This is an optimization exercise on Yosys and OpenROAD, whose aim is small area and a short achievable clock period, not a production implementation.
At most, simulation tests tie the RTL to the original design; equivalence was not proved.
Some runs may be left out. An edit can pass the tests and still lose a function that they never use.
For run 8, only the layout was checked, not whether the RTL still works.
Power figures rest on the tool's default switching activity, not on a simulated workload.

## config.mk

```make
export PLATFORM = sky130hd
export DESIGN_NAME = mac
export DESIGN_NICKNAME = mac
export VERILOG_FILES = /design/flow/design.v
export SDC_FILE = /design/flow/constraint.sdc
export NUM_CORES = 4
export LEC_CHECK = 0
export CAP_MARGIN = 20
export CORE_MARGIN = 5
export CORE_UTILIZATION = 60
export SETUP_SLACK_MARGIN = 2.6
export SLEW_MARGIN = 20
export SYNTH_HIERARCHICAL = 1
export SYNTH_MINIMUM_KEEP_SIZE = 0
```

## constraint.sdc

```tcl
create_clock -name core_clock -period 5.5 [get_ports {i_clk}]
set_input_delay 1.1000 -clock core_clock [delete_from_list [all_inputs] [get_ports {i_clk}]]
set_output_delay 1.1000 -clock core_clock [all_outputs]
set_load 0.01 [all_outputs]
```

## design.v

```verilog
module mac (
    input  logic               i_nrst,
    input  logic               i_clk,
    input  logic signed  [7:0] i_a0, i_a1, i_a2, i_a3, i_a4, i_a5, i_a6, i_a7,
    input  logic signed  [7:0] i_b0, i_b1, i_b2, i_b3, i_b4, i_b5, i_b6, i_b7,
    output logic signed [18:0] o_res
);
    logic p1;
    logic p2;
    logic p3;
    logic p4;
    logic p5;
    logic p6;
    logic p7;
    logic p8;
    logic p9;
    logic p10;
    logic p11;
    logic p12;
    logic p13;
    logic p14;
    logic p15;
    logic p16;
    logic p17;
    logic p18;
    logic p19;
    logic p20;
    logic p21;
    logic p22;
    logic p23;
    logic p24;
    logic p25;
    logic p26;
    logic p27;
    logic p28;
    logic p29;
    logic p30;
    logic p31;
    logic p32;
    logic p33;
    logic p34;
    logic p35;
    logic p36;
    logic p37;
    logic p38;
    logic p39;
    logic p40;
    logic p41;
    logic p42;
    logic p43;
    logic p44;
    logic p45;
    logic p46;
    logic p47;
    logic p48;
    logic p49;
    logic p50;
    logic p51;
    logic p52;
    logic p53;
    logic p54;
    logic p55;
    logic p56;
    logic p57;
    logic p58;
    logic p59;
    logic p60;
    logic p61;
    logic p62;
    logic p63;
    logic p64;
    logic p65;
    logic p66;
    logic p67;
    logic p68;
    logic p69;
    logic p70;
    logic p71;
    logic p72;
    logic p73;
    logic p74;
    logic p75;
    logic p76;
    logic p77;
    logic p78;
    logic p79;
    logic p80;
    logic p81;
    logic p82;
    logic p83;
    logic p84;
    logic p85;
    logic p86;
    logic p87;
    logic p88;
    logic p89;
    logic p90;
    logic p91;
    logic p92;
    logic p93;
    logic p94;
    logic p95;
    logic p96;
    logic p97;
    logic p98;
    logic p99;
    logic p100;
    logic p101;
    logic p102;
    logic p103;
    logic p104;
    logic p105;
    logic p106;
    logic p107;
    logic p108;
    logic p109;
    logic p110;
    logic p111;
    logic p112;
    logic p113;
    logic p114;
    logic p115;
    logic p116;
    logic p117;
    logic p118;
    logic p119;
    logic p120;
    logic p121;
    logic p122;
    logic p123;
    logic p124;
    logic p125;
    logic p126;
    logic p127;
    logic p128;
    logic p129;
    logic p130;
    logic p131;
    logic p132;
    logic p133;
    logic p134;
    logic p135;
    logic p136;
    logic p137;
    logic p138;
    logic p139;
    logic p140;
    logic p141;
    logic p142;
    logic p143;
    logic p144;
    logic p145;
    logic p146;
    logic p147;
    logic p148;
    logic p149;
    logic p150;
    logic p151;
    logic p152;
    logic p153;
    logic p154;
    logic p155;
    logic p156;
    logic p157;
    logic p158;
    logic p159;
    logic p160;
    logic p161;
    logic p162;
    logic p163;
    logic p164;
    logic p165;
    logic p166;
    logic p167;
    logic p168;
    logic p169;
    logic p170;
    logic p171;
    logic p172;
    logic p173;
    logic p174;
    logic p175;
    logic p176;
    logic p177;
    logic p178;
    logic p179;
    logic p180;
    logic p181;
    logic p182;
    logic p183;
    logic p184;
    logic p185;
    logic p186;
    logic p187;
    logic p188;
    logic p189;
    logic p190;
    logic p191;
    logic p192;
    logic p193;
    logic p194;
    logic p195;
    logic p196;
    logic p197;
    logic p198;
    logic p199;
    logic p200;
    logic p201;
    logic p202;
    logic p203;
    logic p204;
    logic p205;
    logic p206;
    logic p207;
    logic p208;
    logic p209;
    logic p210;
    logic p211;
    logic p212;
    logic p213;
    logic p214;
    logic p215;
    logic p216;
    logic p217;
    logic p218;
    logic p219;
    logic p220;
    logic p221;
    logic p222;
    logic p223;
    logic p224;
    logic p225;
    logic p226;
    logic p227;
    logic p228;
    logic p229;
    logic p230;
    logic p231;
    logic p232;
    logic p233;
    logic p234;
    logic p235;
    logic p236;
    logic p237;
    logic p238;
    logic p239;
    logic p240;
    logic p241;
    logic p242;
    logic p243;
    logic p244;
    logic p245;
    logic p246;
    logic p247;
    logic p248;
    logic p249;
    logic p250;
    logic p251;
    logic p252;
    logic p253;
    logic p254;
    logic p255;
    logic p256;
    logic p257;
    logic p258;
    logic p259;
    logic p260;
    logic p261;
    logic p262;
    logic p263;
    logic p264;
    logic p265;
    logic p266;
    logic p267;
    logic p268;
    logic p269;
    logic p270;
    logic p271;
    logic p272;
    logic p273;
    logic p274;
    logic p275;
    logic p276;
    logic p277;
    logic p278;
    logic p279;
    logic p280;
    logic p281;
    logic p282;
    logic p283;
    logic p284;
    logic p285;
    logic p286;
    logic p287;
    logic p288;
    logic p289;
    logic p290;
    logic p291;
    logic p292;
    logic p293;
    logic p294;
    logic p295;
    logic p296;
    logic p297;
    logic p298;
    logic p299;
    logic p300;
    logic p301;
    logic p302;
    logic p303;
    logic p304;
    logic p305;
    logic p306;
    logic p307;
    logic p308;
    logic p309;
    logic p310;
    logic p311;
    logic p312;
    logic p313;
    logic p314;
    logic p315;
    logic p316;
    logic p317;
    logic p318;
    logic p319;
    logic p320;
    logic p321;
    logic p322;
    logic p323;
    logic p324;
    logic p325;
    logic p326;
    logic p327;
    logic p328;
    logic p329;
    logic p330;
    logic p331;
    logic p332;
    logic p333;
    logic p334;
    logic p335;
    logic p336;
    logic p337;
    logic p338;
    logic p339;
    logic p340;
    logic p341;
    logic p342;
    logic p343;
    logic p344;
    logic p345;
    logic p346;
    logic p347;
    logic p348;
    logic p349;
    logic p350;
    logic p351;
    logic p352;
    logic p353;
    logic p354;
    logic p355;
    logic p356;
    logic p357;
    logic p358;
    logic p359;
    logic p360;
    logic p361;
    logic p362;
    logic p363;
    logic p364;
    logic p365;
    logic p366;
    logic p367;
    logic p368;
    logic p369;
    logic p370;
    logic p371;
    logic p372;
    logic p373;
    logic p374;
    logic p375;
    logic p376;
    logic p377;
    logic p378;
    logic p379;
    logic p380;
    logic p381;
    logic p382;
    logic p383;
    logic p384;
    logic p385;
    logic p386;
    logic p387;
    logic p388;
    logic p389;
    logic p390;
    logic p391;
    logic p392;
    logic p393;
    logic p394;
    logic p395;
    logic p396;
    logic p397;
    logic p398;
    logic p399;
    logic p400;
    logic p401;
    logic p402;
    logic p403;
    logic p404;
    logic p405;
    logic p406;
    logic p407;
    logic p408;
    logic p409;
    logic p410;
    logic p411;
    logic p412;
    logic p413;
    logic p414;
    logic p415;
    logic p416;
    logic p417;
    logic p418;
    logic p419;
    logic p420;
    logic p421;
    logic p422;
    logic p423;
    logic p424;
    logic p425;
    logic p426;
    logic p427;
    logic p428;
    logic p429;
    logic p430;
    logic p431;
    logic p432;
    logic p433;
    logic p434;
    logic p435;
    logic p436;
    logic p437;
    logic p438;
    logic p439;
    logic p440;
    logic p441;
    logic p442;
    logic p443;
    logic p444;
    logic p445;
    logic p446;
    logic p447;
    logic p448;
    logic p449;
    logic p450;
    logic p451;
    logic p452;
    logic p453;
    logic p454;
    logic p455;
    logic p456;
    logic p457;
    logic p458;
    logic p459;
    logic p460;
    logic p461;
    logic p462;
    logic p463;
    logic p464;
    logic p465;
    logic p466;
    logic p467;
    logic p468;
    logic p469;
    logic p470;
    logic p471;
    logic p472;
    logic p473;
    logic p474;
    logic p475;
    logic p476;
    logic p477;
    logic p478;
    logic p479;
    logic p480;
    logic p481;
    logic p482;
    logic p483;
    logic p484;
    logic p485;
    logic p486;
    logic p487;
    logic p488;
    logic p489;
    logic p490;
    logic p491;
    logic p492;
    logic p493;
    logic p494;
    logic p495;
    logic p496;
    logic p497;
    logic p498;
    logic p499;
    logic p500;
    logic p501;
    logic p502;
    logic p503;
    logic p504;
    logic p505;
    logic p506;
    logic p507;
    logic p508;
    logic p509;
    logic p510;
    logic p511;
    logic p512;
    logic s513;
    logic c514;
    logic s515;
    logic c516;
    logic s517;
    logic c518;
    logic s519;
    logic c520;
    logic s521;
    logic c522;
    logic s523;
    logic c524;
    logic s525;
    logic c526;
    logic s527;
    logic c528;
    logic s529;
    logic c530;
    logic s531;
    logic c532;
    logic s533;
    logic c534;
    logic s535;
    logic c536;
    logic s537;
    logic c538;
    logic s539;
    logic c540;
    logic s541;
    logic c542;
    logic s543;
    logic c544;
    logic s545;
    logic c546;
    logic s547;
    logic c548;
    logic s549;
    logic c550;
    logic s551;
    logic c552;
    logic s553;
    logic c554;
    logic s555;
    logic c556;
    logic s557;
    logic c558;
    logic s559;
    logic c560;
    logic s561;
    logic c562;
    logic s563;
    logic c564;
    logic s565;
    logic c566;
    logic s567;
    logic c568;
    logic s569;
    logic c570;
    logic s571;
    logic c572;
    logic s573;
    logic c574;
    logic s575;
    logic c576;
    logic s577;
    logic c578;
    logic s579;
    logic c580;
    logic s581;
    logic c582;
    logic s583;
    logic c584;
    logic s585;
    logic c586;
    logic s587;
    logic c588;
    logic s589;
    logic c590;
    logic s591;
    logic c592;
    logic s593;
    logic c594;
    logic s595;
    logic c596;
    logic s597;
    logic c598;
    logic s599;
    logic c600;
    logic s601;
    logic c602;
    logic s603;
    logic c604;
    logic s605;
    logic c606;
    logic s607;
    logic c608;
    logic s609;
    logic c610;
    logic s611;
    logic c612;
    logic s613;
    logic c614;
    logic s615;
    logic c616;
    logic s617;
    logic c618;
    logic s619;
    logic c620;
    logic s621;
    logic c622;
    logic s623;
    logic c624;
    logic s625;
    logic c626;
    logic s627;
    logic c628;
    logic s629;
    logic c630;
    logic s631;
    logic c632;
    logic s633;
    logic c634;
    logic s635;
    logic c636;
    logic s637;
    logic c638;
    logic s639;
    logic c640;
    logic s641;
    logic c642;
    logic s643;
    logic c644;
    logic s645;
    logic c646;
    logic s647;
    logic c648;
    logic s649;
    logic c650;
    logic s651;
    logic c652;
    logic s653;
    logic c654;
    logic s655;
    logic c656;
    logic s657;
    logic c658;
    logic s659;
    logic c660;
    logic s661;
    logic c662;
    logic s663;
    logic c664;
    logic s665;
    logic c666;
    logic s667;
    logic c668;
    logic s669;
    logic c670;
    logic s671;
    logic c672;
    logic s673;
    logic c674;
    logic s675;
    logic c676;
    logic s677;
    logic c678;
    logic s679;
    logic c680;
    logic s681;
    logic c682;
    logic s683;
    logic c684;
    logic s685;
    logic c686;
    logic s687;
    logic c688;
    logic s689;
    logic c690;
    logic s691;
    logic c692;
    logic s693;
    logic c694;
    logic s695;
    logic c696;
    logic s697;
    logic c698;
    logic s699;
    logic c700;
    logic s701;
    logic c702;
    logic s703;
    logic c704;
    logic s705;
    logic c706;
    logic s707;
    logic c708;
    logic s709;
    logic c710;
    logic s711;
    logic c712;
    logic s713;
    logic c714;
    logic s715;
    logic c716;
    logic s717;
    logic c718;
    logic s719;
    logic c720;
    logic s721;
    logic c722;
    logic s723;
    logic c724;
    logic s725;
    logic c726;
    logic s727;
    logic c728;
    logic s729;
    logic c730;
    logic s731;
    logic c732;
    logic s733;
    logic c734;
    logic s735;
    logic c736;
    logic s737;
    logic c738;
    logic s739;
    logic c740;
    logic s741;
    logic c742;
    logic s743;
    logic c744;
    logic s745;
    logic c746;
    logic s747;
    logic c748;
    logic s749;
    logic c750;
    logic s751;
    logic c752;
    logic s753;
    logic c754;
    logic s755;
    logic c756;
    logic s757;
    logic c758;
    logic s759;
    logic c760;
    logic s761;
    logic c762;
    logic s763;
    logic c764;
    logic s765;
    logic c766;
    logic s767;
    logic c768;
    logic s769;
    logic c770;
    logic s771;
    logic c772;
    logic s773;
    logic c774;
    logic s775;
    logic c776;
    logic s777;
    logic c778;
    logic s779;
    logic c780;
    logic s781;
    logic c782;
    logic s783;
    logic c784;
    logic s785;
    logic c786;
    logic s787;
    logic c788;
    logic s789;
    logic c790;
    logic s791;
    logic c792;
    logic s793;
    logic c794;
    logic s795;
    logic c796;
    logic s797;
    logic c798;
    logic s799;
    logic c800;
    logic s801;
    logic c802;
    logic s803;
    logic c804;
    logic s805;
    logic c806;
    logic s807;
    logic c808;
    logic s809;
    logic c810;
    logic s811;
    logic c812;
    logic s813;
    logic c814;
    logic s815;
    logic c816;
    logic s817;
    logic c818;
    logic s819;
    logic c820;
    logic s821;
    logic c822;
    logic s823;
    logic c824;
    logic s825;
    logic c826;
    logic s827;
    logic c828;
    logic s829;
    logic c830;
    logic s831;
    logic c832;
    logic s833;
    logic c834;
    logic s835;
    logic c836;
    logic s837;
    logic c838;
    logic s839;
    logic c840;
    logic s841;
    logic c842;
    logic s843;
    logic c844;
    logic s845;
    logic c846;
    logic s847;
    logic c848;
    logic s849;
    logic c850;
    logic s851;
    logic c852;
    logic s853;
    logic c854;
    logic s855;
    logic c856;
    logic s857;
    logic c858;
    logic s859;
    logic c860;
    logic s861;
    logic c862;
    logic s863;
    logic c864;
    logic s865;
    logic c866;
    logic s867;
    logic c868;
    logic s869;
    logic c870;
    logic s871;
    logic c872;
    logic s873;
    logic c874;
    logic s875;
    logic c876;
    logic s877;
    logic c878;
    logic s879;
    logic c880;
    logic s881;
    logic c882;
    logic s883;
    logic c884;
    logic s885;
    logic c886;
    logic s887;
    logic c888;
    logic s889;
    logic c890;
    logic s891;
    logic c892;
    logic s893;
    logic c894;
    logic s895;
    logic c896;
    logic s897;
    logic c898;
    logic s899;
    logic c900;
    logic s901;
    logic c902;
    logic s903;
    logic c904;
    logic s905;
    logic c906;
    logic s907;
    logic c908;
    logic s909;
    logic c910;
    logic s911;
    logic c912;
    logic s913;
    logic c914;
    logic s915;
    logic c916;
    logic s917;
    logic c918;
    logic s919;
    logic c920;
    logic s921;
    logic c922;
    logic s923;
    logic c924;
    logic s925;
    logic c926;
    logic s927;
    logic c928;
    logic s929;
    logic c930;
    logic s931;
    logic c932;
    logic s933;
    logic c934;
    logic s935;
    logic c936;
    logic s937;
    logic c938;
    logic s939;
    logic c940;
    logic s941;
    logic c942;
    logic s943;
    logic c944;
    logic s945;
    logic c946;
    logic s947;
    logic c948;
    logic s949;
    logic c950;
    logic s951;
    logic c952;
    logic s953;
    logic c954;
    logic s955;
    logic c956;
    logic s957;
    logic c958;
    logic s959;
    logic c960;
    logic s961;
    logic c962;
    logic s963;
    logic c964;
    logic s965;
    logic c966;
    logic s967;
    logic c968;
    logic s969;
    logic c970;
    logic s971;
    logic c972;
    logic s973;
    logic c974;
    logic s975;
    logic c976;
    logic s977;
    logic c978;
    logic s979;
    logic c980;
    logic s981;
    logic c982;
    logic s983;
    logic c984;
    logic s985;
    logic c986;
    logic s987;
    logic c988;
    logic s989;
    logic c990;
    logic s991;
    logic c992;
    logic s993;
    logic c994;
    logic s995;
    logic c996;
    logic s997;
    logic c998;
    logic s999;
    logic c1000;
    logic s1001;
    logic c1002;
    logic s1003;
    logic c1004;
    logic s1005;
    logic c1006;
    logic s1007;
    logic c1008;
    logic s1009;
    logic c1010;
    logic s1011;
    logic c1012;
    logic s1013;
    logic c1014;
    logic s1015;
    logic c1016;
    logic s1017;
    logic c1018;
    logic s1019;
    logic c1020;
    logic s1021;
    logic c1022;
    logic s1023;
    logic c1024;
    logic s1025;
    logic c1026;
    logic s1027;
    logic c1028;
    logic s1029;
    logic c1030;
    logic s1031;
    logic c1032;
    logic s1033;
    logic c1034;
    logic s1035;
    logic c1036;
    logic s1037;
    logic c1038;
    logic s1039;
    logic c1040;
    logic s1041;
    logic c1042;
    logic s1043;
    logic c1044;
    logic s1045;
    logic c1046;
    logic s1047;
    logic c1048;
    logic s1049;
    logic c1050;
    logic s1051;
    logic c1052;
    logic s1053;
    logic c1054;
    logic s1055;
    logic c1056;
    logic s1057;
    logic c1058;
    logic s1059;
    logic c1060;
    logic s1061;
    logic c1062;
    logic s1063;
    logic c1064;
    logic s1065;
    logic c1066;
    logic s1067;
    logic c1068;
    logic s1069;
    logic c1070;
    logic s1071;
    logic c1072;
    logic s1073;
    logic c1074;
    logic s1075;
    logic c1076;
    logic s1077;
    logic c1078;
    logic s1079;
    logic c1080;
    logic s1081;
    logic c1082;
    logic s1083;
    logic c1084;
    logic s1085;
    logic c1086;
    logic s1087;
    logic c1088;
    logic s1089;
    logic c1090;
    logic s1091;
    logic c1092;
    logic s1093;
    logic c1094;
    logic s1095;
    logic c1096;
    logic s1097;
    logic c1098;
    logic s1099;
    logic c1100;
    logic s1101;
    logic c1102;
    logic s1103;
    logic c1104;
    logic s1105;
    logic c1106;
    logic s1107;
    logic c1108;
    logic s1109;
    logic c1110;
    logic s1111;
    logic c1112;
    logic s1113;
    logic c1114;
    logic s1115;
    logic c1116;
    logic s1117;
    logic c1118;
    logic s1119;
    logic c1120;
    logic s1121;
    logic c1122;
    logic s1123;
    logic c1124;
    logic s1125;
    logic c1126;
    logic s1127;
    logic c1128;
    logic s1129;
    logic c1130;
    logic s1131;
    logic c1132;
    logic s1133;
    logic c1134;
    logic s1135;
    logic c1136;
    logic s1137;
    logic c1138;
    logic s1139;
    logic c1140;
    logic s1141;
    logic c1142;
    logic s1143;
    logic c1144;
    logic s1145;
    logic c1146;
    logic s1147;
    logic c1148;
    logic s1149;
    logic c1150;
    logic s1151;
    logic c1152;
    logic s1153;
    logic c1154;
    logic s1155;
    logic c1156;
    logic s1157;
    logic c1158;
    logic s1159;
    logic c1160;
    logic s1161;
    logic c1162;
    logic s1163;
    logic c1164;
    logic s1165;
    logic c1166;
    logic s1167;
    logic c1168;
    logic s1169;
    logic c1170;
    logic s1171;
    logic c1172;
    logic s1173;
    logic c1174;
    logic s1175;
    logic c1176;
    logic s1177;
    logic c1178;
    logic s1179;
    logic c1180;
    logic s1181;
    logic c1182;
    logic s1183;
    logic c1184;
    logic s1185;
    logic c1186;
    logic s1187;
    logic c1188;
    logic s1189;
    logic c1190;
    logic s1191;
    logic c1192;
    logic s1193;
    logic c1194;
    logic s1195;
    logic c1196;
    logic s1197;
    logic c1198;
    logic s1199;
    logic c1200;
    logic s1201;
    logic c1202;
    logic s1203;
    logic c1204;
    logic s1205;
    logic c1206;
    logic s1207;
    logic c1208;
    logic s1209;
    logic c1210;
    logic s1211;
    logic c1212;
    logic [162:0] r1;
    logic s1213;
    logic c1214;
    logic s1215;
    logic c1216;
    logic s1217;
    logic c1218;
    logic s1219;
    logic c1220;
    logic s1221;
    logic c1222;
    logic s1223;
    logic c1224;
    logic s1225;
    logic c1226;
    logic s1227;
    logic c1228;
    logic s1229;
    logic c1230;
    logic s1231;
    logic c1232;
    logic s1233;
    logic c1234;
    logic s1235;
    logic c1236;
    logic s1237;
    logic c1238;
    logic s1239;
    logic c1240;
    logic s1241;
    logic c1242;
    logic s1243;
    logic c1244;
    logic s1245;
    logic c1246;
    logic s1247;
    logic c1248;
    logic s1249;
    logic c1250;
    logic s1251;
    logic c1252;
    logic s1253;
    logic c1254;
    logic s1255;
    logic c1256;
    logic s1257;
    logic c1258;
    logic s1259;
    logic c1260;
    logic s1261;
    logic c1262;
    logic s1263;
    logic c1264;
    logic s1265;
    logic c1266;
    logic s1267;
    logic c1268;
    logic s1269;
    logic c1270;
    logic s1271;
    logic c1272;
    logic s1273;
    logic c1274;
    logic s1275;
    logic c1276;
    logic s1277;
    logic c1278;
    logic s1279;
    logic c1280;
    logic s1281;
    logic c1282;
    logic s1283;
    logic c1284;
    logic s1285;
    logic c1286;
    logic s1287;
    logic c1288;
    logic s1289;
    logic c1290;
    logic s1291;
    logic c1292;
    logic s1293;
    logic c1294;
    logic s1295;
    logic c1296;
    logic s1297;
    logic c1298;
    logic s1299;
    logic c1300;
    logic s1301;
    logic c1302;
    logic s1303;
    logic c1304;
    logic s1305;
    logic c1306;
    logic s1307;
    logic c1308;
    logic s1309;
    logic c1310;
    logic s1311;
    logic c1312;
    logic s1313;
    logic c1314;
    logic s1315;
    logic c1316;
    logic s1317;
    logic c1318;
    logic s1319;
    logic c1320;
    logic s1321;
    logic c1322;
    logic s1323;
    logic c1324;
    logic s1325;
    logic c1326;
    logic s1327;
    logic c1328;
    logic s1329;
    logic c1330;
    logic s1331;
    logic c1332;
    logic s1333;
    logic c1334;
    logic s1335;
    logic c1336;
    logic s1337;
    logic c1338;
    logic s1339;
    logic c1340;
    logic s1341;
    logic c1342;
    logic s1343;
    logic c1344;
    logic s1345;
    logic c1346;
    logic s1347;
    logic c1348;
    logic s1349;
    logic c1350;
    logic s1351;
    logic c1352;
    logic s1353;
    logic c1354;
    logic s1355;
    logic c1356;
    logic s1357;
    logic c1358;
    logic s1359;
    logic c1360;
    logic s1361;
    logic c1362;
    logic s1363;
    logic c1364;
    logic s1365;
    logic c1366;
    logic s1367;
    logic c1368;
    logic s1369;
    logic c1370;
    logic s1371;
    logic c1372;
    logic s1373;
    logic c1374;
    logic s1375;
    logic c1376;
    logic s1377;
    logic c1378;
    logic s1379;
    logic c1380;
    logic s1381;
    logic c1382;
    logic s1383;
    logic c1384;
    logic s1385;
    logic c1386;
    logic s1387;
    logic c1388;
    logic s1389;
    logic c1390;
    logic s1391;
    logic c1392;
    logic s1393;
    logic c1394;
    logic s1395;
    logic c1396;
    logic s1397;
    logic c1398;
    logic s1399;
    logic c1400;
    logic s1401;
    logic c1402;
    logic s1403;
    logic c1404;
    logic s1405;
    logic c1406;
    logic s1407;
    logic c1408;
    logic s1409;
    logic c1410;
    logic s1411;
    logic c1412;
    logic s1413;
    logic c1414;
    logic s1415;
    logic c1416;
    logic s1417;
    logic c1418;
    logic s1419;
    logic c1420;
    logic s1421;
    logic c1422;
    logic s1423;
    logic c1424;
    logic s1425;
    logic c1426;
    logic s1427;
    logic c1428;
    logic s1429;
    logic c1430;
    logic s1431;
    logic c1432;
    logic s1433;
    logic c1434;
    logic s1435;
    logic c1436;
    logic s1437;
    logic c1438;
    logic s1439;
    logic c1440;
    logic s1441;
    logic c1442;
    logic s1443;
    logic c1444;
    logic s1445;
    logic c1446;
    logic s1447;
    logic c1448;
    logic s1449;
    logic c1450;
    logic s1451;
    logic c1452;
    logic s1453;
    logic c1454;
    logic [48:0] r2;
    logic s1455;
    logic c1456;
    logic s1457;
    logic c1458;
    logic s1459;
    logic c1460;
    logic s1461;
    logic c1462;
    logic s1463;
    logic c1464;
    logic s1465;
    logic c1466;
    logic s1467;
    logic c1468;
    logic s1469;
    logic c1470;
    logic s1471;
    logic c1472;
    logic s1473;
    logic c1474;
    logic s1475;
    logic c1476;
    logic s1477;
    logic c1478;
    logic s1479;
    logic c1480;
    logic s1481;
    logic c1482;
    logic s1483;
    logic c1484;
    logic [18:0] nx, ny, sum;
    assign p1 = ~(i_a0[0] & i_b0[0]);
    assign p2 = ~(i_a0[0] & i_b0[1]);
    assign p3 = ~(i_a0[0] & i_b0[2]);
    assign p4 = ~(i_a0[0] & i_b0[3]);
    assign p5 = ~(i_a0[0] & i_b0[4]);
    assign p6 = ~(i_a0[0] & i_b0[5]);
    assign p7 = ~(i_a0[0] & i_b0[6]);
    assign p8 = i_a0[0] & i_b0[7];
    assign p9 = ~(i_a0[1] & i_b0[0]);
    assign p10 = ~(i_a0[1] & i_b0[1]);
    assign p11 = ~(i_a0[1] & i_b0[2]);
    assign p12 = ~(i_a0[1] & i_b0[3]);
    assign p13 = ~(i_a0[1] & i_b0[4]);
    assign p14 = ~(i_a0[1] & i_b0[5]);
    assign p15 = ~(i_a0[1] & i_b0[6]);
    assign p16 = i_a0[1] & i_b0[7];
    assign p17 = ~(i_a0[2] & i_b0[0]);
    assign p18 = ~(i_a0[2] & i_b0[1]);
    assign p19 = ~(i_a0[2] & i_b0[2]);
    assign p20 = ~(i_a0[2] & i_b0[3]);
    assign p21 = ~(i_a0[2] & i_b0[4]);
    assign p22 = ~(i_a0[2] & i_b0[5]);
    assign p23 = ~(i_a0[2] & i_b0[6]);
    assign p24 = i_a0[2] & i_b0[7];
    assign p25 = ~(i_a0[3] & i_b0[0]);
    assign p26 = ~(i_a0[3] & i_b0[1]);
    assign p27 = ~(i_a0[3] & i_b0[2]);
    assign p28 = ~(i_a0[3] & i_b0[3]);
    assign p29 = ~(i_a0[3] & i_b0[4]);
    assign p30 = ~(i_a0[3] & i_b0[5]);
    assign p31 = ~(i_a0[3] & i_b0[6]);
    assign p32 = i_a0[3] & i_b0[7];
    assign p33 = ~(i_a0[4] & i_b0[0]);
    assign p34 = ~(i_a0[4] & i_b0[1]);
    assign p35 = ~(i_a0[4] & i_b0[2]);
    assign p36 = ~(i_a0[4] & i_b0[3]);
    assign p37 = ~(i_a0[4] & i_b0[4]);
    assign p38 = ~(i_a0[4] & i_b0[5]);
    assign p39 = ~(i_a0[4] & i_b0[6]);
    assign p40 = i_a0[4] & i_b0[7];
    assign p41 = ~(i_a0[5] & i_b0[0]);
    assign p42 = ~(i_a0[5] & i_b0[1]);
    assign p43 = ~(i_a0[5] & i_b0[2]);
    assign p44 = ~(i_a0[5] & i_b0[3]);
    assign p45 = ~(i_a0[5] & i_b0[4]);
    assign p46 = ~(i_a0[5] & i_b0[5]);
    assign p47 = ~(i_a0[5] & i_b0[6]);
    assign p48 = i_a0[5] & i_b0[7];
    assign p49 = ~(i_a0[6] & i_b0[0]);
    assign p50 = ~(i_a0[6] & i_b0[1]);
    assign p51 = ~(i_a0[6] & i_b0[2]);
    assign p52 = ~(i_a0[6] & i_b0[3]);
    assign p53 = ~(i_a0[6] & i_b0[4]);
    assign p54 = ~(i_a0[6] & i_b0[5]);
    assign p55 = ~(i_a0[6] & i_b0[6]);
    assign p56 = i_a0[6] & i_b0[7];
    assign p57 = i_a0[7] & i_b0[0];
    assign p58 = i_a0[7] & i_b0[1];
    assign p59 = i_a0[7] & i_b0[2];
    assign p60 = i_a0[7] & i_b0[3];
    assign p61 = i_a0[7] & i_b0[4];
    assign p62 = i_a0[7] & i_b0[5];
    assign p63 = i_a0[7] & i_b0[6];
    assign p64 = ~(i_a0[7] & i_b0[7]);
    assign p65 = ~(i_a1[0] & i_b1[0]);
    assign p66 = ~(i_a1[0] & i_b1[1]);
    assign p67 = ~(i_a1[0] & i_b1[2]);
    assign p68 = ~(i_a1[0] & i_b1[3]);
    assign p69 = ~(i_a1[0] & i_b1[4]);
    assign p70 = ~(i_a1[0] & i_b1[5]);
    assign p71 = ~(i_a1[0] & i_b1[6]);
    assign p72 = i_a1[0] & i_b1[7];
    assign p73 = ~(i_a1[1] & i_b1[0]);
    assign p74 = ~(i_a1[1] & i_b1[1]);
    assign p75 = ~(i_a1[1] & i_b1[2]);
    assign p76 = ~(i_a1[1] & i_b1[3]);
    assign p77 = ~(i_a1[1] & i_b1[4]);
    assign p78 = ~(i_a1[1] & i_b1[5]);
    assign p79 = ~(i_a1[1] & i_b1[6]);
    assign p80 = i_a1[1] & i_b1[7];
    assign p81 = ~(i_a1[2] & i_b1[0]);
    assign p82 = ~(i_a1[2] & i_b1[1]);
    assign p83 = ~(i_a1[2] & i_b1[2]);
    assign p84 = ~(i_a1[2] & i_b1[3]);
    assign p85 = ~(i_a1[2] & i_b1[4]);
    assign p86 = ~(i_a1[2] & i_b1[5]);
    assign p87 = ~(i_a1[2] & i_b1[6]);
    assign p88 = i_a1[2] & i_b1[7];
    assign p89 = ~(i_a1[3] & i_b1[0]);
    assign p90 = ~(i_a1[3] & i_b1[1]);
    assign p91 = ~(i_a1[3] & i_b1[2]);
    assign p92 = ~(i_a1[3] & i_b1[3]);
    assign p93 = ~(i_a1[3] & i_b1[4]);
    assign p94 = ~(i_a1[3] & i_b1[5]);
    assign p95 = ~(i_a1[3] & i_b1[6]);
    assign p96 = i_a1[3] & i_b1[7];
    assign p97 = ~(i_a1[4] & i_b1[0]);
    assign p98 = ~(i_a1[4] & i_b1[1]);
    assign p99 = ~(i_a1[4] & i_b1[2]);
    assign p100 = ~(i_a1[4] & i_b1[3]);
    assign p101 = ~(i_a1[4] & i_b1[4]);
    assign p102 = ~(i_a1[4] & i_b1[5]);
    assign p103 = ~(i_a1[4] & i_b1[6]);
    assign p104 = i_a1[4] & i_b1[7];
    assign p105 = ~(i_a1[5] & i_b1[0]);
    assign p106 = ~(i_a1[5] & i_b1[1]);
    assign p107 = ~(i_a1[5] & i_b1[2]);
    assign p108 = ~(i_a1[5] & i_b1[3]);
    assign p109 = ~(i_a1[5] & i_b1[4]);
    assign p110 = ~(i_a1[5] & i_b1[5]);
    assign p111 = ~(i_a1[5] & i_b1[6]);
    assign p112 = i_a1[5] & i_b1[7];
    assign p113 = ~(i_a1[6] & i_b1[0]);
    assign p114 = ~(i_a1[6] & i_b1[1]);
    assign p115 = ~(i_a1[6] & i_b1[2]);
    assign p116 = ~(i_a1[6] & i_b1[3]);
    assign p117 = ~(i_a1[6] & i_b1[4]);
    assign p118 = ~(i_a1[6] & i_b1[5]);
    assign p119 = ~(i_a1[6] & i_b1[6]);
    assign p120 = i_a1[6] & i_b1[7];
    assign p121 = i_a1[7] & i_b1[0];
    assign p122 = i_a1[7] & i_b1[1];
    assign p123 = i_a1[7] & i_b1[2];
    assign p124 = i_a1[7] & i_b1[3];
    assign p125 = i_a1[7] & i_b1[4];
    assign p126 = i_a1[7] & i_b1[5];
    assign p127 = i_a1[7] & i_b1[6];
    assign p128 = ~(i_a1[7] & i_b1[7]);
    assign p129 = ~(i_a2[0] & i_b2[0]);
    assign p130 = ~(i_a2[0] & i_b2[1]);
    assign p131 = ~(i_a2[0] & i_b2[2]);
    assign p132 = ~(i_a2[0] & i_b2[3]);
    assign p133 = ~(i_a2[0] & i_b2[4]);
    assign p134 = ~(i_a2[0] & i_b2[5]);
    assign p135 = ~(i_a2[0] & i_b2[6]);
    assign p136 = i_a2[0] & i_b2[7];
    assign p137 = ~(i_a2[1] & i_b2[0]);
    assign p138 = ~(i_a2[1] & i_b2[1]);
    assign p139 = ~(i_a2[1] & i_b2[2]);
    assign p140 = ~(i_a2[1] & i_b2[3]);
    assign p141 = ~(i_a2[1] & i_b2[4]);
    assign p142 = ~(i_a2[1] & i_b2[5]);
    assign p143 = ~(i_a2[1] & i_b2[6]);
    assign p144 = i_a2[1] & i_b2[7];
    assign p145 = ~(i_a2[2] & i_b2[0]);
    assign p146 = ~(i_a2[2] & i_b2[1]);
    assign p147 = ~(i_a2[2] & i_b2[2]);
    assign p148 = ~(i_a2[2] & i_b2[3]);
    assign p149 = ~(i_a2[2] & i_b2[4]);
    assign p150 = ~(i_a2[2] & i_b2[5]);
    assign p151 = ~(i_a2[2] & i_b2[6]);
    assign p152 = i_a2[2] & i_b2[7];
    assign p153 = ~(i_a2[3] & i_b2[0]);
    assign p154 = ~(i_a2[3] & i_b2[1]);
    assign p155 = ~(i_a2[3] & i_b2[2]);
    assign p156 = ~(i_a2[3] & i_b2[3]);
    assign p157 = ~(i_a2[3] & i_b2[4]);
    assign p158 = ~(i_a2[3] & i_b2[5]);
    assign p159 = ~(i_a2[3] & i_b2[6]);
    assign p160 = i_a2[3] & i_b2[7];
    assign p161 = ~(i_a2[4] & i_b2[0]);
    assign p162 = ~(i_a2[4] & i_b2[1]);
    assign p163 = ~(i_a2[4] & i_b2[2]);
    assign p164 = ~(i_a2[4] & i_b2[3]);
    assign p165 = ~(i_a2[4] & i_b2[4]);
    assign p166 = ~(i_a2[4] & i_b2[5]);
    assign p167 = ~(i_a2[4] & i_b2[6]);
    assign p168 = i_a2[4] & i_b2[7];
    assign p169 = ~(i_a2[5] & i_b2[0]);
    assign p170 = ~(i_a2[5] & i_b2[1]);
    assign p171 = ~(i_a2[5] & i_b2[2]);
    assign p172 = ~(i_a2[5] & i_b2[3]);
    assign p173 = ~(i_a2[5] & i_b2[4]);
    assign p174 = ~(i_a2[5] & i_b2[5]);
    assign p175 = ~(i_a2[5] & i_b2[6]);
    assign p176 = i_a2[5] & i_b2[7];
    assign p177 = ~(i_a2[6] & i_b2[0]);
    assign p178 = ~(i_a2[6] & i_b2[1]);
    assign p179 = ~(i_a2[6] & i_b2[2]);
    assign p180 = ~(i_a2[6] & i_b2[3]);
    assign p181 = ~(i_a2[6] & i_b2[4]);
    assign p182 = ~(i_a2[6] & i_b2[5]);
    assign p183 = ~(i_a2[6] & i_b2[6]);
    assign p184 = i_a2[6] & i_b2[7];
    assign p185 = i_a2[7] & i_b2[0];
    assign p186 = i_a2[7] & i_b2[1];
    assign p187 = i_a2[7] & i_b2[2];
    assign p188 = i_a2[7] & i_b2[3];
    assign p189 = i_a2[7] & i_b2[4];
    assign p190 = i_a2[7] & i_b2[5];
    assign p191 = i_a2[7] & i_b2[6];
    assign p192 = ~(i_a2[7] & i_b2[7]);
    assign p193 = ~(i_a3[0] & i_b3[0]);
    assign p194 = ~(i_a3[0] & i_b3[1]);
    assign p195 = ~(i_a3[0] & i_b3[2]);
    assign p196 = ~(i_a3[0] & i_b3[3]);
    assign p197 = ~(i_a3[0] & i_b3[4]);
    assign p198 = ~(i_a3[0] & i_b3[5]);
    assign p199 = ~(i_a3[0] & i_b3[6]);
    assign p200 = i_a3[0] & i_b3[7];
    assign p201 = ~(i_a3[1] & i_b3[0]);
    assign p202 = ~(i_a3[1] & i_b3[1]);
    assign p203 = ~(i_a3[1] & i_b3[2]);
    assign p204 = ~(i_a3[1] & i_b3[3]);
    assign p205 = ~(i_a3[1] & i_b3[4]);
    assign p206 = ~(i_a3[1] & i_b3[5]);
    assign p207 = ~(i_a3[1] & i_b3[6]);
    assign p208 = i_a3[1] & i_b3[7];
    assign p209 = ~(i_a3[2] & i_b3[0]);
    assign p210 = ~(i_a3[2] & i_b3[1]);
    assign p211 = ~(i_a3[2] & i_b3[2]);
    assign p212 = ~(i_a3[2] & i_b3[3]);
    assign p213 = ~(i_a3[2] & i_b3[4]);
    assign p214 = ~(i_a3[2] & i_b3[5]);
    assign p215 = ~(i_a3[2] & i_b3[6]);
    assign p216 = i_a3[2] & i_b3[7];
    assign p217 = ~(i_a3[3] & i_b3[0]);
    assign p218 = ~(i_a3[3] & i_b3[1]);
    assign p219 = ~(i_a3[3] & i_b3[2]);
    assign p220 = ~(i_a3[3] & i_b3[3]);
    assign p221 = ~(i_a3[3] & i_b3[4]);
    assign p222 = ~(i_a3[3] & i_b3[5]);
    assign p223 = ~(i_a3[3] & i_b3[6]);
    assign p224 = i_a3[3] & i_b3[7];
    assign p225 = ~(i_a3[4] & i_b3[0]);
    assign p226 = ~(i_a3[4] & i_b3[1]);
    assign p227 = ~(i_a3[4] & i_b3[2]);
    assign p228 = ~(i_a3[4] & i_b3[3]);
    assign p229 = ~(i_a3[4] & i_b3[4]);
    assign p230 = ~(i_a3[4] & i_b3[5]);
    assign p231 = ~(i_a3[4] & i_b3[6]);
    assign p232 = i_a3[4] & i_b3[7];
    assign p233 = ~(i_a3[5] & i_b3[0]);
    assign p234 = ~(i_a3[5] & i_b3[1]);
    assign p235 = ~(i_a3[5] & i_b3[2]);
    assign p236 = ~(i_a3[5] & i_b3[3]);
    assign p237 = ~(i_a3[5] & i_b3[4]);
    assign p238 = ~(i_a3[5] & i_b3[5]);
    assign p239 = ~(i_a3[5] & i_b3[6]);
    assign p240 = i_a3[5] & i_b3[7];
    assign p241 = ~(i_a3[6] & i_b3[0]);
    assign p242 = ~(i_a3[6] & i_b3[1]);
    assign p243 = ~(i_a3[6] & i_b3[2]);
    assign p244 = ~(i_a3[6] & i_b3[3]);
    assign p245 = ~(i_a3[6] & i_b3[4]);
    assign p246 = ~(i_a3[6] & i_b3[5]);
    assign p247 = ~(i_a3[6] & i_b3[6]);
    assign p248 = i_a3[6] & i_b3[7];
    assign p249 = i_a3[7] & i_b3[0];
    assign p250 = i_a3[7] & i_b3[1];
    assign p251 = i_a3[7] & i_b3[2];
    assign p252 = i_a3[7] & i_b3[3];
    assign p253 = i_a3[7] & i_b3[4];
    assign p254 = i_a3[7] & i_b3[5];
    assign p255 = i_a3[7] & i_b3[6];
    assign p256 = ~(i_a3[7] & i_b3[7]);
    assign p257 = ~(i_a4[0] & i_b4[0]);
    assign p258 = ~(i_a4[0] & i_b4[1]);
    assign p259 = ~(i_a4[0] & i_b4[2]);
    assign p260 = ~(i_a4[0] & i_b4[3]);
    assign p261 = ~(i_a4[0] & i_b4[4]);
    assign p262 = ~(i_a4[0] & i_b4[5]);
    assign p263 = ~(i_a4[0] & i_b4[6]);
    assign p264 = i_a4[0] & i_b4[7];
    assign p265 = ~(i_a4[1] & i_b4[0]);
    assign p266 = ~(i_a4[1] & i_b4[1]);
    assign p267 = ~(i_a4[1] & i_b4[2]);
    assign p268 = ~(i_a4[1] & i_b4[3]);
    assign p269 = ~(i_a4[1] & i_b4[4]);
    assign p270 = ~(i_a4[1] & i_b4[5]);
    assign p271 = ~(i_a4[1] & i_b4[6]);
    assign p272 = i_a4[1] & i_b4[7];
    assign p273 = ~(i_a4[2] & i_b4[0]);
    assign p274 = ~(i_a4[2] & i_b4[1]);
    assign p275 = ~(i_a4[2] & i_b4[2]);
    assign p276 = ~(i_a4[2] & i_b4[3]);
    assign p277 = ~(i_a4[2] & i_b4[4]);
    assign p278 = ~(i_a4[2] & i_b4[5]);
    assign p279 = ~(i_a4[2] & i_b4[6]);
    assign p280 = i_a4[2] & i_b4[7];
    assign p281 = ~(i_a4[3] & i_b4[0]);
    assign p282 = ~(i_a4[3] & i_b4[1]);
    assign p283 = ~(i_a4[3] & i_b4[2]);
    assign p284 = ~(i_a4[3] & i_b4[3]);
    assign p285 = ~(i_a4[3] & i_b4[4]);
    assign p286 = ~(i_a4[3] & i_b4[5]);
    assign p287 = ~(i_a4[3] & i_b4[6]);
    assign p288 = i_a4[3] & i_b4[7];
    assign p289 = ~(i_a4[4] & i_b4[0]);
    assign p290 = ~(i_a4[4] & i_b4[1]);
    assign p291 = ~(i_a4[4] & i_b4[2]);
    assign p292 = ~(i_a4[4] & i_b4[3]);
    assign p293 = ~(i_a4[4] & i_b4[4]);
    assign p294 = ~(i_a4[4] & i_b4[5]);
    assign p295 = ~(i_a4[4] & i_b4[6]);
    assign p296 = i_a4[4] & i_b4[7];
    assign p297 = ~(i_a4[5] & i_b4[0]);
    assign p298 = ~(i_a4[5] & i_b4[1]);
    assign p299 = ~(i_a4[5] & i_b4[2]);
    assign p300 = ~(i_a4[5] & i_b4[3]);
    assign p301 = ~(i_a4[5] & i_b4[4]);
    assign p302 = ~(i_a4[5] & i_b4[5]);
    assign p303 = ~(i_a4[5] & i_b4[6]);
    assign p304 = i_a4[5] & i_b4[7];
    assign p305 = ~(i_a4[6] & i_b4[0]);
    assign p306 = ~(i_a4[6] & i_b4[1]);
    assign p307 = ~(i_a4[6] & i_b4[2]);
    assign p308 = ~(i_a4[6] & i_b4[3]);
    assign p309 = ~(i_a4[6] & i_b4[4]);
    assign p310 = ~(i_a4[6] & i_b4[5]);
    assign p311 = ~(i_a4[6] & i_b4[6]);
    assign p312 = i_a4[6] & i_b4[7];
    assign p313 = i_a4[7] & i_b4[0];
    assign p314 = i_a4[7] & i_b4[1];
    assign p315 = i_a4[7] & i_b4[2];
    assign p316 = i_a4[7] & i_b4[3];
    assign p317 = i_a4[7] & i_b4[4];
    assign p318 = i_a4[7] & i_b4[5];
    assign p319 = i_a4[7] & i_b4[6];
    assign p320 = ~(i_a4[7] & i_b4[7]);
    assign p321 = ~(i_a5[0] & i_b5[0]);
    assign p322 = ~(i_a5[0] & i_b5[1]);
    assign p323 = ~(i_a5[0] & i_b5[2]);
    assign p324 = ~(i_a5[0] & i_b5[3]);
    assign p325 = ~(i_a5[0] & i_b5[4]);
    assign p326 = ~(i_a5[0] & i_b5[5]);
    assign p327 = ~(i_a5[0] & i_b5[6]);
    assign p328 = i_a5[0] & i_b5[7];
    assign p329 = ~(i_a5[1] & i_b5[0]);
    assign p330 = ~(i_a5[1] & i_b5[1]);
    assign p331 = ~(i_a5[1] & i_b5[2]);
    assign p332 = ~(i_a5[1] & i_b5[3]);
    assign p333 = ~(i_a5[1] & i_b5[4]);
    assign p334 = ~(i_a5[1] & i_b5[5]);
    assign p335 = ~(i_a5[1] & i_b5[6]);
    assign p336 = i_a5[1] & i_b5[7];
    assign p337 = ~(i_a5[2] & i_b5[0]);
    assign p338 = ~(i_a5[2] & i_b5[1]);
    assign p339 = ~(i_a5[2] & i_b5[2]);
    assign p340 = ~(i_a5[2] & i_b5[3]);
    assign p341 = ~(i_a5[2] & i_b5[4]);
    assign p342 = ~(i_a5[2] & i_b5[5]);
    assign p343 = ~(i_a5[2] & i_b5[6]);
    assign p344 = i_a5[2] & i_b5[7];
    assign p345 = ~(i_a5[3] & i_b5[0]);
    assign p346 = ~(i_a5[3] & i_b5[1]);
    assign p347 = ~(i_a5[3] & i_b5[2]);
    assign p348 = ~(i_a5[3] & i_b5[3]);
    assign p349 = ~(i_a5[3] & i_b5[4]);
    assign p350 = ~(i_a5[3] & i_b5[5]);
    assign p351 = ~(i_a5[3] & i_b5[6]);
    assign p352 = i_a5[3] & i_b5[7];
    assign p353 = ~(i_a5[4] & i_b5[0]);
    assign p354 = ~(i_a5[4] & i_b5[1]);
    assign p355 = ~(i_a5[4] & i_b5[2]);
    assign p356 = ~(i_a5[4] & i_b5[3]);
    assign p357 = ~(i_a5[4] & i_b5[4]);
    assign p358 = ~(i_a5[4] & i_b5[5]);
    assign p359 = ~(i_a5[4] & i_b5[6]);
    assign p360 = i_a5[4] & i_b5[7];
    assign p361 = ~(i_a5[5] & i_b5[0]);
    assign p362 = ~(i_a5[5] & i_b5[1]);
    assign p363 = ~(i_a5[5] & i_b5[2]);
    assign p364 = ~(i_a5[5] & i_b5[3]);
    assign p365 = ~(i_a5[5] & i_b5[4]);
    assign p366 = ~(i_a5[5] & i_b5[5]);
    assign p367 = ~(i_a5[5] & i_b5[6]);
    assign p368 = i_a5[5] & i_b5[7];
    assign p369 = ~(i_a5[6] & i_b5[0]);
    assign p370 = ~(i_a5[6] & i_b5[1]);
    assign p371 = ~(i_a5[6] & i_b5[2]);
    assign p372 = ~(i_a5[6] & i_b5[3]);
    assign p373 = ~(i_a5[6] & i_b5[4]);
    assign p374 = ~(i_a5[6] & i_b5[5]);
    assign p375 = ~(i_a5[6] & i_b5[6]);
    assign p376 = i_a5[6] & i_b5[7];
    assign p377 = i_a5[7] & i_b5[0];
    assign p378 = i_a5[7] & i_b5[1];
    assign p379 = i_a5[7] & i_b5[2];
    assign p380 = i_a5[7] & i_b5[3];
    assign p381 = i_a5[7] & i_b5[4];
    assign p382 = i_a5[7] & i_b5[5];
    assign p383 = i_a5[7] & i_b5[6];
    assign p384 = ~(i_a5[7] & i_b5[7]);
    assign p385 = ~(i_a6[0] & i_b6[0]);
    assign p386 = ~(i_a6[0] & i_b6[1]);
    assign p387 = ~(i_a6[0] & i_b6[2]);
    assign p388 = ~(i_a6[0] & i_b6[3]);
    assign p389 = ~(i_a6[0] & i_b6[4]);
    assign p390 = ~(i_a6[0] & i_b6[5]);
    assign p391 = ~(i_a6[0] & i_b6[6]);
    assign p392 = i_a6[0] & i_b6[7];
    assign p393 = ~(i_a6[1] & i_b6[0]);
    assign p394 = ~(i_a6[1] & i_b6[1]);
    assign p395 = ~(i_a6[1] & i_b6[2]);
    assign p396 = ~(i_a6[1] & i_b6[3]);
    assign p397 = ~(i_a6[1] & i_b6[4]);
    assign p398 = ~(i_a6[1] & i_b6[5]);
    assign p399 = ~(i_a6[1] & i_b6[6]);
    assign p400 = i_a6[1] & i_b6[7];
    assign p401 = ~(i_a6[2] & i_b6[0]);
    assign p402 = ~(i_a6[2] & i_b6[1]);
    assign p403 = ~(i_a6[2] & i_b6[2]);
    assign p404 = ~(i_a6[2] & i_b6[3]);
    assign p405 = ~(i_a6[2] & i_b6[4]);
    assign p406 = ~(i_a6[2] & i_b6[5]);
    assign p407 = ~(i_a6[2] & i_b6[6]);
    assign p408 = i_a6[2] & i_b6[7];
    assign p409 = ~(i_a6[3] & i_b6[0]);
    assign p410 = ~(i_a6[3] & i_b6[1]);
    assign p411 = ~(i_a6[3] & i_b6[2]);
    assign p412 = ~(i_a6[3] & i_b6[3]);
    assign p413 = ~(i_a6[3] & i_b6[4]);
    assign p414 = ~(i_a6[3] & i_b6[5]);
    assign p415 = ~(i_a6[3] & i_b6[6]);
    assign p416 = i_a6[3] & i_b6[7];
    assign p417 = ~(i_a6[4] & i_b6[0]);
    assign p418 = ~(i_a6[4] & i_b6[1]);
    assign p419 = ~(i_a6[4] & i_b6[2]);
    assign p420 = ~(i_a6[4] & i_b6[3]);
    assign p421 = ~(i_a6[4] & i_b6[4]);
    assign p422 = ~(i_a6[4] & i_b6[5]);
    assign p423 = ~(i_a6[4] & i_b6[6]);
    assign p424 = i_a6[4] & i_b6[7];
    assign p425 = ~(i_a6[5] & i_b6[0]);
    assign p426 = ~(i_a6[5] & i_b6[1]);
    assign p427 = ~(i_a6[5] & i_b6[2]);
    assign p428 = ~(i_a6[5] & i_b6[3]);
    assign p429 = ~(i_a6[5] & i_b6[4]);
    assign p430 = ~(i_a6[5] & i_b6[5]);
    assign p431 = ~(i_a6[5] & i_b6[6]);
    assign p432 = i_a6[5] & i_b6[7];
    assign p433 = ~(i_a6[6] & i_b6[0]);
    assign p434 = ~(i_a6[6] & i_b6[1]);
    assign p435 = ~(i_a6[6] & i_b6[2]);
    assign p436 = ~(i_a6[6] & i_b6[3]);
    assign p437 = ~(i_a6[6] & i_b6[4]);
    assign p438 = ~(i_a6[6] & i_b6[5]);
    assign p439 = ~(i_a6[6] & i_b6[6]);
    assign p440 = i_a6[6] & i_b6[7];
    assign p441 = i_a6[7] & i_b6[0];
    assign p442 = i_a6[7] & i_b6[1];
    assign p443 = i_a6[7] & i_b6[2];
    assign p444 = i_a6[7] & i_b6[3];
    assign p445 = i_a6[7] & i_b6[4];
    assign p446 = i_a6[7] & i_b6[5];
    assign p447 = i_a6[7] & i_b6[6];
    assign p448 = ~(i_a6[7] & i_b6[7]);
    assign p449 = ~(i_a7[0] & i_b7[0]);
    assign p450 = ~(i_a7[0] & i_b7[1]);
    assign p451 = ~(i_a7[0] & i_b7[2]);
    assign p452 = ~(i_a7[0] & i_b7[3]);
    assign p453 = ~(i_a7[0] & i_b7[4]);
    assign p454 = ~(i_a7[0] & i_b7[5]);
    assign p455 = ~(i_a7[0] & i_b7[6]);
    assign p456 = i_a7[0] & i_b7[7];
    assign p457 = ~(i_a7[1] & i_b7[0]);
    assign p458 = ~(i_a7[1] & i_b7[1]);
    assign p459 = ~(i_a7[1] & i_b7[2]);
    assign p460 = ~(i_a7[1] & i_b7[3]);
    assign p461 = ~(i_a7[1] & i_b7[4]);
    assign p462 = ~(i_a7[1] & i_b7[5]);
    assign p463 = ~(i_a7[1] & i_b7[6]);
    assign p464 = i_a7[1] & i_b7[7];
    assign p465 = ~(i_a7[2] & i_b7[0]);
    assign p466 = ~(i_a7[2] & i_b7[1]);
    assign p467 = ~(i_a7[2] & i_b7[2]);
    assign p468 = ~(i_a7[2] & i_b7[3]);
    assign p469 = ~(i_a7[2] & i_b7[4]);
    assign p470 = ~(i_a7[2] & i_b7[5]);
    assign p471 = ~(i_a7[2] & i_b7[6]);
    assign p472 = i_a7[2] & i_b7[7];
    assign p473 = ~(i_a7[3] & i_b7[0]);
    assign p474 = ~(i_a7[3] & i_b7[1]);
    assign p475 = ~(i_a7[3] & i_b7[2]);
    assign p476 = ~(i_a7[3] & i_b7[3]);
    assign p477 = ~(i_a7[3] & i_b7[4]);
    assign p478 = ~(i_a7[3] & i_b7[5]);
    assign p479 = ~(i_a7[3] & i_b7[6]);
    assign p480 = i_a7[3] & i_b7[7];
    assign p481 = ~(i_a7[4] & i_b7[0]);
    assign p482 = ~(i_a7[4] & i_b7[1]);
    assign p483 = ~(i_a7[4] & i_b7[2]);
    assign p484 = ~(i_a7[4] & i_b7[3]);
    assign p485 = ~(i_a7[4] & i_b7[4]);
    assign p486 = ~(i_a7[4] & i_b7[5]);
    assign p487 = ~(i_a7[4] & i_b7[6]);
    assign p488 = i_a7[4] & i_b7[7];
    assign p489 = ~(i_a7[5] & i_b7[0]);
    assign p490 = ~(i_a7[5] & i_b7[1]);
    assign p491 = ~(i_a7[5] & i_b7[2]);
    assign p492 = ~(i_a7[5] & i_b7[3]);
    assign p493 = ~(i_a7[5] & i_b7[4]);
    assign p494 = ~(i_a7[5] & i_b7[5]);
    assign p495 = ~(i_a7[5] & i_b7[6]);
    assign p496 = i_a7[5] & i_b7[7];
    assign p497 = ~(i_a7[6] & i_b7[0]);
    assign p498 = ~(i_a7[6] & i_b7[1]);
    assign p499 = ~(i_a7[6] & i_b7[2]);
    assign p500 = ~(i_a7[6] & i_b7[3]);
    assign p501 = ~(i_a7[6] & i_b7[4]);
    assign p502 = ~(i_a7[6] & i_b7[5]);
    assign p503 = ~(i_a7[6] & i_b7[6]);
    assign p504 = i_a7[6] & i_b7[7];
    assign p505 = i_a7[7] & i_b7[0];
    assign p506 = i_a7[7] & i_b7[1];
    assign p507 = i_a7[7] & i_b7[2];
    assign p508 = i_a7[7] & i_b7[3];
    assign p509 = i_a7[7] & i_b7[4];
    assign p510 = i_a7[7] & i_b7[5];
    assign p511 = i_a7[7] & i_b7[6];
    assign p512 = ~(i_a7[7] & i_b7[7]);
    mac_fa us513 (.a(p1), .b(p129), .ci(p193), .s(s513), .co(c514));
    mac_fa us515 (.a(p257), .b(p321), .ci(p385), .s(s515), .co(c516));
    mac_fa us517 (.a(p130), .b(p137), .ci(p194), .s(s517), .co(c518));
    mac_fa us519 (.a(p2), .b(p201), .ci(p258), .s(s519), .co(c520));
    mac_fa us521 (.a(p265), .b(p322), .ci(p329), .s(s521), .co(c522));
    mac_fa us523 (.a(p386), .b(p393), .ci(p450), .s(s523), .co(c524));
    mac_fa us525 (.a(p457), .b(p66), .ci(p73), .s(s525), .co(c526));
    mac_fa us527 (.a(p10), .b(p131), .ci(p138), .s(s527), .co(c528));
    mac_fa us529 (.a(p145), .b(p17), .ci(p195), .s(s529), .co(c530));
    mac_fa us531 (.a(p202), .b(p209), .ci(p259), .s(s531), .co(c532));
    mac_fa us533 (.a(p266), .b(p273), .ci(p3), .s(s533), .co(c534));
    mac_fa us535 (.a(p323), .b(p330), .ci(p337), .s(s535), .co(c536));
    mac_fa us537 (.a(p387), .b(p394), .ci(p401), .s(s537), .co(c538));
    mac_fa us539 (.a(p451), .b(p458), .ci(p465), .s(s539), .co(c540));
    mac_fa us541 (.a(p67), .b(p74), .ci(p81), .s(s541), .co(c542));
    mac_fa us543 (.a(p11), .b(p132), .ci(p139), .s(s543), .co(c544));
    mac_fa us545 (.a(p146), .b(p153), .ci(p18), .s(s545), .co(c546));
    mac_fa us547 (.a(p196), .b(p203), .ci(p210), .s(s547), .co(c548));
    mac_fa us549 (.a(p217), .b(p25), .ci(p260), .s(s549), .co(c550));
    mac_fa us551 (.a(p267), .b(p274), .ci(p281), .s(s551), .co(c552));
    mac_fa us553 (.a(p324), .b(p331), .ci(p338), .s(s553), .co(c554));
    mac_fa us555 (.a(p345), .b(p388), .ci(p395), .s(s555), .co(c556));
    mac_fa us557 (.a(p4), .b(p402), .ci(p409), .s(s557), .co(c558));
    mac_fa us559 (.a(p452), .b(p459), .ci(p466), .s(s559), .co(c560));
    mac_fa us561 (.a(p473), .b(p68), .ci(p75), .s(s561), .co(c562));
    mac_fa us563 (.a(p12), .b(p133), .ci(p140), .s(s563), .co(c564));
    mac_fa us565 (.a(p147), .b(p154), .ci(p161), .s(s565), .co(c566));
    mac_fa us567 (.a(p19), .b(p197), .ci(p204), .s(s567), .co(c568));
    mac_fa us569 (.a(p211), .b(p218), .ci(p225), .s(s569), .co(c570));
    mac_fa us571 (.a(p26), .b(p261), .ci(p268), .s(s571), .co(c572));
    mac_fa us573 (.a(p275), .b(p282), .ci(p289), .s(s573), .co(c574));
    mac_fa us575 (.a(p325), .b(p33), .ci(p332), .s(s575), .co(c576));
    mac_fa us577 (.a(p339), .b(p346), .ci(p353), .s(s577), .co(c578));
    mac_fa us579 (.a(p389), .b(p396), .ci(p403), .s(s579), .co(c580));
    mac_fa us581 (.a(p410), .b(p417), .ci(p453), .s(s581), .co(c582));
    mac_fa us583 (.a(p460), .b(p467), .ci(p474), .s(s583), .co(c584));
    mac_fa us585 (.a(p481), .b(p5), .ci(p69), .s(s585), .co(c586));
    mac_fa us587 (.a(p76), .b(p83), .ci(p90), .s(s587), .co(c588));
    mac_fa us589 (.a(p105), .b(p13), .ci(p134), .s(s589), .co(c590));
    mac_fa us591 (.a(p141), .b(p148), .ci(p155), .s(s591), .co(c592));
    mac_fa us593 (.a(p162), .b(p169), .ci(p198), .s(s593), .co(c594));
    mac_fa us595 (.a(p20), .b(p205), .ci(p212), .s(s595), .co(c596));
    mac_fa us597 (.a(p219), .b(p226), .ci(p233), .s(s597), .co(c598));
    mac_fa us599 (.a(p262), .b(p269), .ci(p27), .s(s599), .co(c600));
    mac_fa us601 (.a(p276), .b(p283), .ci(p290), .s(s601), .co(c602));
    mac_fa us603 (.a(p297), .b(p326), .ci(p333), .s(s603), .co(c604));
    mac_fa us605 (.a(p34), .b(p340), .ci(p347), .s(s605), .co(c606));
    mac_fa us607 (.a(p354), .b(p361), .ci(p390), .s(s607), .co(c608));
    mac_fa us609 (.a(p397), .b(p404), .ci(p41), .s(s609), .co(c610));
    mac_fa us611 (.a(p411), .b(p418), .ci(p425), .s(s611), .co(c612));
    mac_fa us613 (.a(p454), .b(p461), .ci(p468), .s(s613), .co(c614));
    mac_fa us615 (.a(p475), .b(p482), .ci(p489), .s(s615), .co(c616));
    mac_fa us617 (.a(p6), .b(p70), .ci(p77), .s(s617), .co(c618));
    mac_fa us619 (.a(p84), .b(p91), .ci(p98), .s(s619), .co(c620));
    mac_fa us621 (.a(p106), .b(p113), .ci(p135), .s(s621), .co(c622));
    mac_fa us623 (.a(p14), .b(p142), .ci(p149), .s(s623), .co(c624));
    mac_fa us625 (.a(p156), .b(p163), .ci(p170), .s(s625), .co(c626));
    mac_fa us627 (.a(p177), .b(p199), .ci(p206), .s(s627), .co(c628));
    mac_fa us629 (.a(p21), .b(p213), .ci(p220), .s(s629), .co(c630));
    mac_fa us631 (.a(p227), .b(p234), .ci(p241), .s(s631), .co(c632));
    mac_fa us633 (.a(p263), .b(p270), .ci(p277), .s(s633), .co(c634));
    mac_fa us635 (.a(p28), .b(p284), .ci(p291), .s(s635), .co(c636));
    mac_fa us637 (.a(p298), .b(p305), .ci(p327), .s(s637), .co(c638));
    mac_fa us639 (.a(p334), .b(p341), .ci(p348), .s(s639), .co(c640));
    mac_fa us641 (.a(p35), .b(p355), .ci(p362), .s(s641), .co(c642));
    mac_fa us643 (.a(p369), .b(p391), .ci(p398), .s(s643), .co(c644));
    mac_fa us645 (.a(p405), .b(p412), .ci(p419), .s(s645), .co(c646));
    mac_fa us647 (.a(p42), .b(p426), .ci(p433), .s(s647), .co(c648));
    mac_fa us649 (.a(p455), .b(p462), .ci(p469), .s(s649), .co(c650));
    mac_fa us651 (.a(p476), .b(p483), .ci(p49), .s(s651), .co(c652));
    mac_fa us653 (.a(p490), .b(p497), .ci(p7), .s(s653), .co(c654));
    mac_fa us655 (.a(p71), .b(p78), .ci(p85), .s(s655), .co(c656));
    mac_fa us657 (.a(p100), .b(p107), .ci(p114), .s(s657), .co(c658));
    mac_fa us659 (.a(p121), .b(p136), .ci(p143), .s(s659), .co(c660));
    mac_fa us661 (.a(p15), .b(p150), .ci(p157), .s(s661), .co(c662));
    mac_fa us663 (.a(p164), .b(p171), .ci(p178), .s(s663), .co(c664));
    mac_fa us665 (.a(p185), .b(p200), .ci(p207), .s(s665), .co(c666));
    mac_fa us667 (.a(p214), .b(p22), .ci(p221), .s(s667), .co(c668));
    mac_fa us669 (.a(p228), .b(p235), .ci(p242), .s(s669), .co(c670));
    mac_fa us671 (.a(p249), .b(p264), .ci(p271), .s(s671), .co(c672));
    mac_fa us673 (.a(p278), .b(p285), .ci(p29), .s(s673), .co(c674));
    mac_fa us675 (.a(p292), .b(p299), .ci(p306), .s(s675), .co(c676));
    mac_fa us677 (.a(p313), .b(p328), .ci(p335), .s(s677), .co(c678));
    mac_fa us679 (.a(p342), .b(p349), .ci(p356), .s(s679), .co(c680));
    mac_fa us681 (.a(p36), .b(p363), .ci(p370), .s(s681), .co(c682));
    mac_fa us683 (.a(p377), .b(p392), .ci(p399), .s(s683), .co(c684));
    mac_fa us685 (.a(p406), .b(p413), .ci(p420), .s(s685), .co(c686));
    mac_fa us687 (.a(p427), .b(p43), .ci(p434), .s(s687), .co(c688));
    mac_fa us689 (.a(p441), .b(p456), .ci(p463), .s(s689), .co(c690));
    mac_fa us691 (.a(p470), .b(p477), .ci(p484), .s(s691), .co(c692));
    mac_fa us693 (.a(p491), .b(p498), .ci(p50), .s(s693), .co(c694));
    mac_fa us695 (.a(p505), .b(p57), .ci(p72), .s(s695), .co(c696));
    mac_fa us697 (.a(p79), .b(p8), .ci(p86), .s(s697), .co(c698));
    mac_fa us699 (.a(p101), .b(p108), .ci(p115), .s(s699), .co(c700));
    mac_fa us701 (.a(p122), .b(p144), .ci(p151), .s(s701), .co(c702));
    mac_fa us703 (.a(p158), .b(p16), .ci(p165), .s(s703), .co(c704));
    mac_fa us705 (.a(p172), .b(p179), .ci(p186), .s(s705), .co(c706));
    mac_fa us707 (.a(p208), .b(p215), .ci(p222), .s(s707), .co(c708));
    mac_fa us709 (.a(p229), .b(p23), .ci(p236), .s(s709), .co(c710));
    mac_fa us711 (.a(p243), .b(p250), .ci(p272), .s(s711), .co(c712));
    mac_fa us713 (.a(p279), .b(p286), .ci(p293), .s(s713), .co(c714));
    mac_fa us715 (.a(p30), .b(p300), .ci(p307), .s(s715), .co(c716));
    mac_fa us717 (.a(p314), .b(p336), .ci(p343), .s(s717), .co(c718));
    mac_fa us719 (.a(p350), .b(p357), .ci(p364), .s(s719), .co(c720));
    mac_fa us721 (.a(p37), .b(p371), .ci(p378), .s(s721), .co(c722));
    mac_fa us723 (.a(p400), .b(p407), .ci(p414), .s(s723), .co(c724));
    mac_fa us725 (.a(p421), .b(p428), .ci(p435), .s(s725), .co(c726));
    mac_fa us727 (.a(p44), .b(p442), .ci(p464), .s(s727), .co(c728));
    mac_fa us729 (.a(p471), .b(p478), .ci(p485), .s(s729), .co(c730));
    mac_fa us731 (.a(p492), .b(p499), .ci(p506), .s(s731), .co(c732));
    mac_fa us733 (.a(p51), .b(p58), .ci(p80), .s(s733), .co(c734));
    mac_fa us735 (.a(p102), .b(p109), .ci(p116), .s(s735), .co(c736));
    mac_fa us737 (.a(p123), .b(p152), .ci(p159), .s(s737), .co(c738));
    mac_fa us739 (.a(p166), .b(p173), .ci(p180), .s(s739), .co(c740));
    mac_fa us741 (.a(p187), .b(p216), .ci(p223), .s(s741), .co(c742));
    mac_fa us743 (.a(p230), .b(p237), .ci(p24), .s(s743), .co(c744));
    mac_fa us745 (.a(p244), .b(p251), .ci(p280), .s(s745), .co(c746));
    mac_fa us747 (.a(p287), .b(p294), .ci(p301), .s(s747), .co(c748));
    mac_fa us749 (.a(p308), .b(p31), .ci(p315), .s(s749), .co(c750));
    mac_fa us751 (.a(p344), .b(p351), .ci(p358), .s(s751), .co(c752));
    mac_fa us753 (.a(p365), .b(p372), .ci(p379), .s(s753), .co(c754));
    mac_fa us755 (.a(p38), .b(p408), .ci(p415), .s(s755), .co(c756));
    mac_fa us757 (.a(p422), .b(p429), .ci(p436), .s(s757), .co(c758));
    mac_fa us759 (.a(p443), .b(p45), .ci(p472), .s(s759), .co(c760));
    mac_fa us761 (.a(p479), .b(p486), .ci(p493), .s(s761), .co(c762));
    mac_fa us763 (.a(p500), .b(p507), .ci(p52), .s(s763), .co(c764));
    mac_fa us765 (.a(p59), .b(p88), .ci(p95), .s(s765), .co(c766));
    mac_fa us767 (.a(p103), .b(p110), .ci(p117), .s(s767), .co(c768));
    mac_fa us769 (.a(p124), .b(p160), .ci(p167), .s(s769), .co(c770));
    mac_fa us771 (.a(p174), .b(p181), .ci(p188), .s(s771), .co(c772));
    mac_fa us773 (.a(p224), .b(p231), .ci(p238), .s(s773), .co(c774));
    mac_fa us775 (.a(p245), .b(p252), .ci(p288), .s(s775), .co(c776));
    mac_fa us777 (.a(p295), .b(p302), .ci(p309), .s(s777), .co(c778));
    mac_fa us779 (.a(p316), .b(p32), .ci(p352), .s(s779), .co(c780));
    mac_fa us781 (.a(p359), .b(p366), .ci(p373), .s(s781), .co(c782));
    mac_fa us783 (.a(p380), .b(p39), .ci(p416), .s(s783), .co(c784));
    mac_fa us785 (.a(p423), .b(p430), .ci(p437), .s(s785), .co(c786));
    mac_fa us787 (.a(p444), .b(p46), .ci(p480), .s(s787), .co(c788));
    mac_fa us789 (.a(p487), .b(p494), .ci(p501), .s(s789), .co(c790));
    mac_fa us791 (.a(p508), .b(p53), .ci(p60), .s(s791), .co(c792));
    mac_fa us793 (.a(1'b0), .b(p104), .ci(p111), .s(s793), .co(c794));
    mac_fa us795 (.a(p118), .b(p125), .ci(p168), .s(s795), .co(c796));
    mac_fa us797 (.a(p175), .b(p182), .ci(p189), .s(s797), .co(c798));
    mac_fa us799 (.a(p232), .b(p239), .ci(p246), .s(s799), .co(c800));
    mac_fa us801 (.a(p253), .b(p296), .ci(p303), .s(s801), .co(c802));
    mac_fa us803 (.a(p310), .b(p317), .ci(p360), .s(s803), .co(c804));
    mac_fa us805 (.a(p367), .b(p374), .ci(p381), .s(s805), .co(c806));
    mac_fa us807 (.a(p40), .b(p424), .ci(p431), .s(s807), .co(c808));
    mac_fa us809 (.a(p438), .b(p445), .ci(p47), .s(s809), .co(c810));
    mac_fa us811 (.a(p488), .b(p495), .ci(p502), .s(s811), .co(c812));
    mac_fa us813 (.a(p509), .b(p54), .ci(p61), .s(s813), .co(c814));
    mac_fa us815 (.a(p112), .b(p119), .ci(p126), .s(s815), .co(c816));
    mac_fa us817 (.a(p176), .b(p183), .ci(p190), .s(s817), .co(c818));
    mac_fa us819 (.a(p240), .b(p247), .ci(p254), .s(s819), .co(c820));
    mac_fa us821 (.a(p304), .b(p311), .ci(p318), .s(s821), .co(c822));
    mac_fa us823 (.a(p368), .b(p375), .ci(p382), .s(s823), .co(c824));
    mac_fa us825 (.a(p432), .b(p439), .ci(p446), .s(s825), .co(c826));
    mac_fa us827 (.a(p48), .b(p496), .ci(p503), .s(s827), .co(c828));
    mac_fa us829 (.a(p510), .b(p55), .ci(p62), .s(s829), .co(c830));
    mac_fa us831 (.a(p120), .b(p127), .ci(p184), .s(s831), .co(c832));
    mac_fa us833 (.a(p191), .b(p248), .ci(p255), .s(s833), .co(c834));
    mac_fa us835 (.a(p312), .b(p319), .ci(p376), .s(s835), .co(c836));
    mac_fa us837 (.a(p383), .b(p440), .ci(p447), .s(s837), .co(c838));
    mac_fa us839 (.a(p504), .b(p511), .ci(p56), .s(s839), .co(c840));
    mac_fa us841 (.a(p128), .b(p192), .ci(p256), .s(s841), .co(c842));
    mac_fa us843 (.a(p320), .b(p384), .ci(p448), .s(s843), .co(c844));
    mac_fa us845 (.a(p449), .b(p65), .ci(s513), .s(s845), .co(c846));
    mac_fa us847 (.a(p9), .b(c514), .ci(c516), .s(s847), .co(c848));
    mac_fa us849 (.a(s517), .b(s519), .ci(s521), .s(s849), .co(c850));
    mac_fa us851 (.a(c518), .b(c520), .ci(c522), .s(s851), .co(c852));
    mac_fa us853 (.a(c524), .b(c526), .ci(s527), .s(s853), .co(c854));
    mac_fa us855 (.a(s529), .b(s531), .ci(s533), .s(s855), .co(c856));
    mac_fa us857 (.a(s535), .b(s537), .ci(s539), .s(s857), .co(c858));
    mac_fa us859 (.a(p82), .b(p89), .ci(c528), .s(s859), .co(c860));
    mac_fa us861 (.a(c530), .b(c532), .ci(c534), .s(s861), .co(c862));
    mac_fa us863 (.a(c536), .b(c538), .ci(c540), .s(s863), .co(c864));
    mac_fa us865 (.a(c542), .b(s543), .ci(s545), .s(s865), .co(c866));
    mac_fa us867 (.a(s547), .b(s549), .ci(s551), .s(s867), .co(c868));
    mac_fa us869 (.a(s553), .b(s555), .ci(s557), .s(s869), .co(c870));
    mac_fa us871 (.a(p97), .b(c544), .ci(c546), .s(s871), .co(c872));
    mac_fa us873 (.a(c548), .b(c550), .ci(c552), .s(s873), .co(c874));
    mac_fa us875 (.a(c554), .b(c556), .ci(c558), .s(s875), .co(c876));
    mac_fa us877 (.a(c560), .b(c562), .ci(s563), .s(s877), .co(c878));
    mac_fa us879 (.a(s565), .b(s567), .ci(s569), .s(s879), .co(c880));
    mac_fa us881 (.a(s571), .b(s573), .ci(s575), .s(s881), .co(c882));
    mac_fa us883 (.a(s577), .b(s579), .ci(s581), .s(s883), .co(c884));
    mac_fa us885 (.a(s583), .b(s585), .ci(s587), .s(s885), .co(c886));
    mac_fa us887 (.a(c564), .b(c566), .ci(c568), .s(s887), .co(c888));
    mac_fa us889 (.a(c570), .b(c572), .ci(c574), .s(s889), .co(c890));
    mac_fa us891 (.a(c576), .b(c578), .ci(c580), .s(s891), .co(c892));
    mac_fa us893 (.a(c582), .b(c584), .ci(c586), .s(s893), .co(c894));
    mac_fa us895 (.a(c588), .b(s589), .ci(s591), .s(s895), .co(c896));
    mac_fa us897 (.a(s593), .b(s595), .ci(s597), .s(s897), .co(c898));
    mac_fa us899 (.a(s599), .b(s601), .ci(s603), .s(s899), .co(c900));
    mac_fa us901 (.a(s605), .b(s607), .ci(s609), .s(s901), .co(c902));
    mac_fa us903 (.a(s611), .b(s613), .ci(s615), .s(s903), .co(c904));
    mac_fa us905 (.a(p92), .b(p99), .ci(c590), .s(s905), .co(c906));
    mac_fa us907 (.a(c592), .b(c594), .ci(c596), .s(s907), .co(c908));
    mac_fa us909 (.a(c598), .b(c600), .ci(c602), .s(s909), .co(c910));
    mac_fa us911 (.a(c604), .b(c606), .ci(c608), .s(s911), .co(c912));
    mac_fa us913 (.a(c610), .b(c612), .ci(c614), .s(s913), .co(c914));
    mac_fa us915 (.a(c616), .b(c618), .ci(c620), .s(s915), .co(c916));
    mac_fa us917 (.a(s621), .b(s623), .ci(s625), .s(s917), .co(c918));
    mac_fa us919 (.a(s627), .b(s629), .ci(s631), .s(s919), .co(c920));
    mac_fa us921 (.a(s633), .b(s635), .ci(s637), .s(s921), .co(c922));
    mac_fa us923 (.a(s639), .b(s641), .ci(s643), .s(s923), .co(c924));
    mac_fa us925 (.a(s645), .b(s647), .ci(s649), .s(s925), .co(c926));
    mac_fa us927 (.a(s651), .b(s653), .ci(s655), .s(s927), .co(c928));
    mac_fa us929 (.a(p93), .b(c622), .ci(c624), .s(s929), .co(c930));
    mac_fa us931 (.a(c626), .b(c628), .ci(c630), .s(s931), .co(c932));
    mac_fa us933 (.a(c632), .b(c634), .ci(c636), .s(s933), .co(c934));
    mac_fa us935 (.a(c638), .b(c640), .ci(c642), .s(s935), .co(c936));
    mac_fa us937 (.a(c644), .b(c646), .ci(c648), .s(s937), .co(c938));
    mac_fa us939 (.a(c650), .b(c652), .ci(c654), .s(s939), .co(c940));
    mac_fa us941 (.a(c656), .b(s657), .ci(s659), .s(s941), .co(c942));
    mac_fa us943 (.a(s661), .b(s663), .ci(s665), .s(s943), .co(c944));
    mac_fa us945 (.a(s667), .b(s669), .ci(s671), .s(s945), .co(c946));
    mac_fa us947 (.a(s673), .b(s675), .ci(s677), .s(s947), .co(c948));
    mac_fa us949 (.a(s679), .b(s681), .ci(s683), .s(s949), .co(c950));
    mac_fa us951 (.a(s685), .b(s687), .ci(s689), .s(s951), .co(c952));
    mac_fa us953 (.a(s691), .b(s693), .ci(s695), .s(s953), .co(c954));
    mac_fa us955 (.a(p87), .b(p94), .ci(c658), .s(s955), .co(c956));
    mac_fa us957 (.a(c660), .b(c662), .ci(c664), .s(s957), .co(c958));
    mac_fa us959 (.a(c666), .b(c668), .ci(c670), .s(s959), .co(c960));
    mac_fa us961 (.a(c672), .b(c674), .ci(c676), .s(s961), .co(c962));
    mac_fa us963 (.a(c678), .b(c680), .ci(c682), .s(s963), .co(c964));
    mac_fa us965 (.a(c684), .b(c686), .ci(c688), .s(s965), .co(c966));
    mac_fa us967 (.a(c690), .b(c692), .ci(c694), .s(s967), .co(c968));
    mac_fa us969 (.a(c696), .b(c698), .ci(s699), .s(s969), .co(c970));
    mac_fa us971 (.a(s701), .b(s703), .ci(s705), .s(s971), .co(c972));
    mac_fa us973 (.a(s707), .b(s709), .ci(s711), .s(s973), .co(c974));
    mac_fa us975 (.a(s713), .b(s715), .ci(s717), .s(s975), .co(c976));
    mac_fa us977 (.a(s719), .b(s721), .ci(s723), .s(s977), .co(c978));
    mac_fa us979 (.a(s725), .b(s727), .ci(s729), .s(s979), .co(c980));
    mac_fa us981 (.a(c700), .b(c702), .ci(c704), .s(s981), .co(c982));
    mac_fa us983 (.a(c706), .b(c708), .ci(c710), .s(s983), .co(c984));
    mac_fa us985 (.a(c712), .b(c714), .ci(c716), .s(s985), .co(c986));
    mac_fa us987 (.a(c718), .b(c720), .ci(c722), .s(s987), .co(c988));
    mac_fa us989 (.a(c724), .b(c726), .ci(c728), .s(s989), .co(c990));
    mac_fa us991 (.a(c730), .b(c732), .ci(c734), .s(s991), .co(c992));
    mac_fa us993 (.a(s735), .b(s737), .ci(s739), .s(s993), .co(c994));
    mac_fa us995 (.a(s741), .b(s743), .ci(s745), .s(s995), .co(c996));
    mac_fa us997 (.a(s747), .b(s749), .ci(s751), .s(s997), .co(c998));
    mac_fa us999 (.a(s753), .b(s755), .ci(s757), .s(s999), .co(c1000));
    mac_fa us1001 (.a(s759), .b(s761), .ci(s763), .s(s1001), .co(c1002));
    mac_fa us1003 (.a(p96), .b(c736), .ci(c738), .s(s1003), .co(c1004));
    mac_fa us1005 (.a(c740), .b(c742), .ci(c744), .s(s1005), .co(c1006));
    mac_fa us1007 (.a(c746), .b(c748), .ci(c750), .s(s1007), .co(c1008));
    mac_fa us1009 (.a(c752), .b(c754), .ci(c756), .s(s1009), .co(c1010));
    mac_fa us1011 (.a(c758), .b(c760), .ci(c762), .s(s1011), .co(c1012));
    mac_fa us1013 (.a(c764), .b(c766), .ci(s767), .s(s1013), .co(c1014));
    mac_fa us1015 (.a(s769), .b(s771), .ci(s773), .s(s1015), .co(c1016));
    mac_fa us1017 (.a(s775), .b(s777), .ci(s779), .s(s1017), .co(c1018));
    mac_fa us1019 (.a(s781), .b(s783), .ci(s785), .s(s1019), .co(c1020));
    mac_fa us1021 (.a(s787), .b(s789), .ci(s791), .s(s1021), .co(c1022));
    mac_fa us1023 (.a(c768), .b(c770), .ci(c772), .s(s1023), .co(c1024));
    mac_fa us1025 (.a(c774), .b(c776), .ci(c778), .s(s1025), .co(c1026));
    mac_fa us1027 (.a(c780), .b(c782), .ci(c784), .s(s1027), .co(c1028));
    mac_fa us1029 (.a(c786), .b(c788), .ci(c790), .s(s1029), .co(c1030));
    mac_fa us1031 (.a(c792), .b(s793), .ci(s795), .s(s1031), .co(c1032));
    mac_fa us1033 (.a(s797), .b(s799), .ci(s801), .s(s1033), .co(c1034));
    mac_fa us1035 (.a(s803), .b(s805), .ci(s807), .s(s1035), .co(c1036));
    mac_fa us1037 (.a(s809), .b(s811), .ci(s813), .s(s1037), .co(c1038));
    mac_fa us1039 (.a(c794), .b(c796), .ci(c798), .s(s1039), .co(c1040));
    mac_fa us1041 (.a(c800), .b(c802), .ci(c804), .s(s1041), .co(c1042));
    mac_fa us1043 (.a(c806), .b(c808), .ci(c810), .s(s1043), .co(c1044));
    mac_fa us1045 (.a(c812), .b(c814), .ci(s815), .s(s1045), .co(c1046));
    mac_fa us1047 (.a(s817), .b(s819), .ci(s821), .s(s1047), .co(c1048));
    mac_fa us1049 (.a(s823), .b(s825), .ci(s827), .s(s1049), .co(c1050));
    mac_fa us1051 (.a(p63), .b(c816), .ci(c818), .s(s1051), .co(c1052));
    mac_fa us1053 (.a(c820), .b(c822), .ci(c824), .s(s1053), .co(c1054));
    mac_fa us1055 (.a(c826), .b(c828), .ci(c830), .s(s1055), .co(c1056));
    mac_fa us1057 (.a(s831), .b(s833), .ci(s835), .s(s1057), .co(c1058));
    mac_fa us1059 (.a(p512), .b(p64), .ci(c832), .s(s1059), .co(c1060));
    mac_fa us1061 (.a(c834), .b(c836), .ci(c838), .s(s1061), .co(c1062));
    mac_fa us1063 (.a(c840), .b(s841), .ci(s843), .s(s1063), .co(c1064));
    mac_fa us1065 (.a(s523), .b(s525), .ci(c846), .s(s1065), .co(c1066));
    mac_fa us1067 (.a(s541), .b(c848), .ci(c850), .s(s1067), .co(c1068));
    mac_fa us1069 (.a(s851), .b(s853), .ci(s855), .s(s1069), .co(c1070));
    mac_fa us1071 (.a(s559), .b(s561), .ci(c852), .s(s1071), .co(c1072));
    mac_fa us1073 (.a(c854), .b(c856), .ci(c858), .s(s1073), .co(c1074));
    mac_fa us1075 (.a(s859), .b(s861), .ci(s863), .s(s1075), .co(c1076));
    mac_fa us1077 (.a(s865), .b(s867), .ci(s869), .s(s1077), .co(c1078));
    mac_fa us1079 (.a(c860), .b(c862), .ci(c864), .s(s1079), .co(c1080));
    mac_fa us1081 (.a(c866), .b(c868), .ci(c870), .s(s1081), .co(c1082));
    mac_fa us1083 (.a(s871), .b(s873), .ci(s875), .s(s1083), .co(c1084));
    mac_fa us1085 (.a(s877), .b(s879), .ci(s881), .s(s1085), .co(c1086));
    mac_fa us1087 (.a(s617), .b(s619), .ci(c872), .s(s1087), .co(c1088));
    mac_fa us1089 (.a(c874), .b(c876), .ci(c878), .s(s1089), .co(c1090));
    mac_fa us1091 (.a(c880), .b(c882), .ci(c884), .s(s1091), .co(c1092));
    mac_fa us1093 (.a(c886), .b(s887), .ci(s889), .s(s1093), .co(c1094));
    mac_fa us1095 (.a(s891), .b(s893), .ci(s895), .s(s1095), .co(c1096));
    mac_fa us1097 (.a(s897), .b(s899), .ci(s901), .s(s1097), .co(c1098));
    mac_fa us1099 (.a(c888), .b(c890), .ci(c892), .s(s1099), .co(c1100));
    mac_fa us1101 (.a(c894), .b(c896), .ci(c898), .s(s1101), .co(c1102));
    mac_fa us1103 (.a(c900), .b(c902), .ci(c904), .s(s1103), .co(c1104));
    mac_fa us1105 (.a(s905), .b(s907), .ci(s909), .s(s1105), .co(c1106));
    mac_fa us1107 (.a(s911), .b(s913), .ci(s915), .s(s1107), .co(c1108));
    mac_fa us1109 (.a(s917), .b(s919), .ci(s921), .s(s1109), .co(c1110));
    mac_fa us1111 (.a(s923), .b(s925), .ci(s927), .s(s1111), .co(c1112));
    mac_fa us1113 (.a(s697), .b(c906), .ci(c908), .s(s1113), .co(c1114));
    mac_fa us1115 (.a(c910), .b(c912), .ci(c914), .s(s1115), .co(c1116));
    mac_fa us1117 (.a(c916), .b(c918), .ci(c920), .s(s1117), .co(c1118));
    mac_fa us1119 (.a(c922), .b(c924), .ci(c926), .s(s1119), .co(c1120));
    mac_fa us1121 (.a(c928), .b(s929), .ci(s931), .s(s1121), .co(c1122));
    mac_fa us1123 (.a(s933), .b(s935), .ci(s937), .s(s1123), .co(c1124));
    mac_fa us1125 (.a(s939), .b(s941), .ci(s943), .s(s1125), .co(c1126));
    mac_fa us1127 (.a(s945), .b(s947), .ci(s949), .s(s1127), .co(c1128));
    mac_fa us1129 (.a(s731), .b(s733), .ci(c930), .s(s1129), .co(c1130));
    mac_fa us1131 (.a(c932), .b(c934), .ci(c936), .s(s1131), .co(c1132));
    mac_fa us1133 (.a(c938), .b(c940), .ci(c942), .s(s1133), .co(c1134));
    mac_fa us1135 (.a(c944), .b(c946), .ci(c948), .s(s1135), .co(c1136));
    mac_fa us1137 (.a(c950), .b(c952), .ci(c954), .s(s1137), .co(c1138));
    mac_fa us1139 (.a(s955), .b(s957), .ci(s959), .s(s1139), .co(c1140));
    mac_fa us1141 (.a(s961), .b(s963), .ci(s965), .s(s1141), .co(c1142));
    mac_fa us1143 (.a(s967), .b(s969), .ci(s971), .s(s1143), .co(c1144));
    mac_fa us1145 (.a(s973), .b(s975), .ci(s977), .s(s1145), .co(c1146));
    mac_fa us1147 (.a(s765), .b(c956), .ci(c958), .s(s1147), .co(c1148));
    mac_fa us1149 (.a(c960), .b(c962), .ci(c964), .s(s1149), .co(c1150));
    mac_fa us1151 (.a(c966), .b(c968), .ci(c970), .s(s1151), .co(c1152));
    mac_fa us1153 (.a(c972), .b(c974), .ci(c976), .s(s1153), .co(c1154));
    mac_fa us1155 (.a(c978), .b(c980), .ci(s981), .s(s1155), .co(c1156));
    mac_fa us1157 (.a(s983), .b(s985), .ci(s987), .s(s1157), .co(c1158));
    mac_fa us1159 (.a(s989), .b(s991), .ci(s1001), .s(s1159), .co(c1160));
    mac_fa us1161 (.a(s993), .b(s995), .ci(s997), .s(s1161), .co(c1162));
    mac_fa us1163 (.a(c982), .b(c984), .ci(c986), .s(s1163), .co(c1164));
    mac_fa us1165 (.a(c988), .b(c990), .ci(c992), .s(s1165), .co(c1166));
    mac_fa us1167 (.a(c1000), .b(c1002), .ci(c994), .s(s1167), .co(c1168));
    mac_fa us1169 (.a(c996), .b(c998), .ci(s1003), .s(s1169), .co(c1170));
    mac_fa us1171 (.a(s1005), .b(s1007), .ci(s1009), .s(s1171), .co(c1172));
    mac_fa us1173 (.a(s1011), .b(s1013), .ci(s1015), .s(s1173), .co(c1174));
    mac_fa us1175 (.a(s1017), .b(s1019), .ci(s1021), .s(s1175), .co(c1176));
    mac_fa us1177 (.a(c1004), .b(c1006), .ci(c1008), .s(s1177), .co(c1178));
    mac_fa us1179 (.a(c1010), .b(c1012), .ci(c1014), .s(s1179), .co(c1180));
    mac_fa us1181 (.a(c1016), .b(c1018), .ci(c1020), .s(s1181), .co(c1182));
    mac_fa us1183 (.a(c1022), .b(s1023), .ci(s1025), .s(s1183), .co(c1184));
    mac_fa us1185 (.a(s1027), .b(s1029), .ci(s1031), .s(s1185), .co(c1186));
    mac_fa us1187 (.a(s1033), .b(s1035), .ci(s1037), .s(s1187), .co(c1188));
    mac_fa us1189 (.a(s829), .b(c1024), .ci(c1026), .s(s1189), .co(c1190));
    mac_fa us1191 (.a(c1028), .b(c1030), .ci(c1032), .s(s1191), .co(c1192));
    mac_fa us1193 (.a(c1034), .b(c1036), .ci(c1038), .s(s1193), .co(c1194));
    mac_fa us1195 (.a(s1039), .b(s1041), .ci(s1043), .s(s1195), .co(c1196));
    mac_fa us1197 (.a(s1045), .b(s1047), .ci(s1049), .s(s1197), .co(c1198));
    mac_fa us1199 (.a(s837), .b(s839), .ci(c1040), .s(s1199), .co(c1200));
    mac_fa us1201 (.a(c1042), .b(c1044), .ci(c1046), .s(s1201), .co(c1202));
    mac_fa us1203 (.a(c1048), .b(c1050), .ci(s1051), .s(s1203), .co(c1204));
    mac_fa us1205 (.a(s1053), .b(s1055), .ci(s1057), .s(s1205), .co(c1206));
    mac_fa us1207 (.a(c1052), .b(c1054), .ci(c1056), .s(s1207), .co(c1208));
    mac_fa us1209 (.a(c1058), .b(s1059), .ci(s1061), .s(s1209), .co(c1210));
    mac_fa us1211 (.a(c842), .b(c844), .ci(c1060), .s(s1211), .co(c1212));
    always_ff @(posedge i_clk) begin
        r1[0] <= s515;
        r1[1] <= s845;
        r1[2] <= s1065;
        r1[3] <= s847;
        r1[4] <= s849;
        r1[5] <= c1066;
        r1[6] <= s1067;
        r1[7] <= s1069;
        r1[8] <= s857;
        r1[9] <= c1068;
        r1[10] <= c1070;
        r1[11] <= s1071;
        r1[12] <= s1073;
        r1[13] <= s1075;
        r1[14] <= s1077;
        r1[15] <= c1072;
        r1[16] <= c1074;
        r1[17] <= c1076;
        r1[18] <= c1078;
        r1[19] <= s1079;
        r1[20] <= s1081;
        r1[21] <= s1083;
        r1[22] <= s1085;
        r1[23] <= s883;
        r1[24] <= s885;
        r1[25] <= c1080;
        r1[26] <= c1082;
        r1[27] <= c1084;
        r1[28] <= c1086;
        r1[29] <= s1087;
        r1[30] <= s1089;
        r1[31] <= s1091;
        r1[32] <= s1093;
        r1[33] <= s1095;
        r1[34] <= s1097;
        r1[35] <= s903;
        r1[36] <= c1088;
        r1[37] <= c1090;
        r1[38] <= c1092;
        r1[39] <= c1094;
        r1[40] <= c1096;
        r1[41] <= c1098;
        r1[42] <= s1099;
        r1[43] <= s1101;
        r1[44] <= s1103;
        r1[45] <= s1105;
        r1[46] <= s1107;
        r1[47] <= s1109;
        r1[48] <= s1111;
        r1[49] <= c1100;
        r1[50] <= c1102;
        r1[51] <= c1104;
        r1[52] <= c1106;
        r1[53] <= c1108;
        r1[54] <= c1110;
        r1[55] <= c1112;
        r1[56] <= s1113;
        r1[57] <= s1115;
        r1[58] <= s1117;
        r1[59] <= s1119;
        r1[60] <= s1121;
        r1[61] <= s1123;
        r1[62] <= s1125;
        r1[63] <= s1127;
        r1[64] <= s951;
        r1[65] <= s953;
        r1[66] <= c1114;
        r1[67] <= c1116;
        r1[68] <= c1118;
        r1[69] <= c1120;
        r1[70] <= c1122;
        r1[71] <= c1124;
        r1[72] <= c1126;
        r1[73] <= c1128;
        r1[74] <= s1129;
        r1[75] <= s1131;
        r1[76] <= s1133;
        r1[77] <= s1135;
        r1[78] <= s1137;
        r1[79] <= s1139;
        r1[80] <= s1141;
        r1[81] <= s1143;
        r1[82] <= s1145;
        r1[83] <= s979;
        r1[84] <= c1130;
        r1[85] <= c1132;
        r1[86] <= c1134;
        r1[87] <= c1136;
        r1[88] <= c1138;
        r1[89] <= c1140;
        r1[90] <= c1142;
        r1[91] <= c1144;
        r1[92] <= c1146;
        r1[93] <= s1147;
        r1[94] <= s1149;
        r1[95] <= s1151;
        r1[96] <= s1153;
        r1[97] <= s1155;
        r1[98] <= s1157;
        r1[99] <= s1159;
        r1[100] <= s1161;
        r1[101] <= s999;
        r1[102] <= c1148;
        r1[103] <= c1150;
        r1[104] <= c1152;
        r1[105] <= c1154;
        r1[106] <= c1156;
        r1[107] <= c1158;
        r1[108] <= c1160;
        r1[109] <= c1162;
        r1[110] <= s1163;
        r1[111] <= s1165;
        r1[112] <= s1167;
        r1[113] <= s1169;
        r1[114] <= s1171;
        r1[115] <= s1173;
        r1[116] <= s1175;
        r1[117] <= c1164;
        r1[118] <= c1166;
        r1[119] <= c1168;
        r1[120] <= c1170;
        r1[121] <= c1172;
        r1[122] <= c1174;
        r1[123] <= c1176;
        r1[124] <= s1177;
        r1[125] <= s1179;
        r1[126] <= s1181;
        r1[127] <= s1183;
        r1[128] <= s1185;
        r1[129] <= s1187;
        r1[130] <= c1178;
        r1[131] <= c1180;
        r1[132] <= c1182;
        r1[133] <= c1184;
        r1[134] <= c1186;
        r1[135] <= c1188;
        r1[136] <= s1189;
        r1[137] <= s1191;
        r1[138] <= s1193;
        r1[139] <= s1195;
        r1[140] <= s1197;
        r1[141] <= c1190;
        r1[142] <= c1192;
        r1[143] <= c1194;
        r1[144] <= c1196;
        r1[145] <= c1198;
        r1[146] <= s1199;
        r1[147] <= s1201;
        r1[148] <= s1203;
        r1[149] <= s1205;
        r1[150] <= c1200;
        r1[151] <= c1202;
        r1[152] <= c1204;
        r1[153] <= c1206;
        r1[154] <= s1207;
        r1[155] <= s1209;
        r1[156] <= s1063;
        r1[157] <= c1208;
        r1[158] <= c1210;
        r1[159] <= s1211;
        r1[160] <= c1062;
        r1[161] <= c1064;
        r1[162] <= c1212;
    end
    mac_fa us1213 (.a(r1[2]), .b(r1[3]), .ci(r1[4]), .s(s1213), .co(c1214));
    mac_fa us1215 (.a(r1[5]), .b(r1[6]), .ci(r1[7]), .s(s1215), .co(c1216));
    mac_fa us1217 (.a(r1[10]), .b(r1[11]), .ci(r1[12]), .s(s1217), .co(c1218));
    mac_fa us1219 (.a(r1[13]), .b(r1[14]), .ci(r1[9]), .s(s1219), .co(c1220));
    mac_fa us1221 (.a(r1[15]), .b(r1[16]), .ci(r1[17]), .s(s1221), .co(c1222));
    mac_fa us1223 (.a(r1[18]), .b(r1[19]), .ci(r1[20]), .s(s1223), .co(c1224));
    mac_fa us1225 (.a(r1[21]), .b(r1[22]), .ci(r1[23]), .s(s1225), .co(c1226));
    mac_fa us1227 (.a(r1[25]), .b(r1[26]), .ci(r1[27]), .s(s1227), .co(c1228));
    mac_fa us1229 (.a(r1[28]), .b(r1[29]), .ci(r1[30]), .s(s1229), .co(c1230));
    mac_fa us1231 (.a(r1[31]), .b(r1[32]), .ci(r1[33]), .s(s1231), .co(c1232));
    mac_fa us1233 (.a(r1[36]), .b(r1[37]), .ci(r1[38]), .s(s1233), .co(c1234));
    mac_fa us1235 (.a(r1[39]), .b(r1[40]), .ci(r1[41]), .s(s1235), .co(c1236));
    mac_fa us1237 (.a(r1[42]), .b(r1[43]), .ci(r1[44]), .s(s1237), .co(c1238));
    mac_fa us1239 (.a(r1[45]), .b(r1[46]), .ci(r1[47]), .s(s1239), .co(c1240));
    mac_fa us1241 (.a(r1[49]), .b(r1[50]), .ci(r1[51]), .s(s1241), .co(c1242));
    mac_fa us1243 (.a(r1[52]), .b(r1[53]), .ci(r1[54]), .s(s1243), .co(c1244));
    mac_fa us1245 (.a(r1[55]), .b(r1[56]), .ci(r1[57]), .s(s1245), .co(c1246));
    mac_fa us1247 (.a(r1[58]), .b(r1[59]), .ci(r1[60]), .s(s1247), .co(c1248));
    mac_fa us1249 (.a(r1[61]), .b(r1[62]), .ci(r1[63]), .s(s1249), .co(c1250));
    mac_fa us1251 (.a(r1[66]), .b(r1[67]), .ci(r1[68]), .s(s1251), .co(c1252));
    mac_fa us1253 (.a(r1[69]), .b(r1[70]), .ci(r1[71]), .s(s1253), .co(c1254));
    mac_fa us1255 (.a(r1[72]), .b(r1[73]), .ci(r1[74]), .s(s1255), .co(c1256));
    mac_fa us1257 (.a(r1[75]), .b(r1[76]), .ci(r1[77]), .s(s1257), .co(c1258));
    mac_fa us1259 (.a(r1[78]), .b(r1[79]), .ci(r1[80]), .s(s1259), .co(c1260));
    mac_fa us1261 (.a(r1[81]), .b(r1[82]), .ci(r1[83]), .s(s1261), .co(c1262));
    mac_fa us1263 (.a(r1[100]), .b(r1[101]), .ci(r1[84]), .s(s1263), .co(c1264));
    mac_fa us1265 (.a(r1[85]), .b(r1[86]), .ci(r1[87]), .s(s1265), .co(c1266));
    mac_fa us1267 (.a(r1[88]), .b(r1[89]), .ci(r1[90]), .s(s1267), .co(c1268));
    mac_fa us1269 (.a(r1[91]), .b(r1[92]), .ci(r1[93]), .s(s1269), .co(c1270));
    mac_fa us1271 (.a(r1[94]), .b(r1[95]), .ci(r1[96]), .s(s1271), .co(c1272));
    mac_fa us1273 (.a(r1[97]), .b(r1[98]), .ci(r1[99]), .s(s1273), .co(c1274));
    mac_fa us1275 (.a(r1[102]), .b(r1[103]), .ci(r1[104]), .s(s1275), .co(c1276));
    mac_fa us1277 (.a(r1[105]), .b(r1[106]), .ci(r1[107]), .s(s1277), .co(c1278));
    mac_fa us1279 (.a(r1[108]), .b(r1[109]), .ci(r1[110]), .s(s1279), .co(c1280));
    mac_fa us1281 (.a(r1[111]), .b(r1[112]), .ci(r1[113]), .s(s1281), .co(c1282));
    mac_fa us1283 (.a(r1[114]), .b(r1[115]), .ci(r1[116]), .s(s1283), .co(c1284));
    mac_fa us1285 (.a(r1[117]), .b(r1[118]), .ci(r1[119]), .s(s1285), .co(c1286));
    mac_fa us1287 (.a(r1[120]), .b(r1[121]), .ci(r1[122]), .s(s1287), .co(c1288));
    mac_fa us1289 (.a(r1[123]), .b(r1[124]), .ci(r1[125]), .s(s1289), .co(c1290));
    mac_fa us1291 (.a(r1[126]), .b(r1[127]), .ci(r1[128]), .s(s1291), .co(c1292));
    mac_fa us1293 (.a(r1[130]), .b(r1[131]), .ci(r1[132]), .s(s1293), .co(c1294));
    mac_fa us1295 (.a(r1[133]), .b(r1[134]), .ci(r1[135]), .s(s1295), .co(c1296));
    mac_fa us1297 (.a(r1[136]), .b(r1[137]), .ci(r1[138]), .s(s1297), .co(c1298));
    mac_fa us1299 (.a(r1[141]), .b(r1[142]), .ci(r1[143]), .s(s1299), .co(c1300));
    mac_fa us1301 (.a(r1[144]), .b(r1[145]), .ci(r1[146]), .s(s1301), .co(c1302));
    mac_fa us1303 (.a(r1[147]), .b(r1[148]), .ci(r1[149]), .s(s1303), .co(c1304));
    mac_fa us1305 (.a(r1[150]), .b(r1[151]), .ci(r1[152]), .s(s1305), .co(c1306));
    mac_fa us1307 (.a(r1[153]), .b(r1[154]), .ci(r1[155]), .s(s1307), .co(c1308));
    mac_fa us1309 (.a(r1[157]), .b(r1[158]), .ci(r1[159]), .s(s1309), .co(c1310));
    mac_fa us1311 (.a(r1[64]), .b(r1[65]), .ci(c1234), .s(s1311), .co(c1312));
    mac_fa us1313 (.a(c1242), .b(c1244), .ci(c1246), .s(s1313), .co(c1314));
    mac_fa us1315 (.a(1'b1), .b(c1248), .ci(c1250), .s(s1315), .co(c1316));
    mac_fa us1317 (.a(c1252), .b(c1254), .ci(c1256), .s(s1317), .co(c1318));
    mac_fa us1319 (.a(c1258), .b(c1260), .ci(c1262), .s(s1319), .co(c1320));
    mac_fa us1321 (.a(1'b1), .b(s1263), .ci(s1265), .s(s1321), .co(c1322));
    mac_fa us1323 (.a(c1264), .b(c1266), .ci(c1268), .s(s1323), .co(c1324));
    mac_fa us1325 (.a(c1270), .b(c1272), .ci(c1274), .s(s1325), .co(c1326));
    mac_fa us1327 (.a(1'b1), .b(s1275), .ci(s1277), .s(s1327), .co(c1328));
    mac_fa us1329 (.a(r1[129]), .b(c1276), .ci(c1278), .s(s1329), .co(c1330));
    mac_fa us1331 (.a(c1280), .b(c1282), .ci(c1284), .s(s1331), .co(c1332));
    mac_fa us1333 (.a(r1[139]), .b(r1[140]), .ci(c1286), .s(s1333), .co(c1334));
    mac_fa us1335 (.a(r1[34]), .b(r1[35]), .ci(c1222), .s(s1335), .co(c1336));
    mac_fa us1337 (.a(r1[48]), .b(c1228), .ci(c1230), .s(s1337), .co(c1338));
    mac_fa us1339 (.a(1'b1), .b(c1232), .ci(s1233), .s(s1339), .co(c1340));
    mac_fa us1341 (.a(c1236), .b(c1238), .ci(c1240), .s(s1341), .co(c1342));
    mac_fa us1343 (.a(s1241), .b(s1243), .ci(s1245), .s(s1343), .co(c1344));
    mac_fa us1345 (.a(1'b1), .b(s1247), .ci(s1249), .s(s1345), .co(c1346));
    mac_fa us1347 (.a(s1251), .b(s1253), .ci(s1255), .s(s1347), .co(c1348));
    mac_fa us1349 (.a(s1257), .b(s1259), .ci(s1261), .s(s1349), .co(c1350));
    mac_fa us1351 (.a(c1312), .b(s1313), .ci(s1315), .s(s1351), .co(c1352));
    mac_fa us1353 (.a(s1267), .b(s1269), .ci(s1271), .s(s1353), .co(c1354));
    mac_fa us1355 (.a(s1273), .b(c1314), .ci(c1316), .s(s1355), .co(c1356));
    mac_fa us1357 (.a(s1317), .b(s1319), .ci(s1321), .s(s1357), .co(c1358));
    mac_fa us1359 (.a(s1279), .b(s1281), .ci(s1283), .s(s1359), .co(c1360));
    mac_fa us1361 (.a(c1318), .b(c1320), .ci(c1322), .s(s1361), .co(c1362));
    mac_fa us1363 (.a(s1323), .b(s1325), .ci(s1327), .s(s1363), .co(c1364));
    mac_fa us1365 (.a(s1285), .b(s1287), .ci(s1289), .s(s1365), .co(c1366));
    mac_fa us1367 (.a(s1291), .b(c1324), .ci(c1326), .s(s1367), .co(c1368));
    mac_fa us1369 (.a(c1328), .b(s1329), .ci(s1331), .s(s1369), .co(c1370));
    mac_fa us1371 (.a(c1288), .b(c1290), .ci(c1292), .s(s1371), .co(c1372));
    mac_fa us1373 (.a(s1293), .b(s1295), .ci(s1297), .s(s1373), .co(c1374));
    mac_fa us1375 (.a(c1330), .b(c1332), .ci(s1333), .s(s1375), .co(c1376));
    mac_fa us1377 (.a(c1294), .b(c1296), .ci(c1298), .s(s1377), .co(c1378));
    mac_fa us1379 (.a(s1299), .b(s1301), .ci(s1303), .s(s1379), .co(c1380));
    mac_fa us1381 (.a(r1[156]), .b(c1300), .ci(c1302), .s(s1381), .co(c1382));
    mac_fa us1383 (.a(r1[24]), .b(c1218), .ci(c1220), .s(s1383), .co(c1384));
    mac_fa us1385 (.a(c1224), .b(c1226), .ci(s1227), .s(s1385), .co(c1386));
    mac_fa us1387 (.a(1'b1), .b(s1229), .ci(s1231), .s(s1387), .co(c1388));
    mac_fa us1389 (.a(s1235), .b(s1237), .ci(s1239), .s(s1389), .co(c1390));
    mac_fa us1391 (.a(c1336), .b(s1337), .ci(s1339), .s(s1391), .co(c1392));
    mac_fa us1393 (.a(c1338), .b(c1340), .ci(s1311), .s(s1393), .co(c1394));
    mac_fa us1395 (.a(s1341), .b(s1343), .ci(s1345), .s(s1395), .co(c1396));
    mac_fa us1397 (.a(c1342), .b(c1344), .ci(c1346), .s(s1397), .co(c1398));
    mac_fa us1399 (.a(s1347), .b(s1349), .ci(s1351), .s(s1399), .co(c1400));
    mac_fa us1401 (.a(c1348), .b(c1350), .ci(s1353), .s(s1401), .co(c1402));
    mac_fa us1403 (.a(c1352), .b(s1355), .ci(s1357), .s(s1403), .co(c1404));
    mac_fa us1405 (.a(c1354), .b(s1359), .ci(c1356), .s(s1405), .co(c1406));
    mac_fa us1407 (.a(c1358), .b(s1361), .ci(s1363), .s(s1407), .co(c1408));
    mac_fa us1409 (.a(c1360), .b(s1365), .ci(c1362), .s(s1409), .co(c1410));
    mac_fa us1411 (.a(s1367), .b(c1364), .ci(s1369), .s(s1411), .co(c1412));
    mac_fa us1413 (.a(c1366), .b(s1371), .ci(s1373), .s(s1413), .co(c1414));
    mac_fa us1415 (.a(c1368), .b(c1370), .ci(s1375), .s(s1415), .co(c1416));
    mac_fa us1417 (.a(c1334), .b(c1372), .ci(c1374), .s(s1417), .co(c1418));
    mac_fa us1419 (.a(s1377), .b(s1379), .ci(c1376), .s(s1419), .co(c1420));
    mac_fa us1421 (.a(c1304), .b(s1305), .ci(s1307), .s(s1421), .co(c1422));
    mac_fa us1423 (.a(c1378), .b(c1380), .ci(s1381), .s(s1423), .co(c1424));
    mac_fa us1425 (.a(r1[160]), .b(r1[161]), .ci(c1306), .s(s1425), .co(c1426));
    mac_fa us1427 (.a(c1308), .b(s1309), .ci(c1382), .s(s1427), .co(c1428));
    mac_fa us1429 (.a(1'b1), .b(s1221), .ci(s1223), .s(s1429), .co(c1430));
    mac_fa us1431 (.a(c1384), .b(s1335), .ci(s1385), .s(s1431), .co(c1432));
    mac_fa us1433 (.a(c1386), .b(c1388), .ci(s1389), .s(s1433), .co(c1434));
    mac_fa us1435 (.a(c1390), .b(c1392), .ci(s1393), .s(s1435), .co(c1436));
    mac_fa us1437 (.a(c1394), .b(c1396), .ci(s1397), .s(s1437), .co(c1438));
    mac_fa us1439 (.a(c1398), .b(s1401), .ci(c1400), .s(s1439), .co(c1440));
    mac_fa us1441 (.a(c1402), .b(s1405), .ci(c1404), .s(s1441), .co(c1442));
    mac_fa us1443 (.a(c1406), .b(s1409), .ci(c1408), .s(s1443), .co(c1444));
    mac_fa us1445 (.a(s1413), .b(c1410), .ci(c1412), .s(s1445), .co(c1446));
    mac_fa us1447 (.a(c1414), .b(s1417), .ci(c1416), .s(s1447), .co(c1448));
    mac_fa us1449 (.a(s1421), .b(c1418), .ci(s1423), .s(s1449), .co(c1450));
    mac_fa us1451 (.a(c1422), .b(s1425), .ci(c1424), .s(s1451), .co(c1452));
    mac_fa us1453 (.a(r1[162]), .b(c1310), .ci(c1426), .s(s1453), .co(c1454));
    always_ff @(posedge i_clk) begin
        r2[0] <= r1[0];
        r2[1] <= r1[1];
        r2[2] <= s1213;
        r2[3] <= r1[8];
        r2[4] <= c1214;
        r2[5] <= s1215;
        r2[6] <= c1216;
        r2[7] <= s1217;
        r2[8] <= s1219;
        r2[9] <= s1429;
        r2[10] <= s1225;
        r2[11] <= s1383;
        r2[12] <= c1430;
        r2[13] <= s1431;
        r2[14] <= s1387;
        r2[15] <= c1432;
        r2[16] <= s1433;
        r2[17] <= s1391;
        r2[18] <= c1434;
        r2[19] <= s1435;
        r2[20] <= s1395;
        r2[21] <= c1436;
        r2[22] <= s1437;
        r2[23] <= s1399;
        r2[24] <= c1438;
        r2[25] <= s1439;
        r2[26] <= s1403;
        r2[27] <= c1440;
        r2[28] <= s1441;
        r2[29] <= s1407;
        r2[30] <= c1442;
        r2[31] <= s1443;
        r2[32] <= s1411;
        r2[33] <= c1444;
        r2[34] <= s1445;
        r2[35] <= s1415;
        r2[36] <= c1446;
        r2[37] <= s1447;
        r2[38] <= s1419;
        r2[39] <= c1448;
        r2[40] <= s1449;
        r2[41] <= c1420;
        r2[42] <= c1450;
        r2[43] <= s1451;
        r2[44] <= s1427;
        r2[45] <= c1452;
        r2[46] <= s1453;
        r2[47] <= c1428;
        r2[48] <= c1454;
    end
    mac_fa us1455 (.a(1'b1), .b(r2[3]), .ci(r2[4]), .s(s1455), .co(c1456));
    mac_fa us1457 (.a(r2[6]), .b(r2[7]), .ci(r2[8]), .s(s1457), .co(c1458));
    mac_fa us1459 (.a(r2[10]), .b(r2[11]), .ci(r2[9]), .s(s1459), .co(c1460));
    mac_fa us1461 (.a(r2[12]), .b(r2[13]), .ci(r2[14]), .s(s1461), .co(c1462));
    mac_fa us1463 (.a(r2[15]), .b(r2[16]), .ci(r2[17]), .s(s1463), .co(c1464));
    mac_fa us1465 (.a(r2[18]), .b(r2[19]), .ci(r2[20]), .s(s1465), .co(c1466));
    mac_fa us1467 (.a(r2[21]), .b(r2[22]), .ci(r2[23]), .s(s1467), .co(c1468));
    mac_fa us1469 (.a(r2[24]), .b(r2[25]), .ci(r2[26]), .s(s1469), .co(c1470));
    mac_fa us1471 (.a(r2[27]), .b(r2[28]), .ci(r2[29]), .s(s1471), .co(c1472));
    mac_fa us1473 (.a(r2[30]), .b(r2[31]), .ci(r2[32]), .s(s1473), .co(c1474));
    mac_fa us1475 (.a(r2[33]), .b(r2[34]), .ci(r2[35]), .s(s1475), .co(c1476));
    mac_fa us1477 (.a(r2[36]), .b(r2[37]), .ci(r2[38]), .s(s1477), .co(c1478));
    mac_fa us1479 (.a(r2[39]), .b(r2[40]), .ci(r2[41]), .s(s1479), .co(c1480));
    mac_fa us1481 (.a(r2[42]), .b(r2[43]), .ci(r2[44]), .s(s1481), .co(c1482));
    mac_fa us1483 (.a(r2[45]), .b(r2[46]), .ci(r2[47]), .s(s1483), .co(c1484));
    assign nx = {1'b0, c1484, c1482, c1480, c1478, c1476, c1474, c1472, c1470, c1468, c1466, c1464, c1462, c1460, c1458, c1456, s1455, r2[2], r2[0]};
    assign ny = {1'b1, r2[48], s1483, s1481, s1479, s1477, s1475, s1473, s1471, s1469, s1467, s1465, s1463, s1461, s1459, s1457, r2[5], 1'b1, r2[1]};
    assign sum = ~nx + ~ny;
    logic nrst_d1, nrst_d2;
    logic [18:0] res;
    always_ff @(posedge i_clk) begin
        nrst_d1 <= i_nrst;
        nrst_d2 <= nrst_d1;
        if (!(i_nrst && nrst_d1 && nrst_d2)) res <= '0;
        else res <= sum;
    end
    assign o_res = res;
endmodule
module mac_fa (input logic a, b, ci, output logic s, co);
    assign s  = a ^ b ^ ci;
    assign co = (a & b) | (a & ci) | (b & ci);
endmodule
```

## flow/run.sh

```bash
#!/bin/bash
set -e
export BUFFER_PORTS_ARGS="-buffer_cell sky130_fd_sc_hd__buf_1"
sed -E 's/SETUP_SLACK_MARGIN=[-0-9.]+/SETUP_SLACK_MARGIN=0/' standard.sh > standard_fp.sh
bash standard_fp.sh synth floorplan > standard_fp.log 2>&1
bash standard.sh > standard.log 2>&1
```

## standard.sh

```bash
#!/bin/bash
# synth_recipe.tcl (not shown) runs the flow's synth.tcl, then flattens the netlist and writes it again
# the make line also repeats each setting of config.mk as NAME=value (left out here)
make -C /OpenROAD-flow-scripts/flow DESIGN_CONFIG=/design/flow/config.mk WORK_HOME=/design/flow/orfs CLKGATE_MAP_FILE= SYNTH_SCRIPT=/design/flow/synth_recipe.tcl "${@:-finish}"
```

Run 1, pin map:
Bar = 50 µm. Pins as bars across the die edge, other pins in gray.
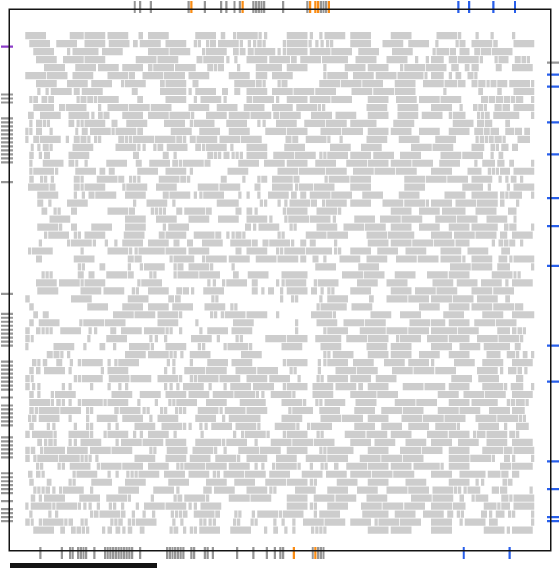
`i_a7`: marked orange, pins 8, direction input, edge 6 top, 2 bottom. `i_clk`: marked purple, pins 1, direction input, edge left. `o_res`: marked blue, pins 19, direction output, edge 13 right, 4 top, 2 bottom.
All pins by edge: 59 left, 47 bottom, 29 top, 14 right.
Die X-Extent: 184 µm
Port Buffer Count: 148
height of the die: 184 µm

Run 1, full-chip view from the flow's report step:
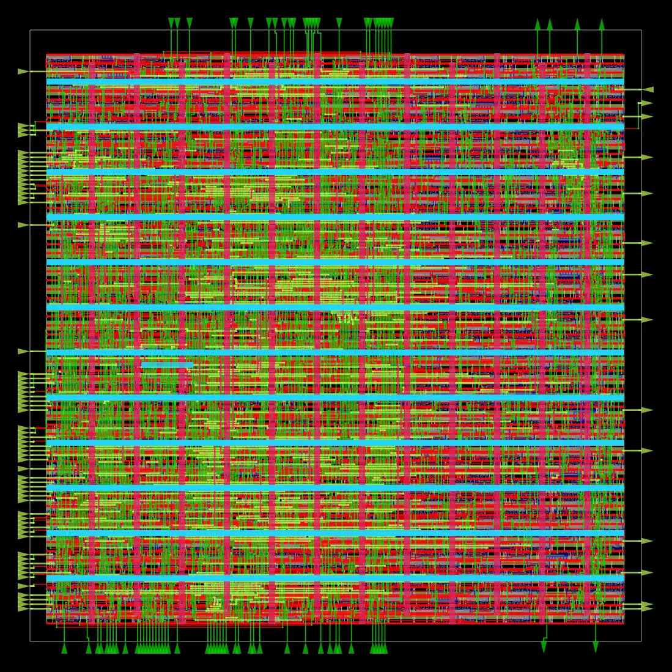
Routed WL: 54300 µm
final standard cell utilization of the core: 66.4%
Die Area: 33900 µm²
Layout Cell Area excl Fill: 19800 µm²
number of primary I/O pins: 149

Run 1, selected gate families:
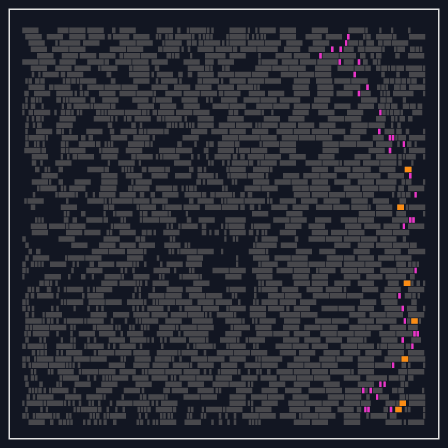
inverters: marked magenta, cells 38, where a column on the right. XOR/XNOR gates: marked orange, cells 7.

==> out/results.tsv, run 1 <==
stage	metric	value	unit
run_status	outcome	complete, no violations	
layout	multi_input_area_share	65.7	%
yosys	synth_xor_xnor_area_share	0.337	%
placement	detailed_place.area	18800	µm²
yosys	netlist_area	18200	µm²
placement	pre_cts_setup_slack	1.89	ns
yosys	synth-seq-cells	233	
placement	place_congestion	0.971	
drt	met1Wirelength	21000	µm
yosys	synth_edf_count	0	
setup_path	cp-startpoint	i_b3[4]	
layout	n_all_buffers	148	
setup_path	critPathRequiredTime	5.93	ns
layout	clockNetworkAreaShare	4.38	%
global_routing	pin_count_of_the_biggest_net_entering_global_routing	18	
drt	wl_per_cell	27.1	µm
setup_path	critPathCaptureType	flip-flop	
layout	nNetsFinal	2230	
sta	finalClockSkew	0.0241	ns
layout	inverters	38	
global_routing	grt_antenna_before_repair	1	
setup_path	critical-path-top-cell-by-count	fa_1	
drt	dr.first_iter.drc_count	966	
sta	setup_tns	0	ns
sta	period_share	54.3	%
hold_path	min_path_type	flip-flop to flip-flop	
sta	fmax	0.335	GHz
clock_network	cts_inserted_buffers	26	
yosys	combinational_family_with_the_most_area_after_synthesis	adder cells	
clock_network	clkSlewWorstSetupHoldPaths	0.06	ns
layout	layoutNonFillerInstCount	2005	
global_routing	grt_util_met1	46.2	%
setup_path	start_kind	input port	
setup_path	reg2reg_depth	5	
global_routing	gr-usage-all-layers	33.4	%
yosys	synth_area_leaders	fa_1 53%, dfxtp_1 26%, nand2_1 8.6%, and2_1 4.0%, clkbuf_1 2.4%	
placement	numPlacedInstances	1958	
yosys	ys_top_cells_by_count	486 x fa_1, 415 x nand2_1, 233 x dfxtp_1	
layout	seq_cell_count	233	
clock_network	insertion_delay	0.54	ns
layout	dominant_cells	multi-input combinational cells	
hold_path	startpoint_of_the_tightest_hold_check_path	r1[8]	
yosys	synth-main-ff-cell	dfxtp_1	
sta	layout_min_cycle_time	2.98	ns
drt	route.met3.wl	7490	µm
layout	layout-drive-gt1-share	6.63	%
yosys	yosysWarningCount	7	
sta	report.final.hold_viol_count	0	
setup_path	timing.critical_path.to	r1[82]	
global_routing	busiest_layer	met2	
yosys	synthesis.area_per_instance	11.9	µm²
clock_network	tritoncts	built	
sta	timing.final.setup_violations	0	
sta	setup_slack	2.52	ns
setup_path	crit_path_top_delay_cell	fa_1	
setup_path	timing.critical_path.depth	5	
setup_path	cp_cell_sequence	buf_1 -> nand2_1 -> fa_1 -> fa_1 -> fa_1	
yosys	yosys.area_share.simple	13.9	%
layout	area_share_nonclk_buffers	3.17	%
drt	pre_repair_dr_iteration_count	5	
layout	area.sequential	4670	µm²
layout	seqAreaFraction	23.6	%
hold_path	min_to	r2[3]	
yosys	synth_async_sr_flop_share	0	%
yosys	synthMostInstantiatedCell	fa_1	
global_routing	global_route.usage.met2	51.6	%
global_routing	grt_first_pass_wirelength	81400	µm
power	power.density	630	nW/µm²
yosys	synth_sequential_area_ratio	25.6	%
sta	timing.slew.headroom	52.6	%
sta	hold_slack	0.325	ns
setup_path	crit_type	input port to flip-flop	
clock_network	cts_htree_levels	1	
drt	route.top_layer_used	met5	
power	cell_leakage_power	7.63	nW
setup_path	worst_path_largest_cell_delay	0.70	ns
sta	unrepaired_setup_endpoints_after_global_routing	yes	
sta	tightest_slew	0.710	ns
setup_path	worst_path_dominant_cell_family	adder cells	
yosys	synth_compound_gate_area_share	1.99	%
setup_path	timing.critical_path.buf_inv	1	
clock_network	numClockSinks	233	
-- run 1: power by group --
group / leakage, nW / total (mW) / switching, mW / internal (mW)
Sequential: 1.95 / 2.99 / 0.427 / 2.56
Combinational: 5.25 / 7.75 / 4.32 / 3.42
Clock: 0.432 / 1.72 / 0.693 / 1.03
Total: 7.63 / 12.5 / 5.44 / 7.01
-- run 1: layout by cell type (no fill, tap or decap), types with 3 or more instances in the layout --
cell,n
xor2_1,5
nand3_1,3
clkbuf_16,27
nor2_1,14
and3_1,4
o21a_1,3
and2_1,115
clkinv_2,6
ha_1,18
nand2b_1,5
mux2i_1,5
nor3b_1,4
conb_1,9
a211oi_1,3
dfxtp_1,232
a21o_1,5
clkbuf_2,49
o21ai_0,9
fa_1,485
a31oi_1,4
buf_1,91
clkbuf_8,6
a21oi_1,11
o211ai_1,4
clkbuf_1,3
inv_1,38
nand2_1,415
buf_2,8
-- run 1: per-module statistics from Yosys, one instance, submodules excluded --
module,flops+latches,copies in the design
mac,233,1
mac_fa,0,486
-- run 1: registers in the layout, summed over array words and instances, names as in the netlist --
name and count:
r1 163, r2 49, res 19, nrst_d2 1
nrst_d1 1
## Run 2: what changed since run 1
--- a/config.mk
+++ b/config.mk
@@ -10,3 +10,3 @@
 export CORE_UTILIZATION = 60
-export SETUP_SLACK_MARGIN = 2.6
+export SETUP_SLACK_MARGIN = 2.9
 export SLEW_MARGIN = 20
==> out/results.tsv, run 2 <==
stage	metric	value	unit	change
placement	pre_cts_setup_slack	1.89	ns	unchanged
power	power_report.internal_total	7.35	mW	+4.8%
yosys	yosysWarningCount	7		unchanged
yosys	synthesis.area_per_instance	11.9	µm²	unchanged
power	switching_share	43.2	%	-0.46 points
layout	n_all_buffers	152		+2.7%
placement	hpwl_after_dpl	46500	µm	
sta	finalClockSkew	0.0220	ns	-0.00201 ns
layout	layout-drive-gt1-share	18.3	%	+12 points
clock_network	numClockSinks	233		unchanged
layout	final_common_cell	fa_1		
floorplan	die_w	184	µm	unchanged
setup_path	cp_cell_sequence	clkbuf_4 -> and2_1 -> fa_1 -> fa_1 -> fa_2		
layout	biggestRegsByFlops	r1 (163), r2 (49), res (19)		
clock_network	cts_htree_levels	1		unchanged
layout	antenna_cells	2		
sta	tightest_slew	0.712	ns	+0.00139 ns
yosys	synth_cell_type_count	43		
drt	wl_per_cell	27.2	µm	+0.35%
power	seq-power	3.01	mW	about the same
drt	route.top_layer_used	met5		
global_routing	gr-usage-all-layers	33.7	%	+0.31 points
layout	largest_register_ffs	163		unchanged
setup_path	worst_path_largest_cell_delay	0.67	ns	-0.03 ns
layout	seqAreaFraction	22.8	%	-0.77 points
layout	mostFrequentLayoutCells	411 x fa_1, 410 x nand2_1, 223 x dfxtp_1		
floorplan	boundaryPins	149		unchanged
yosys	netlist_area	18200	µm²	unchanged
layout	seq_cell_count	233		unchanged
power	sw_power	5.60	mW	+2.8%
setup_path	reg2reg_depth	5		unchanged
layout	clockNetworkAreaShare	4.22	%	-0.16 points
run_status	outcome	complete, no violations		
yosys	synth_edf_count	0		unchanged
power	comb_group	8.22	mW	+6.1%
layout	area.sequential	4680	µm²	+0.35%
clock_network	insertion_delay	0.53	ns	about the same
hold_path	min_path_type	flip-flop to flip-flop		
global_routing	grt_util_met1	46.2	%	+0.074 points
layout	inverters	38		unchanged
setup_path	critical-path-top-cell-by-count	fa_1		
placement	numPlacedInstances	1958		unchanged
sta	setup_slack	2.75	ns	+0.231 ns
drt	pre_repair_dr_iteration_count	7		+2
sta	fmax	0.363	GHz	+8.4%
global_routing	grt_antenna_before_repair	1		unchanged
floorplan	die_h	184	µm	unchanged
sta	setup_tns	0	ns	unchanged
sta	timing.final.max_slew_violations	0		
sta	timing.slew.headroom	52.5	%	-0.093 points
setup_path	start_kind	input port		
placement	port_buffers	148		unchanged
yosys	synth_sequential_area_ratio	25.6	%	unchanged
placement	place_congestion	0.971		unchanged
yosys	synth_async_sr_flop_share	0	%	unchanged
sta	timing.final.setup_violations	0		unchanged
placement	detailed_place.area	18800	µm²	unchanged
sta	hold_slack	0.324	ns	-0.000700 ns
power	power_frac_comb	63.5	%	+1.3 points
sta	layout_min_cycle_time	2.75	ns	-0.231 ns
drt	route.met3.wl	7350	µm	-1.9%
clock_network	cts_inserted_buffers	26		unchanged
floorplan	die-area	33900	µm²	unchanged
layout	area_share_nonclk_buffers	5.20	%	+2.0 points
global_routing	global_route.usage.met2	52.4	%	+0.76 points
drt	dr.first_iter.drc_count	954		-1.2%
sta	unrepaired_setup_endpoints_after_global_routing	yes		
setup_path	critPathCaptureType	flip-flop		
drt	met1Wirelength	21100	µm	+0.52%
setup_path	crit_type	input port to flip-flop		
clock_network	tritoncts	built		
yosys	synth-main-ff-cell	dfxtp_1		
power	p_clk_share	13.3	%	-0.5 points
layout	max_flop_register	r1		
yosys	synth_area_leaders	fa_1 53%, dfxtp_1 26%, nand2_1 8.6%, and2_1 4.0%, clkbuf_1 2.4%		
layout	nNetsFinal	2234		+0.18%
flow_run	timing.max_cap.violations	0		
global_routing	grt_first_pass_wirelength	82200	µm	+0.91%
setup_path	crit_path_top_delay_cell	fa_2		
layout	dominant_cells	multi-input combinational cells		
clock_network	clkSlewWorstSetupHoldPaths	0.06	ns	about the same
yosys	synthMostInstantiatedCell	fa_1		
power	clockNetworkPower	1.72	mW	about the same
sta	report.final.hold_viol_count	0		unchanged
yosys	synth-seq-cells	233		unchanged
power	power.density	631	nW/µm²	+0.19%
## run 2: modules after synthesis, one instance, submodules excluded
module  cells inside  flops+latches  cell area, µm²  copies in the design
mac             1045            233            8480                     1
mac_fa             1              0            20.0                   486
## run 2: cell families (layout without fill, tap and decap cells)
kind of cell	after synthesis	after routing	synth area share, %
and+or+nand+nor	572	572	13.9
buffers and inverters	156	237	3.22
muxes	5	5	0.275
other	2	11	0.0412
AOI/OAI and AO/OA	52	52	1.99
DFF	233	233	25.6
adders and majority gates	504	504	54.7
xor gates and xnor gates	7	7	0.337
## run 2: path summary, 6_finish.rpt
kind                              start     end  slack [ns]
worst min-delay path              r1[8]   r2[3]        0.32
worst min register to register    r1[8]   r2[3]        0.32
worst max register to register  r1[100]  r2[28]        2.79
worst max-delay path            i_a3[1]  r1[82]        2.75
## run 2: timing repair
action,CTS,global route
hold buffers,0,0
buffers inserted,2,2
gates resized for setup,234,152
setup endpoints to repair,159,78
pin swaps,24,67
## run 2: critical path, delay by kind of cell
kind	cells	cell delay (ns)
simple gates	1	0.19
fa+ha+maj	3	1.74
buf+inv	1	0.17
Run 2, placement density heat map:
Bar = 50 µm. The die is cut into 18 by 18 equal tiles; dark purple is low, yellow is high, 0 to 100% covered.
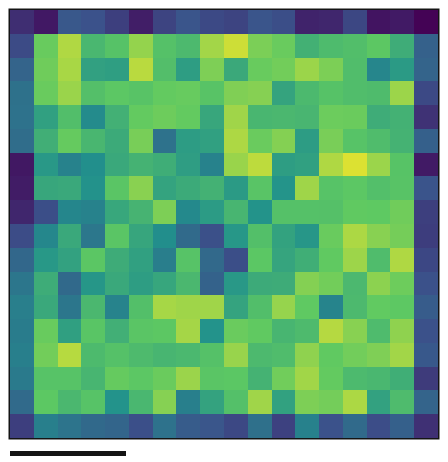
The fullest tile reaches 95%. 0.30% of the tiles are nearly empty. 27% of the tiles are over 75% full. The mean over all tiles is 59%.
placeable core region: 29800 µm²
starting utilization of the core area: 61.1%
final standard cell utilization of the core: 68.8%

Run 2, the metal 4 layer:
Bar = 50 µm. Cells faint in the background.
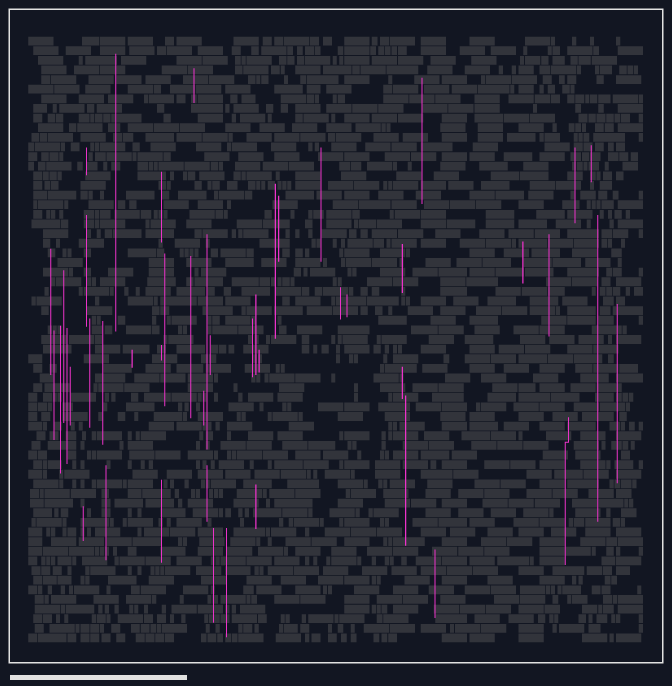
The layer holds 2.3% of the routed length. 37 nets have wire on it. The layer carries 1260 µm of wire. The wires run mostly vertical. The longest straight run is 86.4 µm.
Routed WL: 54600 µm
total via count in the routed design: 11593

Run 2, full-chip view from the flow's report step:
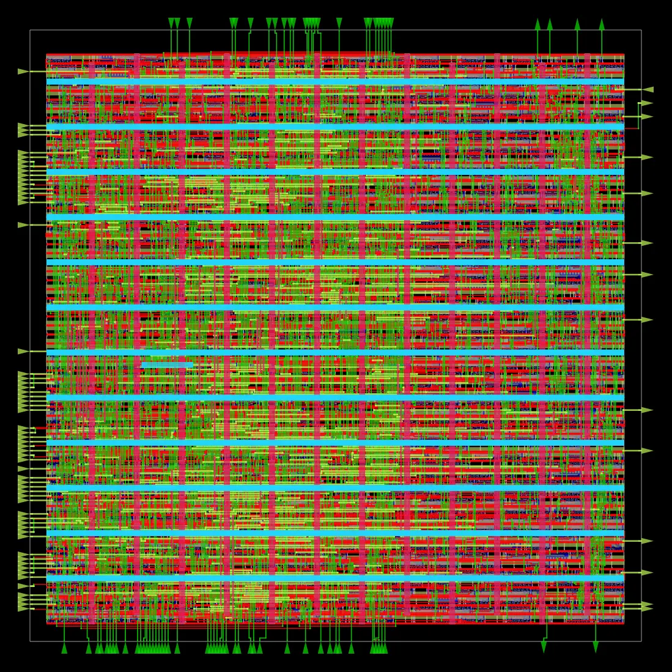
Layout Cell Area excl Fill: 20500 µm²
row cnt: 63
number of non-filler instances in the completed layout: 2011

Run 2, pin map:
Bar = 50 µm. Pins as bars across the die edge, other pins in gray.
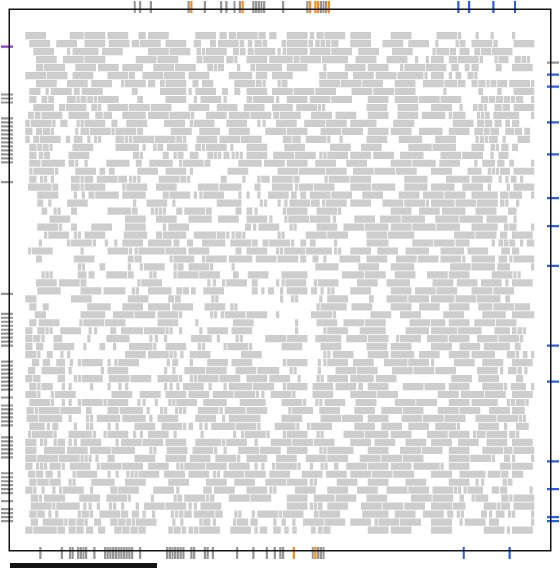
`i_a7`: marked orange, pins 8, direction input, edge 6 top, 2 bottom. `o_res`: marked blue, pins 19, direction output, edge 13 right, 4 top, 2 bottom. `i_clk`: marked purple, pins 1, direction input, edge left.

## Run 3: what changed since run 2
--- a/config.mk
+++ b/config.mk
@@ -9,4 +9,6 @@
 export CORE_MARGIN = 5
-export CORE_UTILIZATION = 60
-export SETUP_SLACK_MARGIN = 2.9
+export CORE_UTILIZATION = 70
+export CTS_CLUSTER_DIAMETER = 100
+export CTS_CLUSTER_SIZE = 30
+export SETUP_SLACK_MARGIN = 2.8
 export SLEW_MARGIN = 20
==> out/results.tsv, run 3 <==
stage	metric	value	unit	change
sta	unrepaired_setup_endpoints_after_global_routing	yes		
clock_network	numClockSinks	233		unchanged
run_status	outcome	complete, no violations		
clock_network	tritoncts	built		
hold_path	min_path_type	flip-flop to flip-flop		
yosys	synthMostInstantiatedCell	fa_1		
setup_path	critical-path-top-cell-by-count	fa_2		
yosys	synth-main-ff-cell	dfxtp_1		
layout	nNetsFinal	2217		-0.76%
yosys	synth_xor_xnor_area_share	0.337	%	unchanged
layout	area.sequential	4670	µm²	-0.19%
setup_path	crit_type	flip-flop to flip-flop		
yosys	combinational_family_with_the_most_area_after_synthesis	adder cells		
clock_network	postCtsResizedCells	152		-35%
sta	fmax	0.365	GHz	+0.60%
flow_run	timing.max_cap.violations	0		unchanged
layout	seqAreaFraction	24.0	%	+1.2 points
yosys	yosysWarningCount	7		unchanged
placement	port_buffers	148		unchanged
yosys	synth_sequential_area_ratio	25.6	%	unchanged
layout	inverters	38		unchanged
yosys	post_synth_mux_area_share	0.275	%	unchanged
clock_network	cts_inserted_buffers	12		-54%
placement	hpwl_after_dpl	45800	µm	-1.6%
sta	timing.final.setup_violations	0		unchanged
layout	largest_register_ffs	163		unchanged
yosys	synth-seq-cells	233		unchanged
layout	max_flop_register	r1		
drt	dr.first_iter.drc_count	1458		+53%
yosys	yosys.area_share.adder	54.7	%	unchanged
floorplan	row_cnt	59		-6.3%
sta	report.final.hold_viol_count	0		unchanged
layout	layout-drive-gt1-share	12.4	%	-5.9 points
layout	final_common_cell	fa_1		
clock_network	clkSlewWorstSetupHoldPaths	0.11	ns	+0.05 ns
layout	seq_cell_count	233		unchanged
setup_path	critPathCaptureType	flip-flop		
sta	timing.final.max_slew_violations	0		unchanged
floorplan	initial_utilization	70.5	%	+9.4 points
yosys	synth_compound_gate_area_share	1.99	%	unchanged
clock_network	insertion_delay	0.49	ns	-0.04 ns
clock_network	cts_hold_buf	0		unchanged
layout	n_all_buffers	149		-2.0%
power	power.density	626	nW/µm²	-0.87%
layout	antenna_cells	0		-2
setup_path	start_kind	flip-flop		
setup_path	worst_path_largest_cell_delay	0.56	ns	-0.11 ns
placement	place_congestion	1.06		+9.2%
yosys	synth_cell_type_count	43		unchanged
sta	setup_tns	0	ns	unchanged
yosys	synth_edf_count	0		unchanged
setup_path	crit_path_top_delay_cell	fa_2		
sta	finalClockSkew	0.00809	ns	-0.0139 ns
clock_network	post_cts_setup_buffers	0		-2
sta	timing.slew.headroom	55.9	%	+3.4 points
drt	wl_per_cell	28.0	µm	+3.2%
drt	pre_repair_dr_iteration_count	5		-2
drt	finalWirelength	53800	µm	-1.5%
run 3: final timing paths:
path | startpoint | to | cells past startpoint
hold / removal | r1[8] | r2[3] | 0
hold reg to reg | r1[8] | r2[3] | 0
setup / recovery | r1[98] | r2[31] | 5
setup reg to reg | r1[98] | r2[31] | 5
run 3: per-stage QoR:
stage | setup WS, ns | hold WS (ns) | area, µm²
floorplan | 2.47 | 0.310 | 18200
global placement | 1.92 | 0.312 | 18800
detailed placement | 1.90 | 0.314 | 18800
CTS | 2.75 | 0.340 | 19400
global route | 2.73 | 0.350 | 19500
finish | 2.76 | 0.337 | 19500
run 3: report_power, final:
part           leakage (nW)  switching (mW)  internal [mW]
Combinational          5.44            4.51           3.64
Sequential             1.95           0.448           2.56
Clock                 0.181           0.579          0.447
Total                  7.58            5.54           6.65
run 3: worst max-delay path, delay by kind of cell, from the launching register on:
| kind | cells | cell delay [ns] |
|---|---|---|
| adders and majority gates | 5 | 2.26 |
| DFF | 1 | 0.37 |
run 3: routing by layer:
layer  vias up  track usage (%)  wire length [µm]
li1       4675                -                 -
met1      6066             52.3             19200
met2       958             61.0             24900
met3       173             14.8              8010
met4         0             8.72              1680
met5         -                0                 0
Run 3, pin map:
Bar = 50 µm. Pins as bars across the die edge, other pins in gray.
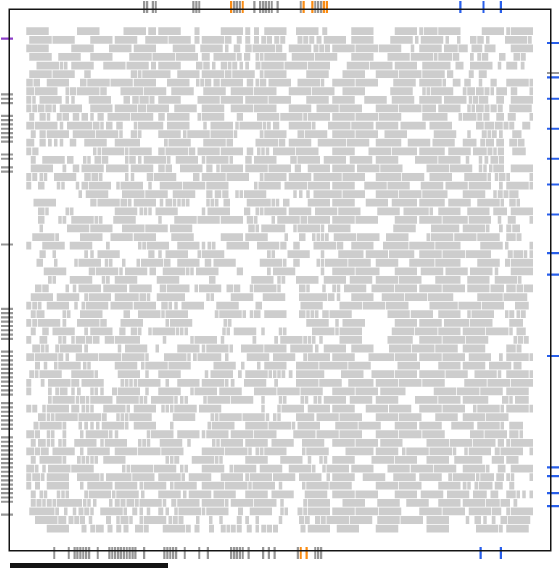
`o_res`: marked blue, pins 19, direction output, edge 14 right, 3 top, 2 bottom. `i_clk`: marked purple, pins 1, direction input, edge left. `i_a7`: marked orange, pins 8, direction input, edge 6 top, 2 bottom.
All pins by edge: 59 left, 45 bottom, 30 top, 15 right.

Run 3, full-chip view from the flow's report step:
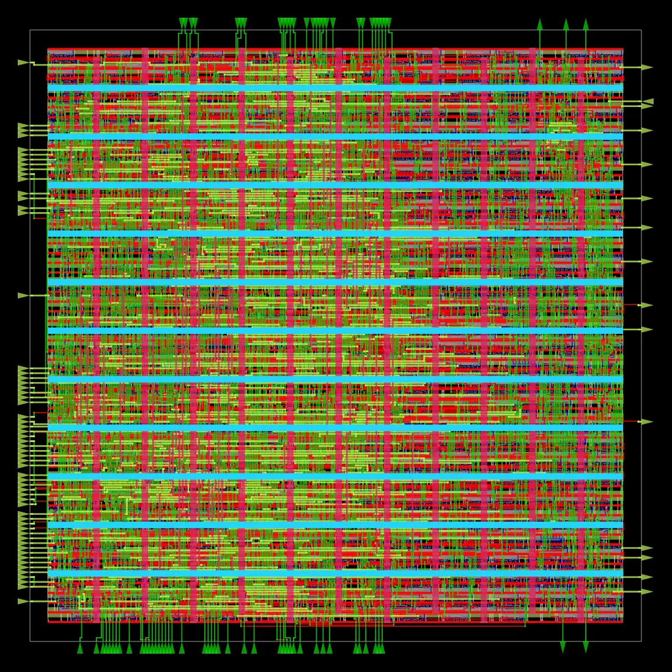
Die Area: 29300 µm²
number of non-filler instances in the completed layout: 1920
Die X-Extent: 171 µm

Run 3, placement density heat map:
Bar = 50 µm. The die is cut into 17 by 17 equal tiles; dark purple is low, yellow is high, 0 to 100% covered.
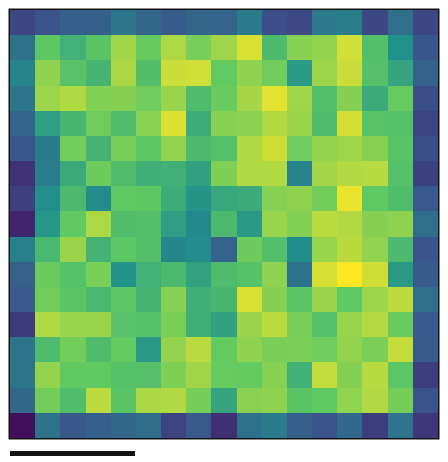
44% of the tiles are over 75% full. The fullest tile reaches 100%. The mean over all tiles is 65%.

Run 3, the metal 4 layer:
Bar = 50 µm. Cells faint in the background.
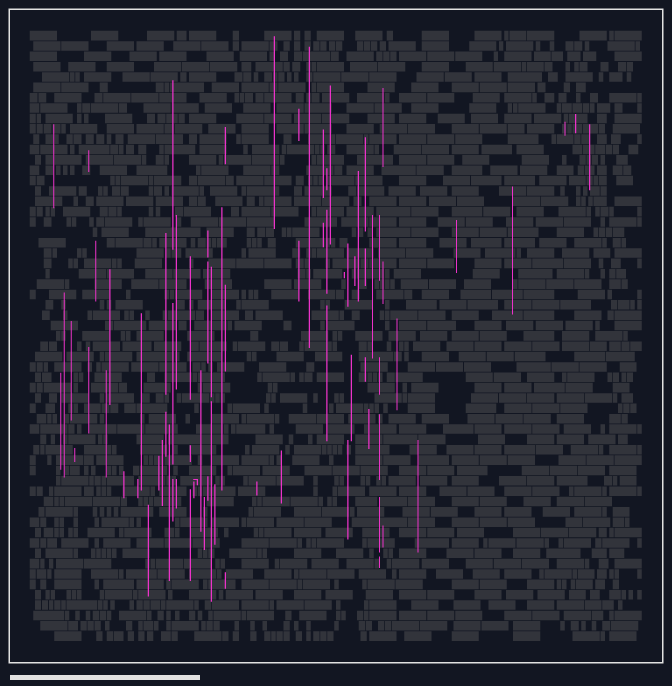
The wires run mostly vertical. The layer carries 1680 µm of wire. 65 nets have wire on it. The longest straight run is 78.9 µm. The layer holds 3.1% of the routed length.

## Run 4: what changed since run 3
--- a/config.mk
+++ b/config.mk
@@ -9,5 +9,6 @@
 export CORE_MARGIN = 5
-export CORE_UTILIZATION = 70
+export CORE_UTILIZATION = 60
 export CTS_CLUSTER_DIAMETER = 100
 export CTS_CLUSTER_SIZE = 30
+export GPL_ROUTABILITY_DRIVEN = 0
 export SETUP_SLACK_MARGIN = 2.8
==> out/results.tsv, run 4 <==
stage	metric	value	unit	change
run_status	outcome	complete, no violations		
yosys	yosys.area_share.simple	13.9	%	
layout	nNetsFinal	2219		+0.090%
sta	finalClockSkew	0.0120	ns	+0.00388 ns
power	comb_group	7.89	mW	-3.2%
clock_network	insertion_delay	0.49	ns	about the same
setup_path	critPathCaptureType	flip-flop		
yosys	synth-seq-cells	233		unchanged
yosys	synth_sequential_area_ratio	25.6	%	unchanged
power	cell_leakage_power	7.58	nW	
layout	inverters	38		unchanged
layout	layoutNonFillerInstCount	1977		+3.0%
sta	timing.final.max_slew_violations	0		unchanged
flow_run	timing.max_cap.violations	0		unchanged
layout	seqAreaFraction	23.9	%	-0.076 points
layout	max_flop_register	r1		
placement	numPlacedInstances	1958		
layout	final_common_cell	fa_1		
placement	hpwl_after_dpl	45800	µm	about the same
clock_network	cts_hold_buf	0		unchanged
layout	utilization	65.6	%	
power	power_report.internal_total	6.57	mW	-1.2%
drt	ant_nets	0		
clock_network	cts_inserted_buffers	12		unchanged
yosys	netlist.top_cell.by_area	fa_1		
layout	seq_cell_count	233		unchanged
global_routing	grt_first_pass_wirelength	80000	µm	
floorplan	initial_utilization	61.1	%	-9.4 points
hold_path	min_path_type	flip-flop to flip-flop		
global_routing	pin_count_of_the_biggest_net_entering_global_routing	31		
layout	area_growth_syn_to_layout	7.28	%	
sta	setup_slack	2.76	ns	-0.00295 ns
setup_path	cp-startpoint	r1[100]		
sta	report.final.hold_viol_count	0		unchanged
yosys	ys_top_cells_by_count	486 x fa_1, 415 x nand2_1, 233 x dfxtp_1		
sta	timing.slew.headroom	52.3	%	-3.6 points
hold_path	startpoint_of_the_tightest_hold_check_path	r1[0]		
power	report.power.total	11.9	mW	
clock_network	tritoncts	built		
power	power.density	609	nW/µm²	-2.7%
hold_path	min_to	r2[0]		
floorplan	row_cnt	63		+6.8%
sta	unrepaired_setup_endpoints_after_global_routing	yes		
sta	fmax	0.365	GHz	-0.11%
power	power.largest_group	combinational logic		
power	share_seq_of_total_power	25.0	%	+0.3 points
power	power_frac_comb	66.4	%	-0.5 points
hold_path	hold_depth	0		unchanged
floorplan	tapCellCount	390		
yosys	synthesis.area_per_instance	11.9	µm²	
drt	dr.first_iter.drc_count	1112		-24%
layout	multi_input_area	13100	µm²	
layout	dominant_cells	multi-input combinational cells		
placement	detailed_place.area	18800	µm²	+0.37%
drt	pre_repair_dr_iteration_count	5		unchanged
layout	area_share_nonclk_buffers	4.02	%	
global_routing	grt_antenna_before_repair	2		
setup_path	start_kind	flip-flop		
yosys	post_synth_mux_area_share	0.275	%	unchanged
layout	layout.clock_buffers	13		
sta	setup_tns	0	ns	unchanged
layout	area.sequential	4670	µm²	about the same
setup_path	worstReg2RegEnd	r2[28]		
clock_network	cts_htree_levels	1		
layout	n_all_buffers	151		+1.3%
yosys	synth_compound_gate_area_share	1.99	%	unchanged
power	p_clk_share	8.6	%	+0.2 points
clock_network	numClockSinks	233		unchanged
yosys	yosysWarningCount	7		unchanged
layout	antenna_cells	0		unchanged
yosys	combinational_family_with_the_most_area_after_synthesis	adder cells		
layout	layout-drive-gt1-share	12.2	%	-0.20 points
layout	largest_register_ffs	163		unchanged
yosys	synth_edf_count	0		unchanged
yosys	yosysTopAreaCellShare	53.4	%	
yosys	synth_async_sr_flop_share	0	%	
sta	timing.final.setup_violations	0		unchanged
setup_path	critPathRequiredTime	5.88	ns	
sta	hold_slack	0.335	ns	-0.00257 ns
yosys	synth-main-ff-cell	dfxtp_1		
yosys	synth_xor_xnor_area_share	0.337	%	unchanged
setup_path	reg2reg_depth	5		unchanged
clock_network	clkSlewWorstSetupHoldPaths	0.12	ns	about the same
layout	final_design_area_no_fill	19500	µm²	+0.29%
drt	wl_per_cell	26.8	µm	-4.3%
power	seq-power	2.98	mW	about the same
sta	layout_min_cycle_time	2.74	ns	
setup_path	arrival	3.12	ns	
yosys	synthMostInstantiatedCell	fa_1		
placement	pre_cts_setup_slack	1.93	ns	+0.0226 ns
setup_path	crit_type	flip-flop to flip-flop		
power	sw_power	5.32	mW	-3.8%
yosys	synth_cell_type_count	43		unchanged
power	clockNetworkPower	1.02	mW	about the same
setup_path	r2r-start	r1[100]		
yosys	yosys.area_share.adder	54.7	%	unchanged
global_routing	grt_overflow_total	0		
power	vdd_drop_max	0.000366	V	
power	switching_share	44.8	%	-0.67 points
placement	port_buffers	148		unchanged
## run 4: worst max-delay path by stage
| stage | end |
|---|---|
| final | r2[28] |
| after global routing | r2[28] |
| after CTS | r2[28] |
| after detailed placement | r1[69] |
| after global placement | r1[62] |
| after floorplan | r1[82] |
## run 4: cell families (layout without fill, tap and decap cells)
group	count (synthesis)	after routing
AO/OA/AOI/OAI	52	52
XOR/XNOR	7	7
adder cells (fa/ha/maj)	504	504
buffers and inverters	156	205
flip-flops	233	233
multiplexers	5	5
other	2	9
AND/OR/NAND/NOR	572	572
## run 4: layer usage
| metal | up-vias | track usage [%] | part of all wire [%] |
|---|---|---|---|
| li1 | 4673 | - | - |
| met1 | 6022 | 46.5 | 40 |
| met2 | 714 | 51.0 | 45 |
| met3 | 100 | 10.2 | 13 |
| met4 | 2 | 5.18 | 1.9 |
| met5 | - | 0 | 0.013 |
## run 4: critical path, stage by stage, from the launching register on
cell	delay [ns]
dfxtp_2	0.36
fa_1	0.51
fa_1	0.54
fa_2	0.44
fa_2	0.35
fa_1	0.42
## run 4: repair_timing
action,CTS,global route
endpoints found under the setup margin,152,40
resized for setup,155,38
pin swaps,9,21
setup buffers,0,3
Run 4, placement density heat map:
Bar = 50 µm. The die is cut into 18 by 18 equal tiles; dark purple is low, yellow is high, 0 to 100% covered.
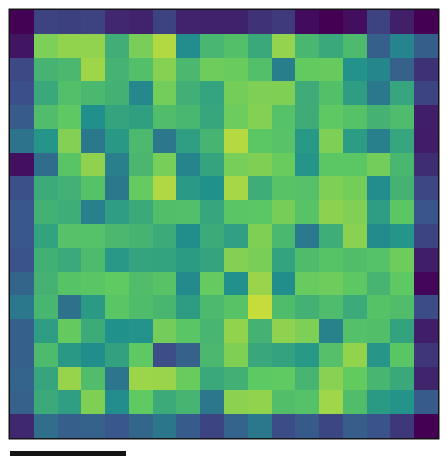
1.5% of the tiles are nearly empty. The mean over all tiles is 56%. 20% of the tiles are over 75% full. The densest ninth of the die: middle. The emptiest ninth of the die: top right.

Run 4, pin map:
Bar = 50 µm. Pins as bars across the die edge, other pins in gray.
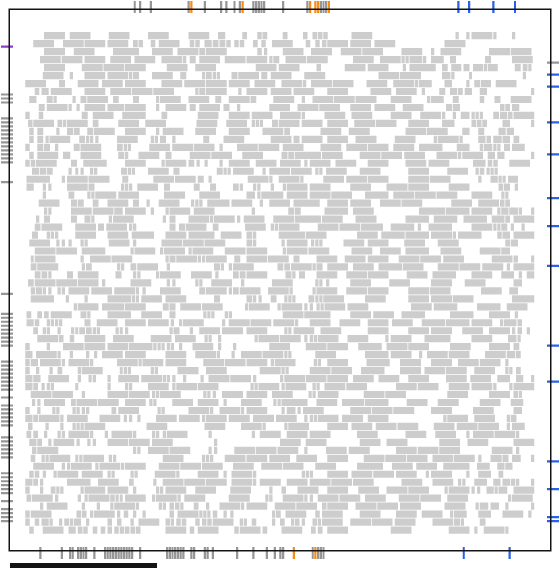
`o_res`: marked blue, pins 19, direction output, edge 13 right, 4 top, 2 bottom. `i_clk`: marked purple, pins 1, direction input, edge left. `i_a7`: marked orange, pins 8, direction input, edge 6 top, 2 bottom.
All pins by edge: 59 left, 47 bottom, 29 top, 14 right.
Die X-Extent: 184 µm

Run 4, full-chip view from the flow's report step:
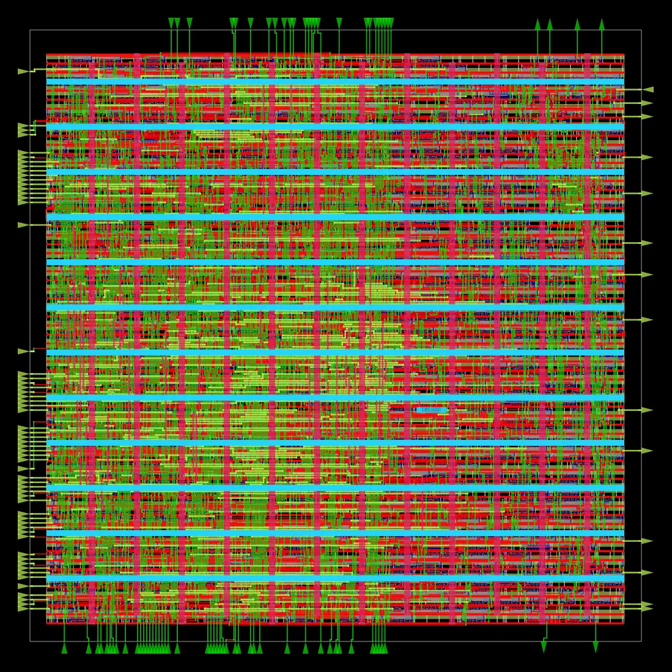
Die Area: 33900 µm²
Routed WL: 53000 µm

Run 4, the metal 4 layer:
Bar = 50 µm. Cells faint in the background.
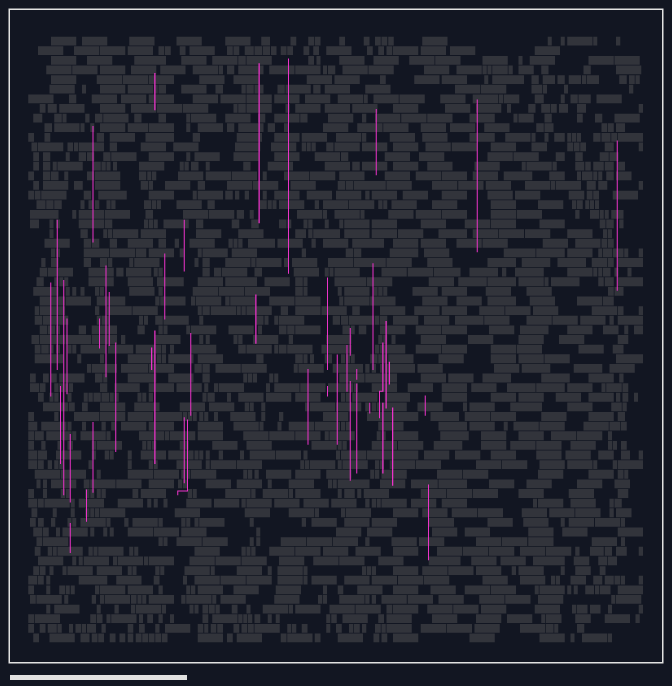
The layer carries 1030 µm of wire. The wires run mostly vertical.

## Run 5: what changed since run 4
--- a/config.mk
+++ b/config.mk
@@ -12,3 +12,2 @@
 export CTS_CLUSTER_SIZE = 30
-export GPL_ROUTABILITY_DRIVEN = 0
 export SETUP_SLACK_MARGIN = 2.8
==> out/results.tsv, run 5 <==
stage	metric	value	unit	change
run_status	outcome	complete, no violations		
yosys	yosysWarningCount	7		unchanged
sta	timing.slew.headroom	55.4	%	+3.1 points
setup_path	worst_path_largest_cell_delay	0.57	ns	+0.03 ns
layout	layout-drive-gt1-share	13.4	%	+1.2 points
setup_path	crit_type	flip-flop to flip-flop		
sta	layout_min_cycle_time	2.74	ns	-0.00141 ns
power	switching_share	45.0	%	+0.23 points
global_routing	first_global_vias	12741		
yosys	ys_top_cells_by_count	486 x fa_1, 415 x nand2_1, 233 x dfxtp_1		
placement	pre_cts_setup_slack	1.89	ns	-0.0419 ns
drt	route.met3.wl	7350	µm	+8.3%
yosys	yosys.area_share.adder	54.7	%	unchanged
power	cell_leakage_power	7.58	nW	about the same
global_routing	grt_util_met1	46.0	%	-0.51 points
yosys	synth_cell_type_count	43		unchanged
power	sw_power	5.38	mW	+1.1%
placement	hpwl_after_dpl	46500	µm	+1.7%
setup_path	critical-path-top-cell-by-count	fa_2		
setup_path	worst_path_dominant_cell_family	adder cells		
layout	area_growth_syn_to_layout	7.74	%	
global_routing	busiest_layer	met2		
sta	unrepaired_setup_endpoints_after_global_routing	yes		
layout	nNetsFinal	2217		-0.090%
placement	place_congestion	0.971		
setup_path	start_kind	flip-flop		
drt	route.met2.wl	24800	µm	+2.9%
sta	tightest_slew	0.669	ns	
yosys	synth_cells	1531		
global_routing	gr-usage-all-layers	33.4	%	
floorplan	coreArea	29800	µm²	
global_routing	grt_first_pass_wirelength	81200	µm	+1.5%
clock_network	cts_max_path_buffers	3		
setup_path	crit_path_top_delay_cell	fa_2		
setup_path	critPathMaxFanout	1		
floorplan	initial_utilization	61.1	%	unchanged
layout	fill_cells	2319		
global_routing	global_route.usage.met2	52.1	%	+1.1 points
layout	final_common_cell	fa_1		
layout	antenna_cells	0		unchanged
sta	setup_slack	2.76	ns	+0.00141 ns
power	power_frac_comb	66.0	%	-0.4 points
yosys	synth_area_leaders	fa_1 53%, dfxtp_1 26%, nand2_1 8.6%, and2_1 4.0%, clkbuf_1 2.4%		
setup_path	arrival	3.12	ns	about the same
sta	timing.final.max_slew_violations	0		unchanged
clock_network	cts_htree_levels	1		unchanged
setup_path	timing.critical_path.buf_inv	0		unchanged
layout	max_flop_register	r1		
yosys	synth-main-ff-cell	dfxtp_1		
yosys	combinational_family_with_the_most_area_after_synthesis	adder cells		
drt	wl_per_cell	27.4	µm	+2.3%
sta	timing.final.setup_violations	0		unchanged
clock_network	clock_tree_root_buffer_cell	clkbuf_16		
layout	largest_register_ffs	163		unchanged
yosys	netlist.top_cell.by_area	fa_1		
yosys	synth_async_sr_flop_share	0	%	unchanged
power	power.density	610	nW/µm²	+0.17%
drt	avgViaCountPerCell	5.78		
floorplan	row_cnt	63		unchanged
layout	area.sequential	4680	µm²	+0.11%
yosys	yosysTopAreaCellShare	53.4	%	unchanged
sta	report.final.hold_viol_count	0		unchanged
clock_network	clkSlewWorstSetupHoldPaths	0.11	ns	about the same
power	report.power.total	12.0	mW	+0.60%
setup_path	cp_cell_sequence	fa_1 -> fa_2 -> fa_2 -> fa_2 -> fa_1		
setup_path	critPathCaptureType	flip-flop		
sta	fmax	0.365	GHz	about the same
floorplan	die_w	184	µm	unchanged
global_routing	grt_overflow_total	0		unchanged
yosys	yosys.area_share.simple	13.9	%	unchanged
yosys	synth_edf_count	0		unchanged
placement	port_buffers	148		unchanged
sta	finalClockSkew	0.0298	ns	+0.0179 ns
flow_run	timing.max_cap.violations	0		unchanged
clock_network	cts_inserted_buffers	13		+1
power	vdd_drop_max	0.000373	V	+2.0%
power	power_report.internal_total	6.58	mW	+0.18%
floorplan	die-area	33900	µm²	unchanged
global_routing	pin_count_of_the_biggest_net_entering_global_routing	31		unchanged
placement	detailed_place.area	18800	µm²	unchanged
drt	met1Wirelength	21000	µm	-0.25%
sta	setup_tns	0	ns	unchanged
power	seq-power	3.00	mW	about the same
power	comb_group	7.90	mW	about the same
power	clockNetworkPower	1.06	mW	+4%
clock_network	cts_hold_buf	0		unchanged
clock_network	numClockSinks	233		unchanged
global_routing	grt_antenna_before_repair	1		-1
yosys	netlist_area	18200	µm²	
drt	route.top_layer_used	met5		
global_routing	grtUsageMet3	13.3	%	+3.1 points
hold_path	min_path_type	flip-flop to flip-flop		
yosys	synth-seq-cells	233		unchanged
power	power.largest_group	combinational logic		
drt	dr.first_iter.drc_count	989		-11%
drt	ant_nets	0		unchanged
yosys	synthesis.area_per_instance	11.9	µm²	unchanged
yosys	post_synth_mux_area_share	0.275	%	unchanged
clock_network	tritoncts	built		
power	share_seq_of_total_power	25.1	%	about the same
clock_network	insertion_delay	0.49	ns	about the same
yosys	synthMostInstantiatedCell	fa_1		
drt	pre_repair_dr_iteration_count	5		unchanged
yosys	synth_sequential_area_ratio	25.6	%	unchanged
yosys	synth_compound_gate_area_share	1.99	%	unchanged
yosys	synth_xor_xnor_area_share	0.337	%	unchanged
layout	multi_input_area	13100	µm²	+0.37%
power	p_clk_share	8.9	%	+0.3 points
setup_path	critPathRequiredTime	5.88	ns	about the same
==> run 5: changes by cell type in the layout (fill, tap and decap cells not counted), sizes merged <==
cell / before / now
buf: 134 / 120
clkbuf: 30 / 41
clkinv: 2 / 3
==> run 5: area by class of cell <==
class	count	share of cell area, %
Clock buffer	13	1.66
Clock inverter	4	0.408
Inverter	38	0.727
Multi-Input combinational cell	1149	66.9
Sequential cell	233	23.8
Tap cell	390	2.49
Timing Repair Buffer	148	3.98
==> run 5: path summary, 6_finish.rpt <==
path                               end    from  slack, ns  cells past startpoint
worst min-delay path             r2[0]   r1[0]       0.34                      0
worst min register to register   r2[0]   r1[0]       0.34                      0
worst max-delay path            r2[28]  r1[79]       2.76                      5
worst max register to register  r2[28]  r1[79]       2.76                      5
==> run 5: through the flow <==
stage / hold WS, ns / std cells / util (%)
3_5_place_dp: 0.314 / 1958 / 63.2
4_1_cts: 0.338 / 1975 / 65.3
2_1_floorplan: 0.310 / 1538 / -
5_1_grt: 0.343 / 1975 / 65.8
6_report: 0.340 / 1975 / 65.8
3_3_place_gp: 0.313 / 1958 / 63.2
==> run 5: timing repair <==
item,CTS,global route
setup buffers,0,0
pin swaps,4,17
resized for setup,153,70
setup endpoints to repair,155,56
Run 5, the metal 4 layer:
Bar = 50 µm. Cells faint in the background.
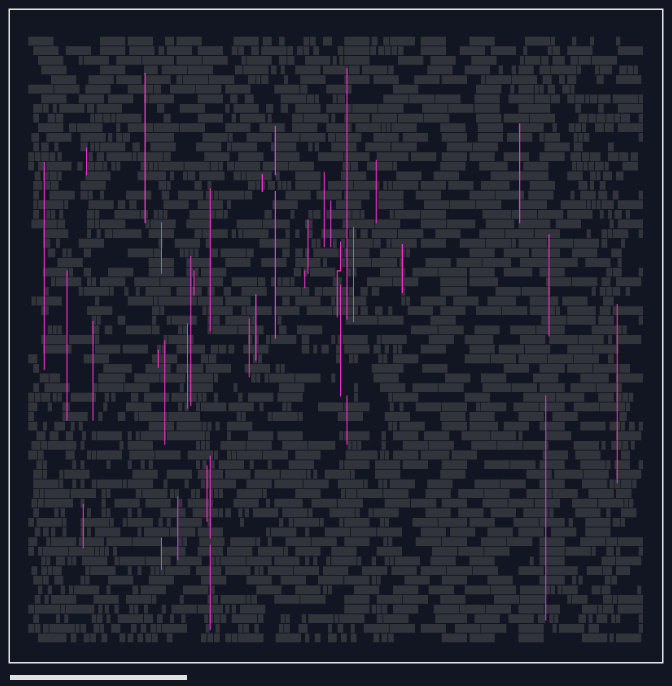
31 nets have wire on it. The layer carries 954 µm of wire. The layer holds 1.8% of the routed length.

Run 5, full-chip view from the flow's report step:
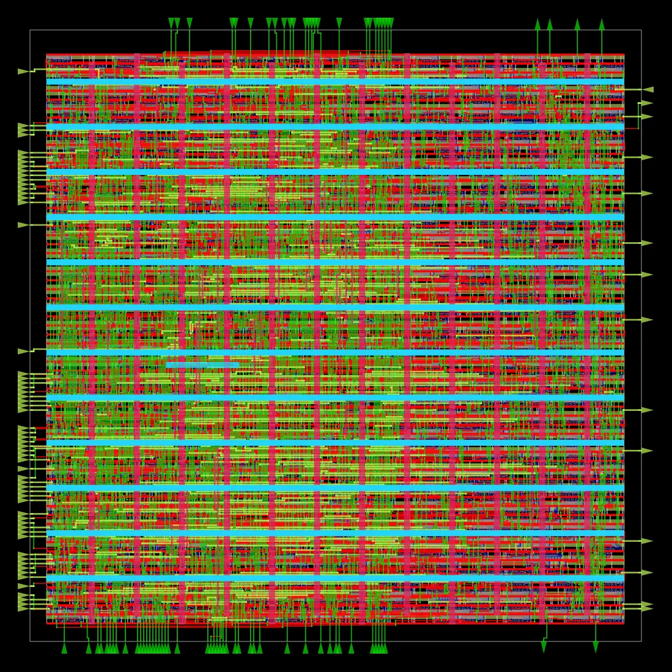
final standard cell utilization of the core: 65.8%
number of non-filler instances in the completed layout: 1975
Routed WL: 54200 µm
Layout Cell Area excl Fill: 19600 µm²

Run 5, placement density heat map:
Bar = 50 µm. The die is cut into 18 by 18 equal tiles; dark purple is low, yellow is high, 0 to 100% covered.
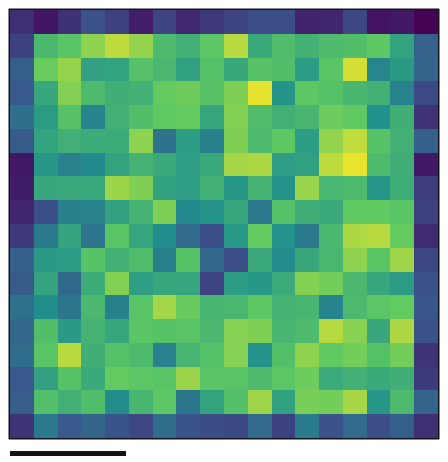
The fullest tile reaches 97%. The mean over all tiles is 56%. 19% of the tiles are over 75% full.

Run 5, pin map:
Bar = 50 µm. Pins as bars across the die edge, other pins in gray.
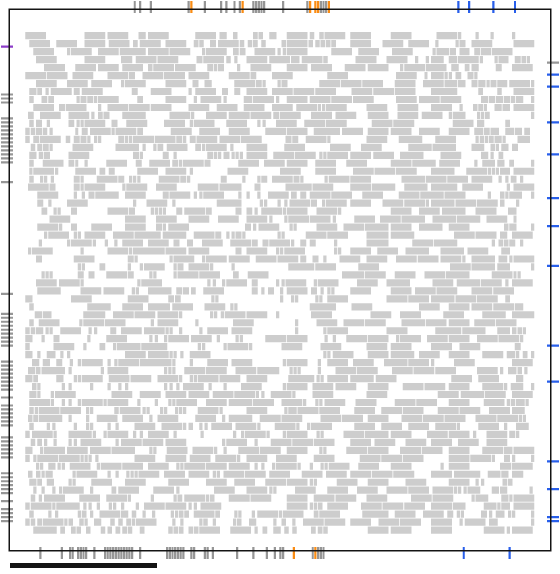
`i_clk`: marked purple, pins 1, direction input, edge left. `i_a7`: marked orange, pins 8, direction input, edge 6 top, 2 bottom. `o_res`: marked blue, pins 19, direction output, edge 13 right, 4 top, 2 bottom.

## Run 6: what changed since run 5
--- a/config.mk
+++ b/config.mk
@@ -12,2 +12,3 @@
 export CTS_CLUSTER_SIZE = 30
+export PLACE_DENSITY = 0.75
 export SETUP_SLACK_MARGIN = 2.8
==> out/results.tsv, run 6 <==
stage	metric	value	unit	change
floorplan	initial_utilization	61.1	%	unchanged
setup_path	crit_type	flip-flop to flip-flop		
drt	pre_repair_dr_iteration_count	5		unchanged
power	share_seq_of_total_power	24.4	%	-0.7 points
setup_path	cp_cell_sequence	fa_2 -> fa_2 -> fa_2 -> fa_2 -> fa_1		
power	report.power.total	12.2	mW	+1.8%
clock_network	cts_max_path_buffers	3		unchanged
power	power.largest_group	combinational logic		
setup_path	arrival	3.14	ns	+0.02 ns
power	power_report.internal_total	6.67	mW	+1.3%
setup_path	crit_path_top_delay_cell	fa_2		
yosys	synthMostInstantiatedCell	fa_1		
sta	report.final.hold_viol_count	0		unchanged
sta	fmax	0.363	GHz	-0.63%
clock_network	cts_hold_buf	0		unchanged
power	power_frac_comb	67.3	%	+1.3 points
placement	place_congestion	1.02		+5.4%
sta	layout_min_cycle_time	2.76	ns	+0.0173 ns
placement	hpwl_after_dpl	47800	µm	+2.7%
hold_path	min_path_type	flip-flop to flip-flop		
yosys	netlist_area	18200	µm²	unchanged
power	switching_share	45.3	%	+0.30 points
global_routing	pin_count_of_the_biggest_net_entering_global_routing	31		unchanged
sta	finalClockSkew	0.0275	ns	-0.00238 ns
clock_network	cts_inserted_buffers	12		-1
global_routing	global_route.usage.met2	56.0	%	+3.9 points
setup_path	timing.critical_path.buf_inv	0		unchanged
global_routing	first_global_vias	13351		+4.8%
power	comb_group	8.20	mW	+3.8%
setup_path	timing.critical_path.to	r2[28]		
global_routing	grt_first_pass_wirelength	84300	µm	+3.8%
yosys	synth_area_leaders	fa_1 53%, dfxtp_1 26%, nand2_1 8.6%, and2_1 4.0%, clkbuf_1 2.4%		
placement	pre_cts_setup_slack	1.78	ns	-0.103 ns
yosys	synthesis.area_per_instance	11.9	µm²	unchanged
drt	route.top_layer_used	met5		
power	p_clk_share	8.3	%	-0.6 points
sta	timing.final.max_slew_violations	0		unchanged
setup_path	worst_path_largest_cell_delay	0.56	ns	about the same
global_routing	gr-usage-all-layers	34.5	%	+1.1 points
layout	area.sequential	4680	µm²	about the same
global_routing	busiest_layer	met2		
hold_path	min_to	r2[0]		
drt	route.met2.wl	26600	µm	+7.3%
yosys	synth-main-ff-cell	dfxtp_1		
layout	nNetsFinal	2216		-0.045%
yosys	yosysWarningCount	7		unchanged
run_status	outcome	complete, no violations		
setup_path	timing.critical_path.depth	5		unchanged
clock_network	insertion_delay	0.50	ns	about the same
drt	met1Wirelength	21000	µm	about the same
clock_network	tritoncts	built		
clock_network	postCtsResizedCells	162		+5.9%
yosys	ys_top_cells_by_count	486 x fa_1, 415 x nand2_1, 233 x dfxtp_1		
drt	wl_per_cell	28.5	µm	+4.0%
drt	ant_nets	0		unchanged
setup_path	r2r-start	r1[100]		
global_routing	grtUsageMet3	9.16	%	-4.1 points
setup_path	critPathMaxFanout	1		unchanged
power	clockNetworkPower	1.01	mW	-5%
clock_network	numClockSinks	233		unchanged
clock_network	cts_htree_levels	1		unchanged
placement	detailed_place.area	18800	µm²	unchanged
layout	max_flop_register	r1		
yosys	synth_edf_count	0		unchanged
layout	fill_cells	2298		-0.91%
clock_network	post_cts_setup_buffers	0		unchanged
setup_path	critPathRequiredTime	5.88	ns	about the same
yosys	netlist.top_cell.by_area	fa_1		
yosys	synth_sequential_area_ratio	25.6	%	unchanged
==> run 6: cell counts after synthesis <==
No cell type changed its count.
==> run 6: cell families (layout without fill, tap and decap cells) <==
logic type / after synthesis / count (layout) / synth area share, %
flip-flops: 233 / 233 / 25.6
buffers and inverters: 156 / 202 / 3.22
AO/OA/AOI/OAI: 52 / 52 / 1.99
other: 2 / 10 / 0.0412
multiplexers: 5 / 5 / 0.275
adder cells (fa/ha/maj): 504 / 504 / 54.7
XOR/XNOR: 7 / 7 / 0.337
AND/OR/NAND/NOR: 572 / 572 / 13.9
==> run 6: cell type report <==
type,instances,area share (%)
Clock inverter,3,0.224
Multi-Input combinational cell,1149,67.0
Antenna cell,1,0.0128
Tap cell,390,2.49
Inverter,38,0.729
Timing Repair Buffer,148,4.00
Clock buffer,13,1.66
Sequential cell,233,23.9
==> run 6: modules after synthesis, one instance, submodules excluded <==
module | area, µm² | times used | flops+latches | cells
mac | 8480 | 1 | 233 | 1045
mac_fa | 20.0 | 486 | 0 | 1
Run 6, the metal 4 layer:
Bar = 50 µm. Cells faint in the background.
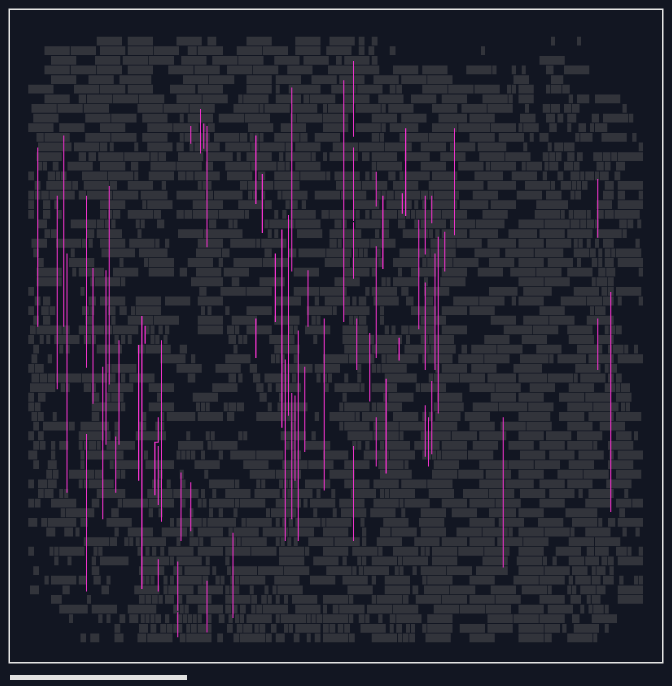
The layer holds 3.8% of the routed length. 63 nets have wire on it. The layer carries 2110 µm of wire. The wires run mostly vertical.
Routed WL: 56300 µm
total via count in the routed design: 11894

Run 6, selected gate families:
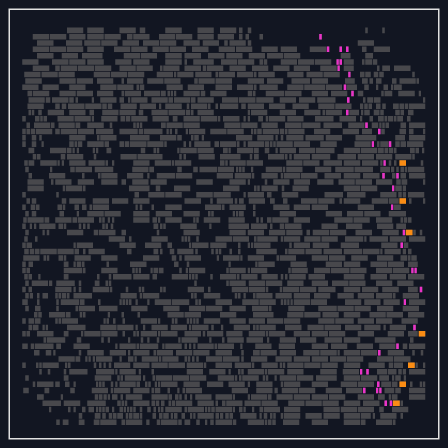
inverters: marked magenta, cells 38, where a column on the right. XOR/XNOR gates: marked orange, cells 7.
most common cell after layout, fill and taps aside: fa_1
fraction of standard cell area in multi-input logic: 67.0%

Run 6, pin map:
Bar = 50 µm. Pins as bars across the die edge, other pins in gray.
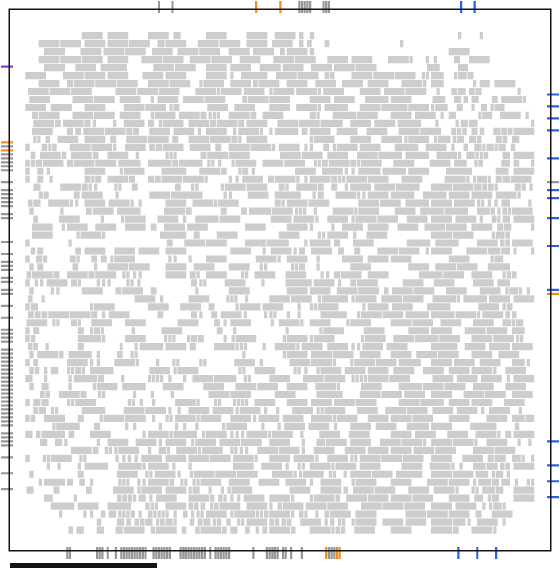
`i_clk`: marked purple, pins 1, direction input, edge left. `i_a7`: marked orange, pins 8, direction input, edge 3 bottom, 2 top, 2 left, 1 right. `o_res`: marked blue, pins 19, direction output, edge 14 right, 3 bottom, 2 top.
All pins by edge: 60 bottom, 59 left, 16 right, 14 top.

Run 6, full-chip view from the flow's report step:
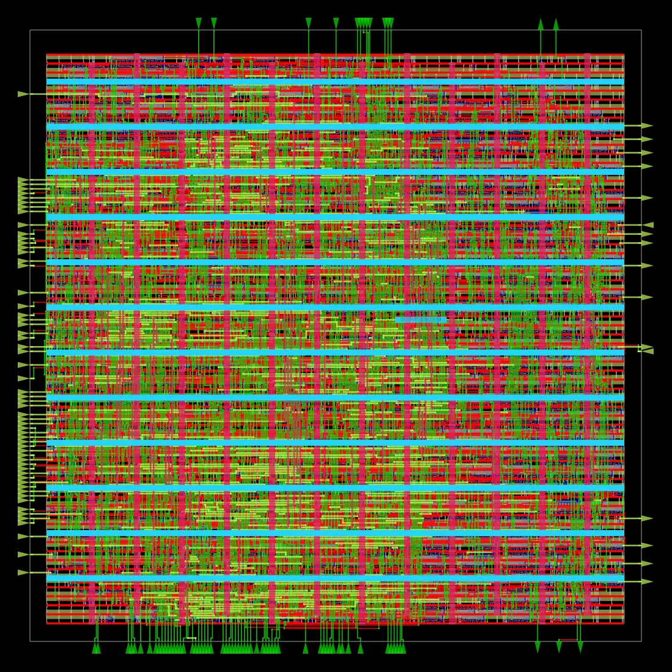
final standard cell utilization of the core: 65.7%
Layout Cell Area excl Fill: 19600 µm²

## Run 7: what changed since run 6
--- a/config.mk
+++ b/config.mk
@@ -7,3 +7,3 @@
 export LEC_CHECK = 0
-export CAP_MARGIN = 20
+export CAP_MARGIN = 0
 export CORE_MARGIN = 5
@@ -12,5 +12,4 @@
 export CTS_CLUSTER_SIZE = 30
-export PLACE_DENSITY = 0.75
 export SETUP_SLACK_MARGIN = 2.8
-export SLEW_MARGIN = 20
+export SLEW_MARGIN = 0
 export SYNTH_HIERARCHICAL = 1
==> out/results.tsv, run 7 <==
stage	metric	value	unit	change
drt	pre_repair_dr_iteration_count	5		unchanged
power	power_frac_comb	66.0	%	-1.3 points
layout	final_common_cell	fa_1		
clock_network	tritoncts	built		
placement	detailed_place.area	18800	µm²	unchanged
layout	multi_input_area_share	66.9	%	about the same
run_status	outcome	complete, no violations		
floorplan	row_cnt	63		
clock_network	insertion_delay	0.49	ns	about the same
drt	wl_per_cell	27.4	µm	-3.8%
setup_path	arrival	3.12	ns	-0.02 ns
sta	timing.final.max_slew_violations	0		unchanged
layout	fill_cells	2319		+0.91%
yosys	synth_sequential_area_ratio	25.6	%	unchanged
drt	finalWirelength	54200	µm	-3.8%
drt	ant_nets	0		unchanged
drt	route.top_layer_used	met5		
global_routing	busiest_layer	met2		
yosys	post_synth_mux_area_share	0.275	%	unchanged
sta	finalClockSkew	0.0298	ns	+0.00238 ns
global_routing	global_route.usage.met2	52.1	%	-3.9 points
setup_path	critPathRequiredTime	5.88	ns	about the same
setup_path	critPathMaxFanout	1		unchanged
drt	route.met2.wl	24800	µm	-6.8%
setup_path	timing.critical_path.depth	5		unchanged
layout	clockNetworkAreaShare	2.07	%	+0.18 points
layout	inverters	38		unchanged
clock_network	cts_max_path_buffers	3		unchanged
yosys	synthesis.area_per_instance	11.9	µm²	unchanged
layout	multi_input_cells	1149		unchanged
setup_path	crit_type	flip-flop to flip-flop		
power	power.largest_group	combinational logic		
yosys	synthMostInstantiatedCell	fa_1		
power	clockNetworkPower	1.06	mW	+5%
yosys	netlist.top_cell.by_area	fa_1		
yosys	synth_xor_xnor_area_share	0.337	%	unchanged
setup_path	crit_path_top_delay_cell	fa_2		
clock_network	post_cts_setup_buffers	0		unchanged
layout	utilization	65.8	%	+0.18 points
floorplan	die_h	184	µm	
placement	hpwl_after_dpl	46500	µm	-2.6%
yosys	combinational_family_with_the_most_area_after_synthesis	adder cells		
sta	fmax	0.365	GHz	+0.63%
yosys	ys_top_cells_by_count	486 x fa_1, 415 x nand2_1, 233 x dfxtp_1		
setup_path	timing.critical_path.buf_inv	0		unchanged
layout	seq_cell_count	233		unchanged
layout	area_share_nonclk_buffers	3.98	%	-0.024 points
layout	layout.clock_buffers	13		unchanged
power	p_clk_share	8.9	%	+0.6 points
clock_network	cts_htree_levels	1		unchanged
global_routing	pin_count_of_the_biggest_net_entering_global_routing	31		unchanged
layout	max_flop_register	r1		
placement	place_congestion	0.971		-5.2%
yosys	synth_compound_gate_area_share	1.99	%	unchanged
floorplan	tapCellCount	390		unchanged
yosys	yosysWarningCount	7		unchanged
power	power_report.internal_total	6.58	mW	-1.3%
yosys	synth_area_leaders	fa_1 53%, dfxtp_1 26%, nand2_1 8.6%, and2_1 4.0%, clkbuf_1 2.4%		
layout	area.sequential	4680	µm²	about the same
layout	seqAreaFraction	23.8	%	-0.074 points
clock_network	cts_inserted_buffers	13		+1
floorplan	initial_utilization	61.1	%	unchanged
global_routing	gr-usage-all-layers	33.4	%	-1.1 points
setup_path	cp_cell_sequence	fa_1 -> fa_2 -> fa_2 -> fa_2 -> fa_1		
yosys	yosys.area_share.adder	54.7	%	unchanged
hold_path	min_path_type	flip-flop to flip-flop		
power	comb_group	7.90	mW	-3.7%
global_routing	grtUsageMet3	13.3	%	+4.1 points
layout	n_all_buffers	148		unchanged
sta	report.final.hold_viol_count	0		unchanged
layout	nNetsFinal	2217		+0.045%
sta	layout_min_cycle_time	2.74	ns	-0.0173 ns
global_routing	grt_first_pass_wirelength	81200	µm	-3.7%
yosys	yosys.area_share.simple	13.9	%	unchanged
clock_network	numClockSinks	233		unchanged
power	share_seq_of_total_power	25.1	%	+0.7 points
power	switching_share	45.0	%	-0.30 points
layout	antenna_cells	0		-1
yosys	synth-main-ff-cell	dfxtp_1		
setup_path	worst_path_largest_cell_delay	0.57	ns	about the same
yosys	synth_edf_count	0		unchanged
drt	avgViaCountPerCell	5.78		
==> run 7: metrics by stage <==
stage | worst slack [ns] | hold slack, ns | power [mW] | std cells
after floorplan | 2.47 | 0.310 | 8.31 | 1538
after global placement | 1.88 | 0.313 | 10.5 | 1958
after detailed placement | 1.89 | 0.314 | 10.8 | 1958
after CTS | 2.73 | 0.338 | 12.0 | 1975
after global routing | 2.71 | 0.343 | 13.4 | 1975
final | 2.76 | 0.340 | 12.0 | 1975
==> run 7: repair_timing <==
| action | 4_1_cts | 5_1_grt |
|---|---|---|
| pin swaps | 4 | 17 |
| hold buffers | 0 | 0 |
| gates resized for setup | 153 | 70 |
| endpoints found under the setup margin | 155 | 56 |
| cloned | 0 | 0 |
==> run 7: final timing paths <==
path                            slack (ns)     end  startpoint
worst max-delay path                  2.76  r2[28]      r1[79]
worst min-delay path                  0.34   r2[0]       r1[0]
worst max register to register        2.76  r2[28]      r1[79]
worst min register to register        0.34   r2[0]       r1[0]
==> run 7: Yosys stat by module, one instance, submodules excluded <==
module	cell area, µm²	flops+latches	cells inside	copies in the design
mac	8480	233	1045	1
mac_fa	20.0	0	1	486
Run 7, selected gate families:
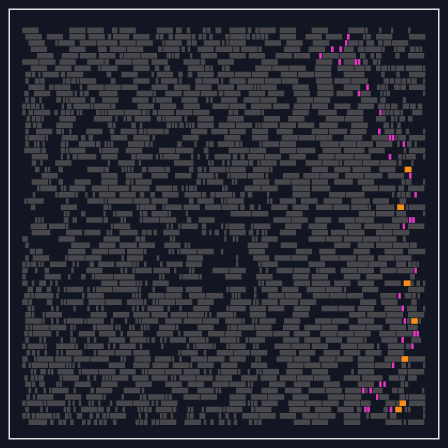
XOR/XNOR gates: marked orange, cells 7. inverters: marked magenta, cells 38, where a column on the right.

## Run 8: large edit since run 7, in outline
design.v: 2725 -> 2725 lines; modules unchanged: 1
  mac: edited, 2721 -> 2721 lines
--- a/config.mk
+++ b/config.mk
@@ -6,11 +6,9 @@
 export NUM_CORES = 4
 export LEC_CHECK = 0
-export CAP_MARGIN = 0
+export CAP_MARGIN = 20
 export CORE_MARGIN = 5
 export CORE_UTILIZATION = 60
-export CTS_CLUSTER_DIAMETER = 100
-export CTS_CLUSTER_SIZE = 30
 export SETUP_SLACK_MARGIN = 2.8
-export SLEW_MARGIN = 0
+export SLEW_MARGIN = 20
 export SYNTH_HIERARCHICAL = 1
 export SYNTH_MINIMUM_KEEP_SIZE = 0
==> out/results.tsv, run 8 <==
stage	metric	value	unit	change
clock_network	cts_max_path_buffers	3		unchanged
clock_network	insertion_delay	0.54	ns	+0.05 ns
global_routing	grt_first_pass_wirelength	80400	µm	-1.0%
yosys	netlist.top_cell.by_area	fa_1		
yosys	synth_compound_gate_area_share	1.99	%	unchanged
yosys	synth-main-ff-cell	dfxtp_1		
layout	clockNetworkAreaShare	4.87	%	+2.8 points
placement	pre_cts_setup_slack	1.99	ns	+0.106 ns
yosys	yosysWarningCount	7		unchanged
yosys	post_synth_mux_area_share	0.275	%	unchanged
placement	detailed_place.area	18800	µm²	unchanged
layout	seqAreaFraction	23.2	%	-0.59 points
clock_network	cts_inserted_buffers	27		+14
setup_path	critPathMaxFanout	1		unchanged
drt	route.met2.wl	25300	µm	+1.8%
sta	report.final.hold_viol_count	0		unchanged
global_routing	grt_overflow_total	0		
global_routing	pin_count_of_the_biggest_net_entering_global_routing	18		-42%
global_routing	global_route.usage.met2	53.7	%	+1.6 points
run_status	outcome	complete, no violations		
clock_network	cts_hold_buf	0		unchanged
yosys	synth_area_leaders	fa_1 53%, dfxtp_1 26%, nand2_1 8.6%, and2_1 4.0%, clkbuf_1 2.4%		
drt	dr.first_iter.drc_count	1010		
layout	area_growth_syn_to_layout	10.5	%	
floorplan	boundaryPins	149		
yosys	synth-seq-cells	233		
floorplan	coreArea	29800	µm²	
sta	finalClockSkew	0.0134	ns	-0.0164 ns
global_routing	grtUsageMet3	9.06	%	-4.2 points
placement	place_congestion	0.948		-2.4%
layout	max_flop_register	r1		
hold_path	min_path_type	flip-flop to flip-flop		
global_routing	gr-usage-all-layers	32.8	%	-0.59 points
setup_path	start_kind	flip-flop		
yosys	combinational_family_with_the_most_area_after_synthesis	adder cells		
layout	fill_cells	2237		-3.5%
sta	timing.slew.headroom	54.3	%	
clock_network	numClockSinks	233		unchanged
placement	hpwl_after_dpl	46000	µm	-1.2%
yosys	synth_xor_xnor_area_share	0.337	%	unchanged
drt	pre_repair_dr_iteration_count	5		unchanged
layout	n_all_buffers	148		unchanged
layout	biggestRegsByFlops	r1 (163), r2 (49), res (19)		
layout	mostFrequentLayoutCells	450 x fa_1, 414 x nand2_1, 223 x dfxtp_1		
power	report.power.total	13.0	mW	+8.9%
clock_network	tritoncts	built		
yosys	synth_cell_type_count	43		
clock_network	clkSlewWorstSetupHoldPaths	0.06	ns	
power	power.density	648	nW/µm²	
layout	area.sequential	4680	µm²	unchanged
layout	layout.clock_buffers	34		+21
clock_network	clock_tree_root_buffer_cell	clkbuf_16		
yosys	synth_cells	1531		
flow_run	timing.max_cap.violations	0		
layout	antenna_cells	1		+1
yosys	ys_top_cells_by_count	486 x fa_1, 415 x nand2_1, 233 x dfxtp_1		
setup_path	crit_type	flip-flop to flip-flop		
sta	hold_slack	0.328	ns	-0.0126 ns
yosys	yosysTopAreaCellShare	53.4	%	
layout	inverters	38		unchanged
layout	layout-drive-gt1-share	14.1	%	
yosys	synth_async_sr_flop_share	0	%	
global_routing	first_global_vias	12898		
placement	port_buffers	148		
yosys	synth_edf_count	0		unchanged
clock_network	cts_htree_levels	1		unchanged
sta	unrepaired_setup_endpoints_after_global_routing	yes		
yosys	yosys.area_share.adder	54.7	%	unchanged
setup_path	arrival	3.14	ns	+0.02 ns
global_routing	busiest_layer	met2		
drt	ant_nets	0		unchanged
yosys	synthesis.area_per_instance	11.9	µm²	unchanged
drt	route.met3.wl	5250	µm	
sta	timing.final.max_slew_violations	0		unchanged
floorplan	row_cnt	63		unchanged
layout	multi_input_area_share	65.1	%	-1.8 points
yosys	yosys.area_share.simple	13.9	%	unchanged
sta	timing.final.setup_violations	0		
sta	layout_min_cycle_time	2.73	ns	-0.00635 ns
drt	wl_per_cell	26.4	µm	-3.8%
sta	period_share	49.7	%	
layout	final_common_cell	fa_1		
drt	route.top_layer_used	met5		
yosys	synthMostInstantiatedCell	fa_1		
power	vdd_drop_max	0.000364	V	
sta	fmax	0.366	GHz	+0.23%
setup_path	critPathRequiredTime	5.91	ns	+0.03 ns
layout	dominant_cells	multi-input combinational cells		
floorplan	tapCellCount	390		unchanged
drt	avgViaCountPerCell	5.67		-1.9%
placement	numPlacedInstances	1958		unchanged
sta	setup_slack	2.77	ns	+0.00635 ns
floorplan	die_h	184	µm	unchanged
yosys	netlist_area	18200	µm²	
layout	area_share_nonclk_buffers	3.67	%	-0.31 points
yosys	synth_sequential_area_ratio	25.6	%	unchanged
clock_network	post_cts_setup_buffers	0		unchanged
sta	setup_tns	0	ns	
power	cell_leakage_power	7.87	nW	
layout	nNetsFinal	2231		+0.63%
layout	seq_cell_count	233		unchanged
layout	largest_register_ffs	163		
layout	multi_input_cells	1149		unchanged
floorplan	initial_utilization	61.1	%	unchanged
run 8: worst max-delay path: stages (launching register included):
cell and delay (ns):
dfxtp_2 0.33, fa_2 0.51, fa_2 0.56, fa_2 0.44, fa_2 0.35, fa_1 0.42
run 8: path summary, 6_finish.rpt:
check             startpoint      to  slack (ns)  cells after the start
setup / recovery     r1[106]  r2[31]        2.77                      5
hold / removal         r1[1]   r2[1]        0.33                      0
setup reg to reg     r1[106]  r2[31]        2.77                      5
hold reg to reg        r1[1]   r2[1]        0.33                      0
run 8: repair_timing:
| item | 4_1_cts | 5_1_grt |
|---|---|---|
| pin swaps | 7 | 19 |
| setup endpoints to repair | 90 | 33 |
| resized for setup | 147 | 43 |
run 8: per-module statistics from Yosys (local to each module, per instance):
module	copies in the design	cells inside	flops+latches
mac	1	1045	233
mac_fa	486	1	0
run 8: where the power goes:
group | total (mW) | leakage [nW] | internal (mW) | switching (mW)
registers | 3.02 | 1.95 | 2.57 | 0.448
clock network | 1.96 | 0.473 | 1.22 | 0.746
logic | 8.05 | 5.44 | 3.60 | 4.45
total | 13.0 | 7.87 | 7.39 | 5.65
Run 8, the metal 4 layer:
Bar = 50 µm. Cells faint in the background.
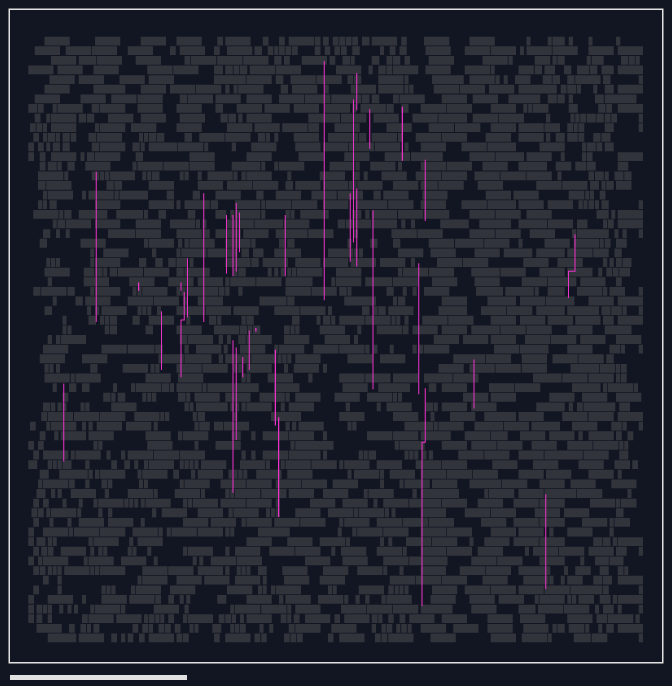
The wires run mostly vertical. The layer holds 1.5% of the routed length. 27 nets have wire on it.
Routed WL: 53000 µm
total via count in the routed design: 11375

Run 8, selected gate families:
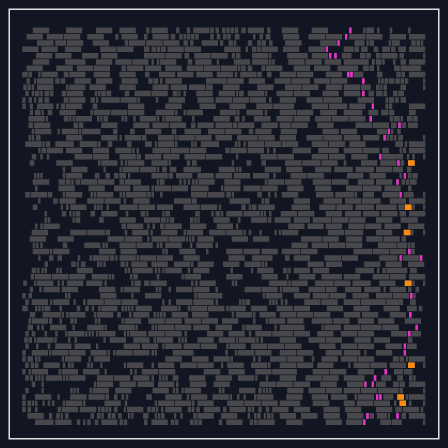
XOR/XNOR gates: marked orange, cells 7. inverters: marked magenta, cells 38, where a column on the right.

Run 8, placement density heat map:
Bar = 50 µm. The die is cut into 18 by 18 equal tiles; dark purple is low, yellow is high, 0 to 100% covered.
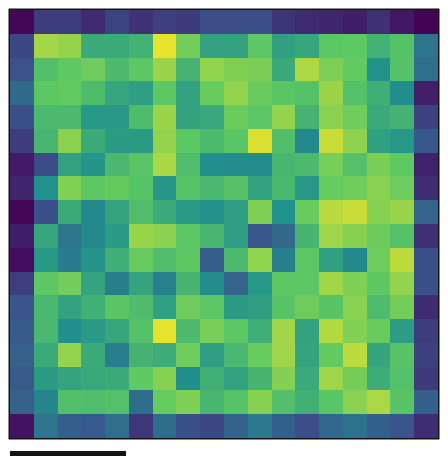
The fullest tile reaches 97%. 0.90% of the tiles are nearly empty. 26% of the tiles are over 75% full. The mean over all tiles is 58%.
final standard cell utilization of the core: 67.5%

Run 8, full-chip view from the flow's report step:
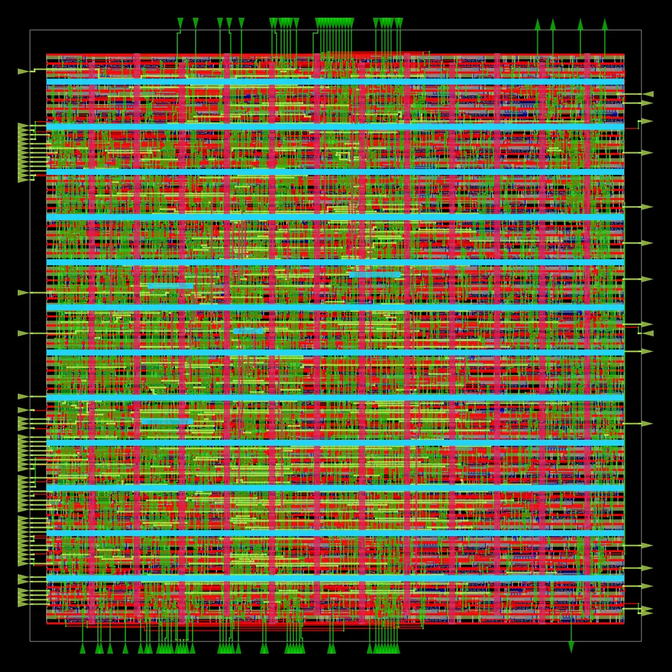
Layout Cell Area excl Fill: 20100 µm²
number of non-filler instances in the completed layout: 2007

==> re-timing with driven ports <==
How much do the figures lean on ideal ports? The routed layouts below were timed once more, with nothing changed but the port constraints. Step 1, drivers: a clkbuf_16 drives i_clk and a buf_2 each remaining input, both assumed. Step 2 adds t to the input delays and takes it off the output delays; t is the mean of the earliest and latest rising clock arrival at the registers after step 1. Input paths then give back, and output paths get back, about the clock's delay inside the block. Three values: ideal ports, drivers, drivers and shift; two values: the first two.
| run | t, ns | slack for setup (ns) | clock arrival spread, ns | slew at the worst register clock pin (ns) | worst data-port slew with drivers (ns) |
|---|---|---|---|---|---|
| run 1 | 0.576 | 2.516 / 2.545 / 1.969 | 0.029 / 0.029 | 0.07 / 0.07 | 0.08 |
| run 2 | 0.572 | 2.746 / 2.775 / 2.203 | 0.028 / 0.028 | 0.07 / 0.07 | 0.08 |
| run 3 | 0.540 | 2.763 / 2.763 / 2.266 | 0.011 / 0.011 | 0.11 / 0.11 | 0.05 |
| run 4 | 0.536 | 2.760 / 2.760 / 2.282 | 0.020 / 0.019 | 0.12 / 0.12 | 0.05 |
| run 5 | 0.528 | 2.761 / 2.761 / 2.269 | 0.030 / 0.030 | 0.11 / 0.11 | 0.08 |
| run 6 | 0.536 | 2.744 / 2.744 / 2.238 | 0.031 / 0.032 | 0.12 / 0.12 | 0.07 |
| run 7 | 0.528 | 2.761 / 2.761 / 2.269 | 0.030 / 0.030 | 0.11 / 0.11 | 0.08 |
| run 8 | 0.582 | 2.768 / 2.768 / 2.229 | 0.017 / 0.016 | 0.07 / 0.07 | 0.08 |
After both steps setup and hold are still met in every run listed. For run 1, which loses most, drivers alone change the setup slack by +0.029 ns; drivers and shift together by -0.547 ns.
